Background: an optimization exercise with open tools, aiming at small area and a short achievable clock period. Do not read the settings as production practice.
RTL that was checked went through simulation tests only; none was proved equivalent to the original.
The series may have gaps, and a smaller design here may also do less where the tests do not look.
No functional check of the RTL was part of runs 1, 2, 6 and 13.
The clock port is modelled as an ideal driver; clocking choices that lean on that would not hold on a real chip.

Run 1, track usage over the die:
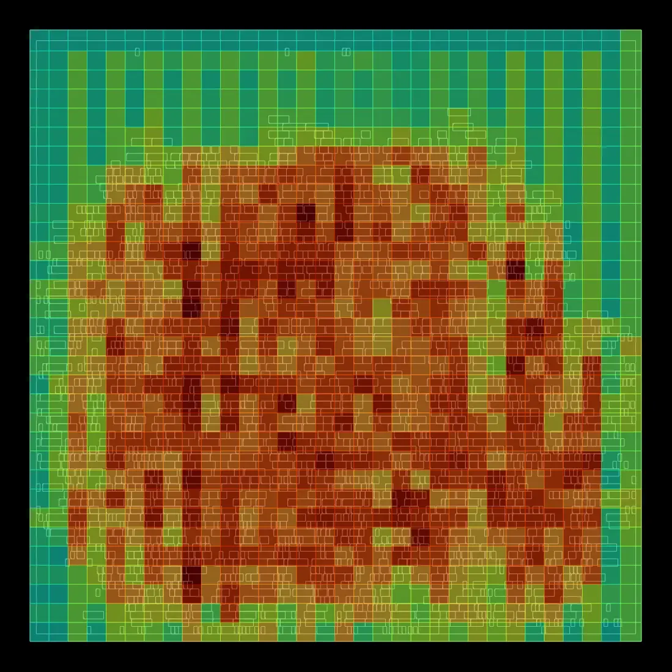
Run 1, M3 wires:
Drawn at 1.5 px/um.
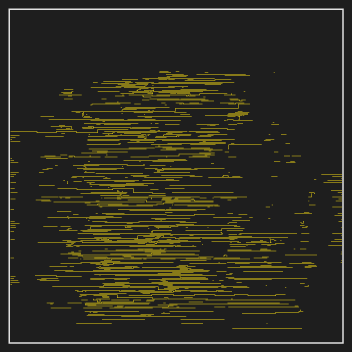
Run 1, placed cells, one color a class:
Drawn at 2 px/um. Fill, decap, tap and diode cells in gray.
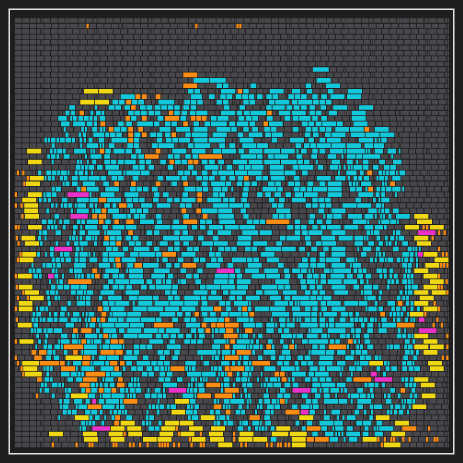
Run 1, pin map:
Drawn at 2 px/um. Pins as bars across the die edge, other pins in gray.
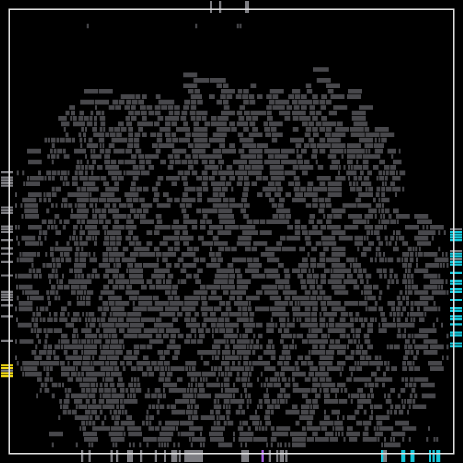
<file path="design.v">
`timescale 1ns / 1ps
module fa(
    input  x,
    input  y,
    input  z,
    output s,
    output c
);
    assign s = x ^ y ^ z;
    assign c = (x & y) | (x & z) | (y & z);
endmodule
module ha(
    input  x,
    input  y,
    output s,
    output c
);
    assign s = x ^ y;
    assign c = x & y;
endmodule
module benc(
    input  [3 : 0] op,
    input  b2,
    input  b1,
    input  b0,
    input  d1,
    input  d2,
    output one,
    output two,
    output neg
);
    wire m = op[3] & ~op[2] & ~op[1];
    wire s = ~op[3] & op[2] & (op[1] | op[0]);
    assign one = m ? (b1 ^ b0) : (s & d1);
    assign two = m ? ((b2 & ~b1 & ~b0) | (~b2 & b1 & b0)) : (s & d2);
    assign neg = m & b2;
endmodule
module benc0(
    input  [3 : 0] op,
    input  b2,
    input  b1,
    input  d1,
    input  d2,
    output one,
    output two,
    output neg
);
    wire m = op[3] & ~op[2] & ~op[1];
    wire s = ~op[3] & op[2] & (op[1] | op[0]);
    wire c = op[3] & (op[2] | op[1]);
    assign one = m ? b1 : (s ? d1 : c);
    assign two = m ? (b2 & ~b1) : (s & d2);
    assign neg = m & b2;
endmodule
module bpp(
    input  one,
    input  two,
    input  neg,
    input  a1,
    input  a0,
    output pp
);
    wire m;
    bsel U_sel(.one(one), .two(two), .a1(a1), .a0(a0), .y(m));
    bneg U_neg(.y(m), .neg(neg), .pp(pp));
endmodule
module bsel(
    input  one,
    input  two,
    input  a1,
    input  a0,
    output y
);
    assign y = (one & a1) | (two & a0);
endmodule
module bneg(
    input  y,
    input  neg,
    output pp
);
    assign pp = y ^ neg;
endmodule
module bpp0(
    input  one,
    input  neg,
    input  a1,
    output pp
);
    assign pp = (one & a1) ^ neg;
endmodule
module mac32(
    input  [31 : 0] a,
    input  [31 : 0] b,
    input  [3 : 0]  op,
    input  [15 : 0] d1,
    input  [15 : 0] d2,
    input  [31 : 0] r,
    input           cin,
    output [31 : 0] x,
    output [31 : 0] y
);
    wire [15 : 0] one, two, neg;
    wire [31 : 0] rr;
    wire pp1, pp2, pp3, pp4, pp5, pp6, pp7, pp8, pp9, pp10, pp11, pp12, pp13, pp14, pp15, pp16;
    wire pp17, pp18, pp19, pp20, pp21, pp22, pp23, pp24, pp25, pp26, pp27, pp28, pp29, pp30, pp31, pp32;
    wire pp33, pp34, pp35, pp36, pp37, pp38, pp39, pp40, pp41, pp42, pp43, pp44, pp45, pp46, pp47, pp48;
    wire pp49, pp50, pp51, pp52, pp53, pp54, pp55, pp56, pp57, pp58, pp59, pp60, pp61, pp62, pp63, pp64;
    wire pp65, pp66, pp67, pp68, pp69, pp70, pp71, pp72, pp73, pp74, pp75, pp76, pp77, pp78, pp79, pp80;
    wire pp81, pp82, pp83, pp84, pp85, pp86, pp87, pp88, pp89, pp90, pp91, pp92, pp93, pp94, pp95, pp96;
    wire pp97, pp98, pp99, pp100, pp101, pp102, pp103, pp104, pp105, pp106, pp107, pp108, pp109, pp110, pp111, pp112;
    wire pp113, pp114, pp115, pp116, pp117, pp118, pp119, pp120, pp121, pp122, pp123, pp124, pp125, pp126, pp127, pp128;
    wire pp129, pp130, pp131, pp132, pp133, pp134, pp135, pp136, pp137, pp138, pp139, pp140, pp141, pp142, pp143, pp144;
    wire pp145, pp146, pp147, pp148, pp149, pp150, pp151, pp152, pp153, pp154, pp155, pp156, pp157, pp158, pp159, pp160;
    wire pp161, pp162, pp163, pp164, pp165, pp166, pp167, pp168, pp169, pp170, pp171, pp172, pp173, pp174, pp175, pp176;
    wire pp177, pp178, pp179, pp180, pp181, pp182, pp183, pp184, pp185, pp186, pp187, pp188, pp189, pp190, pp191, pp192;
    wire pp193, pp194, pp195, pp196, pp197, pp198, pp199, pp200, pp201, pp202, pp203, pp204, pp205, pp206, pp207, pp208;
    wire pp209, pp210, pp211, pp212, pp213, pp214, pp215, pp216, pp217, pp218, pp219, pp220, pp221, pp222, pp223, pp224;
    wire pp225, pp226, pp227, pp228, pp229, pp230, pp231, pp232, pp233, pp234, pp235, pp236, pp237, pp238, pp239, pp240;
    wire pp241, pp242, pp243, pp244, pp245, pp246, pp247, pp248, pp249, pp250, pp251, pp252, pp253, pp254, pp255, pp256;
    wire pp257, pp258, pp259, pp260, pp261, pp262, pp263, pp264, pp265, pp266, pp267, pp268, pp269, pp270, pp271, pp272;
    wire s273, c274, s275, c276, s277, c278, s279, c280, s281, c282, s283, c284, s285, c286, s287, c288;
    wire s289, c290, s291, c292, s293, c294, s295, c296, s297, c298, s299, c300, s301, c302, s303, c304;
    wire s305, s306, s307, s308, s309, c310, s311, c312, s313, c314, s315, c316, s317, c318, s319, c320;
    wire s321, c322, s323, c324, s325, c326, s327, c328, s329, c330, s331, c332, s333, c334, s335, c336;
    wire s337, c338, s339, c340, s341, c342, s343, c344, s345, c346, s347, c348, s349, c350, s351, c352;
    wire s353, c354, s355, c356, s357, c358, s359, c360, s361, c362, s363, c364, s365, c366, s367, c368;
    wire s369, c370, s371, c372, s373, c374, s375, c376, s377, c378, s379, c380, s381, c382, s383, c384;
    wire s385, c386, s387, c388, s389, c390, s391, c392, s393, c394, s395, c396, s397, c398, s399, c400;
    wire s401, c402, s403, c404, s405, s406, s407, s408, s409, c410, s411, c412, s413, c414, s415, c416;
    wire s417, c418, s419, c420, s421, c422, s423, c424, s425, c426, s427, c428, s429, c430, s431, c432;
    wire s433, c434, s435, c436, s437, c438, s439, c440, s441, c442, s443, c444, s445, c446, s447, c448;
    wire s449, c450, s451, c452, s453, c454, s455, c456, s457, c458, s459, c460, s461, c462, s463, c464;
    wire s465, c466, s467, c468, s469, c470, s471, c472, s473, c474, s475, c476, s477, c478, s479, c480;
    wire s481, c482, s483, c484, s485, c486, s487, c488, s489, c490, s491, c492, s493, c494, s495, c496;
    wire s497, c498, s499, c500, s501, c502, s503, c504, s505, c506, s507, c508, s509, c510, s511, c512;
    wire s513, c514, s515, c516, s517, c518, s519, c520, s521, c522, s523, s524, s525, s526, c527, s528;
    wire c529, s530, c531, s532, c533, s534, c535, s536, c537, s538, c539, s540, c541, s542, c543, s544;
    wire c545, s546, c547, s548, c549, s550, c551, s552, c553, s554, c555, s556, c557, s558, c559, s560;
    wire c561, s562, c563, s564, c565, s566, c567, s568, c569, s570, c571, s572, c573, s574, c575, s576;
    wire c577, s578, c579, s580, c581, s582, c583, s584, c585, s586, c587, s588, c589, s590, c591, s592;
    wire c593, s594, c595, s596, c597, s598, c599, s600, c601, s602, c603, s604, c605, s606, c607, s608;
    wire c609, s610, c611, s612, c613, s614, c615, s616, c617, s618, c619, s620, c621, s622, s623, s624;
    wire c625, s626, c627, s628, c629, s630, c631, s632, c633, s634, c635, s636, c637, s638, c639, s640;
    wire c641, s642, c643, s644, c645, s646, c647, s648, c649, s650, c651, s652, c653, s654, c655, s656;
    wire c657, s658, c659, s660, c661, s662, c663, s664, c665, s666, c667, s668, c669, s670, c671, s672;
    wire c673, s674, c675, s676, c677, s678, s679, c680, s681, c682, s683, c684, s685, c686, s687, c688;
    wire s689, c690, s691, c692, s693, c694, s695, c696, s697, c698, s699, c700, s701, c702, s703, c704;
    wire s705, c706, s707, c708, s709, c710, s711, c712, s713, c714, s715, c716, s717, c718, s719, c720;
    wire s721, c722, s723, c724, s725, c726, s727, c728, s729, c730, s731, c732, s733, c734, s735, c736;
    wire s737, c738, s739, c740, s741;
    assign rr[0] = r[0] | neg[0];
    assign rr[1] = r[1];
    assign rr[2] = r[2] | neg[1];
    assign rr[3] = r[3];
    assign rr[4] = r[4] | neg[2];
    assign rr[5] = r[5];
    assign rr[6] = r[6] | neg[3];
    assign rr[7] = r[7];
    assign rr[8] = r[8] | neg[4];
    assign rr[9] = r[9];
    assign rr[10] = r[10] | neg[5];
    assign rr[11] = r[11];
    assign rr[12] = r[12] | neg[6];
    assign rr[13] = r[13];
    assign rr[14] = r[14] | neg[7];
    assign rr[15] = r[15];
    assign rr[16] = r[16] | neg[8];
    assign rr[17] = r[17];
    assign rr[18] = r[18] | neg[9];
    assign rr[19] = r[19];
    assign rr[20] = r[20] | neg[10];
    assign rr[21] = r[21];
    assign rr[22] = r[22] | neg[11];
    assign rr[23] = r[23];
    assign rr[24] = r[24] | neg[12];
    assign rr[25] = r[25];
    assign rr[26] = r[26] | neg[13];
    assign rr[27] = r[27];
    assign rr[28] = r[28] | neg[14];
    assign rr[29] = r[29];
    assign rr[30] = r[30] | neg[15];
    assign rr[31] = r[31];
    benc0 E0(.op(op), .b2(b[1]), .b1(b[0]), .d1(d1[0]), .d2(d2[0]), .one(one[0]), .two(two[0]), .neg(neg[0]));
    bpp0 P0_0(.one(one[0]), .neg(neg[0]), .a1(a[0]), .pp(pp1));
    bpp P0_1(.one(one[0]), .two(two[0]), .neg(neg[0]), .a1(a[1]), .a0(a[0]), .pp(pp2));
    bpp P0_2(.one(one[0]), .two(two[0]), .neg(neg[0]), .a1(a[2]), .a0(a[1]), .pp(pp3));
    bpp P0_3(.one(one[0]), .two(two[0]), .neg(neg[0]), .a1(a[3]), .a0(a[2]), .pp(pp4));
    bpp P0_4(.one(one[0]), .two(two[0]), .neg(neg[0]), .a1(a[4]), .a0(a[3]), .pp(pp5));
    bpp P0_5(.one(one[0]), .two(two[0]), .neg(neg[0]), .a1(a[5]), .a0(a[4]), .pp(pp6));
    bpp P0_6(.one(one[0]), .two(two[0]), .neg(neg[0]), .a1(a[6]), .a0(a[5]), .pp(pp7));
    bpp P0_7(.one(one[0]), .two(two[0]), .neg(neg[0]), .a1(a[7]), .a0(a[6]), .pp(pp8));
    bpp P0_8(.one(one[0]), .two(two[0]), .neg(neg[0]), .a1(a[8]), .a0(a[7]), .pp(pp9));
    bpp P0_9(.one(one[0]), .two(two[0]), .neg(neg[0]), .a1(a[9]), .a0(a[8]), .pp(pp10));
    bpp P0_10(.one(one[0]), .two(two[0]), .neg(neg[0]), .a1(a[10]), .a0(a[9]), .pp(pp11));
    bpp P0_11(.one(one[0]), .two(two[0]), .neg(neg[0]), .a1(a[11]), .a0(a[10]), .pp(pp12));
    bpp P0_12(.one(one[0]), .two(two[0]), .neg(neg[0]), .a1(a[12]), .a0(a[11]), .pp(pp13));
    bpp P0_13(.one(one[0]), .two(two[0]), .neg(neg[0]), .a1(a[13]), .a0(a[12]), .pp(pp14));
    bpp P0_14(.one(one[0]), .two(two[0]), .neg(neg[0]), .a1(a[14]), .a0(a[13]), .pp(pp15));
    bpp P0_15(.one(one[0]), .two(two[0]), .neg(neg[0]), .a1(a[15]), .a0(a[14]), .pp(pp16));
    bpp P0_16(.one(one[0]), .two(two[0]), .neg(neg[0]), .a1(a[16]), .a0(a[15]), .pp(pp17));
    bpp P0_17(.one(one[0]), .two(two[0]), .neg(neg[0]), .a1(a[17]), .a0(a[16]), .pp(pp18));
    bpp P0_18(.one(one[0]), .two(two[0]), .neg(neg[0]), .a1(a[18]), .a0(a[17]), .pp(pp19));
    bpp P0_19(.one(one[0]), .two(two[0]), .neg(neg[0]), .a1(a[19]), .a0(a[18]), .pp(pp20));
    bpp P0_20(.one(one[0]), .two(two[0]), .neg(neg[0]), .a1(a[20]), .a0(a[19]), .pp(pp21));
    bpp P0_21(.one(one[0]), .two(two[0]), .neg(neg[0]), .a1(a[21]), .a0(a[20]), .pp(pp22));
    bpp P0_22(.one(one[0]), .two(two[0]), .neg(neg[0]), .a1(a[22]), .a0(a[21]), .pp(pp23));
    bpp P0_23(.one(one[0]), .two(two[0]), .neg(neg[0]), .a1(a[23]), .a0(a[22]), .pp(pp24));
    bpp P0_24(.one(one[0]), .two(two[0]), .neg(neg[0]), .a1(a[24]), .a0(a[23]), .pp(pp25));
    bpp P0_25(.one(one[0]), .two(two[0]), .neg(neg[0]), .a1(a[25]), .a0(a[24]), .pp(pp26));
    bpp P0_26(.one(one[0]), .two(two[0]), .neg(neg[0]), .a1(a[26]), .a0(a[25]), .pp(pp27));
    bpp P0_27(.one(one[0]), .two(two[0]), .neg(neg[0]), .a1(a[27]), .a0(a[26]), .pp(pp28));
    bpp P0_28(.one(one[0]), .two(two[0]), .neg(neg[0]), .a1(a[28]), .a0(a[27]), .pp(pp29));
    bpp P0_29(.one(one[0]), .two(two[0]), .neg(neg[0]), .a1(a[29]), .a0(a[28]), .pp(pp30));
    bpp P0_30(.one(one[0]), .two(two[0]), .neg(neg[0]), .a1(a[30]), .a0(a[29]), .pp(pp31));
    bpp P0_31(.one(one[0]), .two(two[0]), .neg(neg[0]), .a1(a[31]), .a0(a[30]), .pp(pp32));
    benc E1(.op(op), .b2(b[3]), .b1(b[2]), .b0(b[1]), .d1(d1[1]), .d2(d2[1]), .one(one[1]), .two(two[1]), .neg(neg[1]));
    bpp0 P1_0(.one(one[1]), .neg(neg[1]), .a1(a[0]), .pp(pp33));
    bpp P1_1(.one(one[1]), .two(two[1]), .neg(neg[1]), .a1(a[1]), .a0(a[0]), .pp(pp34));
    bpp P1_2(.one(one[1]), .two(two[1]), .neg(neg[1]), .a1(a[2]), .a0(a[1]), .pp(pp35));
    bpp P1_3(.one(one[1]), .two(two[1]), .neg(neg[1]), .a1(a[3]), .a0(a[2]), .pp(pp36));
    bpp P1_4(.one(one[1]), .two(two[1]), .neg(neg[1]), .a1(a[4]), .a0(a[3]), .pp(pp37));
    bpp P1_5(.one(one[1]), .two(two[1]), .neg(neg[1]), .a1(a[5]), .a0(a[4]), .pp(pp38));
    bpp P1_6(.one(one[1]), .two(two[1]), .neg(neg[1]), .a1(a[6]), .a0(a[5]), .pp(pp39));
    bpp P1_7(.one(one[1]), .two(two[1]), .neg(neg[1]), .a1(a[7]), .a0(a[6]), .pp(pp40));
    bpp P1_8(.one(one[1]), .two(two[1]), .neg(neg[1]), .a1(a[8]), .a0(a[7]), .pp(pp41));
    bpp P1_9(.one(one[1]), .two(two[1]), .neg(neg[1]), .a1(a[9]), .a0(a[8]), .pp(pp42));
    bpp P1_10(.one(one[1]), .two(two[1]), .neg(neg[1]), .a1(a[10]), .a0(a[9]), .pp(pp43));
    bpp P1_11(.one(one[1]), .two(two[1]), .neg(neg[1]), .a1(a[11]), .a0(a[10]), .pp(pp44));
    bpp P1_12(.one(one[1]), .two(two[1]), .neg(neg[1]), .a1(a[12]), .a0(a[11]), .pp(pp45));
    bpp P1_13(.one(one[1]), .two(two[1]), .neg(neg[1]), .a1(a[13]), .a0(a[12]), .pp(pp46));
    bpp P1_14(.one(one[1]), .two(two[1]), .neg(neg[1]), .a1(a[14]), .a0(a[13]), .pp(pp47));
    bpp P1_15(.one(one[1]), .two(two[1]), .neg(neg[1]), .a1(a[15]), .a0(a[14]), .pp(pp48));
    bpp P1_16(.one(one[1]), .two(two[1]), .neg(neg[1]), .a1(a[16]), .a0(a[15]), .pp(pp49));
    bpp P1_17(.one(one[1]), .two(two[1]), .neg(neg[1]), .a1(a[17]), .a0(a[16]), .pp(pp50));
    bpp P1_18(.one(one[1]), .two(two[1]), .neg(neg[1]), .a1(a[18]), .a0(a[17]), .pp(pp51));
    bpp P1_19(.one(one[1]), .two(two[1]), .neg(neg[1]), .a1(a[19]), .a0(a[18]), .pp(pp52));
    bpp P1_20(.one(one[1]), .two(two[1]), .neg(neg[1]), .a1(a[20]), .a0(a[19]), .pp(pp53));
    bpp P1_21(.one(one[1]), .two(two[1]), .neg(neg[1]), .a1(a[21]), .a0(a[20]), .pp(pp54));
    bpp P1_22(.one(one[1]), .two(two[1]), .neg(neg[1]), .a1(a[22]), .a0(a[21]), .pp(pp55));
    bpp P1_23(.one(one[1]), .two(two[1]), .neg(neg[1]), .a1(a[23]), .a0(a[22]), .pp(pp56));
    bpp P1_24(.one(one[1]), .two(two[1]), .neg(neg[1]), .a1(a[24]), .a0(a[23]), .pp(pp57));
    bpp P1_25(.one(one[1]), .two(two[1]), .neg(neg[1]), .a1(a[25]), .a0(a[24]), .pp(pp58));
    bpp P1_26(.one(one[1]), .two(two[1]), .neg(neg[1]), .a1(a[26]), .a0(a[25]), .pp(pp59));
    bpp P1_27(.one(one[1]), .two(two[1]), .neg(neg[1]), .a1(a[27]), .a0(a[26]), .pp(pp60));
    bpp P1_28(.one(one[1]), .two(two[1]), .neg(neg[1]), .a1(a[28]), .a0(a[27]), .pp(pp61));
    bpp P1_29(.one(one[1]), .two(two[1]), .neg(neg[1]), .a1(a[29]), .a0(a[28]), .pp(pp62));
    benc E2(.op(op), .b2(b[5]), .b1(b[4]), .b0(b[3]), .d1(d1[2]), .d2(d2[2]), .one(one[2]), .two(two[2]), .neg(neg[2]));
    bpp0 P2_0(.one(one[2]), .neg(neg[2]), .a1(a[0]), .pp(pp63));
    bpp P2_1(.one(one[2]), .two(two[2]), .neg(neg[2]), .a1(a[1]), .a0(a[0]), .pp(pp64));
    bpp P2_2(.one(one[2]), .two(two[2]), .neg(neg[2]), .a1(a[2]), .a0(a[1]), .pp(pp65));
    bpp P2_3(.one(one[2]), .two(two[2]), .neg(neg[2]), .a1(a[3]), .a0(a[2]), .pp(pp66));
    bpp P2_4(.one(one[2]), .two(two[2]), .neg(neg[2]), .a1(a[4]), .a0(a[3]), .pp(pp67));
    bpp P2_5(.one(one[2]), .two(two[2]), .neg(neg[2]), .a1(a[5]), .a0(a[4]), .pp(pp68));
    bpp P2_6(.one(one[2]), .two(two[2]), .neg(neg[2]), .a1(a[6]), .a0(a[5]), .pp(pp69));
    bpp P2_7(.one(one[2]), .two(two[2]), .neg(neg[2]), .a1(a[7]), .a0(a[6]), .pp(pp70));
    bpp P2_8(.one(one[2]), .two(two[2]), .neg(neg[2]), .a1(a[8]), .a0(a[7]), .pp(pp71));
    bpp P2_9(.one(one[2]), .two(two[2]), .neg(neg[2]), .a1(a[9]), .a0(a[8]), .pp(pp72));
    bpp P2_10(.one(one[2]), .two(two[2]), .neg(neg[2]), .a1(a[10]), .a0(a[9]), .pp(pp73));
    bpp P2_11(.one(one[2]), .two(two[2]), .neg(neg[2]), .a1(a[11]), .a0(a[10]), .pp(pp74));
    bpp P2_12(.one(one[2]), .two(two[2]), .neg(neg[2]), .a1(a[12]), .a0(a[11]), .pp(pp75));
    bpp P2_13(.one(one[2]), .two(two[2]), .neg(neg[2]), .a1(a[13]), .a0(a[12]), .pp(pp76));
    bpp P2_14(.one(one[2]), .two(two[2]), .neg(neg[2]), .a1(a[14]), .a0(a[13]), .pp(pp77));
    bpp P2_15(.one(one[2]), .two(two[2]), .neg(neg[2]), .a1(a[15]), .a0(a[14]), .pp(pp78));
    bpp P2_16(.one(one[2]), .two(two[2]), .neg(neg[2]), .a1(a[16]), .a0(a[15]), .pp(pp79));
    bpp P2_17(.one(one[2]), .two(two[2]), .neg(neg[2]), .a1(a[17]), .a0(a[16]), .pp(pp80));
    bpp P2_18(.one(one[2]), .two(two[2]), .neg(neg[2]), .a1(a[18]), .a0(a[17]), .pp(pp81));
    bpp P2_19(.one(one[2]), .two(two[2]), .neg(neg[2]), .a1(a[19]), .a0(a[18]), .pp(pp82));
    bpp P2_20(.one(one[2]), .two(two[2]), .neg(neg[2]), .a1(a[20]), .a0(a[19]), .pp(pp83));
    bpp P2_21(.one(one[2]), .two(two[2]), .neg(neg[2]), .a1(a[21]), .a0(a[20]), .pp(pp84));
    bpp P2_22(.one(one[2]), .two(two[2]), .neg(neg[2]), .a1(a[22]), .a0(a[21]), .pp(pp85));
    bpp P2_23(.one(one[2]), .two(two[2]), .neg(neg[2]), .a1(a[23]), .a0(a[22]), .pp(pp86));
    bpp P2_24(.one(one[2]), .two(two[2]), .neg(neg[2]), .a1(a[24]), .a0(a[23]), .pp(pp87));
    bpp P2_25(.one(one[2]), .two(two[2]), .neg(neg[2]), .a1(a[25]), .a0(a[24]), .pp(pp88));
    bpp P2_26(.one(one[2]), .two(two[2]), .neg(neg[2]), .a1(a[26]), .a0(a[25]), .pp(pp89));
    bpp P2_27(.one(one[2]), .two(two[2]), .neg(neg[2]), .a1(a[27]), .a0(a[26]), .pp(pp90));
    benc E3(.op(op), .b2(b[7]), .b1(b[6]), .b0(b[5]), .d1(d1[3]), .d2(d2[3]), .one(one[3]), .two(two[3]), .neg(neg[3]));
    bpp0 P3_0(.one(one[3]), .neg(neg[3]), .a1(a[0]), .pp(pp91));
    bpp P3_1(.one(one[3]), .two(two[3]), .neg(neg[3]), .a1(a[1]), .a0(a[0]), .pp(pp92));
    bpp P3_2(.one(one[3]), .two(two[3]), .neg(neg[3]), .a1(a[2]), .a0(a[1]), .pp(pp93));
    bpp P3_3(.one(one[3]), .two(two[3]), .neg(neg[3]), .a1(a[3]), .a0(a[2]), .pp(pp94));
    bpp P3_4(.one(one[3]), .two(two[3]), .neg(neg[3]), .a1(a[4]), .a0(a[3]), .pp(pp95));
    bpp P3_5(.one(one[3]), .two(two[3]), .neg(neg[3]), .a1(a[5]), .a0(a[4]), .pp(pp96));
    bpp P3_6(.one(one[3]), .two(two[3]), .neg(neg[3]), .a1(a[6]), .a0(a[5]), .pp(pp97));
    bpp P3_7(.one(one[3]), .two(two[3]), .neg(neg[3]), .a1(a[7]), .a0(a[6]), .pp(pp98));
    bpp P3_8(.one(one[3]), .two(two[3]), .neg(neg[3]), .a1(a[8]), .a0(a[7]), .pp(pp99));
    bpp P3_9(.one(one[3]), .two(two[3]), .neg(neg[3]), .a1(a[9]), .a0(a[8]), .pp(pp100));
    bpp P3_10(.one(one[3]), .two(two[3]), .neg(neg[3]), .a1(a[10]), .a0(a[9]), .pp(pp101));
    bpp P3_11(.one(one[3]), .two(two[3]), .neg(neg[3]), .a1(a[11]), .a0(a[10]), .pp(pp102));
    bpp P3_12(.one(one[3]), .two(two[3]), .neg(neg[3]), .a1(a[12]), .a0(a[11]), .pp(pp103));
    bpp P3_13(.one(one[3]), .two(two[3]), .neg(neg[3]), .a1(a[13]), .a0(a[12]), .pp(pp104));
    bpp P3_14(.one(one[3]), .two(two[3]), .neg(neg[3]), .a1(a[14]), .a0(a[13]), .pp(pp105));
    bpp P3_15(.one(one[3]), .two(two[3]), .neg(neg[3]), .a1(a[15]), .a0(a[14]), .pp(pp106));
    bpp P3_16(.one(one[3]), .two(two[3]), .neg(neg[3]), .a1(a[16]), .a0(a[15]), .pp(pp107));
    bpp P3_17(.one(one[3]), .two(two[3]), .neg(neg[3]), .a1(a[17]), .a0(a[16]), .pp(pp108));
    bpp P3_18(.one(one[3]), .two(two[3]), .neg(neg[3]), .a1(a[18]), .a0(a[17]), .pp(pp109));
    bpp P3_19(.one(one[3]), .two(two[3]), .neg(neg[3]), .a1(a[19]), .a0(a[18]), .pp(pp110));
    bpp P3_20(.one(one[3]), .two(two[3]), .neg(neg[3]), .a1(a[20]), .a0(a[19]), .pp(pp111));
    bpp P3_21(.one(one[3]), .two(two[3]), .neg(neg[3]), .a1(a[21]), .a0(a[20]), .pp(pp112));
    bpp P3_22(.one(one[3]), .two(two[3]), .neg(neg[3]), .a1(a[22]), .a0(a[21]), .pp(pp113));
    bpp P3_23(.one(one[3]), .two(two[3]), .neg(neg[3]), .a1(a[23]), .a0(a[22]), .pp(pp114));
    bpp P3_24(.one(one[3]), .two(two[3]), .neg(neg[3]), .a1(a[24]), .a0(a[23]), .pp(pp115));
    bpp P3_25(.one(one[3]), .two(two[3]), .neg(neg[3]), .a1(a[25]), .a0(a[24]), .pp(pp116));
    benc E4(.op(op), .b2(b[9]), .b1(b[8]), .b0(b[7]), .d1(d1[4]), .d2(d2[4]), .one(one[4]), .two(two[4]), .neg(neg[4]));
    bpp0 P4_0(.one(one[4]), .neg(neg[4]), .a1(a[0]), .pp(pp117));
    bpp P4_1(.one(one[4]), .two(two[4]), .neg(neg[4]), .a1(a[1]), .a0(a[0]), .pp(pp118));
    bpp P4_2(.one(one[4]), .two(two[4]), .neg(neg[4]), .a1(a[2]), .a0(a[1]), .pp(pp119));
    bpp P4_3(.one(one[4]), .two(two[4]), .neg(neg[4]), .a1(a[3]), .a0(a[2]), .pp(pp120));
    bpp P4_4(.one(one[4]), .two(two[4]), .neg(neg[4]), .a1(a[4]), .a0(a[3]), .pp(pp121));
    bpp P4_5(.one(one[4]), .two(two[4]), .neg(neg[4]), .a1(a[5]), .a0(a[4]), .pp(pp122));
    bpp P4_6(.one(one[4]), .two(two[4]), .neg(neg[4]), .a1(a[6]), .a0(a[5]), .pp(pp123));
    bpp P4_7(.one(one[4]), .two(two[4]), .neg(neg[4]), .a1(a[7]), .a0(a[6]), .pp(pp124));
    bpp P4_8(.one(one[4]), .two(two[4]), .neg(neg[4]), .a1(a[8]), .a0(a[7]), .pp(pp125));
    bpp P4_9(.one(one[4]), .two(two[4]), .neg(neg[4]), .a1(a[9]), .a0(a[8]), .pp(pp126));
    bpp P4_10(.one(one[4]), .two(two[4]), .neg(neg[4]), .a1(a[10]), .a0(a[9]), .pp(pp127));
    bpp P4_11(.one(one[4]), .two(two[4]), .neg(neg[4]), .a1(a[11]), .a0(a[10]), .pp(pp128));
    bpp P4_12(.one(one[4]), .two(two[4]), .neg(neg[4]), .a1(a[12]), .a0(a[11]), .pp(pp129));
    bpp P4_13(.one(one[4]), .two(two[4]), .neg(neg[4]), .a1(a[13]), .a0(a[12]), .pp(pp130));
    bpp P4_14(.one(one[4]), .two(two[4]), .neg(neg[4]), .a1(a[14]), .a0(a[13]), .pp(pp131));
    bpp P4_15(.one(one[4]), .two(two[4]), .neg(neg[4]), .a1(a[15]), .a0(a[14]), .pp(pp132));
    bpp P4_16(.one(one[4]), .two(two[4]), .neg(neg[4]), .a1(a[16]), .a0(a[15]), .pp(pp133));
    bpp P4_17(.one(one[4]), .two(two[4]), .neg(neg[4]), .a1(a[17]), .a0(a[16]), .pp(pp134));
    bpp P4_18(.one(one[4]), .two(two[4]), .neg(neg[4]), .a1(a[18]), .a0(a[17]), .pp(pp135));
    bpp P4_19(.one(one[4]), .two(two[4]), .neg(neg[4]), .a1(a[19]), .a0(a[18]), .pp(pp136));
    bpp P4_20(.one(one[4]), .two(two[4]), .neg(neg[4]), .a1(a[20]), .a0(a[19]), .pp(pp137));
    bpp P4_21(.one(one[4]), .two(two[4]), .neg(neg[4]), .a1(a[21]), .a0(a[20]), .pp(pp138));
    bpp P4_22(.one(one[4]), .two(two[4]), .neg(neg[4]), .a1(a[22]), .a0(a[21]), .pp(pp139));
    bpp P4_23(.one(one[4]), .two(two[4]), .neg(neg[4]), .a1(a[23]), .a0(a[22]), .pp(pp140));
    benc E5(.op(op), .b2(b[11]), .b1(b[10]), .b0(b[9]), .d1(d1[5]), .d2(d2[5]), .one(one[5]), .two(two[5]), .neg(neg[5]));
    bpp0 P5_0(.one(one[5]), .neg(neg[5]), .a1(a[0]), .pp(pp141));
    bpp P5_1(.one(one[5]), .two(two[5]), .neg(neg[5]), .a1(a[1]), .a0(a[0]), .pp(pp142));
    bpp P5_2(.one(one[5]), .two(two[5]), .neg(neg[5]), .a1(a[2]), .a0(a[1]), .pp(pp143));
    bpp P5_3(.one(one[5]), .two(two[5]), .neg(neg[5]), .a1(a[3]), .a0(a[2]), .pp(pp144));
    bpp P5_4(.one(one[5]), .two(two[5]), .neg(neg[5]), .a1(a[4]), .a0(a[3]), .pp(pp145));
    bpp P5_5(.one(one[5]), .two(two[5]), .neg(neg[5]), .a1(a[5]), .a0(a[4]), .pp(pp146));
    bpp P5_6(.one(one[5]), .two(two[5]), .neg(neg[5]), .a1(a[6]), .a0(a[5]), .pp(pp147));
    bpp P5_7(.one(one[5]), .two(two[5]), .neg(neg[5]), .a1(a[7]), .a0(a[6]), .pp(pp148));
    bpp P5_8(.one(one[5]), .two(two[5]), .neg(neg[5]), .a1(a[8]), .a0(a[7]), .pp(pp149));
    bpp P5_9(.one(one[5]), .two(two[5]), .neg(neg[5]), .a1(a[9]), .a0(a[8]), .pp(pp150));
    bpp P5_10(.one(one[5]), .two(two[5]), .neg(neg[5]), .a1(a[10]), .a0(a[9]), .pp(pp151));
    bpp P5_11(.one(one[5]), .two(two[5]), .neg(neg[5]), .a1(a[11]), .a0(a[10]), .pp(pp152));
    bpp P5_12(.one(one[5]), .two(two[5]), .neg(neg[5]), .a1(a[12]), .a0(a[11]), .pp(pp153));
    bpp P5_13(.one(one[5]), .two(two[5]), .neg(neg[5]), .a1(a[13]), .a0(a[12]), .pp(pp154));
    bpp P5_14(.one(one[5]), .two(two[5]), .neg(neg[5]), .a1(a[14]), .a0(a[13]), .pp(pp155));
    bpp P5_15(.one(one[5]), .two(two[5]), .neg(neg[5]), .a1(a[15]), .a0(a[14]), .pp(pp156));
    bpp P5_16(.one(one[5]), .two(two[5]), .neg(neg[5]), .a1(a[16]), .a0(a[15]), .pp(pp157));
    bpp P5_17(.one(one[5]), .two(two[5]), .neg(neg[5]), .a1(a[17]), .a0(a[16]), .pp(pp158));
    bpp P5_18(.one(one[5]), .two(two[5]), .neg(neg[5]), .a1(a[18]), .a0(a[17]), .pp(pp159));
    bpp P5_19(.one(one[5]), .two(two[5]), .neg(neg[5]), .a1(a[19]), .a0(a[18]), .pp(pp160));
    bpp P5_20(.one(one[5]), .two(two[5]), .neg(neg[5]), .a1(a[20]), .a0(a[19]), .pp(pp161));
    bpp P5_21(.one(one[5]), .two(two[5]), .neg(neg[5]), .a1(a[21]), .a0(a[20]), .pp(pp162));
    benc E6(.op(op), .b2(b[13]), .b1(b[12]), .b0(b[11]), .d1(d1[6]), .d2(d2[6]), .one(one[6]), .two(two[6]), .neg(neg[6]));
    bpp0 P6_0(.one(one[6]), .neg(neg[6]), .a1(a[0]), .pp(pp163));
    bpp P6_1(.one(one[6]), .two(two[6]), .neg(neg[6]), .a1(a[1]), .a0(a[0]), .pp(pp164));
    bpp P6_2(.one(one[6]), .two(two[6]), .neg(neg[6]), .a1(a[2]), .a0(a[1]), .pp(pp165));
    bpp P6_3(.one(one[6]), .two(two[6]), .neg(neg[6]), .a1(a[3]), .a0(a[2]), .pp(pp166));
    bpp P6_4(.one(one[6]), .two(two[6]), .neg(neg[6]), .a1(a[4]), .a0(a[3]), .pp(pp167));
    bpp P6_5(.one(one[6]), .two(two[6]), .neg(neg[6]), .a1(a[5]), .a0(a[4]), .pp(pp168));
    bpp P6_6(.one(one[6]), .two(two[6]), .neg(neg[6]), .a1(a[6]), .a0(a[5]), .pp(pp169));
    bpp P6_7(.one(one[6]), .two(two[6]), .neg(neg[6]), .a1(a[7]), .a0(a[6]), .pp(pp170));
    bpp P6_8(.one(one[6]), .two(two[6]), .neg(neg[6]), .a1(a[8]), .a0(a[7]), .pp(pp171));
    bpp P6_9(.one(one[6]), .two(two[6]), .neg(neg[6]), .a1(a[9]), .a0(a[8]), .pp(pp172));
    bpp P6_10(.one(one[6]), .two(two[6]), .neg(neg[6]), .a1(a[10]), .a0(a[9]), .pp(pp173));
    bpp P6_11(.one(one[6]), .two(two[6]), .neg(neg[6]), .a1(a[11]), .a0(a[10]), .pp(pp174));
    bpp P6_12(.one(one[6]), .two(two[6]), .neg(neg[6]), .a1(a[12]), .a0(a[11]), .pp(pp175));
    bpp P6_13(.one(one[6]), .two(two[6]), .neg(neg[6]), .a1(a[13]), .a0(a[12]), .pp(pp176));
    bpp P6_14(.one(one[6]), .two(two[6]), .neg(neg[6]), .a1(a[14]), .a0(a[13]), .pp(pp177));
    bpp P6_15(.one(one[6]), .two(two[6]), .neg(neg[6]), .a1(a[15]), .a0(a[14]), .pp(pp178));
    bpp P6_16(.one(one[6]), .two(two[6]), .neg(neg[6]), .a1(a[16]), .a0(a[15]), .pp(pp179));
    bpp P6_17(.one(one[6]), .two(two[6]), .neg(neg[6]), .a1(a[17]), .a0(a[16]), .pp(pp180));
    bpp P6_18(.one(one[6]), .two(two[6]), .neg(neg[6]), .a1(a[18]), .a0(a[17]), .pp(pp181));
    bpp P6_19(.one(one[6]), .two(two[6]), .neg(neg[6]), .a1(a[19]), .a0(a[18]), .pp(pp182));
    benc E7(.op(op), .b2(b[15]), .b1(b[14]), .b0(b[13]), .d1(d1[7]), .d2(d2[7]), .one(one[7]), .two(two[7]), .neg(neg[7]));
    bpp0 P7_0(.one(one[7]), .neg(neg[7]), .a1(a[0]), .pp(pp183));
    bpp P7_1(.one(one[7]), .two(two[7]), .neg(neg[7]), .a1(a[1]), .a0(a[0]), .pp(pp184));
    bpp P7_2(.one(one[7]), .two(two[7]), .neg(neg[7]), .a1(a[2]), .a0(a[1]), .pp(pp185));
    bpp P7_3(.one(one[7]), .two(two[7]), .neg(neg[7]), .a1(a[3]), .a0(a[2]), .pp(pp186));
    bpp P7_4(.one(one[7]), .two(two[7]), .neg(neg[7]), .a1(a[4]), .a0(a[3]), .pp(pp187));
    bpp P7_5(.one(one[7]), .two(two[7]), .neg(neg[7]), .a1(a[5]), .a0(a[4]), .pp(pp188));
    bpp P7_6(.one(one[7]), .two(two[7]), .neg(neg[7]), .a1(a[6]), .a0(a[5]), .pp(pp189));
    bpp P7_7(.one(one[7]), .two(two[7]), .neg(neg[7]), .a1(a[7]), .a0(a[6]), .pp(pp190));
    bpp P7_8(.one(one[7]), .two(two[7]), .neg(neg[7]), .a1(a[8]), .a0(a[7]), .pp(pp191));
    bpp P7_9(.one(one[7]), .two(two[7]), .neg(neg[7]), .a1(a[9]), .a0(a[8]), .pp(pp192));
    bpp P7_10(.one(one[7]), .two(two[7]), .neg(neg[7]), .a1(a[10]), .a0(a[9]), .pp(pp193));
    bpp P7_11(.one(one[7]), .two(two[7]), .neg(neg[7]), .a1(a[11]), .a0(a[10]), .pp(pp194));
    bpp P7_12(.one(one[7]), .two(two[7]), .neg(neg[7]), .a1(a[12]), .a0(a[11]), .pp(pp195));
    bpp P7_13(.one(one[7]), .two(two[7]), .neg(neg[7]), .a1(a[13]), .a0(a[12]), .pp(pp196));
    bpp P7_14(.one(one[7]), .two(two[7]), .neg(neg[7]), .a1(a[14]), .a0(a[13]), .pp(pp197));
    bpp P7_15(.one(one[7]), .two(two[7]), .neg(neg[7]), .a1(a[15]), .a0(a[14]), .pp(pp198));
    bpp P7_16(.one(one[7]), .two(two[7]), .neg(neg[7]), .a1(a[16]), .a0(a[15]), .pp(pp199));
    bpp P7_17(.one(one[7]), .two(two[7]), .neg(neg[7]), .a1(a[17]), .a0(a[16]), .pp(pp200));
    benc E8(.op(op), .b2(b[17]), .b1(b[16]), .b0(b[15]), .d1(d1[8]), .d2(d2[8]), .one(one[8]), .two(two[8]), .neg(neg[8]));
    bpp0 P8_0(.one(one[8]), .neg(neg[8]), .a1(a[0]), .pp(pp201));
    bpp P8_1(.one(one[8]), .two(two[8]), .neg(neg[8]), .a1(a[1]), .a0(a[0]), .pp(pp202));
    bpp P8_2(.one(one[8]), .two(two[8]), .neg(neg[8]), .a1(a[2]), .a0(a[1]), .pp(pp203));
    bpp P8_3(.one(one[8]), .two(two[8]), .neg(neg[8]), .a1(a[3]), .a0(a[2]), .pp(pp204));
    bpp P8_4(.one(one[8]), .two(two[8]), .neg(neg[8]), .a1(a[4]), .a0(a[3]), .pp(pp205));
    bpp P8_5(.one(one[8]), .two(two[8]), .neg(neg[8]), .a1(a[5]), .a0(a[4]), .pp(pp206));
    bpp P8_6(.one(one[8]), .two(two[8]), .neg(neg[8]), .a1(a[6]), .a0(a[5]), .pp(pp207));
    bpp P8_7(.one(one[8]), .two(two[8]), .neg(neg[8]), .a1(a[7]), .a0(a[6]), .pp(pp208));
    bpp P8_8(.one(one[8]), .two(two[8]), .neg(neg[8]), .a1(a[8]), .a0(a[7]), .pp(pp209));
    bpp P8_9(.one(one[8]), .two(two[8]), .neg(neg[8]), .a1(a[9]), .a0(a[8]), .pp(pp210));
    bpp P8_10(.one(one[8]), .two(two[8]), .neg(neg[8]), .a1(a[10]), .a0(a[9]), .pp(pp211));
    bpp P8_11(.one(one[8]), .two(two[8]), .neg(neg[8]), .a1(a[11]), .a0(a[10]), .pp(pp212));
    bpp P8_12(.one(one[8]), .two(two[8]), .neg(neg[8]), .a1(a[12]), .a0(a[11]), .pp(pp213));
    bpp P8_13(.one(one[8]), .two(two[8]), .neg(neg[8]), .a1(a[13]), .a0(a[12]), .pp(pp214));
    bpp P8_14(.one(one[8]), .two(two[8]), .neg(neg[8]), .a1(a[14]), .a0(a[13]), .pp(pp215));
    bpp P8_15(.one(one[8]), .two(two[8]), .neg(neg[8]), .a1(a[15]), .a0(a[14]), .pp(pp216));
    benc E9(.op(op), .b2(b[19]), .b1(b[18]), .b0(b[17]), .d1(d1[9]), .d2(d2[9]), .one(one[9]), .two(two[9]), .neg(neg[9]));
    bpp0 P9_0(.one(one[9]), .neg(neg[9]), .a1(a[0]), .pp(pp217));
    bpp P9_1(.one(one[9]), .two(two[9]), .neg(neg[9]), .a1(a[1]), .a0(a[0]), .pp(pp218));
    bpp P9_2(.one(one[9]), .two(two[9]), .neg(neg[9]), .a1(a[2]), .a0(a[1]), .pp(pp219));
    bpp P9_3(.one(one[9]), .two(two[9]), .neg(neg[9]), .a1(a[3]), .a0(a[2]), .pp(pp220));
    bpp P9_4(.one(one[9]), .two(two[9]), .neg(neg[9]), .a1(a[4]), .a0(a[3]), .pp(pp221));
    bpp P9_5(.one(one[9]), .two(two[9]), .neg(neg[9]), .a1(a[5]), .a0(a[4]), .pp(pp222));
    bpp P9_6(.one(one[9]), .two(two[9]), .neg(neg[9]), .a1(a[6]), .a0(a[5]), .pp(pp223));
    bpp P9_7(.one(one[9]), .two(two[9]), .neg(neg[9]), .a1(a[7]), .a0(a[6]), .pp(pp224));
    bpp P9_8(.one(one[9]), .two(two[9]), .neg(neg[9]), .a1(a[8]), .a0(a[7]), .pp(pp225));
    bpp P9_9(.one(one[9]), .two(two[9]), .neg(neg[9]), .a1(a[9]), .a0(a[8]), .pp(pp226));
    bpp P9_10(.one(one[9]), .two(two[9]), .neg(neg[9]), .a1(a[10]), .a0(a[9]), .pp(pp227));
    bpp P9_11(.one(one[9]), .two(two[9]), .neg(neg[9]), .a1(a[11]), .a0(a[10]), .pp(pp228));
    bpp P9_12(.one(one[9]), .two(two[9]), .neg(neg[9]), .a1(a[12]), .a0(a[11]), .pp(pp229));
    bpp P9_13(.one(one[9]), .two(two[9]), .neg(neg[9]), .a1(a[13]), .a0(a[12]), .pp(pp230));
    benc E10(.op(op), .b2(b[21]), .b1(b[20]), .b0(b[19]), .d1(d1[10]), .d2(d2[10]), .one(one[10]), .two(two[10]), .neg(neg[10]));
    bpp0 P10_0(.one(one[10]), .neg(neg[10]), .a1(a[0]), .pp(pp231));
    bpp P10_1(.one(one[10]), .two(two[10]), .neg(neg[10]), .a1(a[1]), .a0(a[0]), .pp(pp232));
    bpp P10_2(.one(one[10]), .two(two[10]), .neg(neg[10]), .a1(a[2]), .a0(a[1]), .pp(pp233));
    bpp P10_3(.one(one[10]), .two(two[10]), .neg(neg[10]), .a1(a[3]), .a0(a[2]), .pp(pp234));
    bpp P10_4(.one(one[10]), .two(two[10]), .neg(neg[10]), .a1(a[4]), .a0(a[3]), .pp(pp235));
    bpp P10_5(.one(one[10]), .two(two[10]), .neg(neg[10]), .a1(a[5]), .a0(a[4]), .pp(pp236));
    bpp P10_6(.one(one[10]), .two(two[10]), .neg(neg[10]), .a1(a[6]), .a0(a[5]), .pp(pp237));
    bpp P10_7(.one(one[10]), .two(two[10]), .neg(neg[10]), .a1(a[7]), .a0(a[6]), .pp(pp238));
    bpp P10_8(.one(one[10]), .two(two[10]), .neg(neg[10]), .a1(a[8]), .a0(a[7]), .pp(pp239));
    bpp P10_9(.one(one[10]), .two(two[10]), .neg(neg[10]), .a1(a[9]), .a0(a[8]), .pp(pp240));
    bpp P10_10(.one(one[10]), .two(two[10]), .neg(neg[10]), .a1(a[10]), .a0(a[9]), .pp(pp241));
    bpp P10_11(.one(one[10]), .two(two[10]), .neg(neg[10]), .a1(a[11]), .a0(a[10]), .pp(pp242));
    benc E11(.op(op), .b2(b[23]), .b1(b[22]), .b0(b[21]), .d1(d1[11]), .d2(d2[11]), .one(one[11]), .two(two[11]), .neg(neg[11]));
    bpp0 P11_0(.one(one[11]), .neg(neg[11]), .a1(a[0]), .pp(pp243));
    bpp P11_1(.one(one[11]), .two(two[11]), .neg(neg[11]), .a1(a[1]), .a0(a[0]), .pp(pp244));
    bpp P11_2(.one(one[11]), .two(two[11]), .neg(neg[11]), .a1(a[2]), .a0(a[1]), .pp(pp245));
    bpp P11_3(.one(one[11]), .two(two[11]), .neg(neg[11]), .a1(a[3]), .a0(a[2]), .pp(pp246));
    bpp P11_4(.one(one[11]), .two(two[11]), .neg(neg[11]), .a1(a[4]), .a0(a[3]), .pp(pp247));
    bpp P11_5(.one(one[11]), .two(two[11]), .neg(neg[11]), .a1(a[5]), .a0(a[4]), .pp(pp248));
    bpp P11_6(.one(one[11]), .two(two[11]), .neg(neg[11]), .a1(a[6]), .a0(a[5]), .pp(pp249));
    bpp P11_7(.one(one[11]), .two(two[11]), .neg(neg[11]), .a1(a[7]), .a0(a[6]), .pp(pp250));
    bpp P11_8(.one(one[11]), .two(two[11]), .neg(neg[11]), .a1(a[8]), .a0(a[7]), .pp(pp251));
    bpp P11_9(.one(one[11]), .two(two[11]), .neg(neg[11]), .a1(a[9]), .a0(a[8]), .pp(pp252));
    benc E12(.op(op), .b2(b[25]), .b1(b[24]), .b0(b[23]), .d1(d1[12]), .d2(d2[12]), .one(one[12]), .two(two[12]), .neg(neg[12]));
    bpp0 P12_0(.one(one[12]), .neg(neg[12]), .a1(a[0]), .pp(pp253));
    bpp P12_1(.one(one[12]), .two(two[12]), .neg(neg[12]), .a1(a[1]), .a0(a[0]), .pp(pp254));
    bpp P12_2(.one(one[12]), .two(two[12]), .neg(neg[12]), .a1(a[2]), .a0(a[1]), .pp(pp255));
    bpp P12_3(.one(one[12]), .two(two[12]), .neg(neg[12]), .a1(a[3]), .a0(a[2]), .pp(pp256));
    bpp P12_4(.one(one[12]), .two(two[12]), .neg(neg[12]), .a1(a[4]), .a0(a[3]), .pp(pp257));
    bpp P12_5(.one(one[12]), .two(two[12]), .neg(neg[12]), .a1(a[5]), .a0(a[4]), .pp(pp258));
    bpp P12_6(.one(one[12]), .two(two[12]), .neg(neg[12]), .a1(a[6]), .a0(a[5]), .pp(pp259));
    bpp P12_7(.one(one[12]), .two(two[12]), .neg(neg[12]), .a1(a[7]), .a0(a[6]), .pp(pp260));
    benc E13(.op(op), .b2(b[27]), .b1(b[26]), .b0(b[25]), .d1(d1[13]), .d2(d2[13]), .one(one[13]), .two(two[13]), .neg(neg[13]));
    bpp0 P13_0(.one(one[13]), .neg(neg[13]), .a1(a[0]), .pp(pp261));
    bpp P13_1(.one(one[13]), .two(two[13]), .neg(neg[13]), .a1(a[1]), .a0(a[0]), .pp(pp262));
    bpp P13_2(.one(one[13]), .two(two[13]), .neg(neg[13]), .a1(a[2]), .a0(a[1]), .pp(pp263));
    bpp P13_3(.one(one[13]), .two(two[13]), .neg(neg[13]), .a1(a[3]), .a0(a[2]), .pp(pp264));
    bpp P13_4(.one(one[13]), .two(two[13]), .neg(neg[13]), .a1(a[4]), .a0(a[3]), .pp(pp265));
    bpp P13_5(.one(one[13]), .two(two[13]), .neg(neg[13]), .a1(a[5]), .a0(a[4]), .pp(pp266));
    benc E14(.op(op), .b2(b[29]), .b1(b[28]), .b0(b[27]), .d1(d1[14]), .d2(d2[14]), .one(one[14]), .two(two[14]), .neg(neg[14]));
    bpp0 P14_0(.one(one[14]), .neg(neg[14]), .a1(a[0]), .pp(pp267));
    bpp P14_1(.one(one[14]), .two(two[14]), .neg(neg[14]), .a1(a[1]), .a0(a[0]), .pp(pp268));
    bpp P14_2(.one(one[14]), .two(two[14]), .neg(neg[14]), .a1(a[2]), .a0(a[1]), .pp(pp269));
    bpp P14_3(.one(one[14]), .two(two[14]), .neg(neg[14]), .a1(a[3]), .a0(a[2]), .pp(pp270));
    benc E15(.op(op), .b2(b[31]), .b1(b[30]), .b0(b[29]), .d1(d1[15]), .d2(d2[15]), .one(one[15]), .two(two[15]), .neg(neg[15]));
    bpp0 P15_0(.one(one[15]), .neg(neg[15]), .a1(a[0]), .pp(pp271));
    bpp P15_1(.one(one[15]), .two(two[15]), .neg(neg[15]), .a1(a[1]), .a0(a[0]), .pp(pp272));
    ha H1(.x(rr[24]), .y(pp109), .s(s273), .c(c274));
    fa F2(.x(rr[25]), .y(pp110), .z(pp134), .s(s275), .c(c276));
    fa F3(.x(rr[26]), .y(pp111), .z(pp135), .s(s277), .c(c278));
    ha H4(.x(pp157), .y(pp177), .s(s279), .c(c280));
    fa F5(.x(rr[27]), .y(pp112), .z(pp136), .s(s281), .c(c282));
    fa F6(.x(pp158), .y(pp178), .z(pp196), .s(s283), .c(c284));
    fa F7(.x(rr[28]), .y(pp113), .z(pp137), .s(s285), .c(c286));
    fa F8(.x(pp159), .y(pp179), .z(pp197), .s(s287), .c(c288));
    ha H9(.x(pp213), .y(pp227), .s(s289), .c(c290));
    fa F10(.x(rr[29]), .y(pp114), .z(pp138), .s(s291), .c(c292));
    fa F11(.x(pp160), .y(pp180), .z(pp198), .s(s293), .c(c294));
    fa F12(.x(pp214), .y(pp228), .z(pp240), .s(s295), .c(c296));
    fa F13(.x(rr[30]), .y(pp115), .z(pp139), .s(s297), .c(c298));
    fa F14(.x(pp161), .y(pp181), .z(pp199), .s(s299), .c(c300));
    fa F15(.x(pp215), .y(pp229), .z(pp241), .s(s301), .c(c302));
    ha H16(.x(pp251), .y(pp259), .s(s303), .c(c304));
    fa F17(.x(rr[31]), .y(pp116), .z(pp140), .s(s305), .c());
    fa F18(.x(pp162), .y(pp182), .z(pp200), .s(s306), .c());
    fa F19(.x(pp216), .y(pp230), .z(pp242), .s(s307), .c());
    fa F20(.x(pp252), .y(pp260), .z(pp266), .s(s308), .c());
    ha H21(.x(rr[16]), .y(pp101), .s(s309), .c(c310));
    fa F22(.x(rr[17]), .y(pp102), .z(pp126), .s(s311), .c(c312));
    fa F23(.x(rr[18]), .y(pp103), .z(pp127), .s(s313), .c(c314));
    ha H24(.x(pp149), .y(pp169), .s(s315), .c(c316));
    fa F25(.x(rr[19]), .y(pp104), .z(pp128), .s(s317), .c(c318));
    fa F26(.x(pp150), .y(pp170), .z(pp188), .s(s319), .c(c320));
    fa F27(.x(rr[20]), .y(pp105), .z(pp129), .s(s321), .c(c322));
    fa F28(.x(pp151), .y(pp171), .z(pp189), .s(s323), .c(c324));
    ha H29(.x(pp205), .y(pp21), .s(s325), .c(c326));
    fa F30(.x(rr[21]), .y(pp106), .z(pp130), .s(s327), .c(c328));
    fa F31(.x(pp152), .y(pp172), .z(pp190), .s(s329), .c(c330));
    fa F32(.x(pp206), .y(pp22), .z(pp220), .s(s331), .c(c332));
    fa F33(.x(rr[22]), .y(pp107), .z(pp131), .s(s333), .c(c334));
    fa F34(.x(pp153), .y(pp173), .z(pp191), .s(s335), .c(c336));
    fa F35(.x(pp207), .y(pp221), .z(pp23), .s(s337), .c(c338));
    ha H36(.x(pp233), .y(pp243), .s(s339), .c(c340));
    fa F37(.x(rr[23]), .y(pp108), .z(pp132), .s(s341), .c(c342));
    fa F38(.x(pp154), .y(pp174), .z(pp192), .s(s343), .c(c344));
    fa F39(.x(pp208), .y(pp222), .z(pp234), .s(s345), .c(c346));
    fa F40(.x(pp24), .y(pp244), .z(pp54), .s(s347), .c(c348));
    fa F41(.x(pp133), .y(pp155), .z(pp175), .s(s349), .c(c350));
    fa F42(.x(pp193), .y(pp209), .z(pp223), .s(s351), .c(c352));
    fa F43(.x(pp235), .y(pp245), .z(pp25), .s(s353), .c(c354));
    fa F44(.x(pp253), .y(pp55), .z(pp83), .s(s355), .c(c356));
    fa F45(.x(pp156), .y(pp176), .z(pp194), .s(s357), .c(c358));
    fa F46(.x(pp210), .y(pp224), .z(pp236), .s(s359), .c(c360));
    fa F47(.x(pp246), .y(pp254), .z(pp26), .s(s361), .c(c362));
    fa F48(.x(pp56), .y(pp84), .z(c274), .s(s363), .c(c364));
    fa F49(.x(pp195), .y(pp211), .z(pp225), .s(s365), .c(c366));
    fa F50(.x(pp237), .y(pp247), .z(pp255), .s(s367), .c(c368));
    fa F51(.x(pp261), .y(pp27), .z(pp57), .s(s369), .c(c370));
    fa F52(.x(pp85), .y(s279), .z(c276), .s(s371), .c(c372));
    fa F53(.x(pp212), .y(pp226), .z(pp238), .s(s373), .c(c374));
    fa F54(.x(pp248), .y(pp256), .z(pp262), .s(s375), .c(c376));
    fa F55(.x(pp28), .y(pp58), .z(pp86), .s(s377), .c(c378));
    fa F56(.x(c280), .y(c278), .z(s281), .s(s379), .c(c380));
    fa F57(.x(pp239), .y(pp249), .z(pp257), .s(s381), .c(c382));
    fa F58(.x(pp263), .y(pp267), .z(pp29), .s(s383), .c(c384));
    fa F59(.x(pp59), .y(pp87), .z(s289), .s(s385), .c(c386));
    fa F60(.x(c282), .y(c284), .z(s285), .s(s387), .c(c388));
    fa F61(.x(pp250), .y(pp258), .z(pp264), .s(s389), .c(c390));
    fa F62(.x(pp268), .y(pp30), .z(pp60), .s(s391), .c(c392));
    fa F63(.x(pp88), .y(c290), .z(c286), .s(s393), .c(c394));
    fa F64(.x(c288), .y(s291), .z(s293), .s(s395), .c(c396));
    fa F65(.x(pp265), .y(pp269), .z(pp271), .s(s397), .c(c398));
    fa F66(.x(pp31), .y(pp61), .z(pp89), .s(s399), .c(c400));
    fa F67(.x(s303), .y(c292), .z(c294), .s(s401), .c(c402));
    fa F68(.x(c296), .y(s297), .z(s299), .s(s403), .c(c404));
    fa F69(.x(pp270), .y(pp272), .z(pp32), .s(s405), .c());
    fa F70(.x(pp62), .y(pp90), .z(c304), .s(s406), .c());
    fa F71(.x(c298), .y(c300), .z(c302), .s(s407), .c());
    fa F72(.x(s305), .y(s306), .z(s307), .s(s408), .c());
    ha H73(.x(rr[10]), .y(pp11), .s(s409), .c(c410));
    fa F74(.x(rr[11]), .y(pp12), .z(pp120), .s(s411), .c(c412));
    fa F75(.x(rr[12]), .y(pp121), .z(pp13), .s(s413), .c(c414));
    ha H76(.x(pp143), .y(pp163), .s(s415), .c(c416));
    fa F77(.x(rr[13]), .y(pp122), .z(pp14), .s(s417), .c(c418));
    fa F78(.x(pp144), .y(pp164), .z(pp44), .s(s419), .c(c420));
    fa F79(.x(rr[14]), .y(pp123), .z(pp145), .s(s421), .c(c422));
    fa F80(.x(pp15), .y(pp165), .z(pp183), .s(s423), .c(c424));
    ha H81(.x(pp45), .y(pp73), .s(s425), .c(c426));
    fa F82(.x(rr[15]), .y(pp100), .z(pp124), .s(s427), .c(c428));
    fa F83(.x(pp146), .y(pp16), .z(pp166), .s(s429), .c(c430));
    fa F84(.x(pp184), .y(pp46), .z(pp74), .s(s431), .c(c432));
    fa F85(.x(pp125), .y(pp147), .z(pp167), .s(s433), .c(c434));
    fa F86(.x(pp17), .y(pp185), .z(pp201), .s(s435), .c(c436));
    fa F87(.x(pp47), .y(pp75), .z(s309), .s(s437), .c(c438));
    fa F88(.x(pp148), .y(pp168), .z(pp18), .s(s439), .c(c440));
    fa F89(.x(pp186), .y(pp202), .z(pp48), .s(s441), .c(c442));
    fa F90(.x(pp76), .y(c310), .z(s311), .s(s443), .c(c444));
    fa F91(.x(pp187), .y(pp19), .z(pp203), .s(s445), .c(c446));
    fa F92(.x(pp217), .y(pp49), .z(pp77), .s(s447), .c(c448));
    fa F93(.x(s315), .y(c312), .z(s313), .s(s449), .c(c450));
    fa F94(.x(pp20), .y(pp204), .z(pp218), .s(s451), .c(c452));
    fa F95(.x(pp50), .y(pp78), .z(c316), .s(s453), .c(c454));
    fa F96(.x(c314), .y(s317), .z(s319), .s(s455), .c(c456));
    fa F97(.x(pp219), .y(pp231), .z(pp51), .s(s457), .c(c458));
    fa F98(.x(pp79), .y(s325), .z(c318), .s(s459), .c(c460));
    fa F99(.x(c320), .y(s321), .z(s323), .s(s461), .c(c462));
    fa F100(.x(pp232), .y(pp52), .z(pp80), .s(s463), .c(c464));
    fa F101(.x(c326), .y(c322), .z(c324), .s(s465), .c(c466));
    fa F102(.x(s327), .y(s329), .z(s331), .s(s467), .c(c468));
    fa F103(.x(pp53), .y(pp81), .z(s339), .s(s469), .c(c470));
    fa F104(.x(c328), .y(c330), .z(c332), .s(s471), .c(c472));
    fa F105(.x(s333), .y(s335), .z(s337), .s(s473), .c(c474));
    fa F106(.x(pp82), .y(c340), .z(c334), .s(s475), .c(c476));
    fa F107(.x(c336), .y(c338), .z(s341), .s(s477), .c(c478));
    fa F108(.x(s343), .y(s345), .z(s347), .s(s479), .c(c480));
    fa F109(.x(s273), .y(c342), .z(c344), .s(s481), .c(c482));
    fa F110(.x(c346), .y(c348), .z(s349), .s(s483), .c(c484));
    fa F111(.x(s351), .y(s353), .z(s355), .s(s485), .c(c486));
    fa F112(.x(c350), .y(c352), .z(c354), .s(s487), .c(c488));
    fa F113(.x(c356), .y(s275), .z(s357), .s(s489), .c(c490));
    fa F114(.x(s359), .y(s361), .z(s363), .s(s491), .c(c492));
    fa F115(.x(c358), .y(c360), .z(c362), .s(s493), .c(c494));
    fa F116(.x(s277), .y(s365), .z(s367), .s(s495), .c(c496));
    fa F117(.x(s369), .y(c364), .z(s371), .s(s497), .c(c498));
    fa F118(.x(c366), .y(c368), .z(c370), .s(s499), .c(c500));
    fa F119(.x(s283), .y(s373), .z(s375), .s(s501), .c(c502));
    fa F120(.x(s377), .y(c372), .z(s379), .s(s503), .c(c504));
    fa F121(.x(c374), .y(c376), .z(c378), .s(s505), .c(c506));
    fa F122(.x(s287), .y(s381), .z(s383), .s(s507), .c(c508));
    fa F123(.x(s385), .y(c380), .z(s387), .s(s509), .c(c510));
    fa F124(.x(c382), .y(c384), .z(s295), .s(s511), .c(c512));
    fa F125(.x(s389), .y(s391), .z(c386), .s(s513), .c(c514));
    fa F126(.x(c388), .y(s393), .z(s395), .s(s515), .c(c516));
    fa F127(.x(c390), .y(c392), .z(s301), .s(s517), .c(c518));
    fa F128(.x(s397), .y(s399), .z(c394), .s(s519), .c(c520));
    fa F129(.x(c396), .y(s401), .z(s403), .s(s521), .c(c522));
    fa F130(.x(c398), .y(c400), .z(s308), .s(s523), .c());
    fa F131(.x(s405), .y(s406), .z(c402), .s(s524), .c());
    fa F132(.x(c404), .y(s407), .z(s408), .s(s525), .c());
    ha H133(.x(rr[6]), .y(pp37), .s(s526), .c(c527));
    fa F134(.x(rr[7]), .y(pp38), .z(pp66), .s(s528), .c(c529));
    fa F135(.x(rr[8]), .y(pp117), .z(pp39), .s(s530), .c(c531));
    ha H136(.x(pp67), .y(pp9), .s(s532), .c(c533));
    fa F137(.x(rr[9]), .y(pp10), .z(pp118), .s(s534), .c(c535));
    fa F138(.x(pp40), .y(pp68), .z(pp94), .s(s536), .c(c537));
    fa F139(.x(pp119), .y(pp141), .z(pp41), .s(s538), .c(c539));
    fa F140(.x(pp69), .y(pp95), .z(s409), .s(s540), .c(c541));
    fa F141(.x(pp142), .y(pp42), .z(pp70), .s(s542), .c(c543));
    fa F142(.x(pp96), .y(c410), .z(s411), .s(s544), .c(c545));
    fa F143(.x(pp43), .y(pp71), .z(pp97), .s(s546), .c(c547));
    fa F144(.x(s415), .y(c412), .z(s413), .s(s548), .c(c549));
    fa F145(.x(pp72), .y(pp98), .z(c416), .s(s550), .c(c551));
    fa F146(.x(c414), .y(s417), .z(s419), .s(s552), .c(c553));
    fa F147(.x(pp99), .y(s425), .z(c418), .s(s554), .c(c555));
    fa F148(.x(c420), .y(s421), .z(s423), .s(s556), .c(c557));
    fa F149(.x(c426), .y(c422), .z(c424), .s(s558), .c(c559));
    fa F150(.x(s427), .y(s429), .z(s431), .s(s560), .c(c561));
    fa F151(.x(c428), .y(c430), .z(c432), .s(s562), .c(c563));
    fa F152(.x(s433), .y(s435), .z(s437), .s(s564), .c(c565));
    fa F153(.x(c434), .y(c436), .z(s439), .s(s566), .c(c567));
    fa F154(.x(s441), .y(c438), .z(s443), .s(s568), .c(c569));
    fa F155(.x(c440), .y(c442), .z(s445), .s(s570), .c(c571));
    fa F156(.x(s447), .y(c444), .z(s449), .s(s572), .c(c573));
    fa F157(.x(c446), .y(c448), .z(s451), .s(s574), .c(c575));
    fa F158(.x(s453), .y(c450), .z(s455), .s(s576), .c(c577));
    fa F159(.x(c452), .y(s457), .z(c454), .s(s578), .c(c579));
    fa F160(.x(c456), .y(s459), .z(s461), .s(s580), .c(c581));
    fa F161(.x(c458), .y(s463), .z(c460), .s(s582), .c(c583));
    fa F162(.x(c462), .y(s465), .z(s467), .s(s584), .c(c585));
    fa F163(.x(c464), .y(s469), .z(c466), .s(s586), .c(c587));
    fa F164(.x(c468), .y(s471), .z(s473), .s(s588), .c(c589));
    fa F165(.x(c470), .y(c472), .z(c474), .s(s590), .c(c591));
    fa F166(.x(s475), .y(s477), .z(s479), .s(s592), .c(c593));
    fa F167(.x(c476), .y(c478), .z(c480), .s(s594), .c(c595));
    fa F168(.x(s481), .y(s483), .z(s485), .s(s596), .c(c597));
    fa F169(.x(c482), .y(c484), .z(c486), .s(s598), .c(c599));
    fa F170(.x(s487), .y(s489), .z(s491), .s(s600), .c(c601));
    fa F171(.x(c488), .y(c490), .z(s493), .s(s602), .c(c603));
    fa F172(.x(s495), .y(c492), .z(s497), .s(s604), .c(c605));
    fa F173(.x(c494), .y(c496), .z(s499), .s(s606), .c(c607));
    fa F174(.x(s501), .y(c498), .z(s503), .s(s608), .c(c609));
    fa F175(.x(c500), .y(c502), .z(s505), .s(s610), .c(c611));
    fa F176(.x(s507), .y(c504), .z(s509), .s(s612), .c(c613));
    fa F177(.x(c506), .y(c508), .z(s511), .s(s614), .c(c615));
    fa F178(.x(s513), .y(c510), .z(s515), .s(s616), .c(c617));
    fa F179(.x(c512), .y(s517), .z(c514), .s(s618), .c(c619));
    fa F180(.x(s519), .y(c516), .z(s521), .s(s620), .c(c621));
    fa F181(.x(c518), .y(s523), .z(c520), .s(s622), .c());
    fa F182(.x(s524), .y(c522), .z(s525), .s(s623), .c());
    ha H183(.x(rr[4]), .y(pp35), .s(s624), .c(c625));
    fa F184(.x(rr[5]), .y(pp36), .z(pp6), .s(s626), .c(c627));
    fa F185(.x(pp65), .y(pp7), .z(pp91), .s(s628), .c(c629));
    fa F186(.x(pp8), .y(pp92), .z(c527), .s(s630), .c(c631));
    fa F187(.x(pp93), .y(s532), .z(c529), .s(s632), .c(c633));
    fa F188(.x(c533), .y(c531), .z(s534), .s(s634), .c(c635));
    fa F189(.x(c535), .y(c537), .z(s538), .s(s636), .c(c637));
    fa F190(.x(c539), .y(s542), .z(c541), .s(s638), .c(c639));
    fa F191(.x(c543), .y(s546), .z(c545), .s(s640), .c(c641));
    fa F192(.x(c547), .y(s550), .z(c549), .s(s642), .c(c643));
    fa F193(.x(c551), .y(c553), .z(s554), .s(s644), .c(c645));
    fa F194(.x(c555), .y(c557), .z(s558), .s(s646), .c(c647));
    fa F195(.x(c559), .y(c561), .z(s562), .s(s648), .c(c649));
    fa F196(.x(c563), .y(s566), .z(c565), .s(s650), .c(c651));
    fa F197(.x(c567), .y(s570), .z(c569), .s(s652), .c(c653));
    fa F198(.x(c571), .y(s574), .z(c573), .s(s654), .c(c655));
    fa F199(.x(c575), .y(s578), .z(c577), .s(s656), .c(c657));
    fa F200(.x(c579), .y(s582), .z(c581), .s(s658), .c(c659));
    fa F201(.x(c583), .y(s586), .z(c585), .s(s660), .c(c661));
    fa F202(.x(c587), .y(c589), .z(s590), .s(s662), .c(c663));
    fa F203(.x(c591), .y(c593), .z(s594), .s(s664), .c(c665));
    fa F204(.x(c595), .y(c597), .z(s598), .s(s666), .c(c667));
    fa F205(.x(c599), .y(s602), .z(c601), .s(s668), .c(c669));
    fa F206(.x(c603), .y(s606), .z(c605), .s(s670), .c(c671));
    fa F207(.x(c607), .y(s610), .z(c609), .s(s672), .c(c673));
    fa F208(.x(c611), .y(s614), .z(c613), .s(s674), .c(c675));
    fa F209(.x(c615), .y(s618), .z(c617), .s(s676), .c(c677));
    fa F210(.x(c619), .y(s622), .z(c621), .s(s678), .c());
    ha H211(.x(cin), .y(rr[0]), .s(s679), .c(c680));
    ha H212(.x(rr[1]), .y(pp2), .s(s681), .c(c682));
    fa F213(.x(rr[2]), .y(pp3), .z(pp33), .s(s683), .c(c684));
    fa F214(.x(rr[3]), .y(pp34), .z(pp4), .s(s685), .c(c686));
    fa F215(.x(pp5), .y(pp63), .z(s624), .s(s687), .c(c688));
    fa F216(.x(pp64), .y(c625), .z(s626), .s(s689), .c(c690));
    fa F217(.x(s526), .y(c627), .z(s628), .s(s691), .c(c692));
    fa F218(.x(c629), .y(s528), .z(s630), .s(s693), .c(c694));
    fa F219(.x(s530), .y(c631), .z(s632), .s(s695), .c(c696));
    fa F220(.x(s536), .y(c633), .z(s634), .s(s697), .c(c698));
    fa F221(.x(s540), .y(c635), .z(s636), .s(s699), .c(c700));
    fa F222(.x(c637), .y(s544), .z(s638), .s(s701), .c(c702));
    fa F223(.x(s548), .y(c639), .z(s640), .s(s703), .c(c704));
    fa F224(.x(s552), .y(c641), .z(s642), .s(s705), .c(c706));
    fa F225(.x(s556), .y(c643), .z(s644), .s(s707), .c(c708));
    fa F226(.x(s560), .y(c645), .z(s646), .s(s709), .c(c710));
    fa F227(.x(s564), .y(c647), .z(s648), .s(s711), .c(c712));
    fa F228(.x(c649), .y(s568), .z(s650), .s(s713), .c(c714));
    fa F229(.x(s572), .y(c651), .z(s652), .s(s715), .c(c716));
    fa F230(.x(s576), .y(c653), .z(s654), .s(s717), .c(c718));
    fa F231(.x(s580), .y(c655), .z(s656), .s(s719), .c(c720));
    fa F232(.x(s584), .y(c657), .z(s658), .s(s721), .c(c722));
    fa F233(.x(s588), .y(c659), .z(s660), .s(s723), .c(c724));
    fa F234(.x(s592), .y(c661), .z(s662), .s(s725), .c(c726));
    fa F235(.x(s596), .y(c663), .z(s664), .s(s727), .c(c728));
    fa F236(.x(s600), .y(c665), .z(s666), .s(s729), .c(c730));
    fa F237(.x(c667), .y(s604), .z(s668), .s(s731), .c(c732));
    fa F238(.x(s608), .y(c669), .z(s670), .s(s733), .c(c734));
    fa F239(.x(s612), .y(c671), .z(s672), .s(s735), .c(c736));
    fa F240(.x(s616), .y(c673), .z(s674), .s(s737), .c(c738));
    fa F241(.x(s620), .y(c675), .z(s676), .s(s739), .c(c740));
    fa F242(.x(s623), .y(c677), .z(s678), .s(s741), .c());
    assign x = {c740, c738, c736, c734, c732, c730, c728, c726, c724, c722, c720, c718, c716, c714, c712, c710, c708, c706, c704, c702, c700, c698, c696, c694, c692, c690, c688, c686, c684, c682, c680, s679};
    assign y = {s741, s739, s737, s735, s733, s731, s729, s727, s725, s723, s721, s719, s717, s715, s713, s711, s709, s707, s705, s703, s701, s699, s697, s695, s693, s691, s689, s687, s685, s683, s681, pp1};
endmodule
`timescale 1ns / 1ps
module alu(
    input        [31 : 0] A,
    input        [31 : 0] B,
    input        [3  : 0] aluop,
    output logic [31 : 0] alures,
    output logic          ZF,
    output logic          OF
);
    logic addm, rv, sub, lgm;
    assign addm = aluop[3] & (aluop[2] | aluop[1]);
    assign rv   = ~aluop[3] & aluop[2] & aluop[1];
    assign lgm  = ~aluop[3] & ~(aluop[2] & (aluop[1] | aluop[0]));
    assign sub  = aluop[2];
    logic [15 : 0] d1, d2;
    genvar i;
    generate for (i = 0; i < 16; i++) begin : g_dig
        assign d1[i] = (B[4:1] == i) & ~B[0];
        assign d2[i] = (B[4:1] == i) & B[0];
    end endgenerate
    logic [3 : 0] tt;
    always_comb begin
        if (addm)
            tt = sub ? 4'b0101 : 4'b1010;
        else if (lgm) begin
            case (aluop[2:0])
                3'b000:  tt = 4'b1000;
                3'b001:  tt = 4'b1110;
                3'b010:  tt = 4'b0110;
                3'b011:  tt = 4'b0111;
                default: tt = 4'b0011;
            endcase
        end else
            tt = 4'b0000;
    end
    logic [31 : 0] rev_a, ma, r;
    generate for (i = 0; i < 32; i++) begin : g_rev
        assign rev_a[i] = A[31 - i];
    end endgenerate
    assign ma = rv ? rev_a : A;
    generate for (i = 0; i < 32; i++) begin : g_r
        assign r[i] = A[i] ? (B[i] ? tt[3] : tt[2]) : (B[i] ? tt[1] : tt[0]);
    end endgenerate
    logic [31 : 0] x, y, S;
    mac32 U_mac(.a(ma), .b(B), .op(aluop), .d1(d1), .d2(d2), .r(r), .cin(addm & sub),
                .x(x), .y(y));
    logic [31 : 0] px, gx, ox;
    logic [31 : 0] pg [0 : 5];
    logic [31 : 0] gg [0 : 5];
    assign px = x ^ y;
    assign gx = x & y;
    assign pg[0] = px;
    assign gg[0] = gx;
    genvar l;
    generate for (l = 0; l < 5; l++) begin : g_lvl
        for (i = 0; i < 32; i++) begin : g_bit
            if (i & (1 << l)) begin : g_node
                localparam integer J = ((i >> l) << l) - 1;
                assign gg[l + 1][i] = gg[l][i] | (pg[l][i] & gg[l][J]);
                assign pg[l + 1][i] = pg[l][i] & pg[l][J];
            end else begin : g_pass
                assign gg[l + 1][i] = gg[l][i];
                assign pg[l + 1][i] = pg[l][i];
            end
        end
    end endgenerate
    assign S = px ^ {gg[5][30 : 0], 1'b0};
    logic          zS;
    assign ox = x | y;
    assign zS = ~px[0] & ((px[31 : 1] ^ ox[30 : 0]) == 31'b0);
    logic bx31, lt, lts;
    assign bx31 = B[31] ^ sub;
    assign lt   = (A[31] ^ B[31]) ? (aluop[0] ? B[31] : A[31]) : S[31];
    assign lts  = aluop[3] & aluop[2] & aluop[1];           
    logic          sfill;
    logic [31 : 0] fmask;
    assign sfill = rv & aluop[0] & A[31];
    assign fmask = {32{sfill}} & ~(32'hffffffff >> B[4:0]);
    generate for (i = 0; i < 32; i++) begin : g_res
        if (i == 0)
            assign alures[i] = lts ? lt : (rv ? S[31 - i] | fmask[i] : S[i]);
        else
            assign alures[i] = ~lts & (rv ? S[31 - i] | fmask[i] : S[i]);
    end endgenerate
    assign ZF = lts ? ~lt : (zS & ~sfill);
    assign OF = ((aluop == 4'b1010) | (aluop == 4'b1100)) & (A[31] == bx31) & (S[31] != A[31]);
endmodule
`timescale 1ns / 1ps
module alu_top(
    input                 clk,
    input        [31 : 0] A,
    input        [31 : 0] B,
    input        [3  : 0] aluop,
    output logic [31 : 0] alures,
    output logic          ZF,
    output logic          OF
);
    logic [31 : 0] A_r, B_r;
    logic [3  : 0] aluop_r;
    logic [31 : 0] alures_w;
    logic          ZF_w, OF_w;
    always_ff @(posedge clk) begin
        A_r     <= A;
        B_r     <= B;
        aluop_r <= aluop;
    end
    alu U_alu(
        .A      (A_r),
        .B      (B_r),
        .aluop  (aluop_r),
        .alures (alures_w),
        .ZF     (ZF_w),
        .OF     (OF_w)
    );
    always_ff @(posedge clk) begin
        alures <= alures_w;
        ZF     <= ZF_w;
        OF     <= OF_w;
    end
endmodule
</file>
<file path="flow/run.sh">
#!/bin/bash
# The standard layout (standard.sh, standard synthesis unchanged), with the
# timing repair after CTS and global routing aiming for a larger setup margin on the
# worst path only, and the smallest buffer as the buffer on each port.
set -euo pipefail
bash standard.sh SETUP_SLACK_MARGIN=8 TNS_END_PERCENT=0 \
    "BUFFER_PORTS_ARGS=-buffer_cell sky130_fd_sc_hd__buf_1" finish > flow.log 2>&1
</file>
<file path="standard.sh">
#!/bin/bash
# synth_recipe.tcl (not shown) runs the flow's synth.tcl, then flattens the netlist and writes it again
# the make line also repeats each setting of config.mk as NAME=value (left out here)
make -C /OpenROAD-flow-scripts/flow DESIGN_CONFIG=/design/flow/config.mk WORK_HOME=/design/flow/orfs CLKGATE_MAP_FILE= SYNTH_SCRIPT=/design/flow/synth_recipe.tcl "${@:-finish}"
</file>
<file path="constraint.sdc">
create_clock -name core_clock -period 15.0 [get_ports {clk}]
set_input_delay 3.0000 -clock core_clock [delete_from_list [all_inputs] [get_ports {clk}]]
set_output_delay 3.0000 -clock core_clock [all_outputs]
set_load 0.01 [all_outputs]
</file>
<file path="config.mk">
export PLATFORM = sky130hd
export DESIGN_NAME = alu_top
export DESIGN_NICKNAME = alu_top
export VERILOG_FILES = /design/flow/design.v
export SDC_FILE = /design/flow/constraint.sdc
export NUM_CORES = 4
export LEC_CHECK = 0
export CAP_MARGIN = 20
export CORE_MARGIN = 2
export CORE_UTILIZATION = 40
export SLEW_MARGIN = 20
export SYNTH_HIERARCHICAL = 1
</file>
==> flow_summary_export.csv, run 1 <==
group,metric,value,unit
worst_setup_path,crit_chain,"buf_12, or3_4, nor3b_2, a22o_4, bufbuf_16, a22o_1, xor2_2, fa_1, fa_1, fa_1, fa_1, fa_2, inv_1, ha_2, nand4_1, inv_1, a221oi_2, o211ai_4, a2111oi_1, nor3_1, xnor2_1, a221oi_1",
global_routing,antenna_found_initial,2,
worst_setup_path,path_depth,22,
worst_setup_path,startpoint_type,"flip-flop",
worst_hold_path,min_path_type,"flip-flop to flip-flop",
worst_setup_path,worstSetupEndpointType,"flip-flop",
layout,drive_gt1_frac,0.1823,
worst_setup_path,cp_max_fo,19,
yosys,synth_edf_count,0,
yosys,synth_top_family_by_area,"adder cells",
yosys,yosysWarnings,10,
layout,buf_share,0.09732,
worst_setup_path,critPathBufInv,4,
outcome,status,"complete, no violations",
place,port_buffers,102,
yosys,synth_area_per_cell,9.137,um^2
worst_setup_path,r2r_end,"alures[4]$_DFF_P_",
layout,syn_to_final_growth,19.65,%
timing,worst_slew_pin_slew,0.8632,ns
layout,multi_input_comb_area,16920,um^2
clocking,post_cts_buffers,46,
timing,hold_viol,0,
layout,n_all_buffers,258,
timing,fin_ws,7.967,ns
yosys,ys_ff_latch,102,
yosys,synth_compound_area_frac,0.2687,
job,drv_cap,0,
worst_hold_path,min-delay-start,"B_r[2]$_DFF_P_",
layout,insertedDiodeCount,0,
yosys,synth_fa_ha_area_frac,0.2958,
timing,rsz0062_at_grt,"no",
worst_setup_path,max_stage_delay,0.64,ns
About 'track usage over the die':
grt peak-use layer: met2
Final Util: 0.4853
M3 GR Usage: 0.08428
Global Route Usage Sum: 0.3039
GR Util met2: 0.4697

About 'M3 wires':
main direction	horizontal
nets with wire on the layer	407
share of all routed wire	13%
Total Wirelength: 78.78 mm
total number of vias: 18120

About 'placed cells, one color a class':
color	class	cells	share of their area
yellow	flip-flops	102	9.5%
magenta	clock drivers and dummy loads	16	1.4%
cyan	all other logic	1840	79%
orange	other buffers and delay cells	258	10%
design area: 22640 um^2
sequential cell area share: 0.09141
Core Region: 46650 um^2

About 'pin map':
color	port	pins	direction	edge
yellow	aluop	4	input	west
purple	OF	1	output	south
cyan	alures	32	output	23 east, 9 south
all pins by edge	45 south, 28 west, 26 east, 4 north
die width: 221.5 um
Die Ht: 221.5 um

Run 1, nets reached from selected ports:
Drawn at 1.5 px/um.
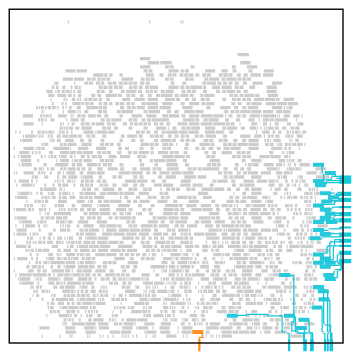

==> run 2: changes to the inputs <==
--- a/flow/run.sh
+++ b/flow/run.sh
@@ -4,4 +4,4 @@
 # worst path only, and the smallest buffer as the buffer on each port.
 set -euo pipefail
-bash standard.sh SETUP_SLACK_MARGIN=8 TNS_END_PERCENT=0 \
+bash standard.sh SETUP_SLACK_MARGIN=9 TNS_END_PERCENT=0 \
     "BUFFER_PORTS_ARGS=-buffer_cell sky130_fd_sc_hd__buf_1" finish > flow.log 2>&1
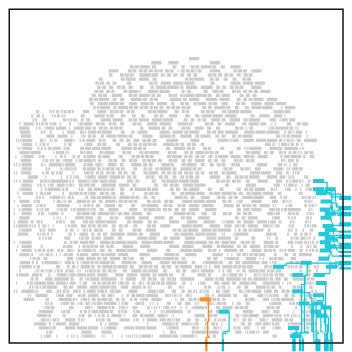
Run 2: nets reached from selected ports
Drawn at 1.5 px/um.
color	port	direction	edge	end cells	wire
orange	OF	output	south	1	31.3 um
cyan	alures	output	19 east, 13 south	32	636 um
I/O pins: 103
IO buf count: 102

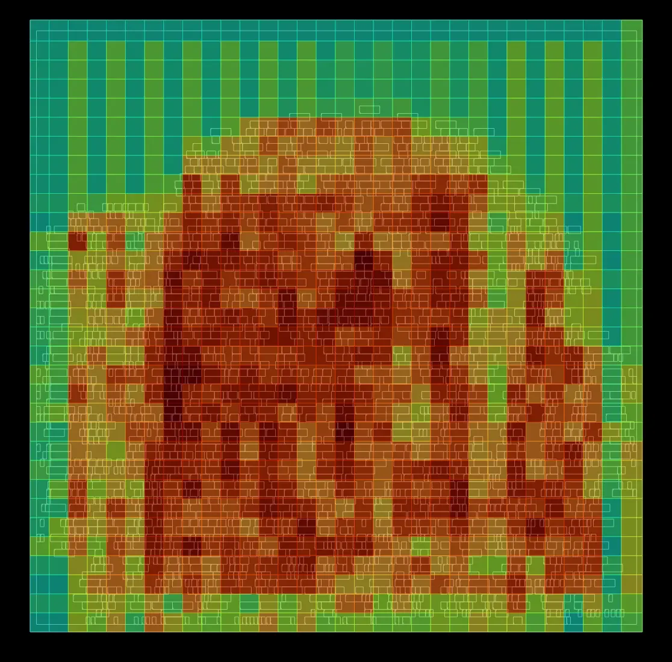
Run 2: track usage over the die
Global Route Usage Sum: 0.3160
DR WL/cell: 28.30 um
met1 usage: 0.3981

==> run 2 against run 1 <==
Effect of this change:
- worst setup slack better by 0.30 ns
- register-to-register slack better by 0.30 ns
- global-route usage is 1.2 points higher
- critical endpoint is now alures[0]$_DFF_P_
==> flow_summary_export.csv, run 2 <==
group,metric,value,unit
worst_setup_path,worstSetupEndpointType,"flip-flop",
layout,n_all_buffers,275,
layout,syn_to_final_growth,22.01,%
worst_setup_path,r2r_end,"alures[0]$_DFF_P_",
layout,fin_util,0.4949,
routing,drt-total-wl,80.66,mm
yosys,yosysWarnings,10,
die,coreArea,46650,um^2
worst_setup_path,path_depth,21,
yosys,synth_edf_count,0,
job,drv_cap,0,
layout,insertedDiodeCount,1,
timing,rsz0062_at_grt,"yes",
yosys,ys_ff_latch,102,
die,fp.dieH,221.5,um
global_routing,antenna_found_initial,2,
layout,buf_share,0.1018,
worst_setup_path,cp_max_fo,19,
yosys,synth_area_per_cell,9.137,um^2
worst_hold_path,min_path_type,"flip-flop to flip-flop",
outcome,status,"complete, no violations",
layout,drive_gt1_frac,0.2007,
yosys,synth_fa_ha_area_frac,0.2958,
layout,postLayoutCellArea,23090,um^2
global_routing,use_met2,0.4712,
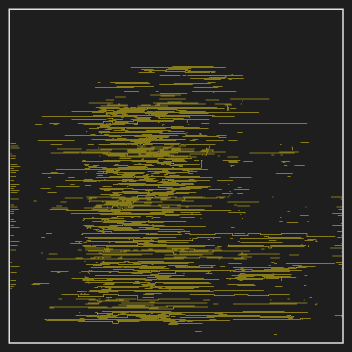
Run 2: M3 wires
Drawn at 1.5 px/um.
total number of vias: 18480
M3 GR Usage: 0.1181

Run 2, placed cells, one color a class:
Drawn at 2 px/um. Fill, decap, tap and diode cells in gray.
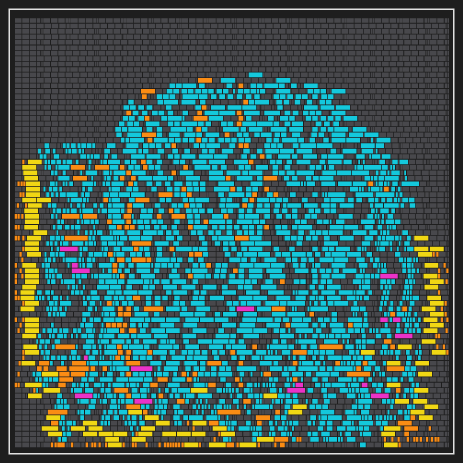

==> run 3: changes to the inputs <==
--- a/design.v
+++ b/design.v
@@ -760,28 +760,9 @@
     mac32 U_mac(.a(ma), .b(B), .op(aluop), .d1(d1), .d2(d2), .r(r), .cin(addm & sub),
                 .x(x), .y(y));
-    logic [31 : 0] px, gx, ox;
-    logic [31 : 0] pg [0 : 5];
-    logic [31 : 0] gg [0 : 5];
-    assign px = x ^ y;
-    assign gx = x & y;
-    assign pg[0] = px;
-    assign gg[0] = gx;
-    genvar l;
-    generate for (l = 0; l < 5; l++) begin : g_lvl
-        for (i = 0; i < 32; i++) begin : g_bit
-            if (i & (1 << l)) begin : g_node
-                localparam integer J = ((i >> l) << l) - 1;
-                assign gg[l + 1][i] = gg[l][i] | (pg[l][i] & gg[l][J]);
-                assign pg[l + 1][i] = pg[l][i] & pg[l][J];
-            end else begin : g_pass
-                assign gg[l + 1][i] = gg[l][i];
-                assign pg[l + 1][i] = pg[l][i];
-            end
-        end
-    end endgenerate
-    assign S = px ^ {gg[5][30 : 0], 1'b0};
+    logic [31 : 0] px, gx;
     logic          zS;
-    assign ox = x | y;
-    assign zS = ~px[0] & ((px[31 : 1] ^ ox[30 : 0]) == 31'b0);
+    pgen  U_pg (.x(x), .y(y), .p(px), .g(gx));
+    sksum U_sum(.p(px), .g(gx), .s(S));
+    zdet  U_z  (.p(px), .g(gx), .z(zS));
     logic bx31, lt, lts;
     assign bx31 = B[31] ^ sub;
@@ -801,4 +782,44 @@
     assign OF = ((aluop == 4'b1010) | (aluop == 4'b1100)) & (A[31] == bx31) & (S[31] != A[31]);
 endmodule
+module pgen(
+    input  [31 : 0] x,
+    input  [31 : 0] y,
+    output [31 : 0] p,
+    output [31 : 0] g
+);
+    assign p = x ^ y;
+    assign g = x & y;
+endmodule
+module sksum(
+    input  [31 : 0] p,
+    input  [31 : 0] g,
+    output [31 : 0] s
+);
+    logic [31 : 0] pg [0 : 5];
+    logic [31 : 0] gg [0 : 5];
+    assign pg[0] = p;
+    assign gg[0] = g;
+    genvar l, i;
+    generate for (l = 0; l < 5; l++) begin : g_lvl
+        for (i = 0; i < 32; i++) begin : g_bit
+            if (i & (1 << l)) begin : g_node
+                localparam integer J = ((i >> l) << l) - 1;
+                assign gg[l + 1][i] = gg[l][i] | (pg[l][i] & gg[l][J]);
+                assign pg[l + 1][i] = pg[l][i] & pg[l][J];
+            end else begin : g_pass
+                assign gg[l + 1][i] = gg[l][i];
+                assign pg[l + 1][i] = pg[l][i];
+            end
+        end
+    end endgenerate
+    assign s = p ^ {gg[5][30 : 0], 1'b0};
+endmodule
+module zdet(
+    input  [31 : 0] p,
+    input  [31 : 0] g,
+    output          z
+);
+    assign z = ~p[0] & ((p[31 : 1] ^ (g[30 : 0] | p[30 : 0])) == 31'b0);
+endmodule
 `timescale 1ns / 1ps
 module alu_top(
--- a/flow/run.sh
+++ b/flow/run.sh
@@ -4,4 +4,4 @@
 # worst path only, and the smallest buffer as the buffer on each port.
 set -euo pipefail
-bash standard.sh SETUP_SLACK_MARGIN=9 TNS_END_PERCENT=0 \
+bash standard.sh SETUP_SLACK_MARGIN=8 TNS_END_PERCENT=0 \
     "BUFFER_PORTS_ARGS=-buffer_cell sky130_fd_sc_hd__buf_1" finish > flow.log 2>&1
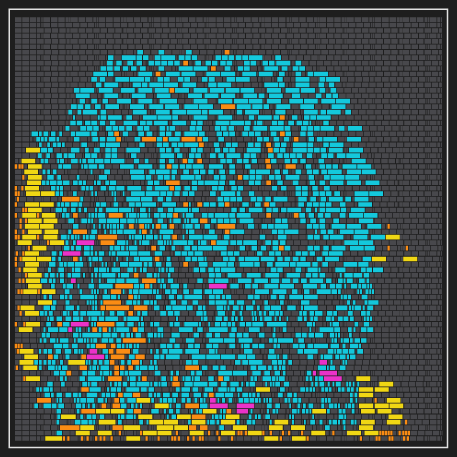
Run 3: placed cells, one color a class
Drawn at 2 px/um. Fill, decap, tap and diode cells in gray.
color	class	cells	share of their area
cyan	all other logic	1756	80%
yellow	flip-flops	102	10%
orange	other buffers and delay cells	214	8.3%
magenta	clock drivers and dummy loads	16	1.4%
design area: 21000 um^2
Core Region: 45380 um^2

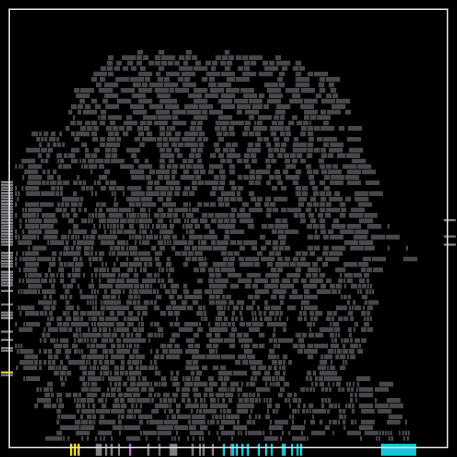
Run 3: pin map
Drawn at 2 px/um. Pins as bars across the die edge, other pins in gray.
color	port	pins	direction	edge
purple	OF	1	output	south
cyan	alures	32	output	south
yellow	aluop	4	input	3 south, 1 west
all pins by edge	53 south, 47 west, 3 east
Die Ht: 218.3 um
die width: 218.3 um

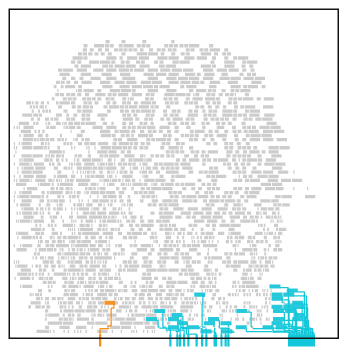
Run 3: nets reached from selected ports
Drawn at 1.5 px/um.

==> run 3 against run 2 <==
Effect of this change:
- wire length shrank 6.4%
- sequential cell count is the same
- worst hold slack worse by 0.072 ns
- final cell count fell by 5.7%
- cell area down 9.0%
- highest routed layer is now met5
- still clean on timing, DRC and antenna
- worst setup slack worse by 0.11 ns
- count of clock-buffer cells in the layout is the same
- area after synthesis shrank 2.9%
- first-iteration DRC count shrank 7.0%
==> flow_summary_export.csv, run 3 <==
group,metric,value,unit
outcome,status,"complete, no violations",
worst_setup_path,startpoint_type,"flip-flop",
global_routing,use_met2,0.4441,
global_routing,gr-usage-met1,0.3921,
worst_setup_path,rrSetupSlack,8.15,ns
routing,num_vias,17490,
yosys,synth_compound_area_frac,0.2551,
yosys,synth_top_family_by_area,"adder cells",
layout,syn_to_final_growth,14.31,%
worst_setup_path,worstSetupEndpointType,"flip-flop",
yosys,yosysWarnings,11,
yosys,synth_fa_ha_area_frac,0.2894,
layout,insertedDiodeCount,0,
worst_hold_path,min-delay-start,"B_r[3]$_DFF_P_",
yosys,synth_area_per_cell,9.256,um^2
worst_setup_path,r2r_end,"ZF$_DFF_P_",
timing,worst_slew_pin_slew,0.9821,ns
yosys,synth_edf_count,0,
die,io_pins,103,
worst_setup_path,path_depth,18,
timing,rsz0062_at_grt,"no",
layout,buf_share,0.08037,
global_routing,grt_usage,0.3003,
worst_setup_path,max_stage_delay,0.70,ns
global_routing,grt.busiest_layer,"met2",
timing,fin_setup_tns,0,ns
routing,drt-total-wl,75.47,mm
clocking,cts_num_sinks,102,
clocking,post_cts_buffers,11,
worst_setup_path,cp_max_fo,25,
layout,n_all_buffers,214,
global_routing,grt_use_met3,0.08267,
place,port_buffers,102,
worst_setup_path,critPathBufInv,2,
global_routing,grt-ovfl-total,0,
timing,hold_viol,0,
job,drv_cap,0,
layout,drive_gt1_frac,0.1365,
Run 3, M3 wires:
Drawn at 1.5 px/um.
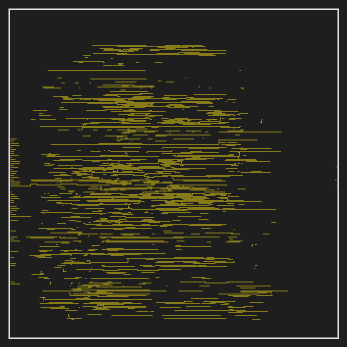

==> run 4: changes to the inputs <==
--- a/design.v
+++ b/design.v
@@ -754,6 +754,9 @@
     end endgenerate
     assign ma = rv ? rev_a : A;
+    logic sfill;
+    assign sfill = rv & aluop[0] & A[31];
     generate for (i = 0; i < 32; i++) begin : g_r
-        assign r[i] = A[i] ? (B[i] ? tt[3] : tt[2]) : (B[i] ? tt[1] : tt[0]);
+        assign r[i] = (A[i] ? (B[i] ? tt[3] : tt[2]) : (B[i] ? tt[1] : tt[0]))
+                    | (sfill & (B[4:0] > i));
     end endgenerate
     logic [31 : 0] x, y, S;
@@ -769,15 +772,11 @@
     assign lt   = (A[31] ^ B[31]) ? (aluop[0] ? B[31] : A[31]) : S[31];
     assign lts  = aluop[3] & aluop[2] & aluop[1];           
-    logic          sfill;
-    logic [31 : 0] fmask;
-    assign sfill = rv & aluop[0] & A[31];
-    assign fmask = {32{sfill}} & ~(32'hffffffff >> B[4:0]);
     generate for (i = 0; i < 32; i++) begin : g_res
         if (i == 0)
-            assign alures[i] = lts ? lt : (rv ? S[31 - i] | fmask[i] : S[i]);
+            assign alures[i] = lts ? lt : (rv ? S[31 - i] : S[i]);
         else
-            assign alures[i] = ~lts & (rv ? S[31 - i] | fmask[i] : S[i]);
+            assign alures[i] = ~lts & (rv ? S[31 - i] : S[i]);
     end endgenerate
-    assign ZF = lts ? ~lt : (zS & ~sfill);
+    assign ZF = lts ? ~lt : zS;
     assign OF = ((aluop == 4'b1010) | (aluop == 4'b1100)) & (A[31] == bx31) & (S[31] != A[31]);
 endmodule
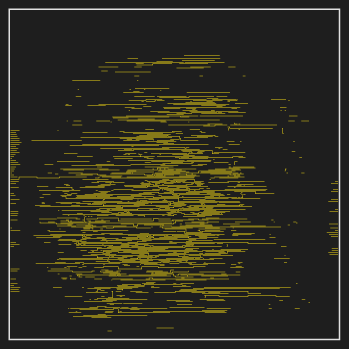
Run 4: M3 wires
Drawn at 1.5 px/um.
Total Wirelength: 81.24 mm
total number of vias: 17900
M3 GR Usage: 0.08385

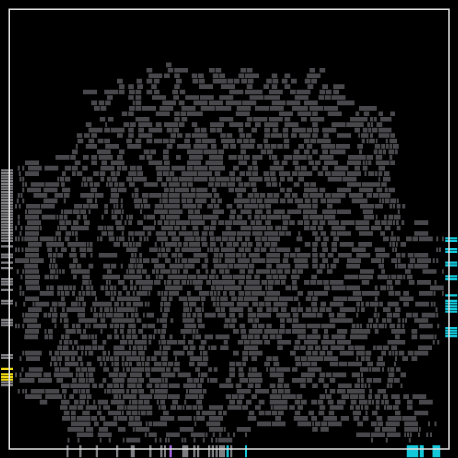
Run 4: pin map
Drawn at 2 px/um. Pins as bars across the die edge, other pins in gray.
color	port	pins	direction	edge
purple	OF	1	output	south
cyan	alures	32	output	18 east, 14 south
yellow	aluop	4	input	west
die width: 219.2 um
Die Ht: 219.2 um

==> run 4 against run 3 <==
Effect of this change:
- worst hold slack improved by 0.059 ns
- sequential share of layout area decreased by 0.49 points
- die area rose by 0.79%
- count of clock-buffer cells in the layout did not move
- critical path type unchanged
- maximum frequency increased by 0.15%
==> flow_summary_export.csv, run 4 <==
group,metric,value,unit
global_routing,grt_usage,0.3106,
timing,rsz0062_at_grt,"no",
place,port_buffers,102,
layout,drive_gt1_frac,0.1941,
layout,syn_to_final_growth,19.68,%
layout,fin_util,0.4863,
yosys,synth_fa_ha_area_frac,0.2801,
layout,sh_seq_area,0.09325,
layout,postLayoutCellArea,22170,um^2
timing,fin_setup_tns,0,ns
global_routing,use_met2,0.4675,
yosys,synth_edf_count,0,
outcome,status,"complete, no violations",
global_routing,antenna_found_initial,3,
layout,insertedDiodeCount,2,
yosys,synth_top_family_by_area,"adder cells",
worst_setup_path,startpoint_type,"flip-flop",
worst_setup_path,cp_max_fo,12,
yosys,synth_compound_area_frac,0.2569,
layout,n_all_buffers,254,
die,coreArea,45580,um^2
timing,fin_ws,8.158,ns
yosys,yosysWarnings,11,
clocking,post_cts_buffers,48,
layout,buf_share,0.09754,
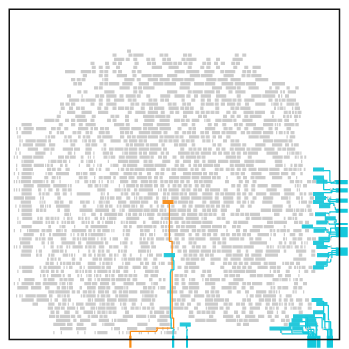
Run 4: nets reached from selected ports
Drawn at 1.5 px/um.
color	port	direction	edge	end cells	wire
orange	OF	output	south	1	125 um
cyan	alures	output	18 east, 14 south	32	489 um

==> run 5: changes to the inputs <==
--- a/flow/run.sh
+++ b/flow/run.sh
@@ -4,4 +4,4 @@
 # worst path only, and the smallest buffer as the buffer on each port.
 set -euo pipefail
-bash standard.sh SETUP_SLACK_MARGIN=8 TNS_END_PERCENT=0 \
+bash standard.sh SETUP_SLACK_MARGIN=9 TNS_END_PERCENT=0 \
     "BUFFER_PORTS_ARGS=-buffer_cell sky130_fd_sc_hd__buf_1" finish > flow.log 2>&1
==> run 5 against run 4 <==
Effect of this change:
- the run now fails in 5_1_grt
- area after synthesis stayed put
- synthesized cell count stayed put
==> flow_summary_export.csv, run 5 <==
group,metric,value,unit
outcome,status,"stopped before the end",
outcome,failed_stage,"5_1_grt",
outcome,error,"[ERROR GRT-0232] Routing congestion too high. Check the congestion heatmap in the GUI.",
yosys,ys_ff_latch,102,
yosys,synthDistinctLibCells,76,
clocking,ctsLongestPathBuffers,2,
place,hpwl,47.59,mm
clocking,post_cts_buffers,97,
yosys,synth_area,18520,um^2
yosys,yosysTopAreaCell,"fa_1",
yosys,yosysWarnings,11,
yosys,synth-async-reset-ratio,0,
global_routing,grt_use_met3,0.1379,
clocking,post_cts_resized,143,
yosys,synth_fa_ha_area_frac,0.2801,
place,place_ws,6.768,ns
timing,endpoint_type,"sequential cell input",
die,io_pins,103,
yosys,synth_top_family_by_area,"adder cells",
global_routing,grt_usage,0.3471,
yosys,yosysMostFrequentCell,"a22o_1",
global_routing,gr-usage-met1,0.4191,
yosys,synth-seq-area-share,0.1103,
yosys,synth_area_per_cell,9.732,um^2
yosys,synth_compound_area_frac,0.2569,
global_routing,grt_max_degree,54,
place,dpl_cell_area,19480,um^2
clocking,root_buffer,"clkbuf_16",
yosys,synth_edf_count,0,
die,die_w,219.2,um
clocking,cts_buffers,9,
yosys,synth_area_leaders,"fa_1, a22o_1, xor2_1",
die,fp.dieH,219.2,um
global_routing,use_met2,0.5065,
global_routing,grt-ovfl-total,1,
global_routing,grt.busiest_layer,"met2",
place,place_inst,2496,
timing,grt-worst-endpoint,"ZF$_DFF_P_/D",
die,start_util,0.4064,
die,rows,78,
place,port_buffers,102,
yosys,synth_xor_area_frac,0.1570,
clocking,cts_num_sinks,102,
yosys,synthSimpleGateAreaFrac,0.1172,
yosys,synthDominantCellAreaShare,0.2443,
==> run 6: changes to the inputs <==
--- a/design.v
+++ b/design.v
@@ -20,5 +20,6 @@
 endmodule
 module benc(
-    input  [3 : 0] op,
+    input  m,
+    input  s,
     input  b2,
     input  b1,
@@ -30,6 +31,4 @@
     output neg
 );
-    wire m = op[3] & ~op[2] & ~op[1];
-    wire s = ~op[3] & op[2] & (op[1] | op[0]);
     assign one = m ? (b1 ^ b0) : (s & d1);
     assign two = m ? ((b2 & ~b1 & ~b0) | (~b2 & b1 & b0)) : (s & d2);
@@ -37,5 +36,7 @@
 endmodule
 module benc0(
-    input  [3 : 0] op,
+    input  m,
+    input  s,
+    input  c,
     input  b2,
     input  b1,
@@ -46,7 +47,4 @@
     output neg
 );
-    wire m = op[3] & ~op[2] & ~op[1];
-    wire s = ~op[3] & op[2] & (op[1] | op[0]);
-    wire c = op[3] & (op[2] | op[1]);
     assign one = m ? b1 : (s ? d1 : c);
     assign two = m ? (b2 & ~b1) : (s & d2);
@@ -92,5 +90,7 @@
     input  [31 : 0] a,
     input  [31 : 0] b,
-    input  [3 : 0]  op,
+    input           m,
+    input           s,
+    input           c,
     input  [15 : 0] d1,
     input  [15 : 0] d2,
@@ -181,5 +181,5 @@
     assign rr[30] = r[30] | neg[15];
     assign rr[31] = r[31];
-    benc0 E0(.op(op), .b2(b[1]), .b1(b[0]), .d1(d1[0]), .d2(d2[0]), .one(one[0]), .two(two[0]), .neg(neg[0]));
+    benc0 E0(.m(m), .s(s), .c(c), .b2(b[1]), .b1(b[0]), .d1(d1[0]), .d2(d2[0]), .one(one[0]), .two(two[0]), .neg(neg[0]));
     bpp0 P0_0(.one(one[0]), .neg(neg[0]), .a1(a[0]), .pp(pp1));
     bpp P0_1(.one(one[0]), .two(two[0]), .neg(neg[0]), .a1(a[1]), .a0(a[0]), .pp(pp2));
@@ -214,5 +214,5 @@
     bpp P0_30(.one(one[0]), .two(two[0]), .neg(neg[0]), .a1(a[30]), .a0(a[29]), .pp(pp31));
     bpp P0_31(.one(one[0]), .two(two[0]), .neg(neg[0]), .a1(a[31]), .a0(a[30]), .pp(pp32));
-    benc E1(.op(op), .b2(b[3]), .b1(b[2]), .b0(b[1]), .d1(d1[1]), .d2(d2[1]), .one(one[1]), .two(two[1]), .neg(neg[1]));
+    benc E1(.m(m), .s(s), .b2(b[3]), .b1(b[2]), .b0(b[1]), .d1(d1[1]), .d2(d2[1]), .one(one[1]), .two(two[1]), .neg(neg[1]));
     bpp0 P1_0(.one(one[1]), .neg(neg[1]), .a1(a[0]), .pp(pp33));
     bpp P1_1(.one(one[1]), .two(two[1]), .neg(neg[1]), .a1(a[1]), .a0(a[0]), .pp(pp34));
@@ -245,5 +245,5 @@
     bpp P1_28(.one(one[1]), .two(two[1]), .neg(neg[1]), .a1(a[28]), .a0(a[27]), .pp(pp61));
     bpp P1_29(.one(one[1]), .two(two[1]), .neg(neg[1]), .a1(a[29]), .a0(a[28]), .pp(pp62));
-    benc E2(.op(op), .b2(b[5]), .b1(b[4]), .b0(b[3]), .d1(d1[2]), .d2(d2[2]), .one(one[2]), .two(two[2]), .neg(neg[2]));
+    benc E2(.m(m), .s(s), .b2(b[5]), .b1(b[4]), .b0(b[3]), .d1(d1[2]), .d2(d2[2]), .one(one[2]), .two(two[2]), .neg(neg[2]));
     bpp0 P2_0(.one(one[2]), .neg(neg[2]), .a1(a[0]), .pp(pp63));
     bpp P2_1(.one(one[2]), .two(two[2]), .neg(neg[2]), .a1(a[1]), .a0(a[0]), .pp(pp64));
@@ -274,5 +274,5 @@
     bpp P2_26(.one(one[2]), .two(two[2]), .neg(neg[2]), .a1(a[26]), .a0(a[25]), .pp(pp89));
     bpp P2_27(.one(one[2]), .two(two[2]), .neg(neg[2]), .a1(a[27]), .a0(a[26]), .pp(pp90));
-    benc E3(.op(op), .b2(b[7]), .b1(b[6]), .b0(b[5]), .d1(d1[3]), .d2(d2[3]), .one(one[3]), .two(two[3]), .neg(neg[3]));
+    benc E3(.m(m), .s(s), .b2(b[7]), .b1(b[6]), .b0(b[5]), .d1(d1[3]), .d2(d2[3]), .one(one[3]), .two(two[3]), .neg(neg[3]));
     bpp0 P3_0(.one(one[3]), .neg(neg[3]), .a1(a[0]), .pp(pp91));
     bpp P3_1(.one(one[3]), .two(two[3]), .neg(neg[3]), .a1(a[1]), .a0(a[0]), .pp(pp92));
@@ -301,5 +301,5 @@
     bpp P3_24(.one(one[3]), .two(two[3]), .neg(neg[3]), .a1(a[24]), .a0(a[23]), .pp(pp115));
     bpp P3_25(.one(one[3]), .two(two[3]), .neg(neg[3]), .a1(a[25]), .a0(a[24]), .pp(pp116));
-    benc E4(.op(op), .b2(b[9]), .b1(b[8]), .b0(b[7]), .d1(d1[4]), .d2(d2[4]), .one(one[4]), .two(two[4]), .neg(neg[4]));
+    benc E4(.m(m), .s(s), .b2(b[9]), .b1(b[8]), .b0(b[7]), .d1(d1[4]), .d2(d2[4]), .one(one[4]), .two(two[4]), .neg(neg[4]));
     bpp0 P4_0(.one(one[4]), .neg(neg[4]), .a1(a[0]), .pp(pp117));
     bpp P4_1(.one(one[4]), .two(two[4]), .neg(neg[4]), .a1(a[1]), .a0(a[0]), .pp(pp118));
@@ -326,5 +326,5 @@
     bpp P4_22(.one(one[4]), .two(two[4]), .neg(neg[4]), .a1(a[22]), .a0(a[21]), .pp(pp139));
     bpp P4_23(.one(one[4]), .two(two[4]), .neg(neg[4]), .a1(a[23]), .a0(a[22]), .pp(pp140));
-    benc E5(.op(op), .b2(b[11]), .b1(b[10]), .b0(b[9]), .d1(d1[5]), .d2(d2[5]), .one(one[5]), .two(two[5]), .neg(neg[5]));
+    benc E5(.m(m), .s(s), .b2(b[11]), .b1(b[10]), .b0(b[9]), .d1(d1[5]), .d2(d2[5]), .one(one[5]), .two(two[5]), .neg(neg[5]));
     bpp0 P5_0(.one(one[5]), .neg(neg[5]), .a1(a[0]), .pp(pp141));
     bpp P5_1(.one(one[5]), .two(two[5]), .neg(neg[5]), .a1(a[1]), .a0(a[0]), .pp(pp142));
@@ -349,5 +349,5 @@
     bpp P5_20(.one(one[5]), .two(two[5]), .neg(neg[5]), .a1(a[20]), .a0(a[19]), .pp(pp161));
     bpp P5_21(.one(one[5]), .two(two[5]), .neg(neg[5]), .a1(a[21]), .a0(a[20]), .pp(pp162));
-    benc E6(.op(op), .b2(b[13]), .b1(b[12]), .b0(b[11]), .d1(d1[6]), .d2(d2[6]), .one(one[6]), .two(two[6]), .neg(neg[6]));
+    benc E6(.m(m), .s(s), .b2(b[13]), .b1(b[12]), .b0(b[11]), .d1(d1[6]), .d2(d2[6]), .one(one[6]), .two(two[6]), .neg(neg[6]));
     bpp0 P6_0(.one(one[6]), .neg(neg[6]), .a1(a[0]), .pp(pp163));
     bpp P6_1(.one(one[6]), .two(two[6]), .neg(neg[6]), .a1(a[1]), .a0(a[0]), .pp(pp164));
@@ -370,5 +370,5 @@
     bpp P6_18(.one(one[6]), .two(two[6]), .neg(neg[6]), .a1(a[18]), .a0(a[17]), .pp(pp181));
     bpp P6_19(.one(one[6]), .two(two[6]), .neg(neg[6]), .a1(a[19]), .a0(a[18]), .pp(pp182));
-    benc E7(.op(op), .b2(b[15]), .b1(b[14]), .b0(b[13]), .d1(d1[7]), .d2(d2[7]), .one(one[7]), .two(two[7]), .neg(neg[7]));
+    benc E7(.m(m), .s(s), .b2(b[15]), .b1(b[14]), .b0(b[13]), .d1(d1[7]), .d2(d2[7]), .one(one[7]), .two(two[7]), .neg(neg[7]));
     bpp0 P7_0(.one(one[7]), .neg(neg[7]), .a1(a[0]), .pp(pp183));
     bpp P7_1(.one(one[7]), .two(two[7]), .neg(neg[7]), .a1(a[1]), .a0(a[0]), .pp(pp184));
@@ -389,5 +389,5 @@
     bpp P7_16(.one(one[7]), .two(two[7]), .neg(neg[7]), .a1(a[16]), .a0(a[15]), .pp(pp199));
     bpp P7_17(.one(one[7]), .two(two[7]), .neg(neg[7]), .a1(a[17]), .a0(a[16]), .pp(pp200));
-    benc E8(.op(op), .b2(b[17]), .b1(b[16]), .b0(b[15]), .d1(d1[8]), .d2(d2[8]), .one(one[8]), .two(two[8]), .neg(neg[8]));
+    benc E8(.m(m), .s(s), .b2(b[17]), .b1(b[16]), .b0(b[15]), .d1(d1[8]), .d2(d2[8]), .one(one[8]), .two(two[8]), .neg(neg[8]));
     bpp0 P8_0(.one(one[8]), .neg(neg[8]), .a1(a[0]), .pp(pp201));
     bpp P8_1(.one(one[8]), .two(two[8]), .neg(neg[8]), .a1(a[1]), .a0(a[0]), .pp(pp202));
@@ -406,5 +406,5 @@
     bpp P8_14(.one(one[8]), .two(two[8]), .neg(neg[8]), .a1(a[14]), .a0(a[13]), .pp(pp215));
     bpp P8_15(.one(one[8]), .two(two[8]), .neg(neg[8]), .a1(a[15]), .a0(a[14]), .pp(pp216));
-    benc E9(.op(op), .b2(b[19]), .b1(b[18]), .b0(b[17]), .d1(d1[9]), .d2(d2[9]), .one(one[9]), .two(two[9]), .neg(neg[9]));
+    benc E9(.m(m), .s(s), .b2(b[19]), .b1(b[18]), .b0(b[17]), .d1(d1[9]), .d2(d2[9]), .one(one[9]), .two(two[9]), .neg(neg[9]));
     bpp0 P9_0(.one(one[9]), .neg(neg[9]), .a1(a[0]), .pp(pp217));
     bpp P9_1(.one(one[9]), .two(two[9]), .neg(neg[9]), .a1(a[1]), .a0(a[0]), .pp(pp218));
@@ -421,5 +421,5 @@
     bpp P9_12(.one(one[9]), .two(two[9]), .neg(neg[9]), .a1(a[12]), .a0(a[11]), .pp(pp229));
     bpp P9_13(.one(one[9]), .two(two[9]), .neg(neg[9]), .a1(a[13]), .a0(a[12]), .pp(pp230));
-    benc E10(.op(op), .b2(b[21]), .b1(b[20]), .b0(b[19]), .d1(d1[10]), .d2(d2[10]), .one(one[10]), .two(two[10]), .neg(neg[10]));
+    benc E10(.m(m), .s(s), .b2(b[21]), .b1(b[20]), .b0(b[19]), .d1(d1[10]), .d2(d2[10]), .one(one[10]), .two(two[10]), .neg(neg[10]));
     bpp0 P10_0(.one(one[10]), .neg(neg[10]), .a1(a[0]), .pp(pp231));
     bpp P10_1(.one(one[10]), .two(two[10]), .neg(neg[10]), .a1(a[1]), .a0(a[0]), .pp(pp232));
@@ -434,5 +434,5 @@
     bpp P10_10(.one(one[10]), .two(two[10]), .neg(neg[10]), .a1(a[10]), .a0(a[9]), .pp(pp241));
     bpp P10_11(.one(one[10]), .two(two[10]), .neg(neg[10]), .a1(a[11]), .a0(a[10]), .pp(pp242));
-    benc E11(.op(op), .b2(b[23]), .b1(b[22]), .b0(b[21]), .d1(d1[11]), .d2(d2[11]), .one(one[11]), .two(two[11]), .neg(neg[11]));
+    benc E11(.m(m), .s(s), .b2(b[23]), .b1(b[22]), .b0(b[21]), .d1(d1[11]), .d2(d2[11]), .one(one[11]), .two(two[11]), .neg(neg[11]));
     bpp0 P11_0(.one(one[11]), .neg(neg[11]), .a1(a[0]), .pp(pp243));
     bpp P11_1(.one(one[11]), .two(two[11]), .neg(neg[11]), .a1(a[1]), .a0(a[0]), .pp(pp244));
@@ -445,5 +445,5 @@
     bpp P11_8(.one(one[11]), .two(two[11]), .neg(neg[11]), .a1(a[8]), .a0(a[7]), .pp(pp251));
     bpp P11_9(.one(one[11]), .two(two[11]), .neg(neg[11]), .a1(a[9]), .a0(a[8]), .pp(pp252));
-    benc E12(.op(op), .b2(b[25]), .b1(b[24]), .b0(b[23]), .d1(d1[12]), .d2(d2[12]), .one(one[12]), .two(two[12]), .neg(neg[12]));
+    benc E12(.m(m), .s(s), .b2(b[25]), .b1(b[24]), .b0(b[23]), .d1(d1[12]), .d2(d2[12]), .one(one[12]), .two(two[12]), .neg(neg[12]));
     bpp0 P12_0(.one(one[12]), .neg(neg[12]), .a1(a[0]), .pp(pp253));
     bpp P12_1(.one(one[12]), .two(two[12]), .neg(neg[12]), .a1(a[1]), .a0(a[0]), .pp(pp254));
@@ -454,5 +454,5 @@
     bpp P12_6(.one(one[12]), .two(two[12]), .neg(neg[12]), .a1(a[6]), .a0(a[5]), .pp(pp259));
     bpp P12_7(.one(one[12]), .two(two[12]), .neg(neg[12]), .a1(a[7]), .a0(a[6]), .pp(pp260));
-    benc E13(.op(op), .b2(b[27]), .b1(b[26]), .b0(b[25]), .d1(d1[13]), .d2(d2[13]), .one(one[13]), .two(two[13]), .neg(neg[13]));
+    benc E13(.m(m), .s(s), .b2(b[27]), .b1(b[26]), .b0(b[25]), .d1(d1[13]), .d2(d2[13]), .one(one[13]), .two(two[13]), .neg(neg[13]));
     bpp0 P13_0(.one(one[13]), .neg(neg[13]), .a1(a[0]), .pp(pp261));
     bpp P13_1(.one(one[13]), .two(two[13]), .neg(neg[13]), .a1(a[1]), .a0(a[0]), .pp(pp262));
@@ -461,10 +461,10 @@
     bpp P13_4(.one(one[13]), .two(two[13]), .neg(neg[13]), .a1(a[4]), .a0(a[3]), .pp(pp265));
     bpp P13_5(.one(one[13]), .two(two[13]), .neg(neg[13]), .a1(a[5]), .a0(a[4]), .pp(pp266));
-    benc E14(.op(op), .b2(b[29]), .b1(b[28]), .b0(b[27]), .d1(d1[14]), .d2(d2[14]), .one(one[14]), .two(two[14]), .neg(neg[14]));
+    benc E14(.m(m), .s(s), .b2(b[29]), .b1(b[28]), .b0(b[27]), .d1(d1[14]), .d2(d2[14]), .one(one[14]), .two(two[14]), .neg(neg[14]));
     bpp0 P14_0(.one(one[14]), .neg(neg[14]), .a1(a[0]), .pp(pp267));
     bpp P14_1(.one(one[14]), .two(two[14]), .neg(neg[14]), .a1(a[1]), .a0(a[0]), .pp(pp268));
     bpp P14_2(.one(one[14]), .two(two[14]), .neg(neg[14]), .a1(a[2]), .a0(a[1]), .pp(pp269));
     bpp P14_3(.one(one[14]), .two(two[14]), .neg(neg[14]), .a1(a[3]), .a0(a[2]), .pp(pp270));
-    benc E15(.op(op), .b2(b[31]), .b1(b[30]), .b0(b[29]), .d1(d1[15]), .d2(d2[15]), .one(one[15]), .two(two[15]), .neg(neg[15]));
+    benc E15(.m(m), .s(s), .b2(b[31]), .b1(b[30]), .b0(b[29]), .d1(d1[15]), .d2(d2[15]), .one(one[15]), .two(two[15]), .neg(neg[15]));
     bpp0 P15_0(.one(one[15]), .neg(neg[15]), .a1(a[0]), .pp(pp271));
     bpp P15_1(.one(one[15]), .two(two[15]), .neg(neg[15]), .a1(a[1]), .a0(a[0]), .pp(pp272));
@@ -754,13 +754,13 @@
     end endgenerate
     assign ma = rv ? rev_a : A;
-    logic sfill;
-    assign sfill = rv & aluop[0] & A[31];
     generate for (i = 0; i < 32; i++) begin : g_r
-        assign r[i] = (A[i] ? (B[i] ? tt[3] : tt[2]) : (B[i] ? tt[1] : tt[0]))
-                    | (sfill & (B[4:0] > i));
+        assign r[i] = A[i] ? (B[i] ? tt[3] : tt[2]) : (B[i] ? tt[1] : tt[0]);
     end endgenerate
     logic [31 : 0] x, y, S;
-    mac32 U_mac(.a(ma), .b(B), .op(aluop), .d1(d1), .d2(d2), .r(r), .cin(addm & sub),
-                .x(x), .y(y));
+    logic m, shm;
+    assign m   = aluop[3] & ~aluop[2] & ~aluop[1];
+    assign shm = ~aluop[3] & aluop[2] & (aluop[1] | aluop[0]);
+    mac32 U_mac(.a(ma), .b(B), .m(m), .s(shm), .c(addm), .d1(d1), .d2(d2), .r(r),
+                .cin(addm & sub), .x(x), .y(y));
     logic [31 : 0] px, gx;
     logic          zS;
@@ -772,11 +772,15 @@
     assign lt   = (A[31] ^ B[31]) ? (aluop[0] ? B[31] : A[31]) : S[31];
     assign lts  = aluop[3] & aluop[2] & aluop[1];           
+    logic          sfill;
+    logic [31 : 0] fmask;
+    assign sfill = rv & aluop[0] & A[31];
+    assign fmask = {32{sfill}} & ~(32'hffffffff >> B[4:0]);
     generate for (i = 0; i < 32; i++) begin : g_res
         if (i == 0)
-            assign alures[i] = lts ? lt : (rv ? S[31 - i] : S[i]);
+            assign alures[i] = lts ? lt : (rv ? S[31 - i] | fmask[i] : S[i]);
         else
-            assign alures[i] = ~lts & (rv ? S[31 - i] : S[i]);
+            assign alures[i] = ~lts & (rv ? S[31 - i] | fmask[i] : S[i]);
     end endgenerate
-    assign ZF = lts ? ~lt : zS;
+    assign ZF = lts ? ~lt : (zS & ~sfill);
     assign OF = ((aluop == 4'b1010) | (aluop == 4'b1100)) & (A[31] == bx31) & (S[31] != A[31]);
 endmodule
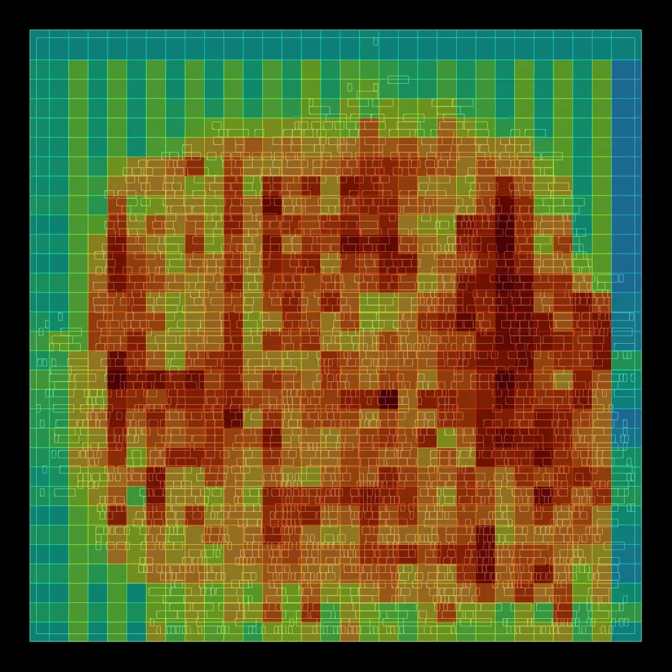
Run 6: track usage over the die
M3 GR Usage: 0.07085
Global Route Usage Sum: 0.3104
DR WL/cell: 27.37 um

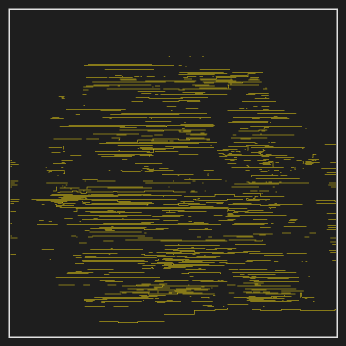
Run 6: M3 wires
Drawn at 1.5 px/um.
longest straight run	112 um
wire length on this layer	8240 um
share of all routed wire	11%
Total Wirelength: 73.34 mm
total number of vias: 17330

==> run 6 against run 5 <==
Effect of this change:
- now clean on timing, DRC and antenna
- area after synthesis down 1.4%
- synthesized cell count rose by 3.5%
==> flow_summary_export.csv, run 6 <==
group,metric,value,unit
job,drv_cap,0,
worst_setup_path,critPathBufInv,5,
layout,area.sequential,2052,um^2
layout,multi_input_comb_area,15900,um^2
die,fp.dieH,217.6,um
timing,fin_ws,8.069,ns
timing,rsz0062_at_grt,"yes",
place,dpl_cell_area,19510,um^2
timing,fin_setup_tns,0,ns
worst_hold_path,min_path_type,"flip-flop to flip-flop",
clocking,post_cts_resized,111,
timing,hold_viol,0,
layout,fin_util,0.4655,
worst_hold_path,min-delay-start,"A_r[31]$_DFF_P_",
worst_setup_path,startpoint_type,"flip-flop",
yosys,synth_area,18260,um^2
global_routing,gr-usage-met1,0.4072,
clocking,root_buffer,"clkbuf_16",
yosys,yosysWarnings,11,
worst_setup_path,path_depth,25,
yosys,synth_area_per_cell,9.271,um^2
yosys,ys_ff_latch,102,
place,place_inst,2606,
global_routing,grt_max_degree,75,
yosys,yosysMostFrequentCell,"xor2_1",
timing,worst_slew_pin_slew,0.9663,ns
outcome,status,"complete, no violations",
layout,insertedDiodeCount,0,
place,place_ws,6.699,ns
global_routing,use_met2,0.4670,
worst_setup_path,cp_max_fo,16,
clocking,ctsLongestPathBuffers,2,
place,hpwl,51.46,mm
layout,n_all_buffers,230,
die,die_w,217.6,um
yosys,synthDominantCellAreaShare,0.2478,
worst_setup_path,max_stage_delay,0.57,ns
die,coreArea,45190,um^2
yosys,synth_top_family_by_area,"adder cells",
worst_setup_path,crit_arrival,7.24,ns
worst_setup_path,worstSetupEndpointType,"flip-flop",
layout,drive_gt1_frac,0.1442,
clocking,cts_buffers,9,
worst_setup_path,rrSetupSlack,8.07,ns
clocking,post_cts_buffers,46,
worst_setup_path,critPathTopFamily,"adder cells",
yosys,synth-seq-area-share,0.1119,
die,io_pins,103,
yosys,synth_area_leaders,"fa_1, xor2_1, a22o_1",
yosys,synthDistinctLibCells,73,
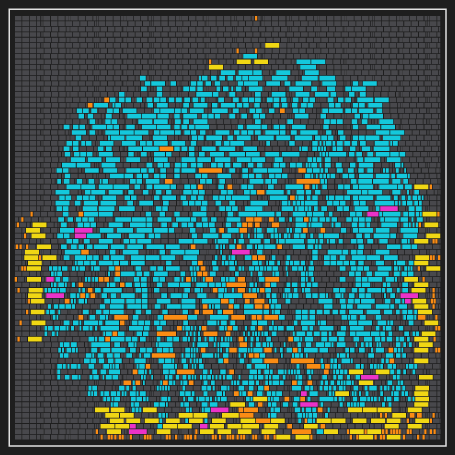
Run 6: placed cells, one color a class
Drawn at 2 px/um. Fill, decap, tap and diode cells in gray.
color	class	cells	share of their area
cyan	all other logic	1732	80%
magenta	clock drivers and dummy loads	16	1.5%
orange	other buffers and delay cells	230	8.8%
yellow	flip-flops	102	10%
sequential cell area share: 0.09756
design area: 21030 um^2

Run 6, nets reached from selected ports:
Drawn at 1.5 px/um.
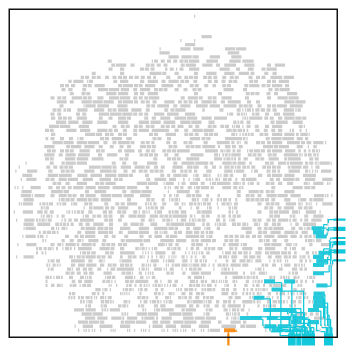

==> run 7: changes to the inputs <==
--- a/design.v
+++ b/design.v
@@ -20,6 +20,5 @@
 endmodule
 module benc(
-    input  m,
-    input  s,
+    input  [3 : 0] op,
     input  b2,
     input  b1,
@@ -31,4 +30,6 @@
     output neg
 );
+    wire m = op[3] & ~op[2] & ~op[1];
+    wire s = ~op[3] & op[2] & (op[1] | op[0]);
     assign one = m ? (b1 ^ b0) : (s & d1);
     assign two = m ? ((b2 & ~b1 & ~b0) | (~b2 & b1 & b0)) : (s & d2);
@@ -36,7 +37,5 @@
 endmodule
 module benc0(
-    input  m,
-    input  s,
-    input  c,
+    input  [3 : 0] op,
     input  b2,
     input  b1,
@@ -47,4 +46,7 @@
     output neg
 );
+    wire m = op[3] & ~op[2] & ~op[1];
+    wire s = ~op[3] & op[2] & (op[1] | op[0]);
+    wire c = op[3] & (op[2] | op[1]);
     assign one = m ? b1 : (s ? d1 : c);
     assign two = m ? (b2 & ~b1) : (s & d2);
@@ -90,7 +92,5 @@
     input  [31 : 0] a,
     input  [31 : 0] b,
-    input           m,
-    input           s,
-    input           c,
+    input  [3 : 0]  op,
     input  [15 : 0] d1,
     input  [15 : 0] d2,
@@ -181,5 +181,5 @@
     assign rr[30] = r[30] | neg[15];
     assign rr[31] = r[31];
-    benc0 E0(.m(m), .s(s), .c(c), .b2(b[1]), .b1(b[0]), .d1(d1[0]), .d2(d2[0]), .one(one[0]), .two(two[0]), .neg(neg[0]));
+    benc0 E0(.op(op), .b2(b[1]), .b1(b[0]), .d1(d1[0]), .d2(d2[0]), .one(one[0]), .two(two[0]), .neg(neg[0]));
     bpp0 P0_0(.one(one[0]), .neg(neg[0]), .a1(a[0]), .pp(pp1));
     bpp P0_1(.one(one[0]), .two(two[0]), .neg(neg[0]), .a1(a[1]), .a0(a[0]), .pp(pp2));
@@ -214,5 +214,5 @@
     bpp P0_30(.one(one[0]), .two(two[0]), .neg(neg[0]), .a1(a[30]), .a0(a[29]), .pp(pp31));
     bpp P0_31(.one(one[0]), .two(two[0]), .neg(neg[0]), .a1(a[31]), .a0(a[30]), .pp(pp32));
-    benc E1(.m(m), .s(s), .b2(b[3]), .b1(b[2]), .b0(b[1]), .d1(d1[1]), .d2(d2[1]), .one(one[1]), .two(two[1]), .neg(neg[1]));
+    benc E1(.op(op), .b2(b[3]), .b1(b[2]), .b0(b[1]), .d1(d1[1]), .d2(d2[1]), .one(one[1]), .two(two[1]), .neg(neg[1]));
     bpp0 P1_0(.one(one[1]), .neg(neg[1]), .a1(a[0]), .pp(pp33));
     bpp P1_1(.one(one[1]), .two(two[1]), .neg(neg[1]), .a1(a[1]), .a0(a[0]), .pp(pp34));
@@ -245,5 +245,5 @@
     bpp P1_28(.one(one[1]), .two(two[1]), .neg(neg[1]), .a1(a[28]), .a0(a[27]), .pp(pp61));
     bpp P1_29(.one(one[1]), .two(two[1]), .neg(neg[1]), .a1(a[29]), .a0(a[28]), .pp(pp62));
-    benc E2(.m(m), .s(s), .b2(b[5]), .b1(b[4]), .b0(b[3]), .d1(d1[2]), .d2(d2[2]), .one(one[2]), .two(two[2]), .neg(neg[2]));
+    benc E2(.op(op), .b2(b[5]), .b1(b[4]), .b0(b[3]), .d1(d1[2]), .d2(d2[2]), .one(one[2]), .two(two[2]), .neg(neg[2]));
     bpp0 P2_0(.one(one[2]), .neg(neg[2]), .a1(a[0]), .pp(pp63));
     bpp P2_1(.one(one[2]), .two(two[2]), .neg(neg[2]), .a1(a[1]), .a0(a[0]), .pp(pp64));
@@ -274,5 +274,5 @@
     bpp P2_26(.one(one[2]), .two(two[2]), .neg(neg[2]), .a1(a[26]), .a0(a[25]), .pp(pp89));
     bpp P2_27(.one(one[2]), .two(two[2]), .neg(neg[2]), .a1(a[27]), .a0(a[26]), .pp(pp90));
-    benc E3(.m(m), .s(s), .b2(b[7]), .b1(b[6]), .b0(b[5]), .d1(d1[3]), .d2(d2[3]), .one(one[3]), .two(two[3]), .neg(neg[3]));
+    benc E3(.op(op), .b2(b[7]), .b1(b[6]), .b0(b[5]), .d1(d1[3]), .d2(d2[3]), .one(one[3]), .two(two[3]), .neg(neg[3]));
     bpp0 P3_0(.one(one[3]), .neg(neg[3]), .a1(a[0]), .pp(pp91));
     bpp P3_1(.one(one[3]), .two(two[3]), .neg(neg[3]), .a1(a[1]), .a0(a[0]), .pp(pp92));
@@ -301,5 +301,5 @@
     bpp P3_24(.one(one[3]), .two(two[3]), .neg(neg[3]), .a1(a[24]), .a0(a[23]), .pp(pp115));
     bpp P3_25(.one(one[3]), .two(two[3]), .neg(neg[3]), .a1(a[25]), .a0(a[24]), .pp(pp116));
-    benc E4(.m(m), .s(s), .b2(b[9]), .b1(b[8]), .b0(b[7]), .d1(d1[4]), .d2(d2[4]), .one(one[4]), .two(two[4]), .neg(neg[4]));
+    benc E4(.op(op), .b2(b[9]), .b1(b[8]), .b0(b[7]), .d1(d1[4]), .d2(d2[4]), .one(one[4]), .two(two[4]), .neg(neg[4]));
     bpp0 P4_0(.one(one[4]), .neg(neg[4]), .a1(a[0]), .pp(pp117));
     bpp P4_1(.one(one[4]), .two(two[4]), .neg(neg[4]), .a1(a[1]), .a0(a[0]), .pp(pp118));
@@ -326,5 +326,5 @@
     bpp P4_22(.one(one[4]), .two(two[4]), .neg(neg[4]), .a1(a[22]), .a0(a[21]), .pp(pp139));
     bpp P4_23(.one(one[4]), .two(two[4]), .neg(neg[4]), .a1(a[23]), .a0(a[22]), .pp(pp140));
-    benc E5(.m(m), .s(s), .b2(b[11]), .b1(b[10]), .b0(b[9]), .d1(d1[5]), .d2(d2[5]), .one(one[5]), .two(two[5]), .neg(neg[5]));
+    benc E5(.op(op), .b2(b[11]), .b1(b[10]), .b0(b[9]), .d1(d1[5]), .d2(d2[5]), .one(one[5]), .two(two[5]), .neg(neg[5]));
     bpp0 P5_0(.one(one[5]), .neg(neg[5]), .a1(a[0]), .pp(pp141));
     bpp P5_1(.one(one[5]), .two(two[5]), .neg(neg[5]), .a1(a[1]), .a0(a[0]), .pp(pp142));
@@ -349,5 +349,5 @@
     bpp P5_20(.one(one[5]), .two(two[5]), .neg(neg[5]), .a1(a[20]), .a0(a[19]), .pp(pp161));
     bpp P5_21(.one(one[5]), .two(two[5]), .neg(neg[5]), .a1(a[21]), .a0(a[20]), .pp(pp162));
-    benc E6(.m(m), .s(s), .b2(b[13]), .b1(b[12]), .b0(b[11]), .d1(d1[6]), .d2(d2[6]), .one(one[6]), .two(two[6]), .neg(neg[6]));
+    benc E6(.op(op), .b2(b[13]), .b1(b[12]), .b0(b[11]), .d1(d1[6]), .d2(d2[6]), .one(one[6]), .two(two[6]), .neg(neg[6]));
     bpp0 P6_0(.one(one[6]), .neg(neg[6]), .a1(a[0]), .pp(pp163));
     bpp P6_1(.one(one[6]), .two(two[6]), .neg(neg[6]), .a1(a[1]), .a0(a[0]), .pp(pp164));
@@ -370,5 +370,5 @@
     bpp P6_18(.one(one[6]), .two(two[6]), .neg(neg[6]), .a1(a[18]), .a0(a[17]), .pp(pp181));
     bpp P6_19(.one(one[6]), .two(two[6]), .neg(neg[6]), .a1(a[19]), .a0(a[18]), .pp(pp182));
-    benc E7(.m(m), .s(s), .b2(b[15]), .b1(b[14]), .b0(b[13]), .d1(d1[7]), .d2(d2[7]), .one(one[7]), .two(two[7]), .neg(neg[7]));
+    benc E7(.op(op), .b2(b[15]), .b1(b[14]), .b0(b[13]), .d1(d1[7]), .d2(d2[7]), .one(one[7]), .two(two[7]), .neg(neg[7]));
     bpp0 P7_0(.one(one[7]), .neg(neg[7]), .a1(a[0]), .pp(pp183));
     bpp P7_1(.one(one[7]), .two(two[7]), .neg(neg[7]), .a1(a[1]), .a0(a[0]), .pp(pp184));
@@ -389,5 +389,5 @@
     bpp P7_16(.one(one[7]), .two(two[7]), .neg(neg[7]), .a1(a[16]), .a0(a[15]), .pp(pp199));
     bpp P7_17(.one(one[7]), .two(two[7]), .neg(neg[7]), .a1(a[17]), .a0(a[16]), .pp(pp200));
-    benc E8(.m(m), .s(s), .b2(b[17]), .b1(b[16]), .b0(b[15]), .d1(d1[8]), .d2(d2[8]), .one(one[8]), .two(two[8]), .neg(neg[8]));
+    benc E8(.op(op), .b2(b[17]), .b1(b[16]), .b0(b[15]), .d1(d1[8]), .d2(d2[8]), .one(one[8]), .two(two[8]), .neg(neg[8]));
     bpp0 P8_0(.one(one[8]), .neg(neg[8]), .a1(a[0]), .pp(pp201));
     bpp P8_1(.one(one[8]), .two(two[8]), .neg(neg[8]), .a1(a[1]), .a0(a[0]), .pp(pp202));
@@ -406,5 +406,5 @@
     bpp P8_14(.one(one[8]), .two(two[8]), .neg(neg[8]), .a1(a[14]), .a0(a[13]), .pp(pp215));
     bpp P8_15(.one(one[8]), .two(two[8]), .neg(neg[8]), .a1(a[15]), .a0(a[14]), .pp(pp216));
-    benc E9(.m(m), .s(s), .b2(b[19]), .b1(b[18]), .b0(b[17]), .d1(d1[9]), .d2(d2[9]), .one(one[9]), .two(two[9]), .neg(neg[9]));
+    benc E9(.op(op), .b2(b[19]), .b1(b[18]), .b0(b[17]), .d1(d1[9]), .d2(d2[9]), .one(one[9]), .two(two[9]), .neg(neg[9]));
     bpp0 P9_0(.one(one[9]), .neg(neg[9]), .a1(a[0]), .pp(pp217));
     bpp P9_1(.one(one[9]), .two(two[9]), .neg(neg[9]), .a1(a[1]), .a0(a[0]), .pp(pp218));
@@ -421,5 +421,5 @@
     bpp P9_12(.one(one[9]), .two(two[9]), .neg(neg[9]), .a1(a[12]), .a0(a[11]), .pp(pp229));
     bpp P9_13(.one(one[9]), .two(two[9]), .neg(neg[9]), .a1(a[13]), .a0(a[12]), .pp(pp230));
-    benc E10(.m(m), .s(s), .b2(b[21]), .b1(b[20]), .b0(b[19]), .d1(d1[10]), .d2(d2[10]), .one(one[10]), .two(two[10]), .neg(neg[10]));
+    benc E10(.op(op), .b2(b[21]), .b1(b[20]), .b0(b[19]), .d1(d1[10]), .d2(d2[10]), .one(one[10]), .two(two[10]), .neg(neg[10]));
     bpp0 P10_0(.one(one[10]), .neg(neg[10]), .a1(a[0]), .pp(pp231));
     bpp P10_1(.one(one[10]), .two(two[10]), .neg(neg[10]), .a1(a[1]), .a0(a[0]), .pp(pp232));
@@ -434,5 +434,5 @@
     bpp P10_10(.one(one[10]), .two(two[10]), .neg(neg[10]), .a1(a[10]), .a0(a[9]), .pp(pp241));
     bpp P10_11(.one(one[10]), .two(two[10]), .neg(neg[10]), .a1(a[11]), .a0(a[10]), .pp(pp242));
-    benc E11(.m(m), .s(s), .b2(b[23]), .b1(b[22]), .b0(b[21]), .d1(d1[11]), .d2(d2[11]), .one(one[11]), .two(two[11]), .neg(neg[11]));
+    benc E11(.op(op), .b2(b[23]), .b1(b[22]), .b0(b[21]), .d1(d1[11]), .d2(d2[11]), .one(one[11]), .two(two[11]), .neg(neg[11]));
     bpp0 P11_0(.one(one[11]), .neg(neg[11]), .a1(a[0]), .pp(pp243));
     bpp P11_1(.one(one[11]), .two(two[11]), .neg(neg[11]), .a1(a[1]), .a0(a[0]), .pp(pp244));
@@ -445,5 +445,5 @@
     bpp P11_8(.one(one[11]), .two(two[11]), .neg(neg[11]), .a1(a[8]), .a0(a[7]), .pp(pp251));
     bpp P11_9(.one(one[11]), .two(two[11]), .neg(neg[11]), .a1(a[9]), .a0(a[8]), .pp(pp252));
-    benc E12(.m(m), .s(s), .b2(b[25]), .b1(b[24]), .b0(b[23]), .d1(d1[12]), .d2(d2[12]), .one(one[12]), .two(two[12]), .neg(neg[12]));
+    benc E12(.op(op), .b2(b[25]), .b1(b[24]), .b0(b[23]), .d1(d1[12]), .d2(d2[12]), .one(one[12]), .two(two[12]), .neg(neg[12]));
     bpp0 P12_0(.one(one[12]), .neg(neg[12]), .a1(a[0]), .pp(pp253));
     bpp P12_1(.one(one[12]), .two(two[12]), .neg(neg[12]), .a1(a[1]), .a0(a[0]), .pp(pp254));
@@ -454,5 +454,5 @@
     bpp P12_6(.one(one[12]), .two(two[12]), .neg(neg[12]), .a1(a[6]), .a0(a[5]), .pp(pp259));
     bpp P12_7(.one(one[12]), .two(two[12]), .neg(neg[12]), .a1(a[7]), .a0(a[6]), .pp(pp260));
-    benc E13(.m(m), .s(s), .b2(b[27]), .b1(b[26]), .b0(b[25]), .d1(d1[13]), .d2(d2[13]), .one(one[13]), .two(two[13]), .neg(neg[13]));
+    benc E13(.op(op), .b2(b[27]), .b1(b[26]), .b0(b[25]), .d1(d1[13]), .d2(d2[13]), .one(one[13]), .two(two[13]), .neg(neg[13]));
     bpp0 P13_0(.one(one[13]), .neg(neg[13]), .a1(a[0]), .pp(pp261));
     bpp P13_1(.one(one[13]), .two(two[13]), .neg(neg[13]), .a1(a[1]), .a0(a[0]), .pp(pp262));
@@ -461,10 +461,10 @@
     bpp P13_4(.one(one[13]), .two(two[13]), .neg(neg[13]), .a1(a[4]), .a0(a[3]), .pp(pp265));
     bpp P13_5(.one(one[13]), .two(two[13]), .neg(neg[13]), .a1(a[5]), .a0(a[4]), .pp(pp266));
-    benc E14(.m(m), .s(s), .b2(b[29]), .b1(b[28]), .b0(b[27]), .d1(d1[14]), .d2(d2[14]), .one(one[14]), .two(two[14]), .neg(neg[14]));
+    benc E14(.op(op), .b2(b[29]), .b1(b[28]), .b0(b[27]), .d1(d1[14]), .d2(d2[14]), .one(one[14]), .two(two[14]), .neg(neg[14]));
     bpp0 P14_0(.one(one[14]), .neg(neg[14]), .a1(a[0]), .pp(pp267));
     bpp P14_1(.one(one[14]), .two(two[14]), .neg(neg[14]), .a1(a[1]), .a0(a[0]), .pp(pp268));
     bpp P14_2(.one(one[14]), .two(two[14]), .neg(neg[14]), .a1(a[2]), .a0(a[1]), .pp(pp269));
     bpp P14_3(.one(one[14]), .two(two[14]), .neg(neg[14]), .a1(a[3]), .a0(a[2]), .pp(pp270));
-    benc E15(.m(m), .s(s), .b2(b[31]), .b1(b[30]), .b0(b[29]), .d1(d1[15]), .d2(d2[15]), .one(one[15]), .two(two[15]), .neg(neg[15]));
+    benc E15(.op(op), .b2(b[31]), .b1(b[30]), .b0(b[29]), .d1(d1[15]), .d2(d2[15]), .one(one[15]), .two(two[15]), .neg(neg[15]));
     bpp0 P15_0(.one(one[15]), .neg(neg[15]), .a1(a[0]), .pp(pp271));
     bpp P15_1(.one(one[15]), .two(two[15]), .neg(neg[15]), .a1(a[1]), .a0(a[0]), .pp(pp272));
@@ -754,13 +754,13 @@
     end endgenerate
     assign ma = rv ? rev_a : A;
+    logic sfill;
+    assign sfill = rv & aluop[0] & A[31];
     generate for (i = 0; i < 32; i++) begin : g_r
-        assign r[i] = A[i] ? (B[i] ? tt[3] : tt[2]) : (B[i] ? tt[1] : tt[0]);
+        assign r[i] = (A[i] ? (B[i] ? tt[3] : tt[2]) : (B[i] ? tt[1] : tt[0]))
+                    | (sfill & (B[4:0] > i));
     end endgenerate
     logic [31 : 0] x, y, S;
-    logic m, shm;
-    assign m   = aluop[3] & ~aluop[2] & ~aluop[1];
-    assign shm = ~aluop[3] & aluop[2] & (aluop[1] | aluop[0]);
-    mac32 U_mac(.a(ma), .b(B), .m(m), .s(shm), .c(addm), .d1(d1), .d2(d2), .r(r),
-                .cin(addm & sub), .x(x), .y(y));
+    mac32 U_mac(.a(ma), .b(B), .op(aluop), .d1(d1), .d2(d2), .r(r), .cin(addm & sub),
+                .x(x), .y(y));
     logic [31 : 0] px, gx;
     logic          zS;
@@ -772,15 +772,11 @@
     assign lt   = (A[31] ^ B[31]) ? (aluop[0] ? B[31] : A[31]) : S[31];
     assign lts  = aluop[3] & aluop[2] & aluop[1];           
-    logic          sfill;
-    logic [31 : 0] fmask;
-    assign sfill = rv & aluop[0] & A[31];
-    assign fmask = {32{sfill}} & ~(32'hffffffff >> B[4:0]);
     generate for (i = 0; i < 32; i++) begin : g_res
         if (i == 0)
-            assign alures[i] = lts ? lt : (rv ? S[31 - i] | fmask[i] : S[i]);
+            assign alures[i] = lts ? lt : (rv ? S[31 - i] : S[i]);
         else
-            assign alures[i] = ~lts & (rv ? S[31 - i] | fmask[i] : S[i]);
+            assign alures[i] = ~lts & (rv ? S[31 - i] : S[i]);
     end endgenerate
-    assign ZF = lts ? ~lt : (zS & ~sfill);
+    assign ZF = lts ? ~lt : zS;
     assign OF = ((aluop == 4'b1010) | (aluop == 4'b1100)) & (A[31] == bx31) & (S[31] != A[31]);
 endmodule
==> flow/run.sh (replaced) <==
#!/bin/bash
# The standard layout (standard.sh, standard synthesis unchanged) with:
# - after CTS, flow/skew.tcl instead of the standard timing repair: the result registers'
#   clock is delayed (useful skew for the register-to-register paths), then setup and
#   hold repair;
# - timing repair after global routing aiming for a larger setup margin, on the worst
#   path only;
# - the smallest buffer as the buffer on each port.
set -euo pipefail
bash standard.sh SETUP_SLACK_MARGIN=10 TNS_END_PERCENT=0 \
    "BUFFER_PORTS_ARGS=-buffer_cell sky130_fd_sc_hd__buf_1" \
    SKIP_CTS_REPAIR_TIMING=1 "POST_CTS_TCL=$PWD/flow/skew.tcl" finish > flow.log 2>&1
==> flow/skew.tcl (new file) <==
set skew_block [ord::get_db_block]
set skew_db [ord::get_db]
set skew_chain [list sky130_fd_sc_hd__dlygate4sd3_1 sky130_fd_sc_hd__dlygate4sd3_1 \
  sky130_fd_sc_hd__dlygate4sd2_1 sky130_fd_sc_hd__clkbuf_8]
# setup repair aims for this slack (the clock period less the period it aims for)
set skew_setup_margin 10

set skew_groups [dict create]
foreach inst [$skew_block getInsts] {
  if { [regexp {^(alures\\?\[[0-9]+\\?\]|ZF|OF)\$_DFF_P_$} [$inst getName]] } {
    set net [[$inst findITerm CLK] getNet]
    dict lappend skew_groups [$net getName] $inst
  }
}
set k 0
foreach netname [dict keys $skew_groups] {
  set insts [dict get $skew_groups $netname]
  set sx 0
  set sy 0
  foreach inst $insts {
    lassign [$inst getLocation] x y
    set sx [expr { $sx + $x }]
    set sy [expr { $sy + $y }]
  }
  set cx [expr { int($sx / [llength $insts]) }]
  set cy [expr { int($sy / [llength $insts]) }]
  set prev [$skew_block findNet $netname]
  set j 0
  foreach mname $skew_chain {
    set master [$skew_db findMaster $mname]
    set cell [odb::dbInst_create $skew_block $master "skew_${k}_${j}"]
    set out [odb::dbNet_create $skew_block "skew_net_${k}_${j}"]
    $out setSigType CLOCK
    set in_term ""
    set out_term ""
    foreach mt [$master getMTerms] {
      if { [$mt getSigType] != "SIGNAL" } { continue }
      if { [$mt getIoType] == "INPUT" } { set in_term [$mt getName] }
      if { [$mt getIoType] == "OUTPUT" } { set out_term [$mt getName] }
    }
    [$cell findITerm $in_term] connect $prev
    [$cell findITerm $out_term] connect $out
    $cell setLocation $cx $cy
    $cell setPlacementStatus PLACED
    set prev $out
    incr j
  }
  foreach inst $insts {
    set ck [$inst findITerm CLK]
    $ck disconnect
    $ck connect $prev
  }
  puts "skew: [llength $insts] result registers on $netname now behind [llength $skew_chain] cells"
  incr k
}

detailed_placement
estimate_parasitics -placement
report_clock_skew
repair_timing -setup -setup_margin $skew_setup_margin -repair_tns 0 -match_cell_footprint -verbose
# hold repair may use setup slack only down to just below what setup repair reached
set skew_wns [sta::worst_slack -max]
puts "skew: worst setup slack $skew_wns"
repair_timing -hold -setup_margin [expr { $skew_wns - 0.05 }] -hold_margin 0.2 -match_cell_footprint -verbose
detailed_placement
estimate_parasitics -placement

# Hold paths left: put a delay cell in front of the input pin nearest the endpoint
# that lies on no setup-critical path.
set skew_n 0
for { set it 0 } { $it < 8 } { incr it } {
  set pes [find_timing_paths -path_delay min -group_path_count 100 -slack_max 0.15]
  if { [llength $pes] == 0 } { break }
  set done_pins [dict create]
  foreach pe $pes {
    set need [expr { 0.15 - [get_property $pe slack] }]
    set pts [lreverse [get_property $pe points]]
    foreach pt [lrange $pts 1 end] {
      set pin [get_property $pt pin]
      if { [get_property $pin direction] != "input" } { continue }
      if { [get_property $pin slack_max] < $skew_wns + $need + 0.5 } { continue }
      set pname [get_full_name $pin]
      if { [dict exists $done_pins $pname] } { break }
      dict set done_pins $pname 1
      set slash [string last "/" $pname]
      set inst [$skew_block findInst [string range $pname 0 [expr { $slash - 1 }]]]
      set iterm [$inst findITerm [string range $pname [expr { $slash + 1 }] end]]
      set net [$iterm getNet]
      set mname sky130_fd_sc_hd__dlygate4sd1_1
      if { $need > 0.35 } { set mname sky130_fd_sc_hd__dlygate4sd3_1 }
      set master [$skew_db findMaster $mname]
      set cell [odb::dbInst_create $skew_block $master "holdfix_$skew_n"]
      set out [odb::dbNet_create $skew_block "holdfix_net_$skew_n"]
      $iterm disconnect
      [$cell findITerm A] connect $net
      [$cell findITerm X] connect $out
      $iterm connect $out
      lassign [$inst getLocation] x y
      $cell setLocation $x $y
      $cell setPlacementStatus PLACED
      puts "skew: hold delay $mname in front of $pname (needed [format %.3f $need])"
      incr skew_n
      break
    }
  }
  detailed_placement
  estimate_parasitics -placement
}
check_placement -verbose
report_clock_skew
report_checks -path_delay max -format end -group_path_count 5
report_checks -path_delay min -format end -group_path_count 5
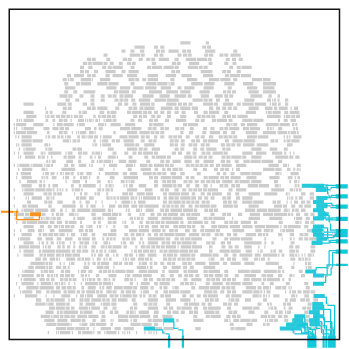
Run 7: nets reached from selected ports
Drawn at 1.5 px/um.
color	port	direction	edge	end cells	wire
cyan	alures	output	17 east, 15 south	32	491 um
orange	OF	output	west	1	29.9 um

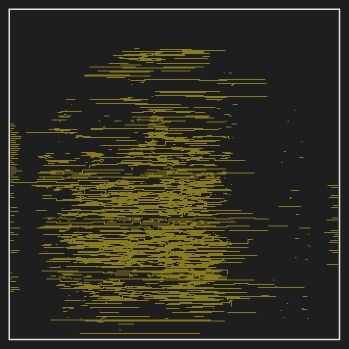
Run 7: M3 wires
Drawn at 1.5 px/um.
total number of vias: 18340
Total Wirelength: 83.78 mm
M3 GR Usage: 0.1210

==> run 7 against run 6 <==
Effect of this change:
- global-route usage increased by 2.3 points
- highest routed layer is now met5
- clock skew increased by 1.5 ns
- utilization increased by 3.1 points
- largest cell class unchanged
- still clean
- register-to-register slack improved by 1.5 ns
==> flow_summary_export.csv, run 7 <==
group,metric,value,unit
yosys,synth_area_leaders,"fa_1, a22o_1, xor2_1",
layout,insertedDiodeCount,2,
global_routing,grt-ovfl-total,0,
layout,syn_to_final_growth,22.08,%
yosys,synthSimpleGateAreaFrac,0.1172,
yosys,synth-seq-area-share,0.1103,
yosys,ys_ff_latch,102,
die,start_util,0.4064,
worst_setup_path,cp_max_fo,33,
outcome,status,"complete, no violations",
worst_setup_path,worstSetupEndpointType,"flip-flop",
timing,worst_slew_pin_slew,0.9231,ns
die,coreArea,45580,um^2
clocking,cts_num_sinks,102,
global_routing,use_met2,0.4888,
global_routing,grt_usage,0.3334,
die,die_w,219.2,um
worst_setup_path,crit_chain,"buf_12, or3_4, nor2_1, a22o_1, buf_12, a22o_1, xor2_1, fa_1, fa_1, fa_1, fa_2, fa_1, fa_1, ha_4, inv_1, or3_1, a211o_4, o311ai_4, buf_12, nor2b_1, o21ai_1, o21ai_1, mux2_2",
yosys,synth_area,18520,um^2
yosys,synthDominantCellAreaShare,0.2443,
yosys,synth_compound_area_frac,0.2569,
worst_setup_path,rrSetupSlack,9.54,ns
layout,fin_util,0.4961,
yosys,synth_top_family_by_area,"adder cells",
place,hpwl,47.59,mm
layout,drive_gt1_frac,0.2065,
yosys,synthDistinctLibCells,76,
worst_hold_path,min_path_type,"flip-flop to flip-flop",
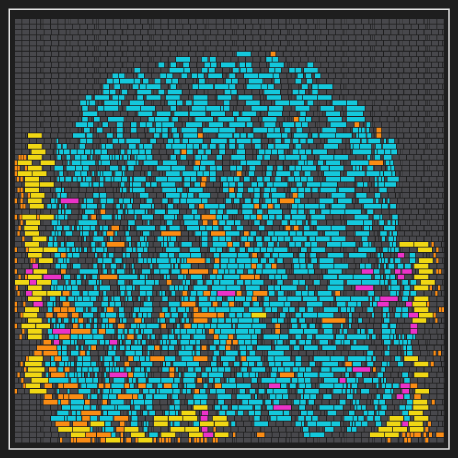
Run 7: placed cells, one color a class
Drawn at 2 px/um. Fill, decap, tap and diode cells in gray.
color	class	cells	share of their area
magenta	clock drivers and dummy loads	36	2.4%
cyan	all other logic	1697	78%
orange	other buffers and delay cells	252	9.8%
yellow	flip-flops	102	9.5%
sequential cell area share: 0.09142
design area: 22610 um^2
num rows: 78

Run 7, pin map:
Drawn at 2 px/um. Pins as bars across the die edge, other pins in gray.
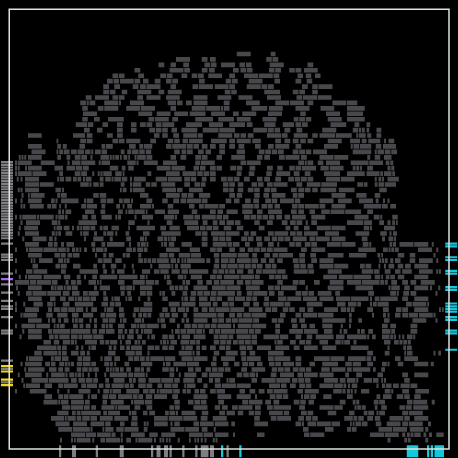

==> run 8: changes to the inputs <==
--- a/flow/skew.tcl
+++ b/flow/skew.tcl
@@ -2,5 +2,5 @@
 set skew_db [ord::get_db]
 set skew_chain [list sky130_fd_sc_hd__dlygate4sd3_1 sky130_fd_sc_hd__dlygate4sd3_1 \
-  sky130_fd_sc_hd__dlygate4sd2_1 sky130_fd_sc_hd__clkbuf_8]
+  sky130_fd_sc_hd__clkbuf_8]
 # setup repair aims for this slack (the clock period less the period it aims for)
 set skew_setup_margin 10
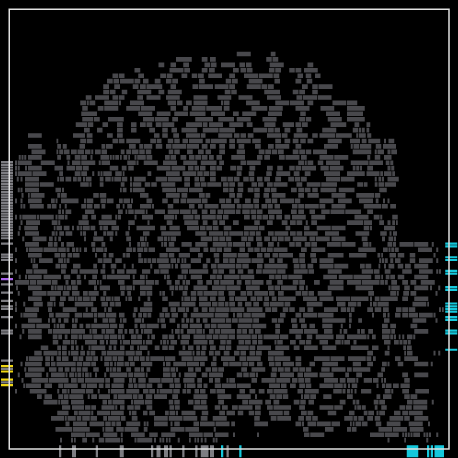
Run 8: pin map
Drawn at 2 px/um. Pins as bars across the die edge, other pins in gray.
color	port	pins	direction	edge
purple	OF	1	output	west
cyan	alures	32	output	17 east, 15 south
yellow	aluop	4	input	west
all pins by edge	50 west, 36 south, 17 east

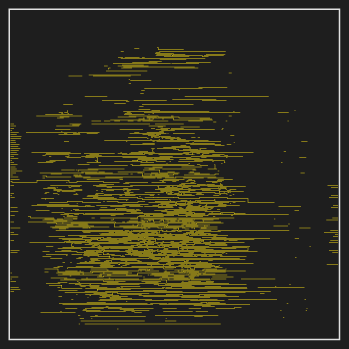
Run 8: M3 wires
Drawn at 1.5 px/um.
share of all routed wire	15%
wire length on this layer	12300 um
longest straight run	90.4 um
main direction	horizontal
nets with wire on the layer	461
total number of vias: 18430
M3 GR Usage: 0.1349
Total Wirelength: 84.59 mm

==> run 8 against run 7 <==
Effect of this change:
- final cell count up 0.74%
- maximum frequency down 3.6%
- global-route usage up 0.61 points
==> flow_summary_export.csv, run 8 <==
group,metric,value,unit
worst_setup_path,crit_arrival,7.21,ns
timing,hold_viol,0,
yosys,synth_edf_count,0,
worst_setup_path,critPathBufInv,4,
routing,routedWlPerCell,31.22,um
yosys,synth_compound_area_frac,0.2569,
worst_setup_path,crit_chain,"buf_12, or3_4, nor2_4, a22o_4, buf_12, a22o_1, xor2_1, fa_1, fa_1, fa_2, fa_2, fa_1, fa_1, ha_4, inv_1, or3_1, a211o_4, o311ai_4, buf_12, nor2b_1, o21ai_1, o21ai_1, mux2_2",
yosys,synthDominantCellAreaShare,0.2443,
layout,area.sequential,2074,um^2
yosys,synth_area_per_cell,9.732,um^2
global_routing,grt_usage,0.3395,
global_routing,gr-usage-met1,0.4112,
global_routing,grt_max_degree,53,
place,place_inst,2496,
job,drv_cap,0,
place,dpl_cell_area,19480,um^2
timing,fin_ws,9.336,ns
layout,multi_input_comb_area,17080,um^2
worst_setup_path,max_stage_delay,0.58,ns
place,place_ws,6.768,ns
layout,sh_seq_area,0.09041,
place,hpwl,47.59,mm
yosys,yosysMostFrequentCell,"a22o_1",
yosys,synth-seq-area-share,0.1103,
die,rows,78,
yosys,yosysWarnings,11,
worst_setup_path,r2r_end,"ZF$_DFF_P_",
worst_setup_path,cp_max_fo,14,
global_routing,grt-ovfl-total,0,
die,die_w,219.2,um
yosys,yosysTopAreaCell,"fa_1",
worst_hold_path,min-delay-start,"aluop_r[3]$_DFF_P_",
worst_setup_path,rrSetupSlack,9.34,ns
global_routing,antenna_found_initial,3,
yosys,synthSimpleGateAreaFrac,0.1172,
yosys,synth_xor_area_frac,0.1570,
outcome,status,"complete, no violations",
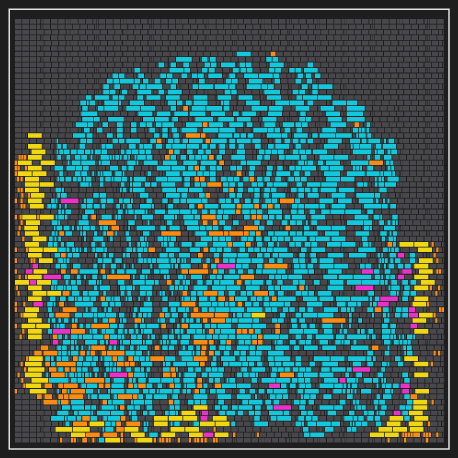
Run 8: placed cells, one color a class
Drawn at 2 px/um. Fill, decap, tap and diode cells in gray.
color	class	cells	share of their area
orange	other buffers and delay cells	281	11%
cyan	all other logic	1693	77%
yellow	flip-flops	102	9.3%
magenta	clock drivers and dummy loads	31	2.2%
Core Region: 45580 um^2
Final Util: 0.5035
design area: 22950 um^2

Run 8, nets reached from selected ports:
Drawn at 1.5 px/um.
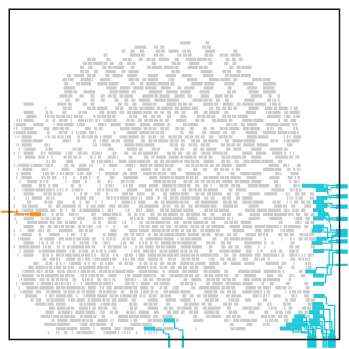

==> run 9: changes to the inputs <==
--- a/flow/skew.tcl
+++ b/flow/skew.tcl
@@ -2,5 +2,5 @@
 set skew_db [ord::get_db]
 set skew_chain [list sky130_fd_sc_hd__dlygate4sd3_1 sky130_fd_sc_hd__dlygate4sd3_1 \
-  sky130_fd_sc_hd__clkbuf_8]
+  sky130_fd_sc_hd__dlygate4sd1_1 sky130_fd_sc_hd__clkbuf_8]
 # setup repair aims for this slack (the clock period less the period it aims for)
 set skew_setup_margin 10
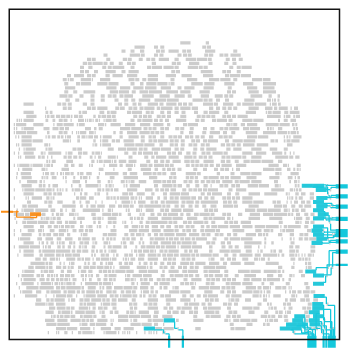
Run 9: nets reached from selected ports
Drawn at 1.5 px/um.
color	port	direction	edge	end cells	wire
orange	OF	output	west	1	28.9 um
cyan	alures	output	17 east, 15 south	32	491 um

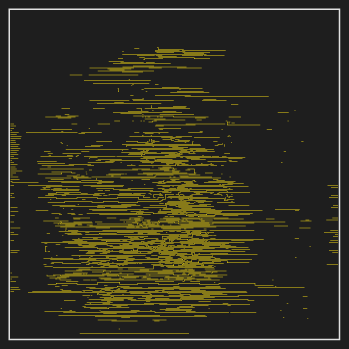
Run 9: M3 wires
Drawn at 1.5 px/um.
Total Wirelength: 83.80 mm
total number of vias: 18320

==> run 9 against run 8 <==
Effect of this change:
- sequential share of layout area is essentially flat
- still clean
- register-to-register slack gained 0.21 ns
- wire length shrank 0.93%
- critical path type unchanged
- maximum frequency grew 3.8%
- via count shrank 0.56%
==> flow_summary_export.csv, run 9 <==
group,metric,value,unit
worst_setup_path,critPathBufInv,6,
place,hpwl,47.59,mm
worst_setup_path,path_depth,24,
timing,rsz0062_at_grt,"yes",
yosys,synth_xor_area_frac,0.1570,
worst_setup_path,crit_chain,"buf_16, clkinvlp_4, buf_4, dlygate4sd3_1, buf_4, o221ai_1, a21o_1, fa_1, fa_1, fa_1, fa_1, ha_4, and3_4, and4_1, a221o_1, o21a_1, o21ba_4, a211o_4, o311ai_4, buf_12, nor2b_1, o21ai_1, o21ai_1, mux2_2",
worst_hold_path,min-delay-start,"A_r[3]$_DFF_P_",
yosys,synth_top_family_by_area,"adder cells",
timing,hold_viol,0,
worst_setup_path,startpoint_type,"flip-flop",
layout,multi_input_comb_area,16960,um^2
yosys,synth_fa_ha_area_frac,0.2801,
yosys,synth_area_per_cell,9.732,um^2
worst_setup_path,rrSetupSlack,9.54,ns
yosys,synthDistinctLibCells,76,
outcome,status,"complete, no violations",
yosys,synth_area_leaders,"fa_1, a22o_1, xor2_1",
die,start_util,0.4064,
global_routing,grt-ovfl-total,0,
layout,postLayoutCellArea,22880,um^2
place,port_buffers,102,
timing,fin_ws,9.545,ns
timing,worst_slew_pin_slew,0.9568,ns
layout,area.sequential,2071,um^2
yosys,yosysTopAreaCell,"fa_1",
die,coreArea,45580,um^2
global_routing,grt_use_met3,0.1368,
yosys,synthSimpleGateAreaFrac,0.1172,
yosys,synthDominantCellAreaShare,0.2443,
yosys,synth_edf_count,0,
timing,fin_setup_tns,0,ns
layout,insertedDiodeCount,2,
yosys,synth_area,18520,um^2
die,rows,78,
place,dpl_cell_area,19480,um^2
global_routing,gr-usage-met1,0.4153,
worst_setup_path,critPathTopFamily,"adder cells",
worst_setup_path,cp_max_fo,26,
layout,drive_gt1_frac,0.2176,
worst_hold_path,min_path_type,"flip-flop to flip-flop",
global_routing,grt.busiest_layer,"met2",
worst_setup_path,r2r_end,"ZF$_DFF_P_",
routing,highest_layer,"met5",
routing,routedWlPerCell,30.91,um
place,place_ws,6.768,ns
yosys,synth-seq-area-share,0.1103,
yosys,ys_ff_latch,102,
clocking,cts_num_sinks,102,
worst_setup_path,worstSetupEndpointType,"flip-flop",
worst_setup_path,max_stage_delay,0.58,ns
yosys,synth_compound_area_frac,0.2569,
job,drv_cap,0,
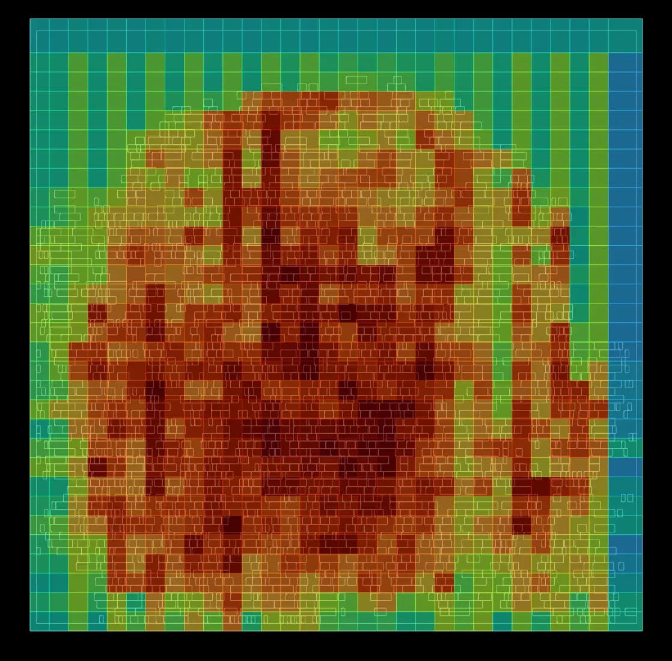
Run 9: track usage over the die
Final Util: 0.5020
Global Route Usage Sum: 0.3403
GR Util met2: 0.4994

Run 9, placed cells, one color a class:
Drawn at 2 px/um. Fill, decap, tap and diode cells in gray.
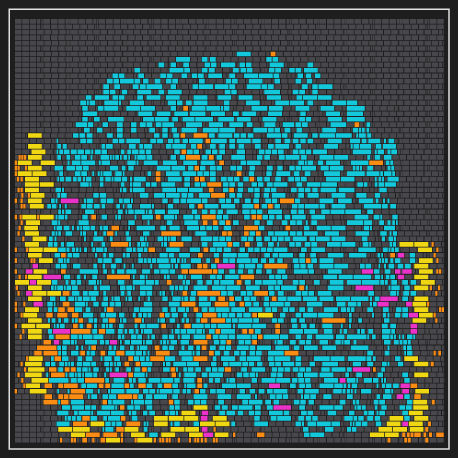

==> run 10: changes to the inputs <==
--- a/flow/run.sh
+++ b/flow/run.sh
@@ -8,5 +8,5 @@
 # - the smallest buffer as the buffer on each port.
 set -euo pipefail
-bash standard.sh SETUP_SLACK_MARGIN=10 TNS_END_PERCENT=0 \
+bash standard.sh SETUP_SLACK_MARGIN=9.5 TNS_END_PERCENT=0 \
     "BUFFER_PORTS_ARGS=-buffer_cell sky130_fd_sc_hd__buf_1" \
     SKIP_CTS_REPAIR_TIMING=1 "POST_CTS_TCL=$PWD/flow/skew.tcl" finish > flow.log 2>&1
--- a/flow/skew.tcl
+++ b/flow/skew.tcl
@@ -2,7 +2,7 @@
 set skew_db [ord::get_db]
 set skew_chain [list sky130_fd_sc_hd__dlygate4sd3_1 sky130_fd_sc_hd__dlygate4sd3_1 \
-  sky130_fd_sc_hd__dlygate4sd1_1 sky130_fd_sc_hd__clkbuf_8]
+  sky130_fd_sc_hd__dlygate4sd2_1 sky130_fd_sc_hd__clkbuf_8]
 # setup repair aims for this slack (the clock period less the period it aims for)
-set skew_setup_margin 10
+set skew_setup_margin 9.5
 
 set skew_groups [dict create]
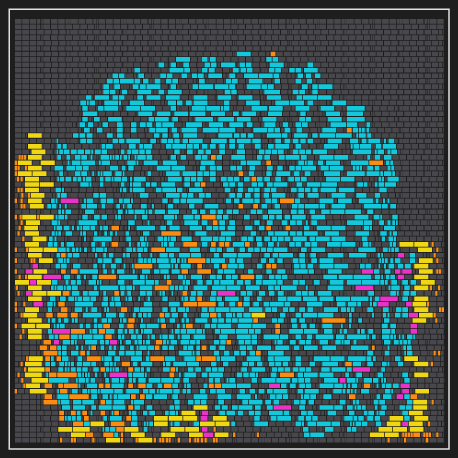
Run 10: placed cells, one color a class
Drawn at 2 px/um. Fill, decap, tap and diode cells in gray.
color	class	cells	share of their area
cyan	all other logic	1691	79%
magenta	clock drivers and dummy loads	36	2.4%
yellow	flip-flops	102	9.6%
orange	other buffers and delay cells	232	8.7%
sequential cell area share: 0.09319
design area: 22170 um^2
Final Util: 0.4864

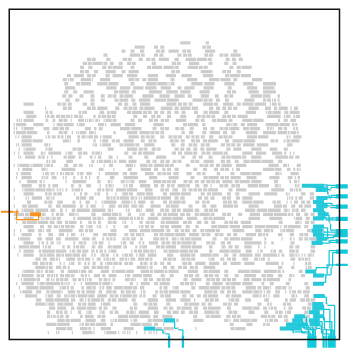
Run 10: nets reached from selected ports
Drawn at 1.5 px/um.

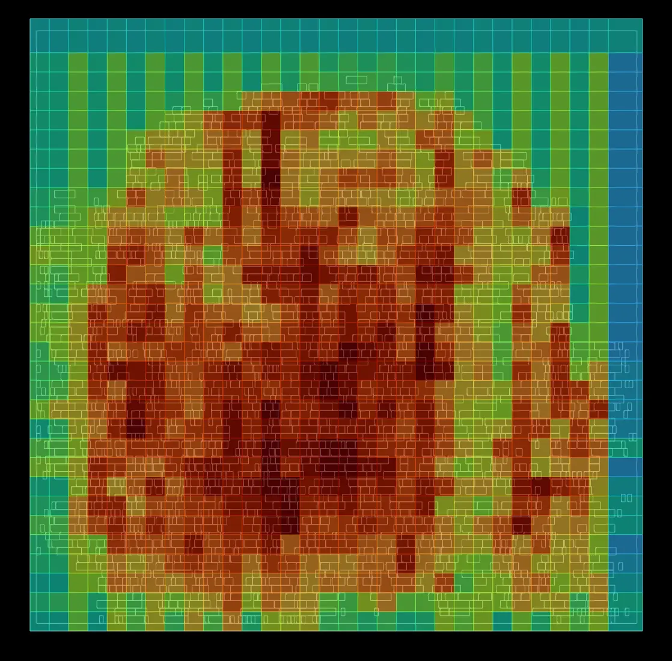
Run 10: track usage over the die
Global Route Usage Sum: 0.3121
met1 usage: 0.4023
DR WL/cell: 30.31 um
M3 GR Usage: 0.09231

==> run 10 against run 9 <==
Effect of this change:
- still clean
- first-iteration DRC count shrank 5.5%
- utilization decreased by 1.6 points
- wire length decreased by 3.7%
- worst setup slack worse by 0.092 ns
- critical endpoint unchanged
- largest cell class unchanged
==> flow_summary_export.csv, run 10 <==
group,metric,value,unit
outcome,status,"complete, no violations",
yosys,synthDominantCellAreaShare,0.2443,
worst_setup_path,critPathTopFamily,"adder cells",
layout,area.sequential,2066,um^2
yosys,synth_fa_ha_area_frac,0.2801,
worst_setup_path,r2r_end,"ZF$_DFF_P_",
routing,num_vias,17910,
global_routing,grt-ovfl-total,0,
yosys,synth_compound_area_frac,0.2569,
yosys,yosysMostFrequentCell,"a22o_1",
routing,highest_layer,"met5",
place,port_buffers,102,
global_routing,antenna_found_initial,1,
place,hpwl,47.59,mm
yosys,synth_area_per_cell,9.732,um^2
die,start_util,0.4064,
layout,syn_to_final_growth,19.69,%
die,die_w,219.2,um
timing,rsz0062_at_grt,"yes",
yosys,yosysWarnings,11,
place,place_inst,2496,
yosys,yosysTopAreaCell,"fa_1",
worst_setup_path,max_stage_delay,0.60,ns
worst_setup_path,startpoint_type,"flip-flop",
worst_setup_path,critPathBufInv,3,
die,rows,78,
yosys,synth_area_leaders,"fa_1, a22o_1, xor2_1",
timing,fin_ws,9.453,ns
worst_setup_path,crit_chain,"and3b_4, buf_16, buf_12, nand2_2, o21ai_4, a22o_1, xor2_1, fa_1, fa_1, fa_1, fa_1, fa_1, ha_4, o21a_1, a211o_2, o21ba_4, a211o_4, o311ai_4, buf_12, nor2b_1, o21ai_1, o21ai_1, mux2_2",
timing,worst_slew_pin_slew,0.9533,ns
yosys,synth-async-reset-ratio,0,
worst_setup_path,rrSetupSlack,9.45,ns
layout,insertedDiodeCount,2,
die,io_pins,103,
worst_hold_path,min-delay-start,"aluop_r[2]$_DFF_P_",
place,dpl_cell_area,19480,um^2
global_routing,use_met2,0.4673,
yosys,ys_ff_latch,102,
routing,drt-total-wl,80.71,mm
worst_setup_path,path_depth,23,
layout,drive_gt1_frac,0.1786,
timing,hold_viol,0,
Run 10, M3 wires:
Drawn at 1.5 px/um.
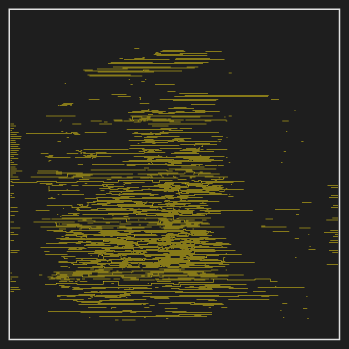

==> run 11: changes to the inputs <==
--- a/design.v
+++ b/design.v
@@ -766,10 +766,16 @@
     logic          zS;
     pgen  U_pg (.x(x), .y(y), .p(px), .g(gx));
-    sksum U_sum(.p(px), .g(gx), .s(S));
+    logic          c31;
+    sksum U_sum(.p(px), .g(gx), .s(S), .c31(c31));
     zdet  U_z  (.p(px), .g(gx), .z(zS));
-    logic bx31, lt, lts;
+    logic bx31, lt, lt0, lt1, lts, ofc, of0, of1;
     assign bx31 = B[31] ^ sub;
-    assign lt   = (A[31] ^ B[31]) ? (aluop[0] ? B[31] : A[31]) : S[31];
+    assign lt0  = (A[31] ^ B[31]) ? (aluop[0] ? B[31] : A[31]) : px[31];
+    assign lt1  = (A[31] ^ B[31]) ? (aluop[0] ? B[31] : A[31]) : ~px[31];
+    assign lt   = c31 ? lt1 : lt0;
     assign lts  = aluop[3] & aluop[2] & aluop[1];           
+    assign ofc  = ((aluop == 4'b1010) | (aluop == 4'b1100)) & (A[31] == bx31);
+    assign of0  = ofc & (px[31] != A[31]);
+    assign of1  = ofc & (px[31] == A[31]);
     generate for (i = 0; i < 32; i++) begin : g_res
         if (i == 0)
@@ -779,5 +785,5 @@
     end endgenerate
     assign ZF = lts ? ~lt : zS;
-    assign OF = ((aluop == 4'b1010) | (aluop == 4'b1100)) & (A[31] == bx31) & (S[31] != A[31]);
+    assign OF = c31 ? of1 : of0;
 endmodule
 module pgen(
@@ -793,5 +799,6 @@
     input  [31 : 0] p,
     input  [31 : 0] g,
-    output [31 : 0] s
+    output [31 : 0] s,
+    output          c31
 );
     logic [31 : 0] pg [0 : 5];
@@ -812,5 +819,6 @@
         end
     end endgenerate
-    assign s = p ^ {gg[5][30 : 0], 1'b0};
+    assign s   = p ^ {gg[5][30 : 0], 1'b0};
+    assign c31 = gg[5][30];
 endmodule
 module zdet(
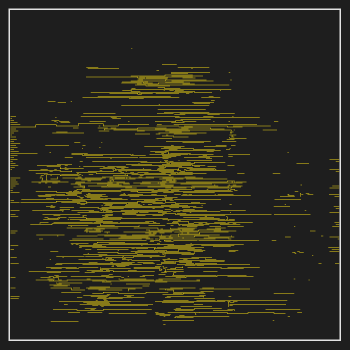
Run 11: M3 wires
Drawn at 1.5 px/um.
main direction	horizontal
wire length on this layer	10800 um
share of all routed wire	14%
longest straight run	78.2 um
M3 GR Usage: 0.08585
Total Wirelength: 79.26 mm
total number of vias: 17900

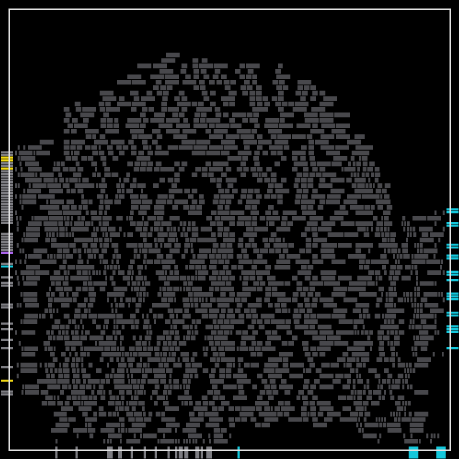
Run 11: pin map
Drawn at 2 px/um. Pins as bars across the die edge, other pins in gray.
Die Ht: 219.7 um
die width: 219.7 um

==> run 11 against run 10 <==
Effect of this change:
- clock skew increased by 0.065 ns
- sequential cell count unchanged
- first-iteration DRC count increased by 5.1%
- wire length decreased by 1.8%
- worst hold slack got worse by 0.082 ns
- die area increased by 0.50%
- final cell count increased by 2.6%
- via count about the same
- critical path type is now flip-flop to output pin
- critical endpoint is now ZF
- largest cell class unchanged
==> flow_summary_export.csv, run 11 <==
group,metric,value,unit
outcome,status,"complete, no violations",
routing,highest_layer,"met4",
worst_hold_path,min_path_type,"flip-flop to flip-flop",
timing,fin_ws,9.486,ns
layout,insertedDiodeCount,2,
yosys,synth_xor_area_frac,0.1637,
worst_setup_path,startpoint_type,"flip-flop",
layout,multi_input_comb_area,16760,um^2
yosys,synth_area_per_cell,9.449,um^2
place,dpl_cell_area,19520,um^2
yosys,synth_area,18610,um^2
job,drv_cap,0,
worst_setup_path,max_stage_delay,0.40,ns
global_routing,use_met2,0.4550,
worst_setup_path,rrSetupSlack,9.49,ns
routing,routedWlPerCell,29.00,um
timing,worst_slew_pin_slew,0.9614,ns
yosys,synthSimpleGateAreaFrac,0.1284,
global_routing,grt-ovfl-total,0,
timing,fin_setup_tns,0,ns
worst_setup_path,worstSetupEndpointType,"output pin",
global_routing,grt.busiest_layer,"met2",
yosys,synth-seq-area-share,0.1097,
timing,rsz0062_at_grt,"yes",
place,port_buffers,102,
layout,drive_gt1_frac,0.1591,
die,rows,79,
layout,area.sequential,2067,um^2
worst_setup_path,critPathTopFamily,"flip-flops",
yosys,synthDistinctLibCells,78,
die,io_pins,103,
yosys,synth_top_family_by_area,"adder cells",
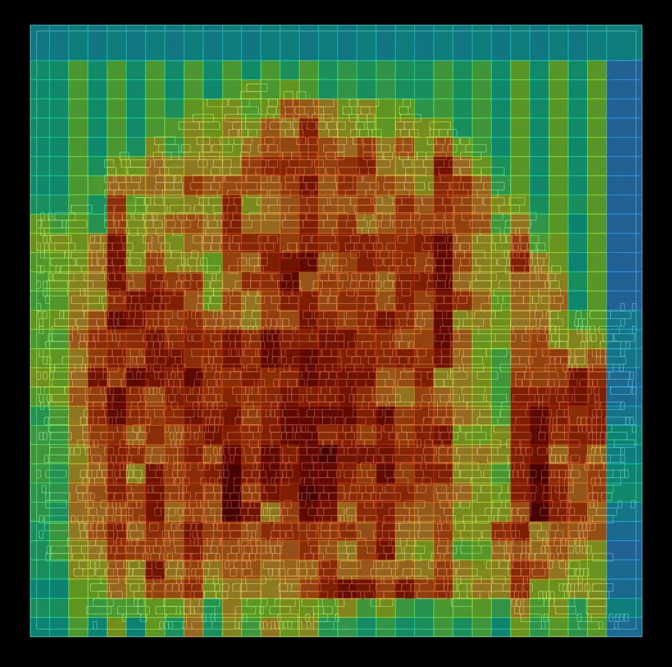
Run 11: track usage over the die
Global Route Usage Sum: 0.3131
met1 usage: 0.4152
Final Util: 0.4746

==> run 12: changes to the inputs <==
--- a/flow/skew.tcl
+++ b/flow/skew.tcl
@@ -72,5 +72,7 @@
   set pes [find_timing_paths -path_delay min -group_path_count 100 -slack_max 0.15]
   if { [llength $pes] == 0 } { break }
+  # choose all the pins first: editing the netlist invalidates the paths found
   set done_pins [dict create]
+  set fixes [list]
   foreach pe $pes {
     set need [expr { 0.15 - [get_property $pe slack] }]
@@ -83,24 +85,28 @@
       if { [dict exists $done_pins $pname] } { break }
       dict set done_pins $pname 1
-      set slash [string last "/" $pname]
-      set inst [$skew_block findInst [string range $pname 0 [expr { $slash - 1 }]]]
-      set iterm [$inst findITerm [string range $pname [expr { $slash + 1 }] end]]
-      set net [$iterm getNet]
-      set mname sky130_fd_sc_hd__dlygate4sd1_1
-      if { $need > 0.35 } { set mname sky130_fd_sc_hd__dlygate4sd3_1 }
-      set master [$skew_db findMaster $mname]
-      set cell [odb::dbInst_create $skew_block $master "holdfix_$skew_n"]
-      set out [odb::dbNet_create $skew_block "holdfix_net_$skew_n"]
-      $iterm disconnect
-      [$cell findITerm A] connect $net
-      [$cell findITerm X] connect $out
-      $iterm connect $out
-      lassign [$inst getLocation] x y
-      $cell setLocation $x $y
-      $cell setPlacementStatus PLACED
-      puts "skew: hold delay $mname in front of $pname (needed [format %.3f $need])"
-      incr skew_n
+      lappend fixes [list $pname $need]
       break
     }
+  }
+  foreach fix $fixes {
+    lassign $fix pname need
+    set slash [string last "/" $pname]
+    set inst [$skew_block findInst [string range $pname 0 [expr { $slash - 1 }]]]
+    set iterm [$inst findITerm [string range $pname [expr { $slash + 1 }] end]]
+    set net [$iterm getNet]
+    set mname sky130_fd_sc_hd__dlygate4sd1_1
+    if { $need > 0.35 } { set mname sky130_fd_sc_hd__dlygate4sd3_1 }
+    set master [$skew_db findMaster $mname]
+    set cell [odb::dbInst_create $skew_block $master "holdfix_$skew_n"]
+    set out [odb::dbNet_create $skew_block "holdfix_net_$skew_n"]
+    $iterm disconnect
+    [$cell findITerm A] connect $net
+    [$cell findITerm X] connect $out
+    $iterm connect $out
+    lassign [$inst getLocation] x y
+    $cell setLocation $x $y
+    $cell setPlacementStatus PLACED
+    puts "skew: hold delay $mname in front of $pname (needed [format %.3f $need])"
+    incr skew_n
   }
   detailed_placement
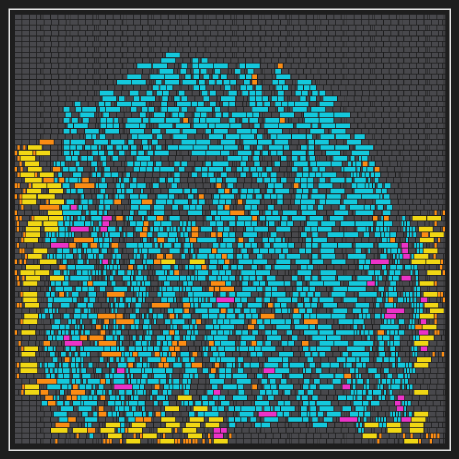
Run 12: placed cells, one color a class
Drawn at 2 px/um. Fill, decap, tap and diode cells in gray.
Core Region: 46260 um^2
num rows: 79

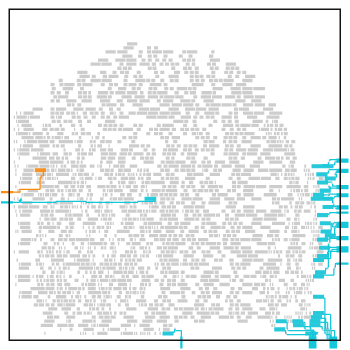
Run 12: nets reached from selected ports
Drawn at 1.5 px/um.
color	port	direction	edge	end cells	wire
cyan	alures	output	20 east, 11 south, 1 west	32	508 um
orange	OF	output	west	1	38.3 um

==> run 12 against run 11 <==
Effect of this change:
- critical path type unchanged
- via count is the same
- worst setup slack is the same
- critical path depth is the same
- sequential cell count is the same
==> flow_summary_export.csv, run 12 <==
group,metric,value,unit
yosys,synth_area_leaders,"fa_1, xor2_1, a22o_1",
yosys,synthDistinctLibCells,78,
worst_setup_path,rrSetupSlack,9.49,ns
routing,drt-total-wl,79.26,mm
routing,routedWlPerCell,29.00,um
global_routing,grt_max_degree,80,
place,hpwl,47.59,mm
die,die_w,219.7,um
layout,fin_util,0.4746,
die,start_util,0.4024,
yosys,synth_fa_ha_area_frac,0.2894,
outcome,status,"complete, no violations",
timing,hold_viol,0,
place,place_ws,6.910,ns
yosys,synth_edf_count,0,
place,port_buffers,102,
yosys,synth_compound_area_frac,0.2421,
layout,postLayoutCellArea,21960,um^2
worst_setup_path,cp_max_fo,1,
yosys,yosysTopAreaCell,"fa_1",
worst_hold_path,min-delay-start,"A_r[31]$_DFF_P_",
yosys,ys_ff_latch,102,
yosys,yosysMostFrequentCell,"xor2_1",
worst_hold_path,min_path_type,"flip-flop to flip-flop",
global_routing,grt-ovfl-total,0,
timing,fin_ws,9.486,ns
layout,multi_input_comb_area,16760,um^2
global_routing,gr-usage-met1,0.4152,
routing,highest_layer,"met4",
yosys,synth_area,18610,um^2
worst_setup_path,critPathTopFamily,"flip-flops",
layout,drive_gt1_frac,0.1591,
worst_setup_path,crit_arrival,2.51,ns
place,dpl_cell_area,19520,um^2
worst_setup_path,startpoint_type,"flip-flop",
yosys,synth_top_family_by_area,"adder cells",
timing,worst_slew_pin_slew,0.9614,ns
worst_setup_path,r2r_end,"ZF$_DFF_P_",
yosys,yosysWarnings,11,
worst_setup_path,worstSetupEndpointType,"output pin",
die,io_pins,103,
timing,rsz0062_at_grt,"yes",
yosys,synth-async-reset-ratio,0,
layout,area.sequential,2067,um^2
worst_setup_path,max_stage_delay,0.40,ns
worst_setup_path,path_depth,1,
--- run 13: outline of the changes from run 12 ---
design.v: 863 -> 715 lines; modules unchanged: 3
  benc: edited, 17 -> 12 lines
  bpp: edited, 12 -> 10 lines
  mul32lo: new, 585 lines
  alu: edited, 72 -> 54 lines
  removed: benc0, bsel, bneg, bpp0, mac32, pgen, sksum, zdet
==> module bpp as of run 13 <==
module bpp(
    input  one,
    input  two,
    input  neg,
    input  a1,
    input  a0,
    output pp
);
    assign pp = ((one & a1) | (two & a0)) ^ neg;
endmodule
==> module benc as of run 13 <==
module benc(
    input  b2,
    input  b1,
    input  b0,
    output one,
    output two,
    output neg
);
    assign one = b1 ^ b0;
    assign two = (b2 & ~b1 & ~b0) | (~b2 & b1 & b0);
    assign neg = b2;
endmodule
==> module alu as of run 13 <==
module alu(
    input        [31 : 0] A,
    input        [31 : 0] B,
    input        [3  : 0] aluop,
    output logic [31 : 0] alures,
    output logic          ZF,
    output logic          OF
);
    logic [31 : 0] mx, my, prod;
    mul32lo U_mul(.a(A), .b(B), .x(mx), .y(my));
    assign prod = mx + my;
    logic          sub;
    logic [31 : 0] bx, S;
    logic          cout;
    assign sub = aluop[2];
    assign bx  = B ^ {32{sub}};
    assign {cout, S} = {1'b0, A} + {1'b0, bx} + {32'b0, sub};
    logic ovf, slt, sltu;
    assign ovf  = (A[31] == bx[31]) & (S[31] != A[31]);
    assign slt  = S[31] ^ ovf;
    assign sltu = ~cout;
    logic [31 : 0] shin, shout, rev_a, rev_o;
    logic          fill;
    genvar i;
    generate for (i = 0; i < 32; i++) begin : g_rev
        assign rev_a[i] = A[31 - i];
        assign rev_o[i] = shout[31 - i];
    end endgenerate
    assign shin  = (aluop[1:0] == 2'b01) ? rev_a : A;
    assign fill  = aluop[1] & aluop[0] & A[31];
    assign shout = $signed({fill, shin}) >>> B[4:0];
    always_comb begin
        case (aluop)
            4'b0000: alures = A & B;
            4'b0001: alures = A | B;
            4'b0010: alures = A ^ B;
            4'b0011: alures = ~(A & B);
            4'b0100: alures = ~A;
            4'b0101: alures = rev_o;
            4'b0110: alures = shout;
            4'b0111: alures = shout;
            4'b1000: alures = prod;
            4'b1001: alures = prod;
            4'b1010: alures = S;
            4'b1011: alures = S;
            4'b1100: alures = S;
            4'b1101: alures = S;
            4'b1110: alures = {31'b0, slt};
            default: alures = {31'b0, sltu};
        endcase
    end
    assign ZF = (alures == 32'b0);
    assign OF = ((aluop == 4'b1010) | (aluop == 4'b1100)) & ovf;
endmodule
==> run.sh (new file) <==
#!/bin/bash
# synth_recipe.tcl (not shown) runs the flow's synth.tcl, then flattens the netlist and writes it again
# the make line also repeats each setting of config.mk as NAME=value (left out here)
make -C /OpenROAD-flow-scripts/flow DESIGN_CONFIG=/design/flow/config.mk WORK_HOME=/design/flow/orfs CLKGATE_MAP_FILE= SYNTH_SCRIPT=/design/flow/synth_recipe.tcl finish
removed: flow/run.sh
removed: flow/skew.tcl
removed: standard.sh
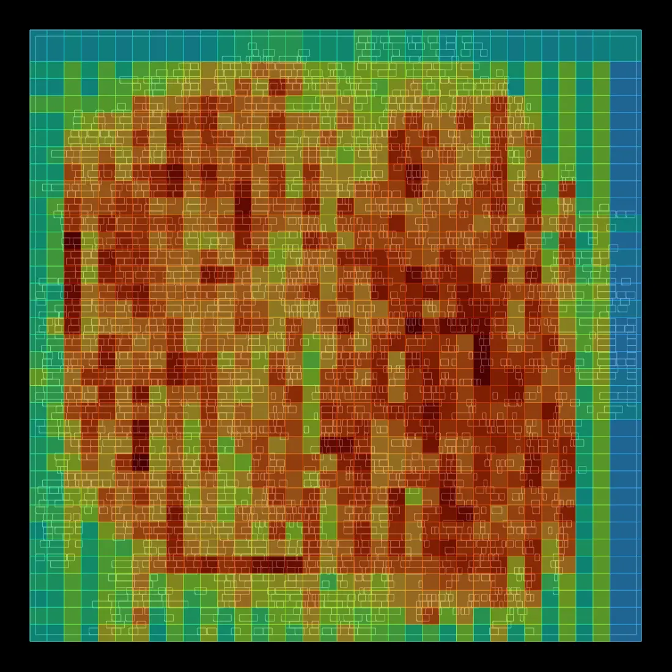
Run 13: track usage over the die
M3 GR Usage: 0.07814
DR WL/cell: 30.83 um

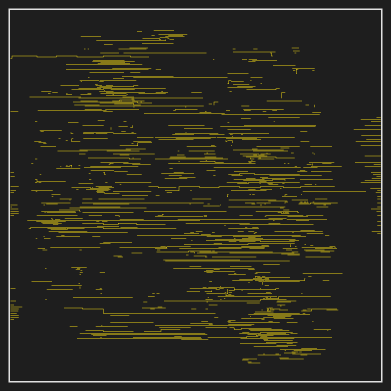
Run 13: M3 wires
Drawn at 1.5 px/um.
main direction	horizontal
nets with wire on the layer	377
longest straight run	115 um
Total Wirelength: 102.0 mm
total number of vias: 21780

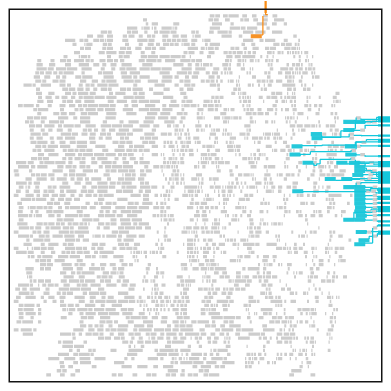
Run 13: nets reached from selected ports
Drawn at 1.5 px/um.
color	port	direction	edge	end cells	wire
cyan	alures	output	east	32	617 um
orange	OF	output	north	1	17.6 um

==> run 13 against run 12 <==
Effect of this change:
- wire length is 29% higher
- still clean
==> flow_summary_export.csv, run 13 <==
group,metric,value,unit
worst_setup_path,startpoint_type,"flip-flop",
outcome,status,"complete, no violations",
place,dpl_cell_area,25410,um^2
worst_setup_path,worstSetupEndpointType,"flip-flop",
die,coreArea,58800,um^2
yosys,synth_area_per_cell,9.491,um^2
die,fp.dieH,247.3,um
clocking,post_cts_buffers,0,
die,die_w,247.3,um
yosys,yosysMostFrequentCell,"xnor2_1",
worst_hold_path,min_path_type,"flip-flop to flip-flop",
global_routing,antenna_found_initial,4,
layout,postLayoutCellArea,25700,um^2
timing,fin_ws,6.848,ns
die,start_util,0.4027,
layout,buf_share,0.06454,
layout,multi_input_comb_area,20380,um^2
worst_setup_path,path_depth,21,
worst_setup_path,critPathTopFamily,"adder cells",
place,hpwl,73.14,mm
yosys,ys_ff_latch,102,
worst_setup_path,rrSetupSlack,6.85,ns
timing,fin_setup_tns,0,ns
yosys,yosysWarnings,8,
layout,n_all_buffers,187,
yosys,synthDominantCellAreaShare,0.1792,
layout,fin_util,0.4372,

[static timing again, ports no longer ideal]
The results above use ideal ports. As a check the final layouts listed here were re-extracted and re-timed, cells and wires unchanged. Step 1 assumes that a clkbuf_16 drives the clock port and a buf_2 every other input. Step 2, shift: input delay + t, output delay - t, t = (earliest + latest rising clock arrival at the registers) / 2. This alone moves slack from input paths to output paths. Three values: ideal, step 1, step 2; two values: the first two.
run	t (ns)	setup slack, ns	clock arrival spread, ns	pins driven straight from the clock port
run 1	0.444	7.967 / 7.967 / 7.967	0.011 / 0.011	1
run 2	0.430	8.263 / 8.263 / 8.263	0.008 / 0.009	1
run 3	0.416	8.148 / 8.148 / 8.148	0.010 / 0.011	1
run 4	0.441	8.158 / 8.158 / 8.158	0.023 / 0.023	1
run 6	0.462	8.069 / 8.069 / 8.069	0.026 / 0.026	1
run 7	1.177	9.538 / 9.538 / 9.538	1.473 / 1.473	1
run 8	1.068	9.336 / 9.336 / 9.336	1.255 / 1.255	1
run 9	1.172	9.545 / 9.545 / 9.545	1.458 / 1.458	1
run 10	1.182	9.453 / 9.453 / 9.453	1.470 / 1.470	1
run 11	1.211	9.486 / 9.429 / 9.495	1.536 / 1.536	1
run 12	1.211	9.486 / 9.429 / 9.495	1.536 / 1.536	1
run 13	0.465	6.848 / 6.848 / 6.848	0.017 / 0.017	1
In 6 of these runs the clock reaches the registers at very different times; t lies between them, and the last value is a rough guide only.
